Background: an optimization exercise with open tools, aiming at small area, a short achievable clock period and few clock cycles per item. Do not read the settings as production practice. At most, simulation tests tie the RTL to the original design; equivalence was not proved. Not every run is shown, and edits may drop behaviour that the tests do not exercise. For runs 2 to 6, 10 and 11, only the layout was checked, not whether the RTL still works.

==> design.v <==
module FA_CLA_prefix(a,b,cin,s,q);
	input 		a;
	input 		b;
	input 		cin;
	output 		s;
	output	[1:0]	q;
	assign q[0] = a ^ b;
	assign s = q[0] ^ cin;
	assign q[1] = a & b;
endmodule
module cin_generation_logic(r,c0,cin);
	input	[1:0]	r;
	input		c0;
	output		cin;
	assign cin = (r[0] & c0) | r[1];
endmodule
module prefix_logic(ql,qh,r);
	input	[1:0]	ql;
	input	[1:0]	qh;
	output	[1:0]	r;
	assign r[0] = qh[0] & ql[0];
	assign r[1] = (qh[0] & ql[1]) | qh[1];
endmodule
module group_q_generation #(parameter Groupsize = 8)(a,b,cin,s,qg);
	input	[Groupsize - 1:0]	a;
	input	[Groupsize - 1:0]	b;
	input				         cin;
	output	[Groupsize - 1:0]	s;
	output	[1:0]			qg;
	wire	[2 * Groupsize - 1:0]	q;
	wire	[Groupsize - 1:0]	c;
	assign c[0] = cin;
	generate
	genvar i;
	for(i = 0;i < Groupsize;i = i + 1) begin: parallel_FA_CLA_prefix
		FA_CLA_prefix f(.a(a[i]),
						.b(b[i]),
						.cin(c[i]),
						.s(s[i]),
						.q(q[i * 2 + 1:i * 2]));
		if(i != Groupsize - 1)begin: special_case
			assign c[i + 1] = q[i * 2 + 1] | q[i * 2] & c[i];
		end
	end
	if(Groupsize == 1) begin: case_gs1
		assign qg[1] = q[1];
		assign qg[0] = q[0];
	end
	else if(Groupsize == 2) begin: case_gs2
		assign qg[1] = q[3] | (q[1] & q[2]);
		assign qg[0] = q[2] & q[0];
	end
	else if(Groupsize == 4) begin: case_gs4
		assign qg[1] = q[7] | (q[5] & q[6]) | (q[3] & q[6] & q[4]) | (q[1] & q[6] & q[4] & q[2]);
		assign qg[0] = q[6] & q[4] & q[2] & q[0];
	end
	else if(Groupsize == 8) begin: case_gs8b
		assign qg[1] = q[15] | (q[13] & q[14]) | (q[11] & q[14] & q[12]) | (q[9] & q[14] & q[12] & q[10]) | (q[7] & q[14] & q[12] & q[10] & q[8]) | (q[5] & q[14] & q[12] & q[10] & q[8] & q[6]) | (q[3] & q[14] & q[12] & q[10] & q[8] & q[6] & q[4]) | (q[1] & q[14] & q[12] & q[10] & q[8] & q[6] & q[4] & q[2]);
		assign qg[0] = q[14] & q[12] & q[10] & q[8] & q[6] & q[4] & q[2] & q[0];
	end 
	else if(Groupsize == 16) begin: case_gs16
		assign qg[1] = q[31] | (q[29] & q[30]) | (q[27] & q[30] & q[28]) | (q[25] & q[30] & q[28] & q[26]) | (q[7] & q[30] & q[28] & q[26] & q[24]) | (q[21] & q[30] & q[28] & q[26] & q[24] & q[22]) | (q[19] & q[30] & q[28] & q[26] & q[24] & q[22] & q[20]) | (q[17] & q[30] & q[28] & q[26] & q[24] & q[22] & q[20] & q[18]) | (q[15] & q[30] & q[28] & q[26] & q[24] & q[22] & q[20] & q[18] & q[16]) | (q[13] & q[30] & q[28] & q[26] & q[24] & q[22] & q[20] & q[18] & q[16] & q[14]) | (q[11] & q[30] & q[28] & q[26] & q[24] & q[22] & q[20] & q[18] & q[16] & q[14] & q[12]) | (q[9] & q[30] & q[28] & q[26] & q[24] & q[22] & q[20] & q[18] & q[16] & q[14] & q[12] & q[10] ) | (q[7] & q[30] & q[28] & q[26] & q[24] & q[22] & q[20] & q[18] & q[16] & q[14] & q[12] & q[10] & q[8]) | (q[5] & q[30] & q[28] & q[26] & q[24] & q[22] & q[20] & q[18] & q[16] & q[14] & q[12] & q[10] & q[8] & q[6]) | (q[3] & q[30] & q[28] & q[26] & q[24] & q[22] & q[20] & q[18] & q[16] & q[14] & q[12] & q[10] & q[8] & q[6] & q[4]) | (q[1] & q[30] & q[28] & q[26] & q[24] & q[22] & q[20] & q[18] & q[16] & q[14] & q[12] & q[10] & q[8] & q[6] & q[4] & q[2]);
		assign qg[0] = q[30] & q[28] & q[26] & q[24] & q[22] & q[20] & q[18] & q[16] & q[14] & q[12] & q[10] & q[8] & q[6] & q[4] & q[2];
	end	
	endgenerate
endmodule
module parallel_prefix_tree_first_half #(parameter Treesize = 256 / 8)(q,r);
	input	[Treesize * 2 - 1:0]	q;
	output	[Treesize * 2 - 1:0]	r;
	generate
	genvar i;
	if(Treesize == 2) begin: trival_case
		assign r[1:0] = q[1:0];
		prefix_logic f(.ql(q[1:0]),
							.qh(q[3:2]),
							.r(r[3:2])
							);
	end
	else begin: recursive_case
		wire	[Treesize * 2 - 1:0]	r_temp;
		parallel_prefix_tree_first_half #(.Treesize(Treesize / 2))
		recursion_lsbh(.q(q[Treesize - 1:0]),
							.r(r_temp[Treesize - 1:0])
							);
		parallel_prefix_tree_first_half #(.Treesize(Treesize / 2))
		recursion_msbh(.q(q[Treesize * 2 - 1:Treesize]),
							.r(r_temp[Treesize * 2 - 1:Treesize])
							);
		for(i = 0;i < Treesize * 2;i = i + 2) begin: parallel_stitch_up
			if(i != Treesize * 2 - 2) begin: parallel_stitch_up_pass
				assign r[i + 1:i] = r_temp[i + 1:i];
			end
			else begin: parallel_stitch_up_produce
				prefix_logic f(.ql(r_temp[Treesize - 1:Treesize - 2]),
									.qh(r_temp[Treesize * 2 - 1:Treesize * 2 - 2]),
									.r(r[Treesize * 2 - 1:Treesize * 2 - 2])
									);
			end
		end
	end
	endgenerate
endmodule
module parallel_prefix_tree_second_half #(parameter Treesize = 256 / 8)(q,r);
	input	[Treesize * 2 - 1:0]	q;
	output	[Treesize * 2 - 1:0]	r;
	wire	[Treesize * 2 * ($clog2(Treesize) - 1) - 1:0]	r_temp;
	assign r_temp[Treesize * 2 - 1:0] = q[Treesize * 2 - 1:0];
	generate
	genvar i, j;
	for(i = 0;i < $clog2(Treesize) - 2;i = i + 1) begin: second_half_level
		assign r_temp[Treesize * 2 * (i + 1) + ((Treesize / (2 ** i)) - 1 - 2 ** ($clog2(Treesize / 4) - i)) * 2 - 1:Treesize * 2 * (i + 1)] = r_temp[Treesize * 2 * i + ((Treesize / (2 ** i)) - 1 - 2 ** ($clog2(Treesize / 4) - i)) * 2 - 1:Treesize * 2 * i];
		for(j = (Treesize / (2 ** i)) - 1 - 2 ** ($clog2(Treesize / 4) - i);j < Treesize;j = j + 2 ** ($clog2(Treesize / 2) - i)) begin: second_half_level_logic
			prefix_logic f(.ql(r_temp[Treesize * 2 * i + (j - 2 ** ($clog2(Treesize / 4) - i)) * 2 + 1:Treesize * 2 * i + (j - 2 ** ($clog2(Treesize / 4) - i)) * 2]),
						   .qh(r_temp[Treesize * 2 * i + j * 2 + 1:Treesize * 2 * i + j * 2]),
						   .r(r_temp[Treesize * 2 * (i + 1) + j * 2 + 1:Treesize * 2 * (i + 1) + j * 2]));
			if(j != Treesize - 1 - 2 ** ($clog2(Treesize / 4) - i)) begin: second_half_level_direct_connect
				assign r_temp[Treesize * 2 * (i + 1) + (j + 2 ** ($clog2(Treesize / 2) - i)) * 2 - 1:Treesize * 2 * (i + 1) + j * 2 + 2] = r_temp[Treesize * 2 * i + (j + 2 ** ($clog2(Treesize / 2) - i)) * 2 - 1:Treesize * 2 * i + j * 2 + 2];
			end
		end
		assign r_temp[Treesize * 2 * (i + 2) - 1:Treesize * 2 * (i + 2) - (2 ** ($clog2(Treesize / 4) - i)) * 2] = r_temp[Treesize * 2 * (i + 1) - 1:Treesize * 2 * (i + 1) - (2 ** ($clog2(Treesize / 4) - i)) * 2];
	end
	assign r[1:0] = r_temp[Treesize * 2 * ($clog2(Treesize) - 2) + 1:Treesize * 2 * ($clog2(Treesize) - 2)];
	for(i = 1;i < Treesize;i = i + 2) begin: final_r_odd
		assign r[i * 2 + 1:i * 2] = r_temp[Treesize * 2 * ($clog2(Treesize) - 2) + i * 2 + 1:Treesize * 2 * ($clog2(Treesize) - 2) + i * 2];
	end
	for(i = 2;i < Treesize;i = i + 2) begin: final_r_even
		prefix_logic f(.ql(r_temp[Treesize * 2 * ($clog2(Treesize) - 2) + i * 2 - 1:Treesize * 2 * ($clog2(Treesize) - 2) + i * 2 - 2]),
					   .qh(r_temp[Treesize * 2 * ($clog2(Treesize) - 2) + i * 2 + 1:Treesize * 2 * ($clog2(Treesize) - 2) + i * 2]),
					   .r(r[i * 2 + 1:i * 2]));
	end
	endgenerate
endmodule
module register1 #(parameter Groupsize = 8) (
    input wire clk,       
    input wire reset,     
    input wire  [1:0] data_in,   
    output wire [1:0] data_out   
);
    reg [1:0] reg_data;   
    always @(posedge clk or negedge reset) begin
        if (!reset) begin
            reg_data <= 2'b00;   
        end else begin
            reg_data <= data_in;   
        end
    end
    assign data_out = reg_data;   
endmodule
module register2 #(parameter Groupsize = 8) (
    input wire clk,       
    input wire reset,     
    input wire  data_in,   
    output wire data_out   
);
    reg  reg_data;   
    always @(posedge clk or negedge reset) begin
        if (!reset) begin
            reg_data <= 1'b0;   
        end else begin
            reg_data <= data_in;   
        end
    end
    assign data_out = reg_data;   
endmodule
module register3 #(parameter Groupsize = 8) (
    input wire clk,       
    input wire reset,     
    input wire  [7:0] data_in,   
    output wire [7:0] data_out   
);
    reg [7:0] reg_data;   
    always @(posedge clk or negedge reset) begin
        if (!reset) begin
            reg_data <= 8'b0;   
        end else begin
            reg_data <= data_in;   
        end
    end
    assign data_out = reg_data;   
endmodule
module BKAA(
	input wire                      clk,reset,
	input	wire  [256 - 1:0]  A,
	input	wire  [256 - 1:0]  B,
	input                           C_in,
	output wire [256 - 1:0]  Sum,
	output wire                     Cout
	);
	wire  [256 - 1:0]		   S;
	wire  [256 - 1:0]		   S_tmp;
	wire	[256 / 8 * 2 - 1:0]	r;
	wire  [256 / 8 * 2 - 1:0] r_out;	
	wire	[256 / 8 * 2 - 1:0]	r_temp;
	wire	[256 / 8 * 2 - 1:0]	r_temp_out;
	wire	[256 / 8:0]			cin;
	wire	[256 / 8:0]			cin_out;
	wire	[256 / 8 * 2 - 1:0]	q;
	wire	[256 / 8 * 2 - 1:0]	q_out;	
	assign cin[0] = C_in;
	generate
	genvar i;
		register2 #(.Groupsize(8))  
		r0(.clk(clk),
		   .reset(reset),
		   .data_in(cin[0]),
		   .data_out(cin_out[0])
		  );
	for(i = 0;i < 256 / 8;i = i + 1) begin: parallel_FA_CLA_prefix  
		group_q_generation #(.Groupsize(8))
		f(.a(A[8 * (i + 1) - 1:8 * i]),
		  .b(B[8 * (i + 1) - 1:8 * i]),
		  .cin(cin_out[i]),
		  .s(S_tmp[8 * (i + 1) - 1:8 * i]),
		  .qg(q[i * 2 + 1:i * 2]));
	end
	for(i = 0;i < 256 / 8;i = i + 1) begin: registerP0   
		register3 #(.Groupsize(8))
		r3(.clk(clk),
		   .reset(reset),
		   .data_in(S_tmp[8 * (i + 1) - 1:8 * i]),
		   .data_out(S[8 * (i + 1) - 1:8 * i])
		  );
	end	
	for(i = 0;i < 256 / 8;i = i + 1) begin: registerP
		register1 #(.Groupsize(8))
		r4(.clk(clk),
		   .reset(reset),
		   .data_in(q[i * 2 + 1:i * 2]),
		   .data_out(q_out[i * 2 + 1:i * 2])
		  );
	end
	parallel_prefix_tree_first_half #(.Treesize(256 / 8))
	t1(.q(q_out[256 / 8 * 2 - 1:0]),
	   .r(r_temp[256 / 8 * 2 - 1:0])
		);
	for(i = 0;i < 256 / 8;i = i + 1) begin: registerP1  
		register1 #(.Groupsize(8))
		r5(.clk(clk),
		   .reset(reset),
		   .data_in(r_temp[2 * i + 1:2 * i]),
		   .data_out(r_temp_out[2 * i + 1:2 * i])
		  );
	end
	parallel_prefix_tree_second_half #(.Treesize(256 / 8))  
	t2(.q(r_temp_out[256 / 8 * 2 - 1:0]),
	   .r(r[256 / 8 * 2 - 1:0])
		); 
	for(i = 0;i < 256 / 8;i = i + 1) begin: registerC
		register1 #(.Groupsize(8))
		r6(.clk(clk),
		   .reset(reset),
		   .data_in(r[2 * i + 1:2 * i]),
		   .data_out(r_out[2 * i + 1:2 * i])
		  );
	end
	for(i = 0;i < 256 / 8;i = i + 1) begin: cin_generation
		cin_generation_logic f(	.r(r_out[2 * i + 1:2 * i]),
										.c0(C_in),
										.cin(cin[i + 1]));
	end
	for(i = 0;i < 256 / 8;i = i + 1) begin: registerD
		register2 #(.Groupsize(8))
		r7(.clk(clk),
		   .reset(reset),
		   .data_in(cin[i + 1]),
		   .data_out(cin_out[i + 1])
		  );
	end
	assign Sum    = S[256 - 1:0];  
	assign Cout = cin_out[32];  
	endgenerate
endmodule
module e_ppn_add_sub #(parameter LAT = 6) (
   input  wire          clk,
   input  wire          reset_n,
   input  wire          start_add_sub,
   input  wire [256:0]  a_i,
   input  wire [256:0]  b_i,
   input  wire          add_sub_sel,
   output wire          done_add,
   output wire [256:0]  s_o,
   output wire          c_o
);
   wire [256:0] b_eff = add_sub_sel ? ~b_i : b_i;
   wire         c_lo;
   reg  [2:0]   cnt;
   BKAA u_bkaa (
      .clk   (clk),
      .reset (reset_n),
      .A     (a_i[255:0]),
      .B     (b_eff[255:0]),
      .C_in  (add_sub_sel),
      .Sum   (s_o[255:0]),
      .Cout  (c_lo)
   );
   assign s_o[256] = a_i[256] ^ b_eff[256] ^ c_lo;
   assign c_o      = (a_i[256] & b_eff[256]) | (c_lo & (a_i[256] ^ b_eff[256]));
   always @(posedge clk or negedge reset_n) begin
      if (!reset_n)
         cnt <= 3'd0;
      else if (!start_add_sub)
         cnt <= 3'd0;
      else if (cnt != LAT)
         cnt <= cnt + 3'd1;
   end
   assign done_add = start_add_sub && (cnt == LAT);
endmodule
module compare_1bit (
   input  logic a,
   input  logic b,
   output logic eq,
   output logic lt,
   output logic gt
);
assign eq = a~^b;
assign gt = a&(~b);
assign lt = (~a)&b;
endmodule
module compare_32bit (
   input  logic [W-1:0] a,
   input  logic [W-1:0] b,
   output logic         eq,
   output logic         gt,
   output logic         lt
);
parameter W = 32;
/*verilator lint_off UNUSED*/
logic [W-1:0] eq_temp;
logic [W-1:0] gt_temp;
logic [W-1:0] lt_temp;
/*verilator lint_off UNUSED*/
assign eq = eq_temp[0] &
            eq_temp[1] &
            eq_temp[2] &
            eq_temp[3] &
            eq_temp[4] &
            eq_temp[5] &
            eq_temp[6] &
            eq_temp[7] &
            eq_temp[8] &
            eq_temp[9] &
            eq_temp[10]&
            eq_temp[11]&
	    eq_temp[12]&
	    eq_temp[13]&
	    eq_temp[14]&
	    eq_temp[15]&
	    eq_temp[16]&
	    eq_temp[17]&
	    eq_temp[18]&
	    eq_temp[19]&
	    eq_temp[20]&
	    eq_temp[21]&
	    eq_temp[22]&
	    eq_temp[23]&
	    eq_temp[24]&
	    eq_temp[25]&
	    eq_temp[26]&
	    eq_temp[27]&
	    eq_temp[28]&
	    eq_temp[29]&
	    eq_temp[30]&
	    eq_temp[31];    
assign gt = gt_temp[31]| 
            (eq_temp[31]&gt_temp[30])|
	    (eq_temp[31]&eq_temp[30]&gt_temp[29])|
	    (eq_temp[31]&eq_temp[30]&eq_temp[29]&gt_temp[28])| 
	    (eq_temp[31]&eq_temp[30]&eq_temp[29]&eq_temp[28]&gt_temp[27])|
            (eq_temp[31]&eq_temp[30]&eq_temp[29]&eq_temp[28]&eq_temp[27]&gt_temp[26])|
	    (eq_temp[31]&eq_temp[30]&eq_temp[29]&eq_temp[28]&eq_temp[27]&eq_temp[26]&gt_temp[25])|
	    (eq_temp[31]&eq_temp[30]&eq_temp[29]&eq_temp[28]&eq_temp[27]&eq_temp[26]&eq_temp[25]&gt_temp[24])|
	    (eq_temp[31]&eq_temp[30]&eq_temp[29]&eq_temp[28]&eq_temp[27]&eq_temp[26]&eq_temp[25]&eq_temp[24]&gt_temp[23])|
	    (eq_temp[31]&eq_temp[30]&eq_temp[29]&eq_temp[28]&eq_temp[27]&eq_temp[26]&eq_temp[25]&eq_temp[24]&eq_temp[23]&gt_temp[22])|
	    (eq_temp[31]&eq_temp[30]&eq_temp[29]&eq_temp[28]&eq_temp[27]&eq_temp[26]&eq_temp[25]&eq_temp[24]&eq_temp[23]&eq_temp[22]&gt_temp[21])|
	    (eq_temp[31]&eq_temp[30]&eq_temp[29]&eq_temp[28]&eq_temp[27]&eq_temp[26]&eq_temp[25]&eq_temp[24]&eq_temp[23]&eq_temp[22]&eq_temp[21]&gt_temp[20])|
	    (eq_temp[31]&eq_temp[30]&eq_temp[29]&eq_temp[28]&eq_temp[27]&eq_temp[26]&eq_temp[25]&eq_temp[24]&eq_temp[23]&eq_temp[22]&eq_temp[21]&eq_temp[20]&gt_temp[19])|
	    (eq_temp[31]&eq_temp[30]&eq_temp[29]&eq_temp[28]&eq_temp[27]&eq_temp[26]&eq_temp[25]&eq_temp[24]&eq_temp[23]&eq_temp[22]&eq_temp[21]&eq_temp[20]&eq_temp[19]&gt_temp[18])|
	    (eq_temp[31]&eq_temp[30]&eq_temp[29]&eq_temp[28]&eq_temp[27]&eq_temp[26]&eq_temp[25]&eq_temp[24]&eq_temp[23]&eq_temp[22]&eq_temp[21]&eq_temp[20]&eq_temp[19]&eq_temp[18]&gt_temp[17])|
	    (eq_temp[31]&eq_temp[30]&eq_temp[29]&eq_temp[28]&eq_temp[27]&eq_temp[26]&eq_temp[25]&eq_temp[24]&eq_temp[23]&eq_temp[22]&eq_temp[21]&eq_temp[20]&eq_temp[19]&eq_temp[18]&eq_temp[17]&gt_temp[16])|
	    (eq_temp[31]&eq_temp[30]&eq_temp[29]&eq_temp[28]&eq_temp[27]&eq_temp[26]&eq_temp[25]&eq_temp[24]&eq_temp[23]&eq_temp[22]&eq_temp[21]&eq_temp[20]&eq_temp[19]&eq_temp[18]&eq_temp[17]&eq_temp[16]&gt_temp[15])|
            (eq_temp[31]&eq_temp[30]&eq_temp[29]&eq_temp[28]&eq_temp[27]&eq_temp[26]&eq_temp[25]&eq_temp[24]&eq_temp[23]&eq_temp[22]&eq_temp[21]&eq_temp[20]&eq_temp[19]&eq_temp[18]&eq_temp[17]&eq_temp[16]&eq_temp[15]&gt_temp[14])|
	    (eq_temp[31]&eq_temp[30]&eq_temp[29]&eq_temp[28]&eq_temp[27]&eq_temp[26]&eq_temp[25]&eq_temp[24]&eq_temp[23]&eq_temp[22]&eq_temp[21]&eq_temp[20]&eq_temp[19]&eq_temp[18]&eq_temp[17]&eq_temp[16]&eq_temp[15]&eq_temp[14]&gt_temp[13])|
	    (eq_temp[31]&eq_temp[30]&eq_temp[29]&eq_temp[28]&eq_temp[27]&eq_temp[26]&eq_temp[25]&eq_temp[24]&eq_temp[23]&eq_temp[22]&eq_temp[21]&eq_temp[20]&eq_temp[19]&eq_temp[18]&eq_temp[17]&eq_temp[16]&eq_temp[15]&eq_temp[14]&eq_temp[13]&gt_temp[12])|
	    (eq_temp[31]&eq_temp[30]&eq_temp[29]&eq_temp[28]&eq_temp[27]&eq_temp[26]&eq_temp[25]&eq_temp[24]&eq_temp[23]&eq_temp[22]&eq_temp[21]&eq_temp[20]&eq_temp[19]&eq_temp[18]&eq_temp[17]&eq_temp[16]&eq_temp[15]&eq_temp[14]&eq_temp[13]&eq_temp[12]&gt_temp[11])|
	    (eq_temp[31]&eq_temp[30]&eq_temp[29]&eq_temp[28]&eq_temp[27]&eq_temp[26]&eq_temp[25]&eq_temp[24]&eq_temp[23]&eq_temp[22]&eq_temp[21]&eq_temp[20]&eq_temp[19]&eq_temp[18]&eq_temp[17]&eq_temp[16]&eq_temp[15]&eq_temp[14]&eq_temp[13]&eq_temp[12]&eq_temp[11]&gt_temp[10])|
            (eq_temp[31]&eq_temp[30]&eq_temp[29]&eq_temp[28]&eq_temp[27]&eq_temp[26]&eq_temp[25]&eq_temp[24]&eq_temp[23]&eq_temp[22]&eq_temp[21]&eq_temp[20]&eq_temp[19]&eq_temp[18]&eq_temp[17]&eq_temp[16]&eq_temp[15]&eq_temp[14]&eq_temp[13]&eq_temp[12]&eq_temp[11]&eq_temp[10]&gt_temp[9])|
	    (eq_temp[31]&eq_temp[30]&eq_temp[29]&eq_temp[28]&eq_temp[27]&eq_temp[26]&eq_temp[25]&eq_temp[24]&eq_temp[23]&eq_temp[22]&eq_temp[21]&eq_temp[20]&eq_temp[19]&eq_temp[18]&eq_temp[17]&eq_temp[16]&eq_temp[15]&eq_temp[14]&eq_temp[13]&eq_temp[12]&eq_temp[11]&eq_temp[10]&eq_temp[9]&gt_temp[8])|
            (eq_temp[31]&eq_temp[30]&eq_temp[29]&eq_temp[28]&eq_temp[27]&eq_temp[26]&eq_temp[25]&eq_temp[24]&eq_temp[23]&eq_temp[22]&eq_temp[21]&eq_temp[20]&eq_temp[19]&eq_temp[18]&eq_temp[17]&eq_temp[16]&eq_temp[15]&eq_temp[14]&eq_temp[13]&eq_temp[12]&eq_temp[11]&eq_temp[10]&eq_temp[9]&eq_temp[8]&gt_temp[7])|
            (eq_temp[31]&eq_temp[30]&eq_temp[29]&eq_temp[28]&eq_temp[27]&eq_temp[26]&eq_temp[25]&eq_temp[24]&eq_temp[23]&eq_temp[22]&eq_temp[21]&eq_temp[20]&eq_temp[19]&eq_temp[18]&eq_temp[17]&eq_temp[16]&eq_temp[15]&eq_temp[14]&eq_temp[13]&eq_temp[12]&eq_temp[11]&eq_temp[10]&eq_temp[9]&eq_temp[8]&eq_temp[7]&gt_temp[6])|
            (eq_temp[31]&eq_temp[30]&eq_temp[29]&eq_temp[28]&eq_temp[27]&eq_temp[26]&eq_temp[25]&eq_temp[24]&eq_temp[23]&eq_temp[22]&eq_temp[21]&eq_temp[20]&eq_temp[19]&eq_temp[18]&eq_temp[17]&eq_temp[16]&eq_temp[15]&eq_temp[14]&eq_temp[13]&eq_temp[12]&eq_temp[11]&eq_temp[10]&eq_temp[9]&eq_temp[8]&eq_temp[7]&eq_temp[6]&gt_temp[5])|
            (eq_temp[31]&eq_temp[30]&eq_temp[29]&eq_temp[28]&eq_temp[27]&eq_temp[26]&eq_temp[25]&eq_temp[24]&eq_temp[23]&eq_temp[22]&eq_temp[21]&eq_temp[20]&eq_temp[19]&eq_temp[18]&eq_temp[17]&eq_temp[16]&eq_temp[15]&eq_temp[14]&eq_temp[13]&eq_temp[12]&eq_temp[11]&eq_temp[10]&eq_temp[9]&eq_temp[8]&eq_temp[7]&eq_temp[6]&eq_temp[5]&gt_temp[4])|	
            (eq_temp[31]&eq_temp[30]&eq_temp[29]&eq_temp[28]&eq_temp[27]&eq_temp[26]&eq_temp[25]&eq_temp[24]&eq_temp[23]&eq_temp[22]&eq_temp[21]&eq_temp[20]&eq_temp[19]&eq_temp[18]&eq_temp[17]&eq_temp[16]&eq_temp[15]&eq_temp[14]&eq_temp[13]&eq_temp[12]&eq_temp[11]&eq_temp[10]&eq_temp[9]&eq_temp[8]&eq_temp[7]&eq_temp[6]&eq_temp[5]&eq_temp[4]&gt_temp[3])|
            (eq_temp[31]&eq_temp[30]&eq_temp[29]&eq_temp[28]&eq_temp[27]&eq_temp[26]&eq_temp[25]&eq_temp[24]&eq_temp[23]&eq_temp[22]&eq_temp[21]&eq_temp[20]&eq_temp[19]&eq_temp[18]&eq_temp[17]&eq_temp[16]&eq_temp[15]&eq_temp[14]&eq_temp[13]&eq_temp[12]&eq_temp[11]&eq_temp[10]&eq_temp[9]&eq_temp[8]&eq_temp[7]&eq_temp[6]&eq_temp[5]&eq_temp[4]&eq_temp[3]&gt_temp[2])|
            (eq_temp[31]&eq_temp[30]&eq_temp[29]&eq_temp[28]&eq_temp[27]&eq_temp[26]&eq_temp[25]&eq_temp[24]&eq_temp[23]&eq_temp[22]&eq_temp[21]&eq_temp[20]&eq_temp[19]&eq_temp[18]&eq_temp[17]&eq_temp[16]&eq_temp[15]&eq_temp[14]&eq_temp[13]&eq_temp[12]&eq_temp[11]&eq_temp[10]&eq_temp[9]&eq_temp[8]&eq_temp[7]&eq_temp[6]&eq_temp[5]&eq_temp[4]&eq_temp[3]&eq_temp[2]&gt_temp[1])|
            (eq_temp[31]&eq_temp[30]&eq_temp[29]&eq_temp[28]&eq_temp[27]&eq_temp[26]&eq_temp[25]&eq_temp[24]&eq_temp[23]&eq_temp[22]&eq_temp[21]&eq_temp[20]&eq_temp[19]&eq_temp[18]&eq_temp[17]&eq_temp[16]&eq_temp[15]&eq_temp[14]&eq_temp[13]&eq_temp[12]&eq_temp[11]&eq_temp[10]&eq_temp[9]&eq_temp[8]&eq_temp[7]&eq_temp[6]&eq_temp[5]&eq_temp[4]&eq_temp[3]&eq_temp[2]&eq_temp[1]&gt_temp[0])  
	    ;
assign lt = ~(eq|gt);
compare_1bit compare_0  (.a(a[0]),  .b(b[0]),  .eq(eq_temp[0]),  .gt(gt_temp[0]),  .lt(lt_temp[0]));
compare_1bit compare_1  (.a(a[1]),  .b(b[1]),  .eq(eq_temp[1]),  .gt(gt_temp[1]),  .lt(lt_temp[1]));
compare_1bit compare_2  (.a(a[2]),  .b(b[2]),  .eq(eq_temp[2]),  .gt(gt_temp[2]),  .lt(lt_temp[2]));
compare_1bit compare_3  (.a(a[3]),  .b(b[3]),  .eq(eq_temp[3]),  .gt(gt_temp[3]),  .lt(lt_temp[3]));
compare_1bit compare_4  (.a(a[4]),  .b(b[4]),  .eq(eq_temp[4]),  .gt(gt_temp[4]),  .lt(lt_temp[4]));
compare_1bit compare_5  (.a(a[5]),  .b(b[5]),  .eq(eq_temp[5]),  .gt(gt_temp[5]),  .lt(lt_temp[5]));
compare_1bit compare_6  (.a(a[6]),  .b(b[6]),  .eq(eq_temp[6]),  .gt(gt_temp[6]),  .lt(lt_temp[6]));
compare_1bit compare_7  (.a(a[7]),  .b(b[7]),  .eq(eq_temp[7]),  .gt(gt_temp[7]),  .lt(lt_temp[7]));
compare_1bit compare_8  (.a(a[8]),  .b(b[8]),  .eq(eq_temp[8]),  .gt(gt_temp[8]),  .lt(lt_temp[8]));
compare_1bit compare_9  (.a(a[9]),  .b(b[9]),  .eq(eq_temp[9]),  .gt(gt_temp[9]),  .lt(lt_temp[9]));
compare_1bit compare_10 (.a(a[10]), .b(b[10]), .eq(eq_temp[10]), .gt(gt_temp[10]), .lt(lt_temp[10]));
compare_1bit compare_11 (.a(a[11]), .b(b[11]), .eq(eq_temp[11]), .gt(gt_temp[11]), .lt(lt_temp[11]));
compare_1bit compare_12 (.a(a[12]), .b(b[12]), .eq(eq_temp[12]), .gt(gt_temp[12]), .lt(lt_temp[12]));
compare_1bit compare_13 (.a(a[13]), .b(b[13]), .eq(eq_temp[13]), .gt(gt_temp[13]), .lt(lt_temp[13]));
compare_1bit compare_14 (.a(a[14]), .b(b[14]), .eq(eq_temp[14]), .gt(gt_temp[14]), .lt(lt_temp[14]));
compare_1bit compare_15 (.a(a[15]), .b(b[15]), .eq(eq_temp[15]), .gt(gt_temp[15]), .lt(lt_temp[15]));
compare_1bit compare_16 (.a(a[16]), .b(b[16]), .eq(eq_temp[16]), .gt(gt_temp[16]), .lt(lt_temp[16]));
compare_1bit compare_17 (.a(a[17]), .b(b[17]), .eq(eq_temp[17]), .gt(gt_temp[17]), .lt(lt_temp[17]));
compare_1bit compare_18 (.a(a[18]), .b(b[18]), .eq(eq_temp[18]), .gt(gt_temp[18]), .lt(lt_temp[18]));
compare_1bit compare_19 (.a(a[19]), .b(b[19]), .eq(eq_temp[19]), .gt(gt_temp[19]), .lt(lt_temp[19]));
compare_1bit compare_20 (.a(a[20]), .b(b[20]), .eq(eq_temp[20]), .gt(gt_temp[20]), .lt(lt_temp[20]));
compare_1bit compare_21 (.a(a[21]), .b(b[21]), .eq(eq_temp[21]), .gt(gt_temp[21]), .lt(lt_temp[21]));
compare_1bit compare_22 (.a(a[22]), .b(b[22]), .eq(eq_temp[22]), .gt(gt_temp[22]), .lt(lt_temp[22]));
compare_1bit compare_23 (.a(a[23]), .b(b[23]), .eq(eq_temp[23]), .gt(gt_temp[23]), .lt(lt_temp[23]));
compare_1bit compare_24 (.a(a[24]), .b(b[24]), .eq(eq_temp[24]), .gt(gt_temp[24]), .lt(lt_temp[24]));
compare_1bit compare_25 (.a(a[25]), .b(b[25]), .eq(eq_temp[25]), .gt(gt_temp[25]), .lt(lt_temp[25]));
compare_1bit compare_26 (.a(a[26]), .b(b[26]), .eq(eq_temp[26]), .gt(gt_temp[26]), .lt(lt_temp[26]));
compare_1bit compare_27 (.a(a[27]), .b(b[27]), .eq(eq_temp[27]), .gt(gt_temp[27]), .lt(lt_temp[27]));
compare_1bit compare_28 (.a(a[28]), .b(b[28]), .eq(eq_temp[28]), .gt(gt_temp[28]), .lt(lt_temp[28]));
compare_1bit compare_29 (.a(a[29]), .b(b[29]), .eq(eq_temp[29]), .gt(gt_temp[29]), .lt(lt_temp[29]));
compare_1bit compare_30 (.a(a[30]), .b(b[30]), .eq(eq_temp[30]), .gt(gt_temp[30]), .lt(lt_temp[30]));
compare_1bit compare_31 (.a(a[31]), .b(b[31]), .eq(eq_temp[31]), .gt(gt_temp[31]), .lt(lt_temp[31]));
endmodule
module compare_256bit (
   input  logic [W-1:0] a,
   input  logic [W-1:0] b,
   output logic         eq,
   output logic         gt,
   output logic         lt
);
parameter W = 256;
/*verilator lint_off UNUSED*/
logic [7:0] eq_temp;
logic [7:0] gt_temp;
logic [7:0] lt_temp;
assign eq = eq_temp[0] & eq_temp[1] & eq_temp[2] & eq_temp[3] & eq_temp[4] & eq_temp[5] & eq_temp[6] & eq_temp[7];
assign gt = gt_temp[7] | (eq_temp[7] & gt_temp[6]) | (eq_temp[7] & eq_temp[6] & gt_temp[5]) |
            (eq_temp[7] & eq_temp[6] & eq_temp[5] & gt_temp[4]) |
            (eq_temp[7] & eq_temp[6] & eq_temp[5] & eq_temp[4] & gt_temp[3]) |
            (eq_temp[7] & eq_temp[6] & eq_temp[5] & eq_temp[4] & eq_temp[3] & gt_temp[2]) |
            (eq_temp[7] & eq_temp[6] & eq_temp[5] & eq_temp[4] & eq_temp[3] & eq_temp[2] & gt_temp[1]) |
            (eq_temp[7] & eq_temp[6] & eq_temp[5] & eq_temp[4] & eq_temp[3] & eq_temp[2] & eq_temp[1] & gt_temp[0]);
assign lt = (!eq&!gt);
compare_32bit compare_0 (.a(a[31:0]   ), .b(b[31:0]   ), .eq(eq_temp[0]), .gt(gt_temp[0]), .lt(lt_temp[0]));
compare_32bit compare_1 (.a(a[63:32]  ), .b(b[63:32]  ), .eq(eq_temp[1]), .gt(gt_temp[1]), .lt(lt_temp[1]));
compare_32bit compare_2 (.a(a[95:64]  ), .b(b[95:64]  ), .eq(eq_temp[2]), .gt(gt_temp[2]), .lt(lt_temp[2]));
compare_32bit compare_3 (.a(a[127:96] ), .b(b[128:96] ), .eq(eq_temp[3]), .gt(gt_temp[3]), .lt(lt_temp[3]));
compare_32bit compare_4 (.a(a[159:128]), .b(b[159:128]), .eq(eq_temp[4]), .gt(gt_temp[4]), .lt(lt_temp[4]));
compare_32bit compare_5 (.a(a[191:160]), .b(b[191:160]), .eq(eq_temp[5]), .gt(gt_temp[5]), .lt(lt_temp[5]));
compare_32bit compare_6 (.a(a[223:192]), .b(b[223:192]), .eq(eq_temp[6]), .gt(gt_temp[6]), .lt(lt_temp[6]));
compare_32bit compare_7 (.a(a[255:224]), .b(b[255:224]), .eq(eq_temp[7]), .gt(gt_temp[7]), .lt(lt_temp[7]));
endmodule
module inv_control #(
   parameter WIDTH = 256    
) (
  input                     clk,
  input                     reset_n,
  input wire [WIDTH:0]      u,
  input wire [WIDTH:0]      v,
  input wire [WIDTH:0]      r,
  input wire [WIDTH:0]      s,
  input wire [WIDTH-1:0]    P,
  input wire [WIDTH-1:0]    nu_in,
  input wire                start_inv,
  input wire [WIDTH:0]	    denta_result,
  input wire                done_denta,
  input wire                done_sigma,
  output reg [WIDTH:0]      u_cal,
  output reg [WIDTH:0]      v_cal,
  output reg [WIDTH:0]      r_cal,
  output reg [WIDTH:0]      s_cal,
  output reg [1:0]          sel_u,
  output reg [1:0]          sel_v,
  output reg [1:0]          sel_r,
  output reg [1:0]          sel_s,
  output reg [2:0]          sel_denta,
  output reg [1:0]          sel_sigma,
  output reg                start_denta,
  output reg                start_sigma,
  output reg                done_inv,
  output reg [WIDTH:0]      inv
);
  parameter [13:0] IDLE        = 14'b00000000000001;
  parameter [13:0] LOAD        = 14'b00000000000010;
  parameter [13:0] CHECK       = 14'b00000000000100;
  parameter [13:0] P1          = 14'b00000000001000;
  parameter [13:0] P2          = 14'b00000000010000;
  parameter [13:0] P3          = 14'b00000000100000;
  parameter [13:0] P4          = 14'b00000001000000;
  parameter [13:0] P5          = 14'b00000010000000;
  parameter [13:0] P6          = 14'b00000100000000;
  parameter [13:0] P7          = 14'b00001000000000;
  parameter [13:0] CALSIGMA    = 14'b00010000000000;
  parameter [13:0] CALUVRS     = 14'b00100000000000;
  parameter [13:0] STORE       = 14'b01000000000000;
  parameter [13:0] DONE        = 14'b10000000000000;
  reg [13:0] state;
  reg [13:0] n_state;
  reg [13:0] pre_state;
  reg [10:0]  pi0;
  reg         sel;
  wire        uv_gt;
   compare_256bit u_cmp_uv (.a(u), .b(v), .eq(), .gt(uv_gt), .lt());
   always @(*) begin
      case(state)
         IDLE: begin
            n_state = start_inv ? LOAD : IDLE;
         end
         LOAD: begin
            n_state = CHECK;
         end
         CHECK: begin
            n_state = pi0 < 'd512 ? P1 : DONE;
         end
         P1: begin
            if(v > 'd0) begin
              if(u[0] == 'b0) begin
                 n_state = P2;
              end
              else begin
                 if(v[0] == 'b0) begin
                    n_state = P3;
                 end
                 else begin
                    if(uv_gt) begin
                       n_state = P4;
                    end
                    else begin
                       n_state = P5;
                    end
                 end
              end
           end 
           else begin
              if(r > P) begin
                 n_state = P6;
              end
              else begin
                 n_state = P7;
              end
           end
        end
        P2: begin
           if(done_denta) begin
              n_state = CALSIGMA;
           end
           else begin
              n_state = P2;
           end
        end
        P3: begin
           if(done_denta) begin
              n_state = CALSIGMA;
           end
           else begin
              n_state = P3;
           end
        end
        P4: begin
           if(done_denta) begin
              n_state = CALSIGMA;
           end
           else begin
              n_state = P4;
           end
        end
        P5: begin
           if(done_denta) begin
              n_state = CALSIGMA;
           end
           else begin
              n_state = P5;
           end
        end
        P6: begin
           if(done_denta) begin
              n_state = CALSIGMA;
           end
           else begin
              n_state = P6;
           end
        end
        P7: begin
           if(done_denta) begin
              n_state = CALSIGMA;
           end
           else begin
              n_state = P7;
           end
        end
        CALSIGMA: begin
           n_state = done_sigma ? CALUVRS : CALSIGMA;
        end
        CALUVRS: begin
           n_state = STORE;
        end
        STORE: begin
           n_state = CHECK;
        end
        DONE: begin
           n_state = done_denta ? IDLE : DONE;
        end
        default: begin
           n_state = IDLE;
        end
     endcase
  end
  always @(posedge clk or negedge reset_n) begin
     if(!reset_n) begin
        state <= IDLE;
     end
	  else if (!start_inv) begin
		  state <= IDLE;	
	  end
     else begin
        state <= n_state;
     end
  end
 always @(posedge clk or negedge reset_n) begin
      if(!reset_n) begin
         sel <= 1'b0;
      end
      else begin
         sel <= (pi0 == 0 && state != STORE) ? 1'b1 : 1'b0;
      end
  end
  always @(posedge clk or negedge reset_n) begin
     if(!reset_n) begin
        pi0            <= 'd0;
        u_cal          <= 'd0;
        v_cal          <= 'd0;
        r_cal          <= 'd0;
        s_cal          <= 'd0;
        sel_u          <= 'd0;
        sel_v          <= 'd0;
        sel_r          <= 'd0;
        sel_s          <= 'd0;
        start_denta    <= 'd0;
        start_sigma    <= 'd0;
        done_inv       <= 'd0;
        sel_denta      <= 'd0;
        sel_sigma      <= 'd0; 
        pre_state      <= IDLE;
		  inv            <= 'd0;
     end
     else begin
        case(state)
           IDLE: begin
              pi0                <= 'd0;
              u_cal              <= 'd0;
              v_cal              <= 'd0;
              r_cal              <= 'd0;
              s_cal              <= 'd0;
              sel_u              <= 'd0;
              sel_v              <= 'd0;
              sel_r              <= 'd0;
              sel_s              <= 'd0;
              start_denta        <= 'd0;
              start_sigma        <= 'd0;
              done_inv           <= 'd0;
              sel_denta          <= 'd0;
              sel_sigma          <= 'd0; 
              pre_state          <= IDLE;
				  inv                <= 'd0;
           end
           LOAD: begin
              pi0                <= pi0;
				  u_cal              <= sel ? {1'b0,P} : u;
              v_cal              <= sel ? {1'b0,nu_in} : v;
              r_cal              <= sel ? 'd0 : r;
              s_cal              <= sel ? 'd1 : s;
              sel_u              <= 'd0;
              sel_v              <= 'd0;
              sel_r              <= 'd0;  
              sel_s              <= 'd0;
              start_denta        <= 'd0;
              start_sigma        <= 'd0;
              done_inv           <= 'd0;
              sel_denta          <= 'd0;
              sel_sigma          <= 'd0;
              pre_state          <= pre_state;
				  inv                <= 'd0;
           end
           CHECK: begin
              pi0                <= pi0;
				  u_cal              <= sel ? {1'b0,P} : u;
              v_cal              <= sel ? {1'b0,nu_in} : v;
              r_cal              <= sel ? 'd0 : r;
              s_cal              <= sel ? 'd1 : s;
              sel_u              <= 'd0;
              sel_v              <= 'd0;
              sel_r              <= 'd0;  
              sel_s              <= 'd0;
              start_denta        <= 'd0;
              start_sigma        <= 'd0;
              done_inv           <= 'd0;
				  sel_denta          <= 'd0;
              sel_sigma          <= 'd0;
              pre_state          <= pre_state;
				  inv                <= 'd0;
           end
           P1: begin
              pi0                <= pi0;
				  u_cal 					<= u_cal;
              v_cal 					<= v_cal;
              r_cal 					<= r_cal;
              s_cal 					<= s_cal;
              sel_u              <= sel_u;
              sel_v              <= sel_v;
              sel_r              <= sel_r;
              sel_s              <= sel_s;
              start_denta        <= 'd0;
              start_sigma        <= 'd0;
              done_inv           <= 'd0;
              sel_denta          <= sel_denta;
              sel_sigma          <= 'd0;
              pre_state          <= pre_state;
				  inv                <= 'd0;
           end
           P2: begin
              pi0                <= pi0;
				  u_cal 					<= u_cal;
              v_cal 					<= v_cal;
              r_cal 					<= r_cal;
              s_cal 					<= s_cal;
              sel_u              <= sel_u;
              sel_v              <= sel_v;
              sel_r              <= sel_r;
              sel_s              <= sel_s;
				  start_denta        <= 'b1;
              start_sigma        <= (done_denta) ? 1'b1 : 1'b0;
              done_inv           <= 'd0;
              sel_denta          <= 3'b000;    
              sel_sigma          <= 2'b00;     
              pre_state          <= P2;
				  inv                <= 'd0;
           end
           P3: begin
              pi0                <= pi0;
				  u_cal 					<= u_cal;
              v_cal 					<= v_cal;
              r_cal 					<= r_cal;
              s_cal 					<= s_cal;
              sel_u              <= sel_u;
              sel_v              <= sel_v;
              sel_r              <= sel_r;
              sel_s              <= sel_s;    
              start_denta        <= 'b1;
              start_sigma        <= (done_denta) ? 1'b1 : 1'b0;
              done_inv           <= 'd0;
              sel_denta          <= 3'b001;   
              sel_sigma          <= 2'b01;    
              pre_state          <= P3;
				  inv                <= 'd0;
           end
           P4: begin
              pi0                <= pi0;
				  u_cal 					<= u_cal;
              v_cal 					<= v_cal;
              r_cal 					<= r_cal;
              s_cal 					<= s_cal;
              sel_u              <= sel_u;
              sel_v              <= sel_v;
              sel_r              <= sel_r;
              sel_s              <= sel_s;
              start_denta        <= 'b1;
              start_sigma        <= (done_denta) ? 1'b1 : 1'b0;
              done_inv           <= 'd0;
              sel_denta          <= 3'b010;   
              sel_sigma          <= 2'b10;    
              pre_state          <= P4;
				  inv                <= 'd0;
           end
           P5: begin
              pi0                <= pi0;
				  u_cal 					<= u_cal;
              v_cal 					<= v_cal;
              r_cal 					<= r_cal;
              s_cal 					<= s_cal;
              sel_u              <= sel_u;
              sel_v              <= sel_v;
              sel_r              <= sel_r;
              sel_s              <= sel_s;    
              start_denta        <= 'b1;
              start_sigma        <= (done_denta) ? 1'b1 : 1'b0;
              done_inv           <= 'd0;
              sel_denta          <= 3'b011;   
              sel_sigma          <= 2'b10;    
              pre_state          <= P5;
				  inv                <= 'd0;
           end
           P6: begin
              pi0                <= pi0;
				  u_cal 					<= u_cal;
              v_cal 					<= v_cal;
              r_cal 					<= r_cal;
              s_cal 					<= s_cal;
              sel_u              <= sel_u;
              sel_v              <= sel_v;
              sel_r              <= sel_r;
              sel_s              <= sel_s;   
              start_denta        <= 'b1;
              start_sigma        <= (done_denta) ? 1'b1 : 1'b0;
              done_inv           <= 'd0;
              sel_denta          <= 3'b100;   
              sel_sigma          <= 2'b11;    
              pre_state          <= P6;
				  inv                <= 'd0;
           end
           P7: begin
              pi0                <= pi0;
				  u_cal 					<= u_cal;
              v_cal 					<= v_cal;
              r_cal 					<= r_cal;
              s_cal 					<= s_cal;
              sel_u              <= sel_u;
              sel_v              <= sel_v;
              sel_r              <= sel_r;
              sel_s              <= sel_s;   
              start_denta        <= 'b1;
              start_sigma        <= (done_denta) ? 1'b1 : 1'b0;
              done_inv           <= 'd0;
              sel_denta          <= 3'b100;   
              sel_sigma          <= 2'b11;    
              pre_state          <= P7;
				  inv                <= 'd0;
           end
           CALSIGMA: begin
              pi0              <= pi0;
              u_cal            <= u_cal;
              v_cal            <= v_cal;
              r_cal            <= r_cal;
              s_cal            <= s_cal;
              sel_u            <= sel_u;
              sel_v            <= sel_v;
              sel_r            <= sel_r;
              sel_s            <= sel_s;
              start_denta      <= 'd0;
              start_sigma      <= 'd1;
              done_inv         <= 'd0;
              sel_denta        <= sel_denta;
              sel_sigma        <= sel_sigma;
              pre_state        <= pre_state;
				  inv              <= 'd0;
           end
           CALUVRS: begin
              pi0              <= pi0;
              u_cal            <= u_cal;
              v_cal            <= v_cal;
              r_cal            <= r_cal;
              s_cal            <= s_cal;
              case(pre_state)
                 P2: begin
                    sel_u              <= 2'b01;        
                    sel_v              <= 2'b00;        
                    sel_r              <= 2'b10;        
                    sel_s              <= 2'b01;        
                 end 
                 P3: begin
                    sel_u              <= 2'b00;        
                    sel_v              <= 2'b01;        
                    sel_r              <= 2'b01;        
                    sel_s              <= 2'b10;        
                 end
                 P4: begin
                    sel_u              <= 2'b10;        
                    sel_v              <= 2'b00;        
                    sel_r              <= 2'b10;        
                    sel_s              <= 2'b01;        
                 end
                 P5: begin
					     sel_u              <= 2'b00;        
                    sel_v              <= 2'b10;        
						  sel_r              <= 2'b01;        
                    sel_s              <= 2'b10;        
                 end
                 P6: begin
                    sel_u              <= 2'b00;        
                    sel_v              <= 2'b00;        
                    sel_r              <= 2'b11;        
                    sel_s              <= 2'b11;        
                 end
                 P7: begin
                    sel_u              <= 2'b00;        
                    sel_v              <= 2'b00;        
                    sel_r              <= 2'b01;        
                    sel_s              <= 2'b11;        
                 end
                 default: begin
                    sel_u              <= sel_u;
                    sel_v              <= sel_v;
                    sel_r              <= sel_r;
                    sel_s              <= sel_s;
                 end
              endcase
              start_denta      <= 'd0;
              start_sigma      <= 'd0;
              done_inv         <= 'd0;
              sel_denta        <= sel_denta;
              sel_sigma        <= sel_sigma;
              pre_state        <= pre_state;
				  inv              <= 'd0;
           end
           STORE: begin
              pi0              <= pi0 + 11'd1;
              u_cal            <= u_cal;
              v_cal            <= v_cal;
              r_cal            <= r_cal;
              s_cal            <= s_cal;
              sel_u            <= sel_u;
              sel_v            <= sel_v;
              sel_r            <= sel_r;
              sel_s            <= sel_s;
				  start_denta      <= 'd0;
              start_sigma      <= 'd0;
              done_inv         <= 'd0;
              sel_denta        <= sel_denta;
              sel_sigma        <= sel_sigma;
              pre_state        <= IDLE;
				  inv              <= 'd0;
           end
           DONE: begin
              pi0              <= pi0;
              u_cal            <= u_cal;
              v_cal            <= v_cal;
              r_cal            <= r_cal;
              s_cal            <= s_cal;
              sel_u            <= sel_u;
              sel_v            <= sel_v;
              sel_r            <= sel_r;
              sel_s            <= sel_s;
              start_denta      <= 'b1;
              start_sigma      <= 'd0;
              done_inv         <= (done_denta) ? 1'b1 : 1'b0;
              sel_denta        <= (r > 0) ? 3'b110  : 3'b101;
              sel_sigma        <= sel_sigma;
              pre_state        <= IDLE;
				  inv              <= (done_denta) ? denta_result : 'd0;
           end
           default: begin
              pi0              <= 'd0;
              u_cal            <= 'd0;
              v_cal            <= 'd0;
              r_cal            <= 'd0;
              s_cal            <= 'd0;
              sel_u            <= 'd0;
              sel_v            <= 'd0;
              sel_r            <= 'd0;
              sel_s            <= 'd0;
				  start_denta      <= 'd0;
              start_sigma      <= 'd0;
              done_inv         <= 'd0;
              sel_denta        <= 'd0;
              sel_sigma        <= 'd0;
              pre_state        <= IDLE;
				  inv              <= 'd0;
           end
        endcase
     end
  end
endmodule
module inv #(parameter WIDTH = 256)
   (
   input wire               clk,
   input wire               reset_n,
   input wire               start_inv,
   input wire [WIDTH - 1:0] a,   
   input wire [WIDTH - 1:0] P,
   output wire              done_inv,
   output wire [WIDTH:0]    result
   ); 
   reg [WIDTH - 1:0] nu_in;   
   reg               start;
   reg [WIDTH:0]      u;
   reg [WIDTH:0]      v;
   reg [WIDTH:0]      r;
   reg [WIDTH:0]      s;
   wire [WIDTH:0]     u_cal;
   wire [WIDTH:0]     v_cal;
   wire [WIDTH:0]     r_cal;
   wire [WIDTH:0]     s_cal;
   wire               done_denta;
   wire               done_sigma;
   wire [1:0]         sel_u;
   wire [1:0]         sel_v;
   wire [1:0]         sel_r;
   wire [1:0]         sel_s;
   wire [2:0]         sel_denta;
   wire [1:0]         sel_sigma;
   wire               start_denta;
   wire               start_sigma;
   reg  [WIDTH:0] 	 nu1_denta; 
   reg  [WIDTH:0]     nu2_denta;
   wire               c_denta;
	wire [WIDTH:0]     denta_result;
   reg  [WIDTH:0] 	 nu1_sigma;
   reg  [WIDTH:0] 	 nu2_sigma;
   wire               c_sigma;
	wire [WIDTH:0]     sigma_result;
   always @(posedge clk or negedge reset_n) begin
      if(!reset_n) begin
         start  <= 'b0;
         nu_in  <= 'd0;
      end
      else begin
         start  <= start_inv;
         nu_in  <= a;
      end
   end
   inv_control inv_ctrl (
										.clk(clk),
										.reset_n(reset_n),
										.u(u),
										.v(v),
										.r(r),
										.s(s),
										.nu_in(nu_in),
										.P(P),
										.start_inv(start),
										.denta_result(denta_result),
										.done_denta(done_denta),
										.done_sigma(done_sigma),
										.u_cal(u_cal),
										.v_cal(v_cal),
										.r_cal(r_cal),
										.s_cal(s_cal),
										.sel_u(sel_u),
										.sel_v(sel_v),
										.sel_r(sel_r),
										.sel_s(sel_s),
										.sel_denta(sel_denta),
										.sel_sigma(sel_sigma),
										.start_denta(start_denta),
										.start_sigma(start_sigma),
										.done_inv(done_inv),
										.inv(result)
   );
      e_ppn_add_sub u_denta (
										.clk(clk),
										.reset_n(reset_n),
										.start_add_sub(start_denta),
										.a_i(nu1_denta),
										.b_i(nu2_denta),
										.add_sub_sel(1'b1),
										.done_add(done_denta),
										.s_o(denta_result),
										.c_o(c_denta)
   );
      e_ppn_add_sub u_sigma (
										.clk(clk),
										.reset_n(reset_n),
										.start_add_sub(start_sigma),
										.a_i(nu1_sigma),
										.b_i(nu2_sigma),
										.add_sub_sel(1'b0),
										.done_add(done_sigma),
										.s_o(sigma_result),
										.c_o(c_sigma)
   );
always @(posedge clk or negedge reset_n) begin    
      if(!reset_n) begin
         u <= 'd0;
      end
      else begin
         case (sel_u)
            'd0: begin  
               u <= u_cal;
            end
            'd1: begin  
               u <= {1'b0,u_cal[WIDTH:1]};
            end
            'd2: begin  
               u <= {1'b0,denta_result[WIDTH:1]};
            end
            default: begin
               u <= u;
            end
         endcase
      end
   end
   always @(posedge clk or negedge reset_n) begin    
      if(!reset_n) begin
        v <= 'd0;
      end
      else begin
         case (sel_v)
            'd0: begin  
               v <= v_cal;
            end
            'd1: begin  
               v <= {1'b0,v_cal[WIDTH:1]};
            end
            'd2: begin   
               v <= {1'b0,denta_result[WIDTH:1]};
            end
            default: begin
               v <= v;
            end
         endcase
      end
   end
   always @(posedge clk or negedge reset_n) begin    
      if(!reset_n) begin
         r <= 'd0;
      end
      else begin
         case (sel_r)
            'd0: begin  
               r <= r_cal;
            end
            'd1: begin  
               r <= {r_cal[WIDTH - 1:0],1'b0};
            end
            'd2: begin  
               r <= sigma_result[WIDTH:0];
            end
            'd3: begin  
               r <= {denta_result[WIDTH - 1:0],1'b0};
            end
         endcase
      end
   end
   always @(posedge clk or negedge reset_n) begin    
      if(!reset_n) begin
         s <= 'd0;
      end
      else begin
         case (sel_s)
            'd0: begin   
               s <= s_cal;
            end
            'd1: begin  
               s <= {s_cal[WIDTH - 1:0],1'b0};
            end
            'd2: begin  
               s <= sigma_result[WIDTH:0];
            end
            'd3: begin  
               s <= {1'b0,sigma_result[WIDTH:1]};
            end
         endcase
      end
   end
   always @(posedge clk or negedge reset_n) begin
      if(!reset_n) begin                             
         nu1_denta <= 'd0;
         nu2_denta <= 'd0;
      end
      else begin
         case (sel_denta)
            'd0: begin  
                nu1_denta <= r_cal;
                nu2_denta <= s_cal;
            end
            'd1: begin  
                nu1_denta <= s_cal;
                nu2_denta <= r_cal;
            end
				'd2: begin  
                nu1_denta <= u_cal;
                nu2_denta <= v_cal;
            end
				'd3: begin  
                nu1_denta <= v_cal;
                nu2_denta <= u_cal;
            end
				'd4: begin  
                nu1_denta <= r_cal;
                nu2_denta <= {1'b0,P[WIDTH-1:0]};
            end
				'd5: begin  
                nu1_denta <= {1'b0,P[WIDTH-1:0]};
                nu2_denta <= r_cal;
            end
				'd6: begin  
                nu1_denta <= {P[WIDTH-1:0],1'b0};
                nu2_denta <= r_cal;
            end				
            default: begin
                nu1_denta <= nu1_denta;
                nu2_denta <= nu2_denta;
            end
         endcase
      end
   end
   always @(posedge clk or negedge reset_n) begin
      if(!reset_n) begin                             
         nu1_sigma <= 'd0;
         nu2_sigma <= 'd0;
      end
      else begin
         case (sel_sigma)
            'd0: begin  
                nu1_sigma <= denta_result;
                nu2_sigma <= s_cal;
            end
            'd1: begin  
                nu1_sigma <= denta_result;
                nu2_sigma <= r_cal;
            end
            'd2: begin  
                nu1_sigma <= r_cal;
                nu2_sigma <= s_cal;
            end
            'd3: begin  
                nu1_sigma <= s_cal;
                nu2_sigma <= {1'b0,P[WIDTH-1:0]};
            end		
         endcase
      end
   end
endmodule
==> run.sh <==
#!/bin/bash
# synth_recipe.tcl (not shown) runs the flow's synth.tcl, then flattens the netlist and writes it again
# the make line also repeats each setting of config.mk as NAME=value (left out here)
make -C /OpenROAD-flow-scripts/flow DESIGN_CONFIG=/design/flow/config.mk WORK_HOME=/design/flow/orfs CLKGATE_MAP_FILE= SYNTH_SCRIPT=/design/flow/synth_recipe.tcl finish
==> config.mk <==
export PLATFORM = sky130hd
export DESIGN_NAME = inv
export DESIGN_NICKNAME = inv
export VERILOG_FILES = /design/flow/design.v
export SDC_FILE = /design/flow/constraint.sdc
export NUM_CORES = 4
export LEC_CHECK = 0
export CAP_MARGIN = 20
export CELL_PAD_IN_SITES_DETAIL_PLACEMENT = 1
export CELL_PAD_IN_SITES_GLOBAL_PLACEMENT = 2
export CORE_MARGIN = 2
export CORE_UTILIZATION = 35
export SLEW_MARGIN = 20
==> constraint.sdc <==
create_clock -name core_clock -period 10.0 [get_ports {clk}]
set_input_delay 2.0000 -clock core_clock [delete_from_list [all_inputs] [get_ports {clk}]]
set_output_delay 2.0000 -clock core_clock [all_outputs]
set_load 0.01 [all_outputs]
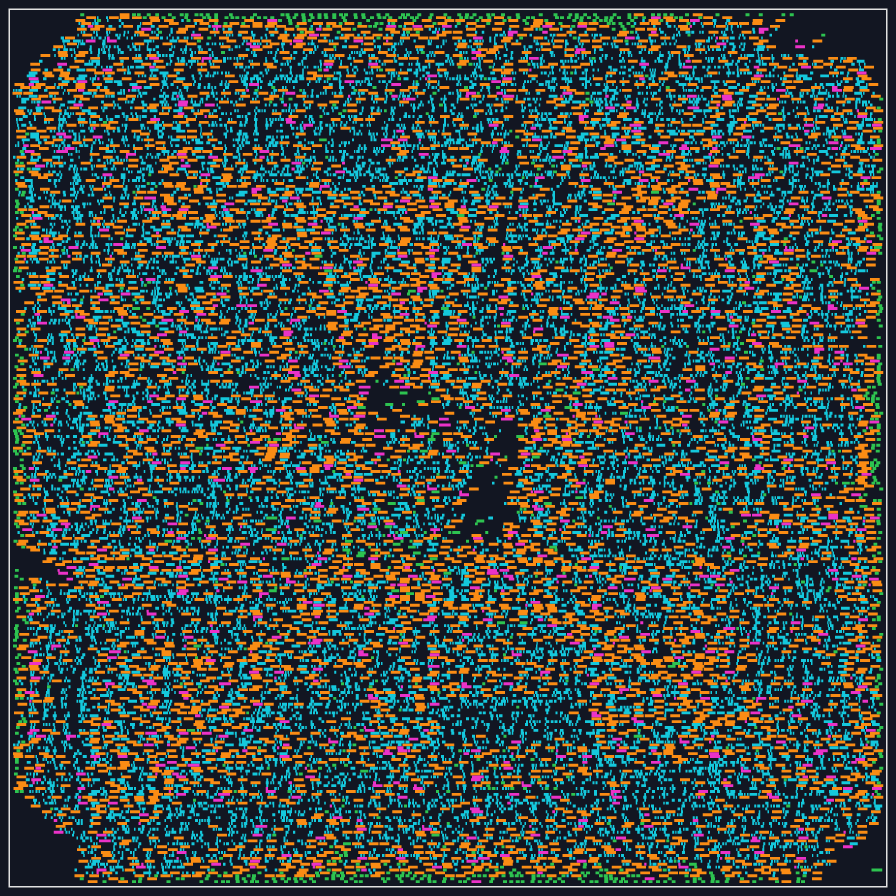
Run 1: placement by cell class
- magenta: clock drivers and dummy loads (cells 1033; share of their area 7.6%)
- green: other buffers and delay cells (cells 1120; share of their area 4.4%)
- orange: flip-flops (cells 4575; share of their area 44%)
- cyan: all other logic (cells 15925; share of their area 44%)
total core area: 663000 um^2
final core occ: 0.406
Row Count: 299
Seq area share: 0.425

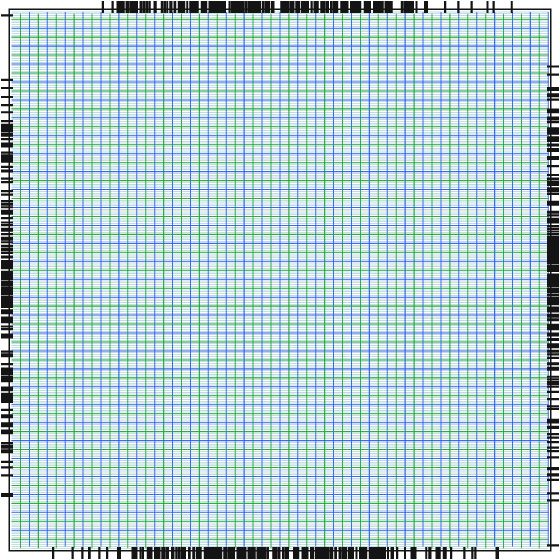
Run 1: floorplan with the power grid
Pins as bars on the die edge.
- green: VSS
- blue: VDD
- signal pins: 773
- met4 straps: 60
- met5 straps: 59
- met1 rails: 300
- rows: 299
Die Y: 819 um
die width: 819 um

==> summary.txt, run 1 <==
Cells and area
  – Area delta synth->final: 15.8%
  – Non-clock inverters: 1379
  – Antenna cell count: 176
  – Design Area, Final: 269000 um^2
  – Non-clock buffers: 1120
  – Most frequent cells in the layout: dfrtp_1 (4563), nor2_1 (1972), o21ai_0 (1969)
  – Sequential cell area: 115000 um^2
  – Seq cells: 4575

Synthesis
  – Synthesized area: 233000 um^2
  – Syn Inst Count: 22100
  – EDFF count, synth: 0
  – Netlist cell types: 77
  – Syn_nets: 24100
  – Commonest cells in the netlist: dfrtp_1 (4573), nor2_1 (1977), o21ai_0 (1973), a21oi_1 (1850), nand2_1 (1600)

Drt
  – Post-DR wirelength/cell: 33.3 um
  – Vias per std cell: 5.81
  – Detailed Route Iter0 Violations: 15300

Global route
  – Vias in the first global route: 193000
  – Total grt overflow: 0
  – Largest net degree at the start of global routing: 172

Critical path
  – Critical Path Source: P[255]
  – Crit path capture: inv_ctrl.state[8]
  – Reg2reg setup slack: 3970 ps
  – Worst reg2reg path startpoint: v[255]
  – WP data required: 11000 ps
  – CP delay by family, top: simple AND/OR/NAND/NOR gates
  – Most frequent CP cell: and3_1

Timing
  – Slew Limit Fails: 0
  – Fin Setup TNS: 0 ps

Outcome
  – Status: complete, no violations

Die
  – Initial Util: 0.351
Testbench counts for the RTL of run 1, summed over its fixed seeds: cycles 701,346, items 72.
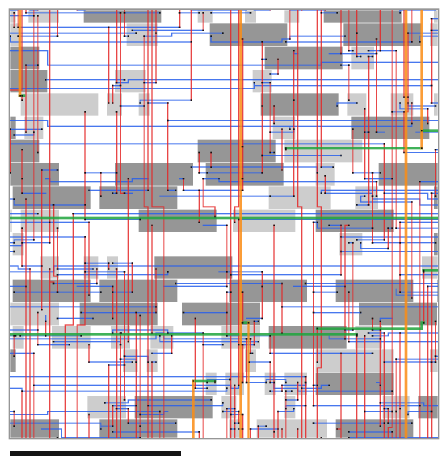
Run 1: a small window of the routed layout
Bar = 20 um. Window x 589 to 639, y 180 to 230 um. Cells in gray, sequential cells in the stronger gray; small squares are vias.
- green: met3
- blue: met1
- red: met2
- orange: met4
- sequential cells in the window: 30
- cells with their middle in the window: 78
- netlist names of flops here include: u_denta.u_bkaa.registerP1.r5.reg_data (5), nu_in (3), u_denta.u_bkaa.registerP.r4.reg_data (3)
- most frequent: dfrtp_1 (30), nand2_1 (6), a21o_1 (6)

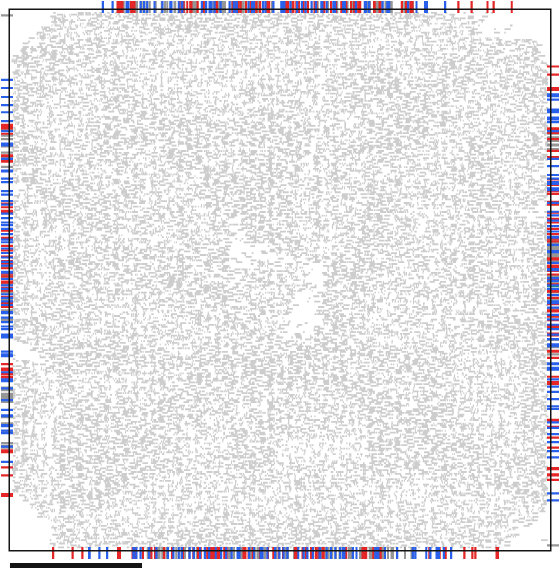
Run 1: I/O pins on the die edge
Bar = 200 um. Pins as bars across the die edge, other pins in gray.
- blue: P (pins 256; direction input; edge 68 right, 66 left, 62 bottom, 60 top)
- green: start_inv (pins 1; direction input; edge right)
- red: result (pins 257; direction output; edge 74 bottom, 71 top, 63 right, 49 left)

Run 1, worst path highlighted:
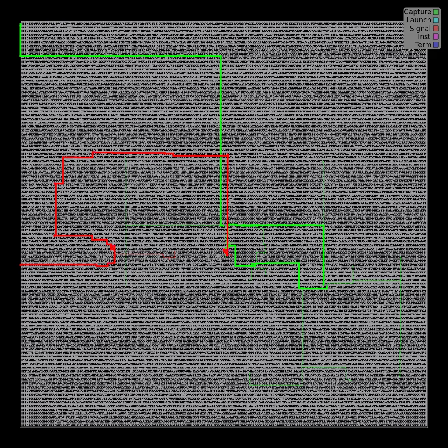

--- run 2: outline of the changes from run 1 ---
design.v: 1219 -> 8816 lines; modules unchanged: 0
  inv: edited, 251 -> 76 lines
  inv_csub: new, 4098 lines
  inv_add: new, 4642 lines
  removed: FA_CLA_prefix, cin_generation_logic, prefix_logic, group_q_generation, parallel_prefix_tree_first_half, parallel_prefix_tree_second_half, register1, register2, register3, BKAA, e_ppn_add_sub, compare_1bit, compare_32bit, compare_256bit, inv_control
==> module inv as of run 2 <==
module inv #(parameter WIDTH = 256)
   (
   input  wire               clk,
   input  wire               reset_n,
   input  wire               start_inv,
   input  wire [WIDTH - 1:0] a,
   input  wire [WIDTH - 1:0] P,
   output wire               done_inv,
   output wire [WIDTH:0]     result
   );
   reg  [255:0] U, V, CV;
   reg  [256:0] CU;
   reg  [9:0]   cnt;
   reg          busy, ph2, done, sig;
   assign done_inv = done;
   assign result   = CU;
   wire         load = start_inv & ~busy & ~done;
   wire [254:0] x = U[255:1];
   wire [254:0] y = V[255:1];
   wire         ge, eq_unused;
   wire [254:0] dm;
   inv_csub u_csub (.x(x), .y(y), .ge(ge), .eq(eq_unused), .d(dm));
   wire         even = ~U[0];
   wire         fin  = ~even & ~(|x) & ~(|y);
   wire [1:0]   m = ph2  ? 2'd0 :
                    even ? (U[1] ? 2'd0 : U[2] ? 2'd1 : 2'd2) :
                    fin  ? 2'd0 :
                    (x[0] ^ y[0]) ? 2'd0 : (x[1] ^ y[1]) ? 2'd1 : 2'd2;
   wire [254:0] z  = even ? x : dm;
   wire [254:0] zs = (m == 2'd0) ? z : (m == 2'd1) ? {1'b0, z[254:1]} : {2'b0, z[254:2]};
   wire         swp = ~even & ~ge & ~ph2;
   wire [256:0] sum;
   wire         sge;
   inv_add u_add (.a(CU), .b(ph2 ? ~{1'b0, CV} : {1'b0, CV}), .ci(ph2), .s(sum), .co(sge));
   wire [256:0] zc  = (swp | (fin & sig)) ? {1'b0, CV} : CU;
   wire [256:0] zcs = (m == 2'd0) ? {zc[255:0], 1'b0} :
                      (m == 2'd1) ? {zc[254:0], 2'b0} : {zc[253:0], 3'b0};
   wire [9:0] cnt_n = cnt + {8'd0, m} + 10'd1;
   always @(posedge clk or negedge reset_n) begin
      if (!reset_n) begin
         busy <= 1'b0;
         done <= 1'b0;
         ph2  <= 1'b0;
         sig  <= 1'b0;
         cnt  <= 10'd0;
      end else if (!start_inv) begin
         busy <= 1'b0;
         done <= 1'b0;
      end else if (load) begin
         busy <= 1'b1;
         ph2  <= 1'b0;
         sig  <= 1'b1;
         cnt  <= 10'd0;
      end else if (busy) begin
         cnt <= cnt_n;
         if (fin)
            ph2 <= 1'b1;
         if (swp)
            sig <= ~sig;
         if (cnt_n[9]) begin
            busy <= 1'b0;
            done <= 1'b1;
         end
      end else begin
         done <= 1'b0;
      end
   end
   always @(posedge clk) begin
      U  <= load ? a : {1'b0, zs};
      if (load | swp)
         V <= load ? P : U;
      CU <= load ? 257'd0 : (ph2 & sge) ? {sum[255:0], 1'b0} : zcs;
      if (load | (busy & ~ph2 & ~even))
         CV <= load ? 256'd1 : sum[255:0];
   end
endmodule
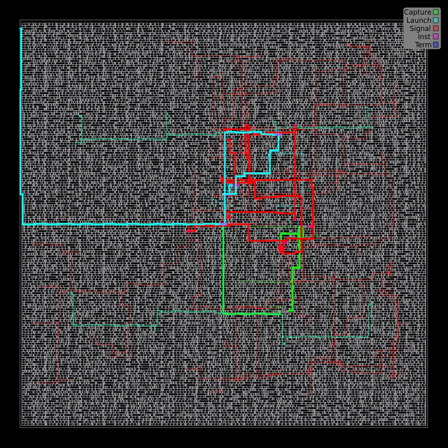
Run 2: worst path highlighted
Fin Setup TNS: 0 ps
min Tclk post-route: 8640 ps

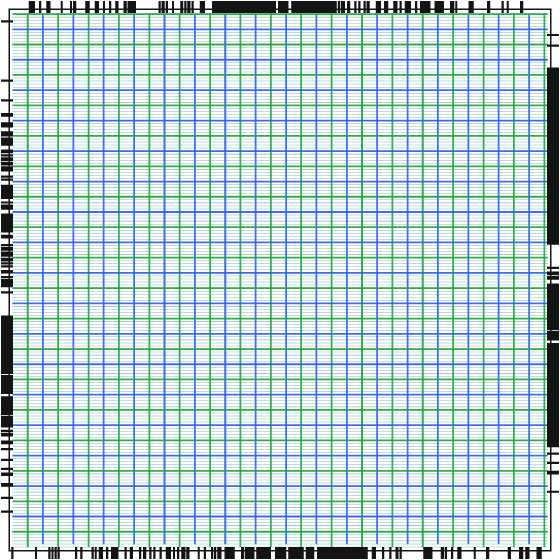
Run 2: floorplan with the power grid
Pins as bars on the die edge.
- blue: VDD
- green: VSS
- met5 straps: 35
- met1 rails: 176
- met4 straps: 35
die width: 482 um
Die Y: 482 um
total core area: 227000 um^2

==> run 2 against run 1 <==
Effect of this change:
- non-clock buffer count decreased by 231
- count of clock-buffer cells in the layout fell by 592
- global-route usage up 0.56 points
- sequential share of layout area down 15 points
- final area shrank 65%
- critical path type is now register to register
==> summary.txt, run 2 <==
Global route
  – Initial antenna violation count: 34
  – M2 GR Usage: 0.503
  – Total grt overflow: 0 (unchanged)
  – Largest net degree at the start of global routing: 186 (+8.1%)
  – Vias in the first global route: 81100 (-58%)

Outcome
  – Status: complete, no violations

Synthesis
  – Netlist cell types: 92 (+19%)
  – EDFF count, synth: 511 (+511)
  – Synth Warn #: 1
  – Synthesized area: 80100 um^2 (-66%)
  – Commonest cells in the netlist: nand2_1 (1243), nor2_1 (930), a21oi_1 (688), o21ai_0 (638), ha_1 (514)
  – Syn_nets: 10800 (-55%)

Cells and area
  – Antenna cell count: 11 (-94%)
  – Seq cells: 1037 (-77%)
  – Clk tree area frac: 0.0501
  – Most frequent cells in the layout: nand2_1 (1235), nor2_1 (920), clkdlybuf4s50_1 (770)
  – Seq area share: 0.272 (-0.154)
  – Non-clock inverters: 400 (-71%)
  – Design Area, Final: 95500 um^2 (-65%)
  – Sequential cell area: 26000 um^2 (-77%)
  – Final core occ: 0.420 (+0.0135)
  – Non-clock buffers: 889 (-21%)

Die
  – # Taps: 3009
  – Initial Util: 0.352 (+0.00107)
  – Row Count: 175 (-41%)

Hold path
  – Hold path startpoint: cnt[0]

Critical path
  – Reg2reg setup slack: 1360 ps (-2610 ps)
  – Crit path capture: U[210]
  – WP data required: 10710 ps (-290 ps)
  – Reg2Reg Depth: 15

Drt
  – Vias per std cell: 5.95 (+2.3%)
  – Detailed Route Iter0 Violations: 5760 (-62%)
  – Met3 wire len: 25200 um
  – DR vias: 79200

Timing
  – Slew Limit Fails: 0 (unchanged)
  – Max_slew headroom: 0.165
  – Worst Setup Slack, final: 1360 ps
  – Final setup vio count: 0
Run 2, I/O pins on the die edge:
Bar = 100 um. Pins as bars across the die edge, other pins in gray.
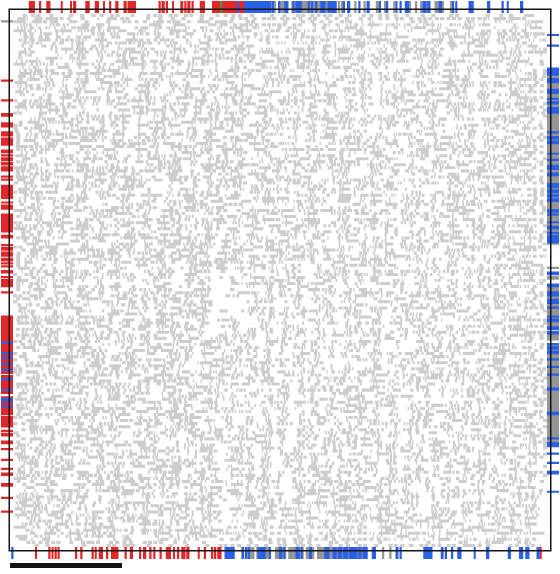

==> inputs of run 3 (changes only) <==
--- a/design.v
+++ b/design.v
@@ -25,5 +25,4 @@
    wire [1:0]   m = ph2  ? 2'd0 :
                     even ? (U[1] ? 2'd0 : U[2] ? 2'd1 : 2'd2) :
-                    fin  ? 2'd0 :
                     (x[0] ^ y[0]) ? 2'd0 : (x[1] ^ y[1]) ? 2'd1 : 2'd2;
    wire [254:0] z  = even ? x : dm;
@@ -36,5 +35,5 @@
    wire [256:0] zcs = (m == 2'd0) ? {zc[255:0], 1'b0} :
                       (m == 2'd1) ? {zc[254:0], 2'b0} : {zc[253:0], 3'b0};
-   wire [9:0] cnt_n = cnt + {8'd0, m} + 10'd1;
+   wire [9:0] cnt_n = cnt + (fin ? 10'd1 : {8'd0, m} + 10'd1);
    always @(posedge clk or negedge reset_n) begin
       if (!reset_n) begin
@@ -70,5 +69,6 @@
       if (load | swp)
          V <= load ? P : U;
-      CU <= load ? 257'd0 : (ph2 & sge) ? {sum[255:0], 1'b0} : zcs;
+      CU <= load ? 257'd0 : (ph2 & sge) ? {sum[255:0], 1'b0} :
+            fin ? {zc[255:0], 1'b0} : zcs;
       if (load | (busy & ~ph2 & ~even))
          CV <= load ? 256'd1 : sum[255:0];
--- a/config.mk
+++ b/config.mk
@@ -6,8 +6,10 @@
 export NUM_CORES = 4
 export LEC_CHECK = 0
+export ABC_CLOCK_PERIOD_IN_PS = 4000
 export CAP_MARGIN = 20
 export CELL_PAD_IN_SITES_DETAIL_PLACEMENT = 1
 export CELL_PAD_IN_SITES_GLOBAL_PLACEMENT = 2
 export CORE_MARGIN = 2
-export CORE_UTILIZATION = 35
+export CORE_UTILIZATION = 40
+export SETUP_SLACK_MARGIN = 5
 export SLEW_MARGIN = 20
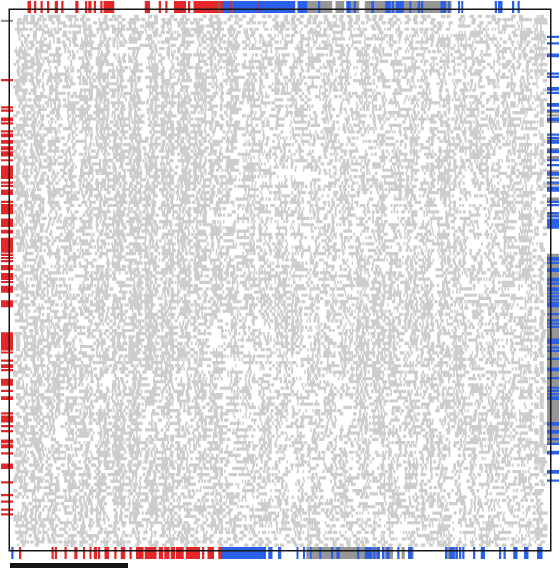
Run 3: I/O pins on the die edge
Bar = 100 um. Pins as bars across the die edge, other pins in gray.
- green: start_inv (pins 1; direction input; edge top)
- red: result (pins 257; direction output; edge 115 left, 71 bottom, 71 top)
- blue: P (pins 256; direction input; edge 90 top, 83 bottom, 83 right)
- all pins by edge: 263 top, 219 bottom, 175 right, 116 left

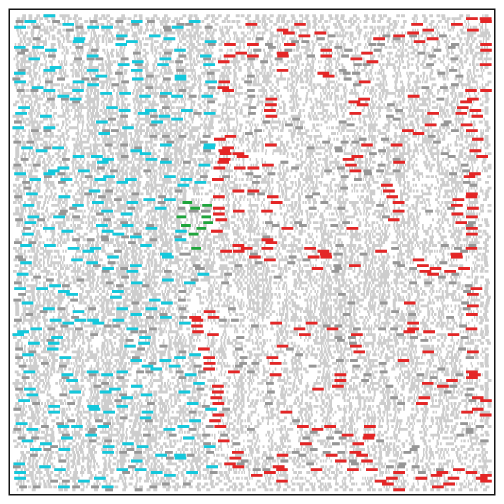
Run 3: where the registers sit
- red: V (flops 255)
- green: cnt (flops 10)
- cyan: CV (flops 256)
final core occ: 0.544
Seq area share: 0.233
sequential cell area: 26000 um^2

==> run 3 against run 2 <==
Effect of this change:
- critical path depth shrank 5
- global-route usage is 6.3 points higher
- via count rose by 11%
- worst hold slack improved by 5.1 ps
- maximum frequency grew 57%
- count of clock-buffer cells in the layout increased by 1
- final cell count rose by 2.8%
- first-iteration DRC count rose by 35%
- final area up 17%
- sequential share of layout area decreased by 3.9 points
- synthesized cell count rose by 1.8%
==> summary.txt, run 3 <==
Outcome
  – Status: complete, no violations

Synthesis
  – Syn_nets: 10900 (+1.7%)
  – EDFF count, synth: 511 (unchanged)
  – Netlist cell types: 105 (+14%)
  – Synth Warn #: 1 (unchanged)
  – Commonest cells in the netlist: nand2_1 (1420), a21oi_1 (824), nor2_1 (617), ha_1 (518), dfxtp_1 (512)

Cells and area
  – Seq cells: 1037 (unchanged)
  – Non-clock inverters: 417 (+4.3%)
  – Antenna cell count: 25 (+14)
  – Clk tree area frac: 0.0413 (-0.00885)
  – Design Area, Final: 112000 um^2 (+17%)

Drt
  – Met3 wire len: 34400 um (+37%)
  – DR vias: 88100 (+11%)
  – Detailed Route Iter0 Violations: 7755 (+35%)

Timing
  – Worst Setup Slack, final: 4500 ps (+3140 ps)
  – Min Tclk post-route: 5500 ps (-3140 ps)
  – Max_slew headroom: 0.244 (+0.0791)
  – Final setup vio count: 0 (unchanged)

Die
  – Die Y: 458 um (-5.0%)
  – Die width: 458 um (-5.0%)
  – Row Count: 166 (-5.1%)
  – # Taps: 2688 (-11%)
  – Total core area: 205000 um^2 (-9.9%)
  – Initial Util: 0.403 (+0.0508)

Global route
  – Initial antenna violation count: 36 (+5.9%)
  – M2 GR Usage: 0.609 (+0.106)
  – Total grt overflow: 0 (unchanged)

Critical path
  – Crit path capture: CU[147]
  – Reg2Reg Depth: 10 (-5)
  – Reg2reg setup slack: 4500 ps (+3140 ps)
Run 3, placement by cell class:
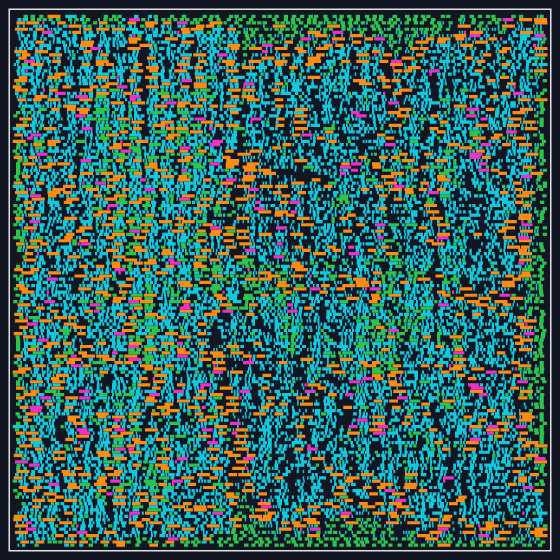

==> inputs of run 4 (changes only) <==
--- a/design.v
+++ b/design.v
@@ -24,15 +24,19 @@
    wire         fin  = ~even & ~(|x) & ~(|y);
    wire [1:0]   m = ph2  ? 2'd0 :
-                    even ? (U[1] ? 2'd0 : U[2] ? 2'd1 : 2'd2) :
-                    (x[0] ^ y[0]) ? 2'd0 : (x[1] ^ y[1]) ? 2'd1 : 2'd2;
+                    even ? (U[1] ? 2'd0 : U[2] ? 2'd1 : U[3] ? 2'd2 : 2'd3) :
+                    (x[0] ^ y[0]) ? 2'd0 : (x[1] ^ y[1]) ? 2'd1 :
+                    (x[2] ^ y[2]) ? 2'd2 : 2'd3;
    wire [254:0] z  = even ? x : dm;
-   wire [254:0] zs = (m == 2'd0) ? z : (m == 2'd1) ? {1'b0, z[254:1]} : {2'b0, z[254:2]};
+   wire [254:0] zs = (m == 2'd0) ? z : (m == 2'd1) ? {1'b0, z[254:1]} :
+                     (m == 2'd2) ? {2'b0, z[254:2]} : {3'b0, z[254:3]};
    wire         swp = ~even & ~ge & ~ph2;
    wire [256:0] sum;
    wire         sge;
-   inv_add u_add (.a(CU), .b(ph2 ? ~{1'b0, CV} : {1'b0, CV}), .ci(ph2), .s(sum), .co(sge));
+   wire [256:0] sumv;
+   inv_add u_add (.a(CU), .b({ph2, CV}), .ci(ph2), .fi(fin), .s(sum), .sv(sumv), .co(sge));
    wire [256:0] zc  = (swp | (fin & sig)) ? {1'b0, CV} : CU;
    wire [256:0] zcs = (m == 2'd0) ? {zc[255:0], 1'b0} :
-                      (m == 2'd1) ? {zc[254:0], 2'b0} : {zc[253:0], 3'b0};
+                      (m == 2'd1) ? {zc[254:0], 2'b0} :
+                      (m == 2'd2) ? {zc[253:0], 3'b0} : {zc[252:0], 4'b0};
    wire [9:0] cnt_n = cnt + (fin ? 10'd1 : {8'd0, m} + 10'd1);
    always @(posedge clk or negedge reset_n) begin
@@ -72,5 +76,5 @@
             fin ? {zc[255:0], 1'b0} : zcs;
       if (load | (busy & ~ph2 & ~even))
-         CV <= load ? 256'd1 : sum[255:0];
+         CV <= load ? 256'd1 : sumv[255:0];
    end
 endmodule
@@ -4173,6 +4177,6 @@
    assign d = ge ? (cs_p ^ c1) : ~(cs_p ^ c0);
 endmodule
-module inv_add (input wire [256:0] a, input wire [256:0] b, input wire ci,
-                output wire [256:0] s, output wire co);
+module inv_add (input wire [256:0] a, input wire [256:0] b, input wire ci, input wire fi,
+                output wire [256:0] s, output wire [256:0] sv, output wire co);
    wire [256:0] ad_p = a ^ b;
    wire [256:0] ad_g = {a[256:1] & b[256:1], (a[0] & b[0]) | (ad_p[0] & ci)};
@@ -8813,4 +8817,5 @@
    assign ad_P8[256] = ad_P7[256] & ad_P7[255];
    assign s = ad_p ^ {ad_G8[255:0], ci};
+   assign sv = (ad_p ^ {257{fi}}) ^ {ad_G8[255:0], ci};
    assign co = ad_G8[256];
 endmodule
--- a/config.mk
+++ b/config.mk
@@ -6,5 +6,5 @@
 export NUM_CORES = 4
 export LEC_CHECK = 0
-export ABC_CLOCK_PERIOD_IN_PS = 4000
+export ABC_CLOCK_PERIOD_IN_PS = 3000
 export CAP_MARGIN = 20
 export CELL_PAD_IN_SITES_DETAIL_PLACEMENT = 1
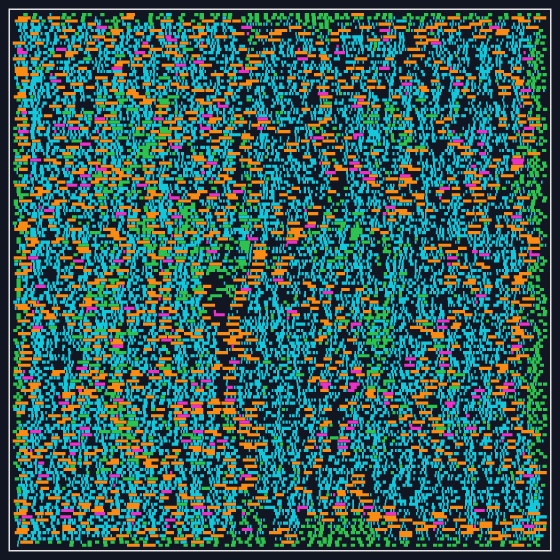
Run 4: placement by cell class
- cyan: all other logic (cells 8616; share of their area 57%)
- orange: flip-flops (cells 1037; share of their area 24%)
- magenta: clock drivers and dummy loads (cells 261; share of their area 4.4%)
- green: other buffers and delay cells (cells 1311; share of their area 14%)

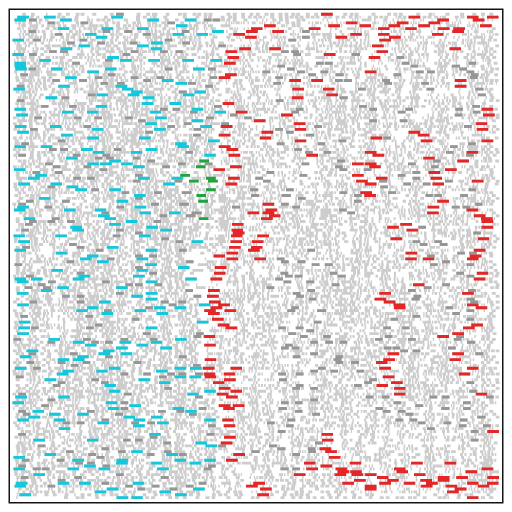
Run 4: where the registers sit
- cyan: CV (flops 256)
- red: V (flops 255)
- green: cnt (flops 10)
- not colored: 516
Seq area share: 0.235
final core occ: 0.523
sequential cell area: 26000 um^2

==> run 4 against run 3 <==
Effect of this change:
- count of clock-buffer cells in the layout shrank 14
- first-iteration DRC count up 19%
- non-clock buffer count down 126
- maximum frequency increased by 3.2%
- highest routed layer unchanged
- via count is 3.3% higher
- critical path depth up 10
- wire length up 3.5%
- clock skew barely moved
- register-to-register slack improved by 170 ps
==> summary.txt, run 4 <==
Global route
  – Vias in the first global route: 88500
  – Initial antenna violation count: 68 (+89%)
  – Total grt overflow: 0 (unchanged)
  – M2 GR Usage: 0.589 (-0.0196)

Cells and area
  – Clk tree area frac: 0.0421 (+0.000805)
  – Multi-input combinational area share: 0.541
  – Design Area, Final: 111000 um^2 (-0.74%)
  – Seq cells: 1037 (unchanged)
  – Filler cells: 24200
  – Non-clock inverters: 408 (-2.2%)
  – Comb_multi_in: 8208
  – Signal buf overhead: 0.136
  – Antenna cell count: 48 (+92%)
  – Area delta synth->final: 30.2%

Die
  – # Taps: 2821 (+4.9%)
  – Die width: 465 um (+1.5%)
  – Initial Util: 0.402 (-0.00103)
  – Total core area: 212000 um^2 (+3.3%)
  – Row Count: 169 (+1.8%)
  – Die Y: 465 um (+1.5%)

Synthesis
  – Syn_nets: 11300 (+3.4%)
  – EDFF count, synth: 511 (unchanged)
  – Netlist cell types: 116 (+10%)
  – Top post-synthesis cells by area: edfxtp_1 (18%), dfxtp_1 (12%), ha_1 (7.7%)
  – Synth Warn #: 1 (unchanged)
  – Commonest cells in the netlist: nand2_1 (1310), nor2_1 (900), a21oi_1 (880), o21ai_0 (601), mux2i_1 (590)

Critical path
  – Most frequent CP cell: buf_4
  – Reg2Reg Depth: 20 (+10)
  – Reg2reg setup slack: 4680 ps (+170 ps)
  – Crit path capture: CU[249]
  – CP delay by family, top: compound AO/OA/AOI/OAI gates
  – Stages on worst setup path: 20
  – Worst-path cell chain: ha_1, nand2_1, nor3_1, o311ai_1, a31oi_1, a211oi_1, buf_4, o21ai_2, a21oi_1, and2_4, a2bb2oi_4, o31ai_4, a21oi_4, buf_6, o21ai_4, buf_12, buf_4, buf_8, nand2_2, o22ai_1

CTS
  – # H-tree levels: 4
  – CTS buffer count: 141
  – Hold_buf cts: 0
  – Setup Buffers After CTS: 125

Drt
  – TritonRoute pass-1 iters: 7
  – WL final: 461000 um
  – Detailed Route Iter0 Violations: 9195 (+19%)
  – DR vias: 91000 (+3.3%)
  – Met3 wire len: 45200 um (+32%)

Timing
  – Min Tclk post-route: 5320 ps (-171 ps)
  – RSZ-0062 raised after global routing: true
  – Worst Setup Slack, final: 4680 ps (+171 ps)
  – Final setup vio count: 0 (unchanged)
  – Max_slew headroom: 0.103 (-0.141)

Placed design
  – PortBufs: 770
  – Cell total after placement: 13300
  – Final HPWL DP: 280000 um
  – Placed instance area: 95100 um^2

Outcome
  – Status: complete, no violations
Run 4, worst path highlighted:
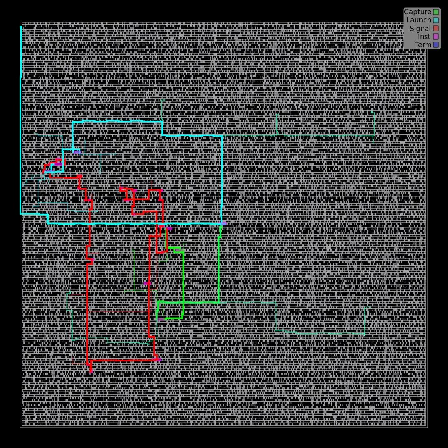

==> inputs of run 5 (changes only) <==
--- a/config.mk
+++ b/config.mk
@@ -6,5 +6,4 @@
 export NUM_CORES = 4
 export LEC_CHECK = 0
-export ABC_CLOCK_PERIOD_IN_PS = 3000
 export CAP_MARGIN = 20
 export CELL_PAD_IN_SITES_DETAIL_PLACEMENT = 1
@@ -14,2 +13,3 @@
 export SETUP_SLACK_MARGIN = 5
 export SLEW_MARGIN = 20
+export TNS_END_PERCENT = 5
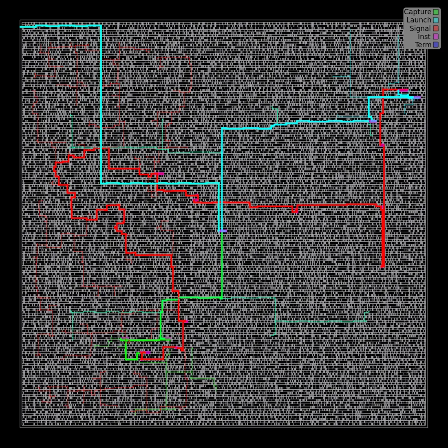
Run 5: worst path highlighted
post-route insts no fill: 13800
final core occ: 0.493

==> run 5 against run 4 <==
Effect of this change:
- still clean on timing, DRC and antenna
- via count fell by 3.7%
- utilization fell by 3.0 points
- critical path depth fell by 8
- maximum frequency rose by 0.47%
- clock skew fell by 2.0 ps
- global-route usage fell by 0.95 points
- first-iteration DRC count fell by 16%
- critical path type unchanged
- largest cell class unchanged
- highest routed layer unchanged
==> summary.txt, run 5 <==
Outcome
  – Status: complete, no violations

Synthesis
  – Top post-synthesis cells by area: edfxtp_1 (18%), dfxtp_1 (12%), ha_1 (7.7%)
  – Netlist cell types: 116 (unchanged)
  – Synth Warn #: 1 (unchanged)
  – Commonest cells in the netlist: nand2_1 (1310), nor2_1 (900), a21oi_1 (880), o21ai_0 (601), mux2i_1 (590)
  – EDFF count, synth: 511 (unchanged)

Die
  – Initial Util: 0.402 (unchanged)
  – # Taps: 2821 (unchanged)
  – Die width: 465 um (unchanged)
  – Die Y: 465 um (unchanged)

Timing
  – Min Tclk post-route: 5300 ps (-24.9 ps)
  – Max_slew headroom: 0.123 (+0.0200)
  – RSZ-0062 raised after global routing: true
  – Final setup vio count: 0 (unchanged)

CTS
  – CTS buffer count: 143 (+1.4%)
  – Hold_buf cts: 0 (unchanged)
  – Setup Buffers After CTS: 83 (-34%)
  – Clock-pin transition on the worst setup and hold timing paths: 60 ps
  – # H-tree levels: 4 (unchanged)

Drt
  – Post-DR wirelength/cell: 30.6 um
  – WL final: 423000 um (-8.2%)
  – DRC viols: 0
  – TritonRoute pass-1 iters: 9 (+2)
  – Met3 wire len: 35000 um (-23%)
  – Detailed Route Iter0 Violations: 7748 (-16%)

Critical path
  – Reg2Reg Depth: 12 (-40%)
  – Reg2reg setup slack: 4700 ps (+20 ps)
  – Crit path capture: CU[225]
  – Worst-path cell chain: nor4_2, nand4_1, nor4_1, nand4_1, buf_4, o21ai_4, buf_4, buf_16, buf_6, a222oi_1, nand2_1, a21oi_1
  – Stages on worst setup path: 12 (-40%)
  – Critical Path Slowest Stage Cell: nor4_1
  – CP delay by family, top: simple AND/OR/NAND/NOR gates

Cells and area
  – Non-clock inverters: 408 (unchanged)
  – Area delta synth->final: 22.7%
  – Filler cells: 24400 (+1.1%)
  – Clk tree area frac: 0.0447 (+0.00265)
  – Signal buf overhead: 0.111 (-0.0248)
  – Non-clock buffers: 1084
  – Antenna cell count: 24 (-50%)
  – Comb_multi_in: 8200 (-0.097%)
  – Seq cells: 1037 (unchanged)

Global route
  – Initial antenna violation count: 46 (-32%)
  – M2 GR Usage: 0.584 (-0.00512)
  – Total grt overflow: 0 (unchanged)
  – Vias in the first global route: 88000 (-0.52%)

Placed design
  – Placed instance area: 95200 um^2 (about the same)
  – Final HPWL DP: 282000 um (+0.79%)
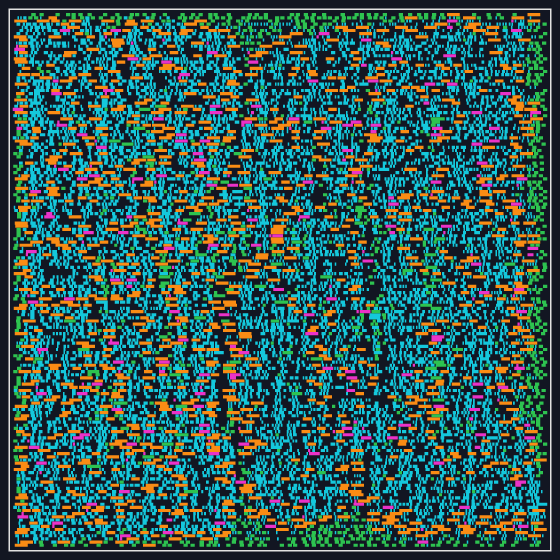
Run 5: placement by cell class
- magenta: clock drivers and dummy loads (cells 262; share of their area 4.6%)
- orange: flip-flops (cells 1037; share of their area 26%)
- cyan: all other logic (cells 8608; share of their area 58%)
- green: other buffers and delay cells (cells 1084; share of their area 11%)
Design Area, Final: 104000 um^2
Seq area share: 0.249
Row Count: 169

Run 5, I/O pins on the die edge:
Bar = 100 um. Pins as bars across the die edge, other pins in gray.
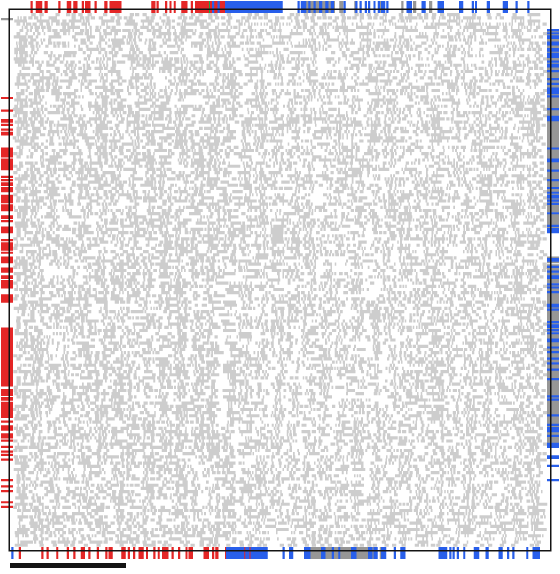

==> inputs of run 6 (changes only) <==
==> flow/run.sh (new file) <==
#!/bin/bash
# The standard layout (standard.sh, all steps), except that the
# input and output ports are buffered with the smallest buffer cell.
set -euo pipefail
bash standard.sh 'BUFFER_PORTS_ARGS=-buffer_cell sky130_fd_sc_hd__buf_1' finish > standard_flow.log 2>&1
==> standard.sh (new file) <==
#!/bin/bash
# synth_recipe.tcl (not shown) runs the flow's synth.tcl, then flattens the netlist and writes it again
# the make line also repeats each setting of config.mk as NAME=value (left out here)
make -C /OpenROAD-flow-scripts/flow DESIGN_CONFIG=/design/flow/config.mk WORK_HOME=/design/flow/orfs CLKGATE_MAP_FILE= SYNTH_SCRIPT=/design/flow/synth_recipe.tcl "${@:-finish}"
removed: run.sh
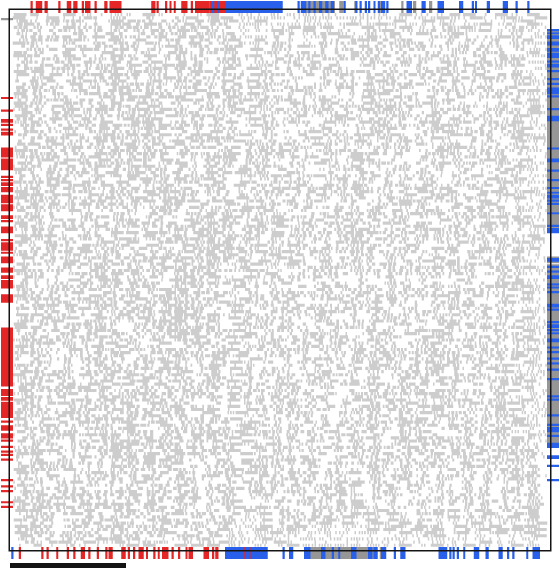
Run 6: I/O pins on the die edge
Bar = 100 um. Pins as bars across the die edge, other pins in gray.
- red: result (pins 257; direction output; edge 140 left, 70 top, 47 bottom)
- blue: P (pins 256; direction input; edge 92 top, 82 bottom, 82 right)
- green: start_inv (pins 1; direction input; edge top)
- all pins by edge: 253 right, 194 top, 185 bottom, 141 left

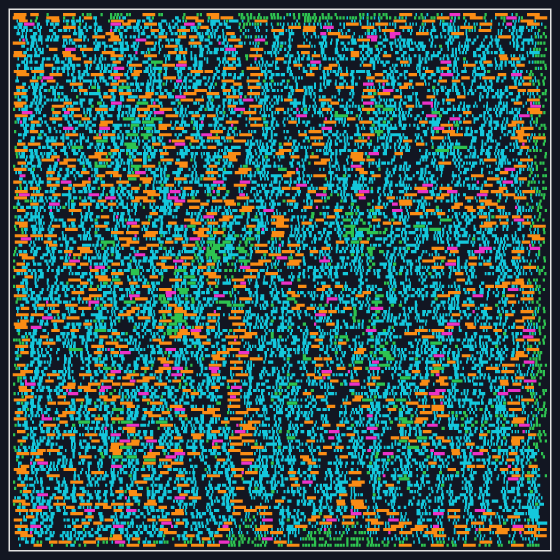
Run 6: placement by cell class
- green: other buffers and delay cells (cells 1158; share of their area 7.8%)
- magenta: clock drivers and dummy loads (cells 264; share of their area 4.9%)
- cyan: all other logic (cells 8607; share of their area 61%)
- orange: flip-flops (cells 1037; share of their area 27%)

==> run 6 against run 5 <==
Effect of this change:
- still clean
- global-route usage is 0.29 points higher
- critical path depth is 11 higher
- utilization is 1.4 points lower
- non-clock buffer count is 74 higher
- synthesized area stayed put
- sequential share of layout area is 0.76 points higher
- die area stayed put
- worst hold slack worse by 1.5 ps
- setup slack better by 110 ps
- critical path type unchanged
==> summary.txt, run 6 <==
Critical path
  – Stages on worst setup path: 23 (+11)
  – Crit path capture: U[224]
  – Reg2reg setup slack: 4810 ps (+110 ps)
  – Worst-path cell chain: inv_1, ha_1, and4_1, and4_4, inv_1, o211ai_1, nand3_2, buf_4, nand2_8, a221oi_4, buf_12, a31oi_4, buf_6, buf_16, buf_16, buf_12, mux2i_4, xor2_2, a21oi_1, a21oi_1, o21ai_0, a21oi_1, o21ai_0
  – Critical Path Slowest Stage Cell: o211ai_1
  – CP delay by family, top: compound AO/OA/AOI/OAI gates

Timing
  – Max_slew headroom: 0.239 (+0.116)
  – Min Tclk post-route: 5190 ps (-112 ps)
  – Final setup vio count: 0 (unchanged)
  – RSZ-0062 raised after global routing: true

CTS
  – Clock-pin transition on the worst setup and hold timing paths: 60 ps (about the same)
  – CTS buffer count: 143 (unchanged)
  – Setup Buffers After CTS: 88 (+6.0%)
  – # H-tree levels: 4 (unchanged)
  – Num Clock Sinks: 1037
  – Hold_buf cts: 0 (unchanged)

Cells and area
  – Non-clock buffers: 1158 (+6.8%)
  – Post-route insts no fill: 13900 (+0.60%)
  – Seq area share: 0.256 (+0.00758)
  – Signal buf overhead: 0.0753 (-0.0355)
  – Clk tree area frac: 0.0470 (+0.00226)
  – Design Area, Final: 101000 um^2 (-2.9%)
  – Final core occ: 0.479 (-0.0143)
  – Filler cells: 25000 (+2.2%)
  – Comb_multi_in: 8199 (-0.012%)
  – Sequential cell area: 26000 um^2
  – Seq cells: 1037 (unchanged)
  – Antenna cell count: 32 (+33%)

Die
  – Die Y: 465 um (unchanged)
  – # Taps: 2821 (unchanged)
  – Die width: 465 um (unchanged)
  – Row Count: 169 (unchanged)

Outcome
  – Status: complete, no violations

Drt
  – TritonRoute pass-1 iters: 8 (-1)
  – WL final: 428000 um (+1.2%)
  – Detailed Route Iter0 Violations: 7822 (+0.96%)
  – Met3 wire len: 36800 um (+5.1%)
  – Post-DR wirelength/cell: 30.8 um (+0.60%)
  – DRC viols: 0 (unchanged)

Synthesis
  – Netlist cell types: 116 (unchanged)
  – Commonest cells in the netlist: nand2_1 (1310), nor2_1 (900), a21oi_1 (880), o21ai_0 (601), mux2i_1 (590)
  – EDFF count, synth: 511 (unchanged)
  – Top post-synthesis cells by area: edfxtp_1 (18%), dfxtp_1 (12%), ha_1 (7.7%)
  – Synth Warn #: 1 (unchanged)

Placed design
  – Cell total after placement: 13300
  – Final HPWL DP: 283000 um (+0.28%)

Global route
  – Initial antenna violation count: 50 (+8.7%)
  – Total grt overflow: 0 (unchanged)
  – Vias in the first global route: 87700 (-0.43%)
  – M2 GR Usage: 0.586 (+0.00162)
Run 6, where the registers sit:
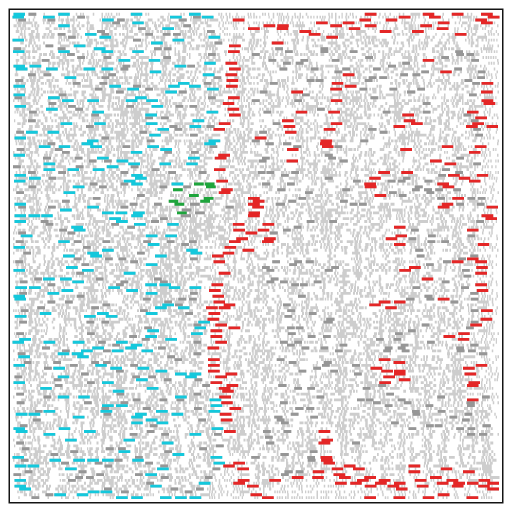

==> inputs of run 7 (changes only) <==
--- a/design.v
+++ b/design.v
@@ -23,5 +23,13 @@
    wire         even = ~U[0];
    wire         fin  = ~even & ~(|x) & ~(|y);
-   wire [1:0]   m = ph2  ? 2'd0 :
+   wire [31:0]  ctop = CU[256:225];
+   wire [255:0] pm   = ~CV;                     
+   wire         lt1  = ctop < {2'b0, pm[255:226]};
+   wire         lt2  = ctop < {3'b0, pm[255:227]};
+   wire         lt3  = ctop < {4'b0, pm[255:228]};
+   wire [1:0]   jw   = lt3 ? 2'd3 : lt2 ? 2'd2 : lt1 ? 2'd1 : 2'd0;
+   wire [1:0]   jl   = (cnt[8:2] != 7'h7f) ? 2'd3 : ~cnt[1:0];    
+   wire [1:0]   j2   = (jw < jl) ? jw : jl;
+   wire [1:0]   m = ph2  ? j2 :
                     even ? (U[1] ? 2'd0 : U[2] ? 2'd1 : U[3] ? 2'd2 : 2'd3) :
                     (x[0] ^ y[0]) ? 2'd0 : (x[1] ^ y[1]) ? 2'd1 :
--- a/config.mk
+++ b/config.mk
@@ -11,4 +11,5 @@
 export CORE_MARGIN = 2
 export CORE_UTILIZATION = 40
+export CTS_BUF_LIST = sky130_fd_sc_hd__clkbuf_8
 export SETUP_SLACK_MARGIN = 5
 export SLEW_MARGIN = 20
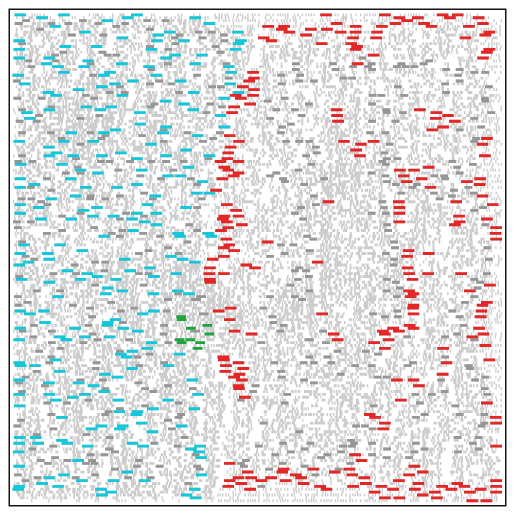
Run 7: where the registers sit
- green: cnt (flops 10)
- red: V (flops 255)
- cyan: CV (flops 256)
- not colored: 516
sequential cell area: 26000 um^2
Seq area share: 0.250
final core occ: 0.483

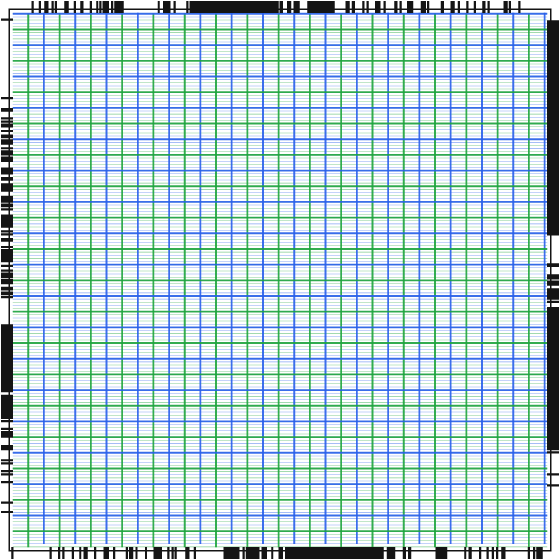
Run 7: floorplan with the power grid
Pins as bars on the die edge.
- green: VSS
- blue: VDD
- rows: 170
- met5 straps: 34
- met4 straps: 34
- met1 rails: 171
total core area: 214000 um^2
die width: 468 um

==> run 7 against run 6 <==
Effect of this change:
- still clean on timing, DRC and antenna
- worst hold slack worse by 11 ps
- maximum frequency decreased by 4.8%
- global-route usage increased by 2.0 points
- critical path depth shrank 10
- clock skew up 26 ps
- count of clock-buffer cells in the layout up 17
- first-iteration DRC count is 18% higher
- register-to-register slack got worse by 260 ps
- setup slack worse by 260 ps
- synthesized area up 1.4%
- largest cell class unchanged
- highest routed layer unchanged
==> summary.txt, run 7 <==
Outcome
  – Status: complete, no violations

Timing
  – Min Tclk post-route: 5450 ps (+261 ps)
  – RSZ-0062 raised after global routing: true
  – Max_slew headroom: 0.216 (-0.0228)
  – Final setup vio count: 0 (unchanged)
  – Fmax: 184 MHz
  – Slew Limit Fails: 0

Global route
  – M2 GR Usage: 0.616 (+0.0304)
  – Initial antenna violation count: 45 (-10%)
  – Vias in the first global route: 91000 (+3.8%)
  – Total grt overflow: 0 (unchanged)

Synthesis
  – Netlist cell types: 113 (-2.6%)
  – Share of the synthesized area in the top cell type: 0.178
  – Mux cell area share after synthesis: 0.0727
  – Mapped Avg Cell Area: 8.49 um^2
  – Top post-synthesis cells by area: edfxtp_1 (18%), dfxtp_1 (12%), ha_1 (8.8%)
  – Commonest cells in the netlist: nand2_1 (1260), nor2_1 (745), a21oi_1 (689), ha_1 (606), a22oi_1 (514)
  – Synth Warn #: 1 (unchanged)
  – EDFF count, synth: 511 (unchanged)

Critical path
  – CP max stage delay: 990 ps
  – CP delay by family, top: simple AND/OR/NAND/NOR gates
  – RR Endpoint: CU[96]
  – Critical Path Slowest Stage Cell: nor4_1
  – Stages on worst setup path: 13 (-43%)
  – Reg2reg setup slack: 4550 ps (-260 ps)
  – Crit path capture: CU[96]
  – Worst-path cell chain: nor4_1, nand4_1, nor4_1, nand4_1, nor3_2, buf_4, a22oi_2, buf_12, bufbuf_16, mux2i_1, a22oi_1, o2111ai_1, o21ai_0

Drt
  – WL final: 472000 um (+10%)
  – Detailed Route Iter0 Violations: 9255 (+18%)
  – Met3 wire len: 44500 um (+21%)
  – Vias per std cell: 6.58
  – TritonRoute pass-1 iters: 6 (-2)
  – Post-DR wirelength/cell: 33.5 um (+9.0%)
  – DRC viols: 0 (unchanged)

Cells and area
  – Multi-input combinational area share: 0.560
  – Non-clock buffers: 1261 (+8.9%)
  – Clk tree area frac: 0.0398 (-0.00715)
  – Filler cells: 25100 (+0.46%)
  – Design Area, Final: 104000 um^2 (+2.3%)
  – Signal buf overhead: 0.0996 (+0.0244)
  – Antenna cell count: 30 (-6.3%)
  – Post-route insts no fill: 14100 (+1.1%)
  – Seq cells: 1037 (unchanged)
  – Comb_multi_in: 8114 (-1.0%)

CTS
  – CTS buffer count: 207 (+45%)
  – Hold_buf cts: 0 (unchanged)
  – Setup Buffers After CTS: 155 (+76%)
  – # H-tree levels: 4 (unchanged)
  – Clock-pin transition on the worst setup and hold timing paths: 60 ps (about the same)
  – CTS tree: built
  – Num Clock Sinks: 1037 (unchanged)

Placed design
  – Cell total after placement: 13300 (-0.64%)
  – Final HPWL DP: 292000 um (+3.3%)

Die
  – # Taps: 2838 (+0.60%)
  – Row Count: 170 (+0.59%)
Testbench counts for the RTL of run 7, summed over its fixed seeds: cycles 22,407, items 72.
Run 7, I/O pins on the die edge:
Bar = 100 um. Pins as bars across the die edge, other pins in gray.
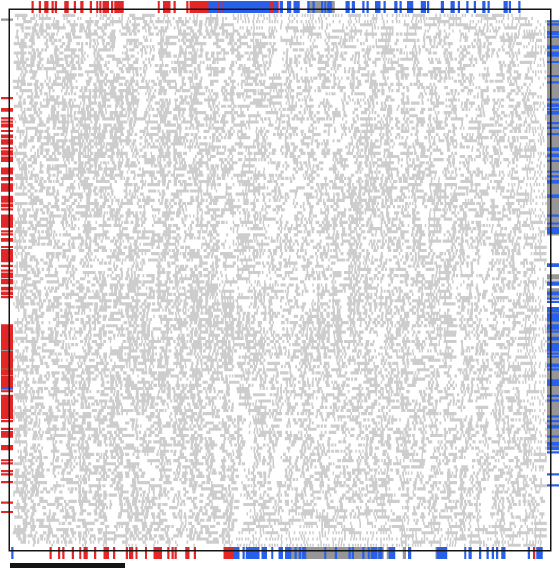

==> inputs of run 8 (changes only) <==
--- a/config.mk
+++ b/config.mk
@@ -11,5 +11,4 @@
 export CORE_MARGIN = 2
 export CORE_UTILIZATION = 40
-export CTS_BUF_LIST = sky130_fd_sc_hd__clkbuf_8
 export SETUP_SLACK_MARGIN = 5
 export SLEW_MARGIN = 20
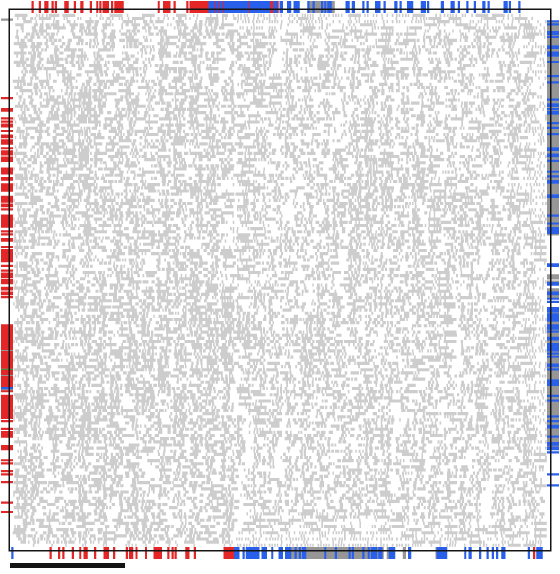
Run 8: I/O pins on the die edge
Bar = 100 um. Pins as bars across the die edge, other pins in gray.
- blue: P (pins 256; direction input; edge 93 top, 89 right, 73 bottom, 1 left)
- green: start_inv (pins 1; direction input; edge left)
- red: result (pins 257; direction output; edge 141 left, 75 top, 41 bottom)
PortBufs: 770
Die Y: 468 um

==> run 8 against run 7 <==
Effect of this change:
- setup slack better by 28 ps
- clock skew down 31 ps
- wire length down 2.7%
- synthesized cell count unchanged
- register-to-register slack better by 30 ps
- highest routed layer unchanged
- final area down 0.52%
==> summary.txt, run 8 <==
Drt
  – Detailed Route Iter0 Violations: 8968 (-3.1%)
  – Post-DR wirelength/cell: 33.1 um (-1.3%)
  – Met3 wire len: 39900 um (-10%)
  – DRC viols: 0 (unchanged)
  – WL final: 459000 um (-2.7%)

Cells and area
  – Clk tree area frac: 0.0448 (+0.00496)
  – Design Area, Final: 103000 um^2 (-0.52%)
  – Final core occ: 0.481 (-0.00250)
  – Filler cells: 25000 (-0.42%)
  – Multi-input combinational area share: 0.563 (+0.00314)
  – Seq cells: 1037 (unchanged)
  – Antenna cell count: 27 (-10%)
  – Post-route insts no fill: 13900 (-1.5%)
  – Signal buf overhead: 0.0900 (-0.00959)
  – Comb_multi_in: 8113 (-0.012%)
  – Sequential cell area: 26000 um^2 (unchanged)

Global route
  – M2 GR Usage: 0.618 (+0.00235)
  – Initial antenna violation count: 43 (-4.4%)
  – Total grt overflow: 0 (unchanged)
  – Vias in the first global route: 90600 (-0.44%)

CTS
  – # H-tree levels: 4 (unchanged)
  – Hold_buf cts: 0 (unchanged)
  – Setup Buffers After CTS: 159 (+2.6%)
  – Clock-pin transition on the worst setup and hold timing paths: 70 ps (about the same)
  – CTS buffer count: 139 (-33%)

Synthesis
  – Netlist cell types: 113 (unchanged)
  – Commonest cells in the netlist: nand2_1 (1260), nor2_1 (745), a21oi_1 (689), ha_1 (606), a22oi_1 (514)
  – EDFF count, synth: 511 (unchanged)
  – Share of the synthesized area in the top cell type: 0.178 (unchanged)
  – Mux cell area share after synthesis: 0.0727 (unchanged)
  – Top post-synthesis cells by area: edfxtp_1 (18%), dfxtp_1 (12%), ha_1 (8.8%)
  – Synth Warn #: 1 (unchanged)
  – Most frequent cell after synthesis: nand2_1

Die
  – Die width: 468 um (unchanged)
  – # Taps: 2838 (unchanged)
  – Total core area: 214000 um^2 (unchanged)
  – Row Count: 170 (unchanged)

Timing
  – Max_slew headroom: 0.176 (-0.0410)
  – Min Tclk post-route: 5420 ps (-27.8 ps)
  – Fin Setup TNS: 0 ps
  – Final worst path period share: 0.542
  – RSZ-0062 raised after global routing: true
  – Fmax: 184 MHz (+0.51%)
  – Final setup vio count: 0 (unchanged)

Critical path
  – Critical Path Slowest Stage Cell: mux2i_1
  – Reg2reg setup slack: 4580 ps (+30 ps)
  – CP delay by family, top: simple AND/OR/NAND/NOR gates
  – Most frequent CP cell: a31o_4
  – Crit path capture: CU[171]
  – RR Endpoint: CU[171]
  – Worst-path cell chain: inv_1, ha_1, nand4_1, nor4_4, and3_1, and3_2, nand2_4, a31o_4, a31o_4, a22oi_2, buf_12, buf_6, buf_16, mux2i_1, a22oi_1, a32o_1
  – Reg2Reg Depth: 16
  – Stages on worst setup path: 16 (+3)

Placed design
  – Cell total after placement: 13300 (unchanged)
  – Final HPWL DP: 292000 um (unchanged)

Outcome
  – Status: complete, no violations
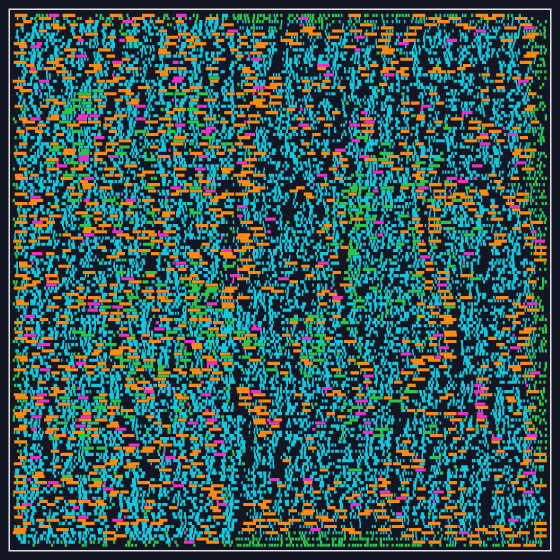
Run 8: placement by cell class
- cyan: all other logic (cells 8512; share of their area 60%)
- magenta: clock drivers and dummy loads (cells 259; share of their area 4.6%)
- green: other buffers and delay cells (cells 1188; share of their area 9.3%)
- orange: flip-flops (cells 1037; share of their area 26%)

Run 8, worst path highlighted:
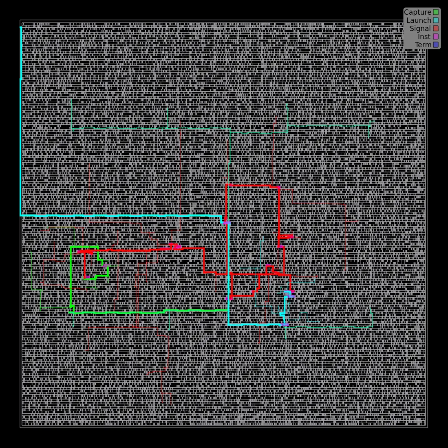

==> inputs of run 9 (changes only) <==
==> flow/run.sh (replaced) <==
#!/bin/bash
set -euo pipefail
bash standard.sh 'BUFFER_PORTS_ARGS=-buffer_cell sky130_fd_sc_hd__buf_1' SETUP_SLACK_MARGIN=6.5 finish > standard_flow.log 2>&1
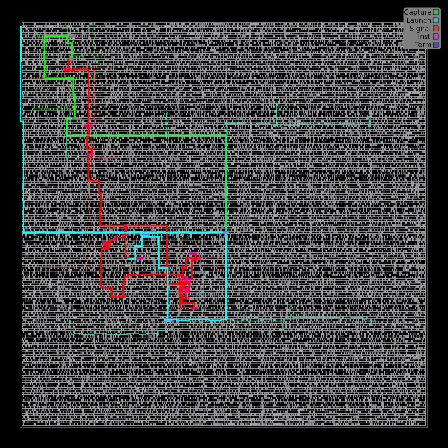
Run 9: worst path highlighted
min Tclk post-route: 5490 ps
final core occ: 0.475
post-route insts no fill: 13800
Worst Setup Slack, final: 4510 ps

==> run 9 against run 8 <==
Effect of this change:
- worst hold slack improved by 7.4 ps
- count of clock-buffer cells in the layout increased by 18
- non-clock buffer count decreased by 71
- sequential share of layout area increased by 0.32 points
- sequential cell count unchanged
- clock skew about the same
==> summary.txt, run 9 <==
Timing
  – Max_slew headroom: 0.162 (-0.0136)
  – Final worst path period share: 0.549 (+0.00721)
  – Fmax: 182 MHz (-1.3%)
  – RSZ-0062 raised after global routing: true
  – Final Hold Violating Endpoints: 0
  – Fin Setup TNS: 0 ps (unchanged)
  – Final setup vio count: 0 (unchanged)

CTS
  – # H-tree levels: 4 (unchanged)
  – Clock-pin transition on the worst setup and hold timing paths: 60 ps (about the same)
  – Setup Buffers After CTS: 129 (-19%)
  – Clk latency of the worst-skew pair: 820 ps
  – CTS buffer count: 143 (+2.9%)

Drt
  – WL final: 460000 um (+0.27%)
  – DRC viols: 0 (unchanged)
  – Post-DR wirelength/cell: 33.4 um (+0.75%)
  – Detailed Route Iter0 Violations: 8629 (-3.8%)

Synthesis
  – EDFF count, synth: 511 (unchanged)
  – Mux cell area share after synthesis: 0.0727 (unchanged)
  – Synth Area in Adders: 0.0918
  – Mapped Avg Cell Area: 8.49 um^2
  – Commonest cells in the netlist: nand2_1 (1260), nor2_1 (745), a21oi_1 (689), ha_1 (606), a22oi_1 (514)
  – Netlist cell types: 113 (unchanged)
  – Most frequent cell after synthesis: nand2_1
  – Share of the synthesized area in the top cell type: 0.178 (unchanged)
  – Synth Warn #: 1 (unchanged)
  – Top post-synthesis cells by area: edfxtp_1 (18%), dfxtp_1 (12%), ha_1 (8.8%)

Critical path
  – Reg2Reg Depth: 30 (+14)
  – Crit path capture type: register
  – Crit path capture: CU[128]
  – Stages on worst setup path: 30 (+14)
  – Critical Path Slowest Stage Cell: edfxtp_1
  – Reg2reg setup slack: 4510 ps (-70 ps)
  – CP delay by family, top: compound AO/OA/AOI/OAI gates

Cells and area
  – Seq cells: 1037 (unchanged)
  – Clk tree area frac: 0.0462 (+0.00145)
  – Share of cells above drive strength 1: 0.0933
  – Filler cells: 25200 (+0.95%)
  – Multi-input combinational area share: 0.567 (+0.00389)
  – Antenna cell count: 28 (+3.7%)
  – Sequential cell area: 26000 um^2 (about the same)
  – Signal buf overhead: 0.0811 (-0.00893)

Placed design
  – Final HPWL DP: 294000 um (+0.67%)
  – Routability cong.: 0.941
  – Cell total after placement: 13300 (-0.038%)
  – PortBufs: 770 (unchanged)

Die
  – Die width: 468 um (unchanged)
  – # Taps: 2838 (unchanged)
  – Die Y: 468 um (unchanged)
  – Row Count: 170 (unchanged)
  – Total core area: 214000 um^2 (unchanged)

Global route
  – Vias in the first global route: 91300 (+0.74%)
  – Total grt overflow: 0 (unchanged)

Hold path
  – Hold path startpoint: cnt[6]

Outcome
  – Status: complete, no violations
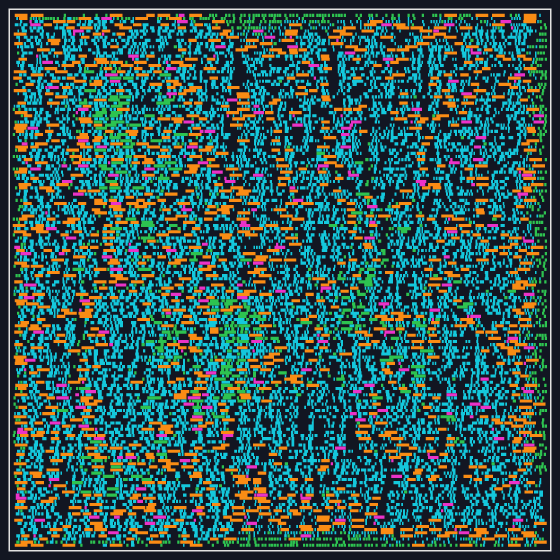
Run 9: placement by cell class
- magenta: clock drivers and dummy loads (cells 266; share of their area 4.8%)
- green: other buffers and delay cells (cells 1117; share of their area 8.4%)
- cyan: all other logic (cells 8509; share of their area 60%)
- orange: flip-flops (cells 1037; share of their area 26%)
Seq area share: 0.255
Design Area, Final: 102000 um^2

Run 9, where the registers sit:
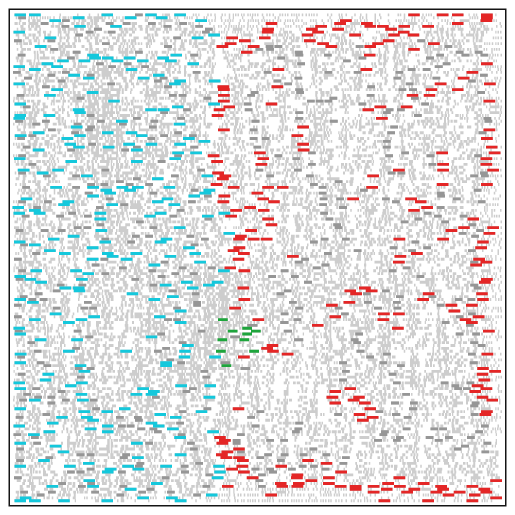

==> inputs of run 10 (changes only) <==
--- a/design.v
+++ b/design.v
@@ -23,19 +23,22 @@
    wire         even = ~U[0];
    wire         fin  = ~even & ~(|x) & ~(|y);
-   wire [31:0]  ctop = CU[256:225];
+   wire [15:0]  ctop = CU[256:241];
    wire [255:0] pm   = ~CV;                     
-   wire         lt1  = ctop < {2'b0, pm[255:226]};
-   wire         lt2  = ctop < {3'b0, pm[255:227]};
-   wire         lt3  = ctop < {4'b0, pm[255:228]};
+   wire [15:0]  ptop = {1'b0, pm[255:241]};
+   wire         gtp  = ctop > ptop;             
+   wire [15:0]  wtop = gtp ? ctop - ptop : ctop;
+   wire         lt1  = wtop < {2'b0, pm[255:242]};
+   wire         lt2  = wtop < {3'b0, pm[255:243]};
+   wire         lt3  = wtop < {4'b0, pm[255:244]};
    wire [1:0]   jw   = lt3 ? 2'd3 : lt2 ? 2'd2 : lt1 ? 2'd1 : 2'd0;
    wire [1:0]   jl   = (cnt[8:2] != 7'h7f) ? 2'd3 : ~cnt[1:0];    
    wire [1:0]   j2   = (jw < jl) ? jw : jl;
-   wire [1:0]   m = ph2  ? j2 :
-                    even ? (U[1] ? 2'd0 : U[2] ? 2'd1 : U[3] ? 2'd2 : 2'd3) :
-                    (x[0] ^ y[0]) ? 2'd0 : (x[1] ^ y[1]) ? 2'd1 :
-                    (x[2] ^ y[2]) ? 2'd2 : 2'd3;
+   wire [1:0]   mu = even ? (U[1] ? 2'd0 : U[2] ? 2'd1 : U[3] ? 2'd2 : 2'd3) :
+                     (x[0] ^ y[0]) ? 2'd0 : (x[1] ^ y[1]) ? 2'd1 :
+                     (x[2] ^ y[2]) ? 2'd2 : 2'd3;
+   wire [1:0]   m  = ph2 ? j2 : mu;
    wire [254:0] z  = even ? x : dm;
-   wire [254:0] zs = (m == 2'd0) ? z : (m == 2'd1) ? {1'b0, z[254:1]} :
-                     (m == 2'd2) ? {2'b0, z[254:2]} : {3'b0, z[254:3]};
+   wire [254:0] zs = (mu == 2'd0) ? z : (mu == 2'd1) ? {1'b0, z[254:1]} :
+                     (mu == 2'd2) ? {2'b0, z[254:2]} : {3'b0, z[254:3]};
    wire         swp = ~even & ~ge & ~ph2;
    wire [256:0] sum;
@@ -43,5 +46,5 @@
    wire [256:0] sumv;
    inv_add u_add (.a(CU), .b({ph2, CV}), .ci(ph2), .fi(fin), .s(sum), .sv(sumv), .co(sge));
-   wire [256:0] zc  = (swp | (fin & sig)) ? {1'b0, CV} : CU;
+   wire [256:0] zc  = (ph2 & sge) ? sum : (swp | (fin & sig)) ? {1'b0, CV} : CU;
    wire [256:0] zcs = (m == 2'd0) ? {zc[255:0], 1'b0} :
                       (m == 2'd1) ? {zc[254:0], 2'b0} :
@@ -81,6 +84,5 @@
       if (load | swp)
          V <= load ? P : U;
-      CU <= load ? 257'd0 : (ph2 & sge) ? {sum[255:0], 1'b0} :
-            fin ? {zc[255:0], 1'b0} : zcs;
+      CU <= load ? 257'd0 : fin ? {zc[255:0], 1'b0} : zcs;
       if (load | (busy & ~ph2 & ~even))
          CV <= load ? 256'd1 : sumv[255:0];
==> flow/run.sh (replaced) <==
#!/bin/bash
# The standard layout (standard.sh, all steps), except that the
# input and output ports are buffered with the smallest buffer cell.
set -euo pipefail
bash standard.sh 'BUFFER_PORTS_ARGS=-buffer_cell sky130_fd_sc_hd__buf_1' finish > standard_flow.log 2>&1
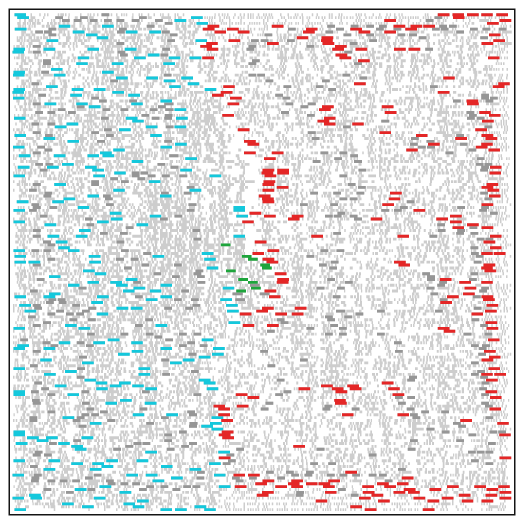
Run 10: where the registers sit
- red: V (flops 255)
- cyan: CV (flops 256)
- green: cnt (flops 10; where middle)
sequential cell area: 26000 um^2
final core occ: 0.470
Seq area share: 0.249

==> run 10 against run 9 <==
Effect of this change:
- final cell count up 8.0%
- synthesized cell count grew 10%
- highest routed layer unchanged
- critical path depth down 13
- synthesized area grew 3.5%
- global-route usage is 1.5 points lower
- register-to-register slack worse by 1300 ps
- setup slack worse by 1300 ps
==> summary.txt, run 10 <==
Timing
  – Min Tclk post-route: 6810 ps (+1320 ps)
  – Fmax: 147 MHz (-19%)
  – Final worst path period share: 0.681 (+0.132)
  – Final setup vio count: 0 (unchanged)

Cells and area
  – Filler cells: 26900 (+6.4%)
  – Signal buf overhead: 0.0727 (-0.00837)
  – Clk tree area frac: 0.0469 (+0.000660)
  – Antenna cell count: 8 (-71%)
  – Multi-input combinational area share: 0.580 (+0.0123)

Hold path
  – Hold path startpoint: sig

Synthesis
  – Synth Warn #: 1 (unchanged)
  – Mux cell area share after synthesis: 0.0708 (-0.00196)
  – EDFF count, synth: 511 (unchanged)
  – Commonest cells in the netlist: nand2_1 (1680), nor2_1 (982), a21oi_1 (836), o21ai_0 (710), ha_1 (559)
  – Netlist cell types: 108 (-4.4%)
  – Synth Area in Adders: 0.0824 (-0.00943)
  – Share of the synthesized area in the top cell type: 0.172 (-0.00593)

Drt
  – WL final: 462000 um (+0.30%)
  – Post-DR wirelength/cell: 31.0 um (-7.2%)
  – DRC viols: 0 (unchanged)

CTS
  – Clock-pin transition on the worst setup and hold timing paths: 60 ps (about the same)
  – CTS buffer count: 143 (unchanged)
  – Clk latency of the worst-skew pair: 820 ps (about the same)

Critical path
  – Stages on worst setup path: 17 (-43%)
  – Crit path capture: U[103]
  – Reg2reg setup slack: 3190 ps (-1320 ps)

Die
  – # Taps: 2975 (+4.8%)
  – Die Y: 476 um (+1.7%)

Outcome
  – Status: complete, no violations
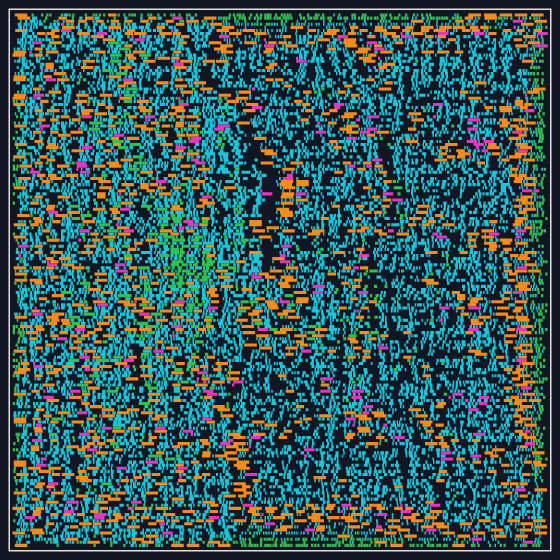
Run 10: placement by cell class
- cyan: all other logic (cells 9492; share of their area 62%)
- orange: flip-flops (cells 1037; share of their area 26%)
- magenta: clock drivers and dummy loads (cells 265; share of their area 4.9%)
- green: other buffers and delay cells (cells 1125; share of their area 7.5%)

Run 10, I/O pins on the die edge:
Bar = 100 um. Pins as bars across the die edge, other pins in gray.
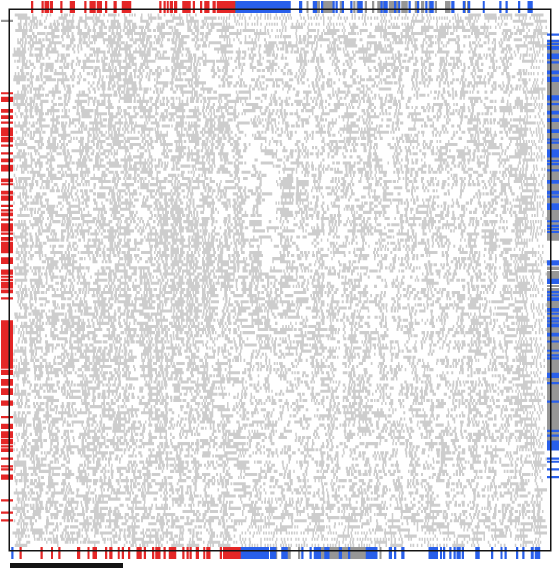

==> inputs of run 11 (changes only) <==
--- a/design.v
+++ b/design.v
@@ -27,8 +27,13 @@
    wire [15:0]  ptop = {1'b0, pm[255:241]};
    wire         gtp  = ctop > ptop;             
-   wire [15:0]  wtop = gtp ? ctop - ptop : ctop;
-   wire         lt1  = wtop < {2'b0, pm[255:242]};
-   wire         lt2  = wtop < {3'b0, pm[255:243]};
-   wire         lt3  = wtop < {4'b0, pm[255:244]};
+   wire [15:0]  t1   = {2'b0, pm[255:242]};
+   wire [15:0]  t2   = {3'b0, pm[255:243]};
+   wire [15:0]  t3   = {4'b0, pm[255:244]};
+   wire [17:0]  e1   = {2'b0, ctop} - {2'b0, ptop} - {2'b0, t1};
+   wire [17:0]  e2   = {2'b0, ctop} - {2'b0, ptop} - {2'b0, t2};
+   wire [17:0]  e3   = {2'b0, ctop} - {2'b0, ptop} - {2'b0, t3};
+   wire         lt1  = gtp ? e1[17] : ctop < t1;
+   wire         lt2  = gtp ? e2[17] : ctop < t2;
+   wire         lt3  = gtp ? e3[17] : ctop < t3;
    wire [1:0]   jw   = lt3 ? 2'd3 : lt2 ? 2'd2 : lt1 ? 2'd1 : 2'd0;
    wire [1:0]   jl   = (cnt[8:2] != 7'h7f) ? 2'd3 : ~cnt[1:0];    
@@ -50,5 +55,11 @@
                       (m == 2'd1) ? {zc[254:0], 2'b0} :
                       (m == 2'd2) ? {zc[253:0], 3'b0} : {zc[252:0], 4'b0};
-   wire [9:0] cnt_n = cnt + (fin ? 10'd1 : {8'd0, m} + 10'd1);
+   wire [9:0]  cnt1 = cnt + 10'd1;
+   wire [9:0]  cnt2 = cnt + 10'd2;
+   wire [9:0]  cnt3 = cnt + 10'd3;
+   wire [9:0]  cnt4 = cnt + 10'd4;
+   wire [1:0]  mn   = fin ? 2'd0 : m;
+   wire [9:0]  cnt_n = (mn == 2'd0) ? cnt1 : (mn == 2'd1) ? cnt2 :
+                       (mn == 2'd2) ? cnt3 : cnt4;
    always @(posedge clk or negedge reset_n) begin
       if (!reset_n) begin
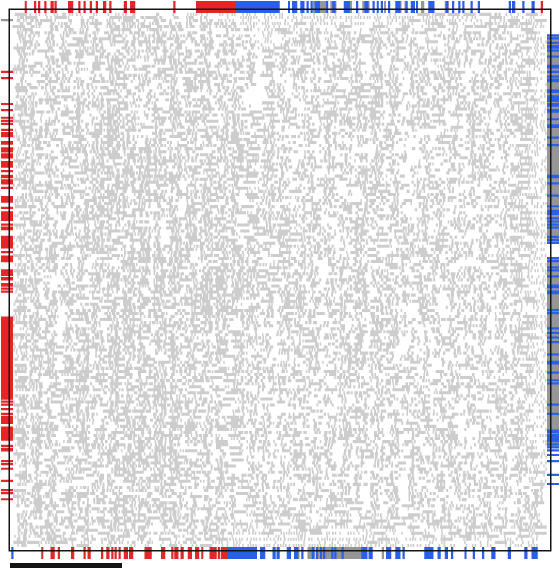
Run 11: I/O pins on the die edge
Bar = 100 um. Pins as bars across the die edge, other pins in gray.
- green: start_inv (pins 1; direction input; edge top)
- blue: P (pins 256; direction input; edge 88 bottom, 88 top, 80 right)
- red: result (pins 257; direction output; edge 149 left, 60 top, 48 bottom)
- all pins by edge: 267 right, 181 bottom, 175 top, 150 left

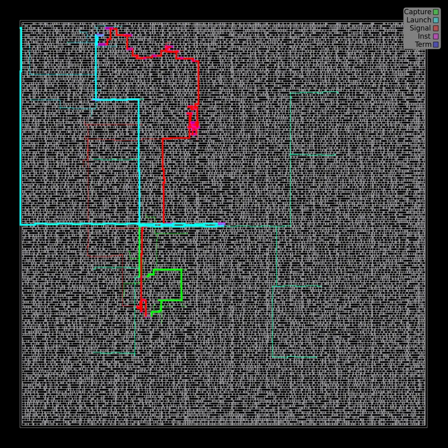
Run 11: worst path highlighted
Worst Setup Slack, final: 4200 ps
post-route insts no fill: 15300

==> run 11 against run 10 <==
Effect of this change:
- wire length is 9.4% higher
- worst hold slack worse by 14 ps
- final area is 3.6% higher
- largest cell class unchanged
==> summary.txt, run 11 <==
Drt
  – Post-DR wirelength/cell: 33.0 um (+6.6%)
  – WL final: 505000 um (+9.4%)
  – Metal1 wirelength: 196000 um
  – DRC viols: 0 (unchanged)
  – DR vias: 100000
  – Met2 WL: 220000 um
  – Met3 wire len: 47000 um

Synthesis
  – Commonest cells in the netlist: nand2_1 (1633), nor2_1 (1112), a21oi_1 (1012), ha_1 (596), o21ai_0 (573)
  – EDFF count, synth: 511 (unchanged)
  – Netlist cell types: 121 (+12%)
  – Mux cell area share after synthesis: 0.0632 (-0.00758)
  – Synth Warn #: 1 (unchanged)
  – Synth Area in Adders: 0.0856 (+0.00318)
  – Share of the synthesized area in the top cell type: 0.168 (-0.00350)

Hold path
  – Hold path startpoint: cnt[7]

Cells and area
  – Most frequent cells in the layout: nand2_1 (1606), nor2_1 (1070), a21oi_1 (965)
  – Filler cells: 27200 (+1.4%)
  – Area of the multi-input gates: 63000 um^2
  – Non-clock inverters: 416
  – Multi-input combinational area share: 0.583 (+0.00361)
  – Seq area share: 0.240 (-0.00837)
  – Clk tree area frac: 0.0440 (-0.00289)
  – Final core occ: 0.476 (+0.00665)
  – Antenna cell count: 16 (+8)
  – Sequential cell area: 26000 um^2 (+0.10%)
  – Signal buf overhead: 0.0822 (+0.00944)

CTS
  – Clock-pin transition on the worst setup and hold timing paths: 60 ps (about the same)
  – CTS buffer count: 139 (-2.8%)
  – Clk root buf: clkbuf_16
  – Clk latency of the worst-skew pair: 850 ps (+30 ps)

Timing
  – Min Tclk post-route: 5800 ps (-1010 ps)
  – Measured slew at the worst slew-check pin: 1220 ps
  – Final worst path period share: 0.580 (-0.101)
  – Clk_skew: 32.1 ps
  – Final setup vio count: 0 (unchanged)
  – Fmax: 172 MHz (+17%)

Global route
  – Gr usage total: 0.412
  – First-pass GRT wire length: 707000 um
  – Grt peak-use layer: met2
  – Vias in the first global route: 99400

Critical path
  – Stages on worst setup path: 29 (+12)
  – WP data required: 10700 ps
  – Crit path capture: CU[81]
  – Reg2reg setup slack: 4200 ps (+1010 ps)

Die
  – Die Y: 481 um (+1.0%)
  – # Taps: 3009 (+1.1%)
  – Die footprint: 232000 um^2

Outcome
  – Status: complete, no violations
Run 11, floorplan with the power grid:
Pins as bars on the die edge.
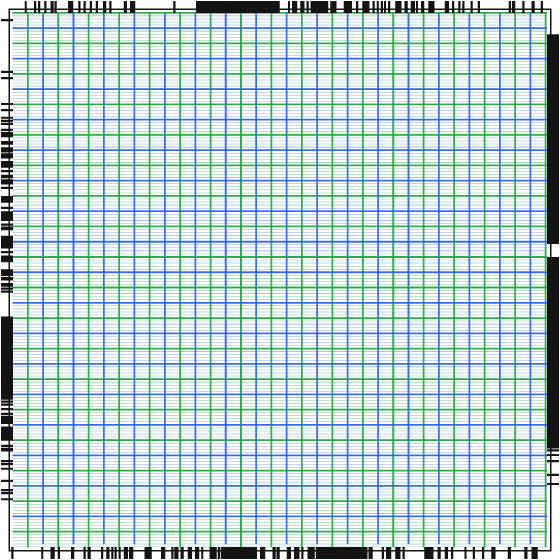

==> inputs of run 12 (changes only) <==
--- a/design.v
+++ b/design.v
@@ -23,17 +23,17 @@
    wire         even = ~U[0];
    wire         fin  = ~even & ~(|x) & ~(|y);
-   wire [15:0]  ctop = CU[256:241];
+   wire [7:0]   ctop = CU[256:249];
    wire [255:0] pm   = ~CV;                     
-   wire [15:0]  ptop = {1'b0, pm[255:241]};
+   wire [7:0]   ptop = {1'b0, pm[255:249]};
    wire         gtp  = ctop > ptop;             
-   wire [15:0]  t1   = {2'b0, pm[255:242]};
-   wire [15:0]  t2   = {3'b0, pm[255:243]};
-   wire [15:0]  t3   = {4'b0, pm[255:244]};
-   wire [17:0]  e1   = {2'b0, ctop} - {2'b0, ptop} - {2'b0, t1};
-   wire [17:0]  e2   = {2'b0, ctop} - {2'b0, ptop} - {2'b0, t2};
-   wire [17:0]  e3   = {2'b0, ctop} - {2'b0, ptop} - {2'b0, t3};
-   wire         lt1  = gtp ? e1[17] : ctop < t1;
-   wire         lt2  = gtp ? e2[17] : ctop < t2;
-   wire         lt3  = gtp ? e3[17] : ctop < t3;
+   wire [7:0]   t1   = {2'b0, pm[255:250]};
+   wire [7:0]   t2   = {3'b0, pm[255:251]};
+   wire [7:0]   t3   = {4'b0, pm[255:252]};
+   wire [9:0]   e1   = {2'b0, ctop} - {2'b0, ptop} - {2'b0, t1};
+   wire [9:0]   e2   = {2'b0, ctop} - {2'b0, ptop} - {2'b0, t2};
+   wire [9:0]   e3   = {2'b0, ctop} - {2'b0, ptop} - {2'b0, t3};
+   wire         lt1  = gtp ? e1[9] : ctop < t1;
+   wire         lt2  = gtp ? e2[9] : ctop < t2;
+   wire         lt3  = gtp ? e3[9] : ctop < t3;
    wire [1:0]   jw   = lt3 ? 2'd3 : lt2 ? 2'd2 : lt1 ? 2'd1 : 2'd0;
    wire [1:0]   jl   = (cnt[8:2] != 7'h7f) ? 2'd3 : ~cnt[1:0];    
--- a/config.mk
+++ b/config.mk
@@ -13,3 +13,3 @@
 export SETUP_SLACK_MARGIN = 5
 export SLEW_MARGIN = 20
-export TNS_END_PERCENT = 5
+export TNS_END_PERCENT = 0
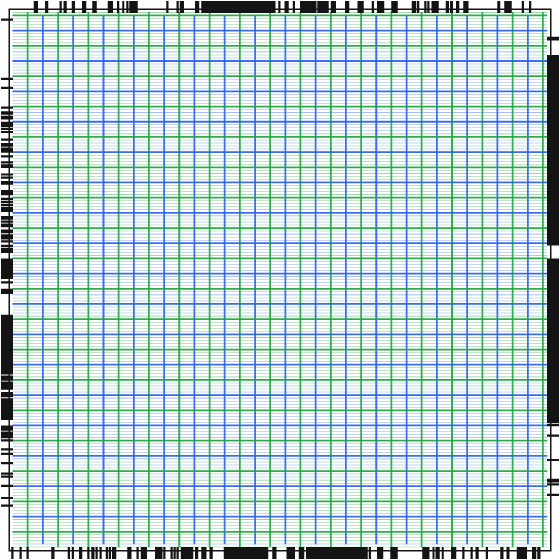
Run 12: floorplan with the power grid
Pins as bars on the die edge.
- green: VSS
- blue: VDD
- met1 rails: 177
- met4 straps: 35
- signal pins: 773
- met5 straps: 35

==> run 12 against run 11 <==
Effect of this change:
- die area is 0.97% higher
- count of clock-buffer cells in the layout is 15 lower
- worst hold slack better by 26 ps
- utilization is 0.24 points lower
- final area is 0.54% higher
- critical endpoint is now CU[199]
==> summary.txt, run 12 <==
Outcome
  – Status: complete, no violations

Drt
  – Post-DR wirelength/cell: 33.7 um (+2.2%)
  – Metal1 wirelength: 198000 um (+1.2%)
  – Met2 WL: 227000 um (+3.5%)
  – WL final: 525000 um (+4.0%)
  – DRC viols: 0 (unchanged)

Cells and area
  – Antenna cell count: 15 (-1)
  – Post-route insts no fill: 15600 (+1.8%)
  – Multi-input combinational area share: 0.593 (+0.00937)
  – Most frequent cells in the layout: nand2_1 (1809), a21oi_1 (988), nor2_1 (969)
  – Non-clock inverters: 416 (unchanged)
  – Filler cells: 27700 (+1.8%)
  – Signal buf overhead: 0.0742 (-0.00800)
  – Final core occ: 0.474 (-0.00244)
  – Seq area share: 0.239 (-0.00134)
  – Sequential cell area: 26000 um^2 (about the same)
  – Clk tree area frac: 0.0443 (+0.000317)

Critical path
  – WP data required: 10700 ps (about the same)
  – Crit path capture: CU[199]
  – Reg2reg setup slack: 4580 ps (+380 ps)

Hold path
  – Hold path startpoint: cnt[7]

Global route
  – First-pass GRT wire length: 743000 um (+5.1%)
  – Gr usage total: 0.427 (+0.0148)
  – Vias in the first global route: 104000 (+4.4%)
  – Grt peak-use layer: met2

Timing
  – Fmax: 185 MHz (+7.0%)
  – Final setup vio count: 0 (unchanged)
  – Clk_skew: 39.5 ps (+7.44 ps)
  – Measured slew at the worst slew-check pin: 1270 ps (+53.0 ps)

Synthesis
  – Synth Area in Adders: 0.0782 (-0.00736)
  – Synth Warn #: 1 (unchanged)
  – EDFF count, synth: 511 (unchanged)
  – Share of the synthesized area in the top cell type: 0.167 (-0.00164)

CTS
  – Clock-pin transition on the worst setup and hold timing paths: 60 ps (about the same)
  – Clk root buf: clkbuf_16
  – Clk latency of the worst-skew pair: 840 ps (about the same)
  – CTS buffer count: 142 (+2.2%)

Die
  – Die Y: 484 um (+0.49%)
  – Die footprint: 234000 um^2 (+0.97%)
Testbench counts for the RTL of run 12, summed over its fixed seeds: cycles 20,074, items 72.
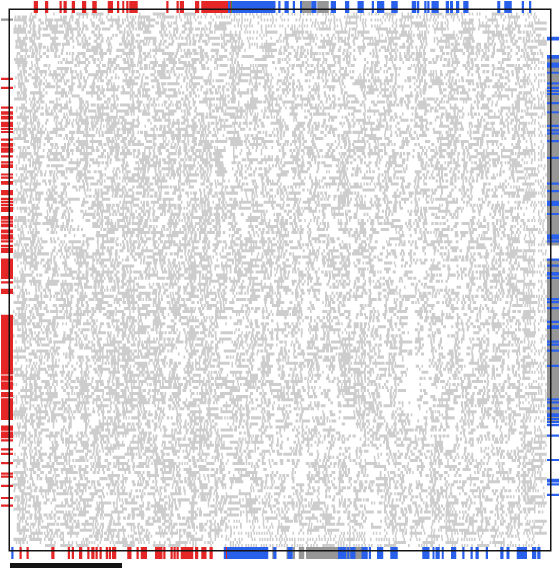
Run 12: I/O pins on the die edge
Bar = 100 um. Pins as bars across the die edge, other pins in gray.
- red: result (pins 257; direction output; edge 147 left, 61 top, 49 bottom)
- blue: P (pins 256; direction input; edge 100 bottom, 98 top, 58 right)
- green: start_inv (pins 1; direction input; edge top)
- all pins by edge: 242 right, 200 bottom, 183 top, 148 left

Run 12, placement by cell class:
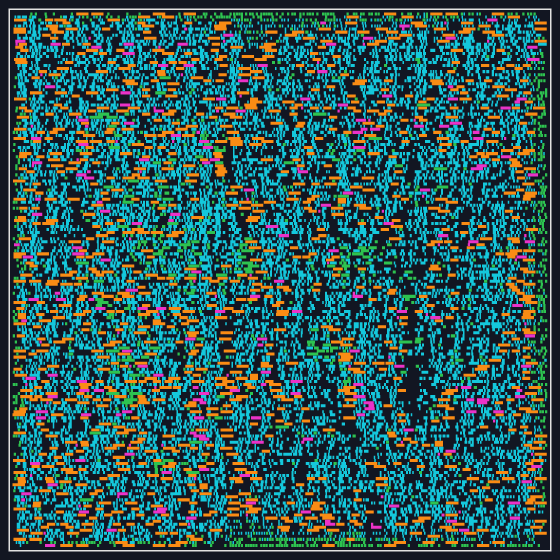

==> inputs of run 13 (changes only) <==
--- a/config.mk
+++ b/config.mk
@@ -13,3 +13,3 @@
 export SETUP_SLACK_MARGIN = 5
 export SLEW_MARGIN = 20
-export TNS_END_PERCENT = 0
+export TNS_END_PERCENT = 5
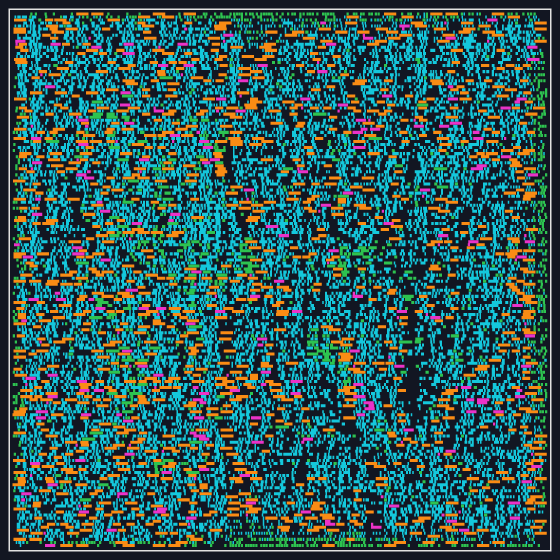
Run 13: placement by cell class
- green: other buffers and delay cells (cells 1280; share of their area 8.4%)
- magenta: clock drivers and dummy loads (cells 263; share of their area 4.5%)
- orange: flip-flops (cells 1037; share of their area 24%)
- cyan: all other logic (cells 10016; share of their area 63%)

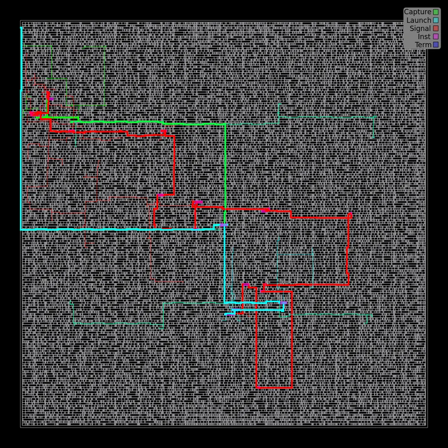
Run 13: worst path highlighted
min Tclk post-route: 5220 ps
post-route insts no fill: 15600

==> run 13 against run 12 <==
Effect of this change:
- still clean on timing, DRC and antenna
- first-iteration DRC count down 2.1%
- global-route usage increased by 0.31 points
- non-clock buffer count increased by 74
- synthesized cell count is the same
- setup slack improved by 200 ps
- critical path depth rose by 2
- sequential cell count stayed put
- utilization up 0.82 points
- critical path type unchanged
- highest routed layer unchanged
==> summary.txt, run 13 <==
Outcome
  – Status: complete, no violations

Synthesis
  – Synth Warn #: 1 (unchanged)
  – Share of the synthesized area in the top cell type: 0.167 (unchanged)
  – Synth Area in Adders: 0.0782 (unchanged)
  – EDFF count, synth: 511 (unchanged)

Global route
  – Gr usage total: 0.430 (+0.00312)
  – Grt peak-use layer: met2
  – First-pass GRT wire length: 748000 um (+0.65%)
  – Vias in the first global route: 104000 (+0.50%)

Drt
  – WL final: 533000 um (+1.5%)
  – Metal1 wirelength: 201000 um (+1.3%)
  – Met2 WL: 230000 um (+1.4%)
  – DRC viols: 0 (unchanged)
  – Post-DR wirelength/cell: 34.1 um (+0.96%)
  – DR vias: 105000

Cells and area
  – Seq area share: 0.235 (-0.00401)
  – Clk tree area frac: 0.0436 (-0.000756)
  – Antenna cell count: 22 (+7)
  – Final-layout clock buffer total: 184
  – Final core occ: 0.482 (+0.00821)
  – Non-clock inverters: 416 (unchanged)
  – Sequential cell area: 26000 um^2 (about the same)
  – Most frequent cells in the layout: nand2_1 (1807), a21oi_1 (974), nor2_1 (958)
  – Signal buf overhead: 0.0808 (+0.00664)
  – Multi-input combinational area share: 0.591 (-0.00121)
  – Filler cells: 27600 (-0.40%)
  – Non-clock buffers: 1280

Critical path
  – WP data required: 10730 ps (+30 ps)
  – Most frequent CP cell: buf_12
  – Reg2reg setup slack: 4780 ps (+200 ps)
  – Crit path capture: CU[219]
  – Critical-path maximum fanout: 47

Die
  – Initial Util: 0.401
  – Die footprint: 234000 um^2 (unchanged)
  – Die Y: 484 um (unchanged)

CTS
  – Clk root buf: clkbuf_16
  – Clk latency of the worst-skew pair: 850 ps (about the same)
  – Clock-pin transition on the worst setup and hold timing paths: 60 ps (about the same)
  – CTS buffer count: 142 (unchanged)

Timing
  – Final setup vio count: 0 (unchanged)
  – Fmax: 192 MHz (+3.9%)
  – Clk_skew: 35.7 ps (-3.82 ps)
  – Worst Hold Margin: 513 ps
  – Measured slew at the worst slew-check pin: 1210 ps (-65.3 ps)

Hold path
  – Hold path startpoint: cnt[7]
Run 13, I/O pins on the die edge:
Bar = 100 um. Pins as bars across the die edge, other pins in gray.
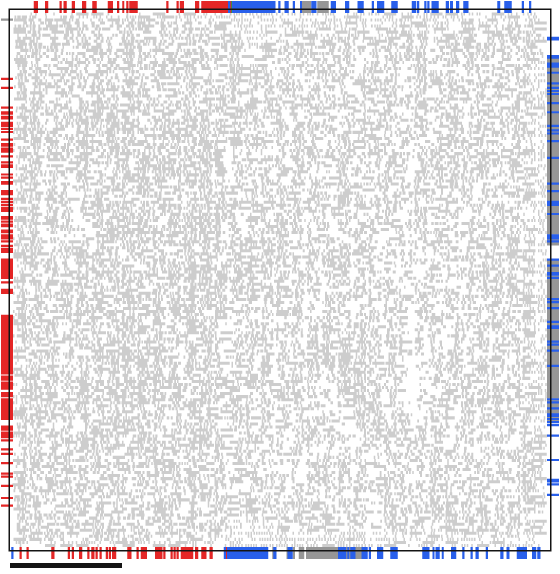

==> inputs of run 14 (changes only) <==
--- a/config.mk
+++ b/config.mk
@@ -10,5 +10,5 @@
 export CELL_PAD_IN_SITES_GLOBAL_PLACEMENT = 2
 export CORE_MARGIN = 2
-export CORE_UTILIZATION = 40
+export CORE_UTILIZATION = 45
 export SETUP_SLACK_MARGIN = 5
 export SLEW_MARGIN = 20
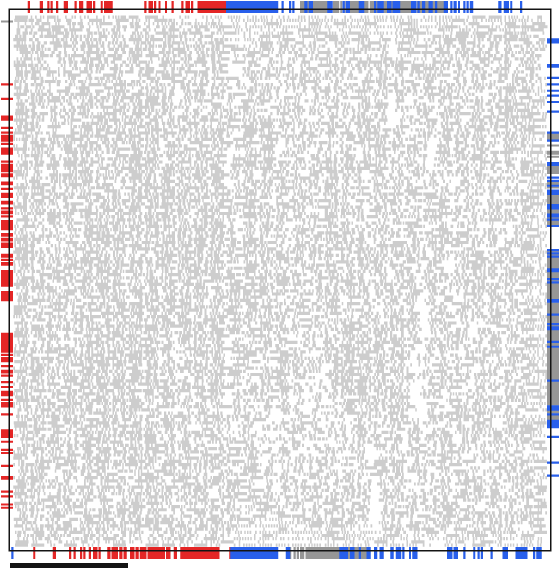
Run 14: I/O pins on the die edge
Bar = 100 um. Pins as bars across the die edge, other pins in gray.
- green: start_inv (pins 1; direction input; edge top)
- blue: P (pins 256; direction input; edge 103 bottom, 97 top, 56 right)
- red: result (pins 257; direction output; edge 115 left, 82 bottom, 60 top)
Die Y: 456 um
die width: 456 um

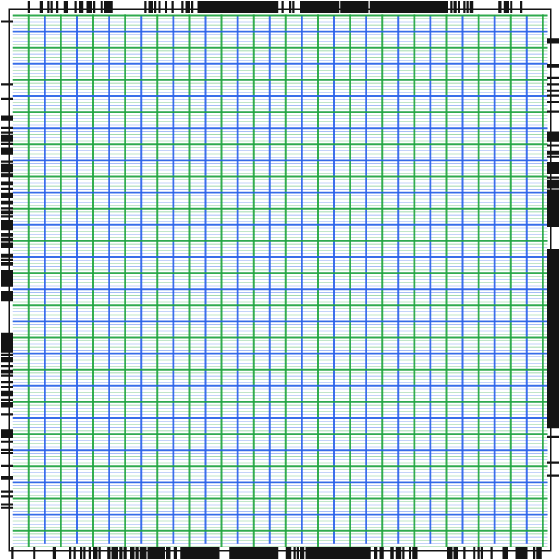
Run 14: floorplan with the power grid
Pins as bars on the die edge.
- blue: VDD
- green: VSS
- met4 straps: 33
- met5 straps: 33
total core area: 203000 um^2

==> run 14 against run 13 <==
Effect of this change:
- still clean
- setup slack worse by 120 ps
- synthesized cell count unchanged
- die area down 11%
- largest cell class unchanged
==> summary.txt, run 14 <==
Timing
  – Min Tclk post-route: 5340 ps (+124 ps)
  – Final setup vio count: 0 (unchanged)
  – Measured slew at the worst slew-check pin: 1360 ps (+151 ps)
  – Worst Hold Margin: 484 ps (-29.2 ps)

Drt
  – Post-DR wirelength/cell: 34.2 um (+0.33%)
  – DRC viols: 0 (unchanged)
  – Metal1 wirelength: 185000 um (-8.1%)
  – DR vias: 106000 (+1.1%)
  – WL final: 521000 um (-2.1%)
  – TritonRoute pass-1 iters: 9
  – Met2 WL: 224000 um (-2.8%)

Cells and area
  – Final core occ: 0.540 (+0.0575)
  – Non-clock buffers: 1246 (-2.7%)
  – Final-layout clock buffer total: 203 (+10%)
  – Signal buf overhead: 0.0787 (-0.00210)
  – Filler cells: 24500 (-11%)
  – Most frequent cells in the layout: nand2_1 (1807), a21oi_1 (983), nor2_1 (965)
  – Sequential cell area: 26000 um^2 (about the same)
  – Multi-input combinational area share: 0.593 (+0.00201)
  – Post-route insts no fill: 15300 (-2.5%)
  – Non-clock inverters: 416 (unchanged)
  – Clk tree area frac: 0.0449 (+0.00130)
  – Antenna cell count: 23 (+4.5%)

Outcome
  – Status: complete, no violations

Global route
  – Gr usage total: 0.468 (+0.0383)
  – First-pass GRT wire length: 732000 um (-2.1%)
  – Largest net degree at the start of global routing: 203
  – Grt peak-use layer: met2
  – Met1 capacity usage during global routing: 0.539

Synthesis
  – Synth Warn #: 1 (unchanged)
  – Syn Inst Count: 11800
  – EDFF count, synth: 511 (unchanged)

CTS
  – Clk latency of the worst-skew pair: 860 ps (about the same)
  – CTS buffer count: 139 (-2.1%)
  – Clock-pin transition on the worst setup and hold timing paths: 60 ps (about the same)
  – Clk root buf: clkbuf_16

Hold path
  – Hold path startpoint: cnt[7]

Critical path
  – Worst-path cell chain: nor4_4, nand4_1, nor4_4, nand4_1, nor3_4, buf_4, buf_16, nand2b_4, clkinvlp_4, ha_4, a21oi_1, nor3_1, a211oi_1, nand4_1, xnor2_2, a32o_1
  – Most frequent CP cell: nand4_1
  – Crit path capture: cnt[9]
  – Reg2reg setup slack: 4660 ps (-120 ps)
  – Critical-path maximum fanout: 27 (-43%)

Die
  – Initial Util: 0.454 (+0.0525)
  – Die footprint: 208000 um^2 (-11%)

## static timing again, ports no longer ideal
No port has a modelled driver above. Below, the same layouts with a new extraction and two added sets of constraints. Step 1 assumes that a clkbuf_16 drives the clock port and a buf_2 every other input. Step 2 times the ports against the registers' clock, not the clock port: input delays grow and output delays shrink by t, the midpoint of the rising clock arrivals with the driver on. a / b / c = ideal / step 1 / step 2; a / b = the first two.
run	t, ns	slack for setup (ns)	slew at the worst register clock pin (ns)
run 1	1.274	3.941 / 3.917 / 2.643	0.07 / 0.07
run 2	0.905	1.365 / 1.365 / 1.365	0.06 / 0.06
run 3	0.928	4.504 / 4.504 / 4.057	0.07 / 0.07
run 4	0.916	4.675 / 4.675 / 4.094	0.07 / 0.07
run 5	0.899	4.700 / 4.700 / 3.993	0.06 / 0.06
run 6	0.914	4.812 / 4.812 / 4.161	0.07 / 0.07
run 7	1.077	4.552 / 4.552 / 3.940	0.07 / 0.07
run 8	0.905	4.579 / 4.579 / 3.967	0.07 / 0.07
run 9	0.913	4.507 / 4.507 / 4.099	0.07 / 0.07
run 10	0.897	3.190 / 3.190 / 3.190	0.07 / 0.07
run 11	0.928	4.201 / 4.201 / 3.909	0.07 / 0.07
run 12	0.932	4.582 / 4.582 / 4.086	0.07 / 0.07
run 13	0.931	4.785 / 4.785 / 4.064	0.07 / 0.07
run 14	0.937	4.661 / 4.661 / 3.746	0.07 / 0.07
After both steps every run listed still meets setup and hold. The setup slack of run 1, which loses most, moves by -0.024 ns with the drivers and by -1.298 ns with both steps.
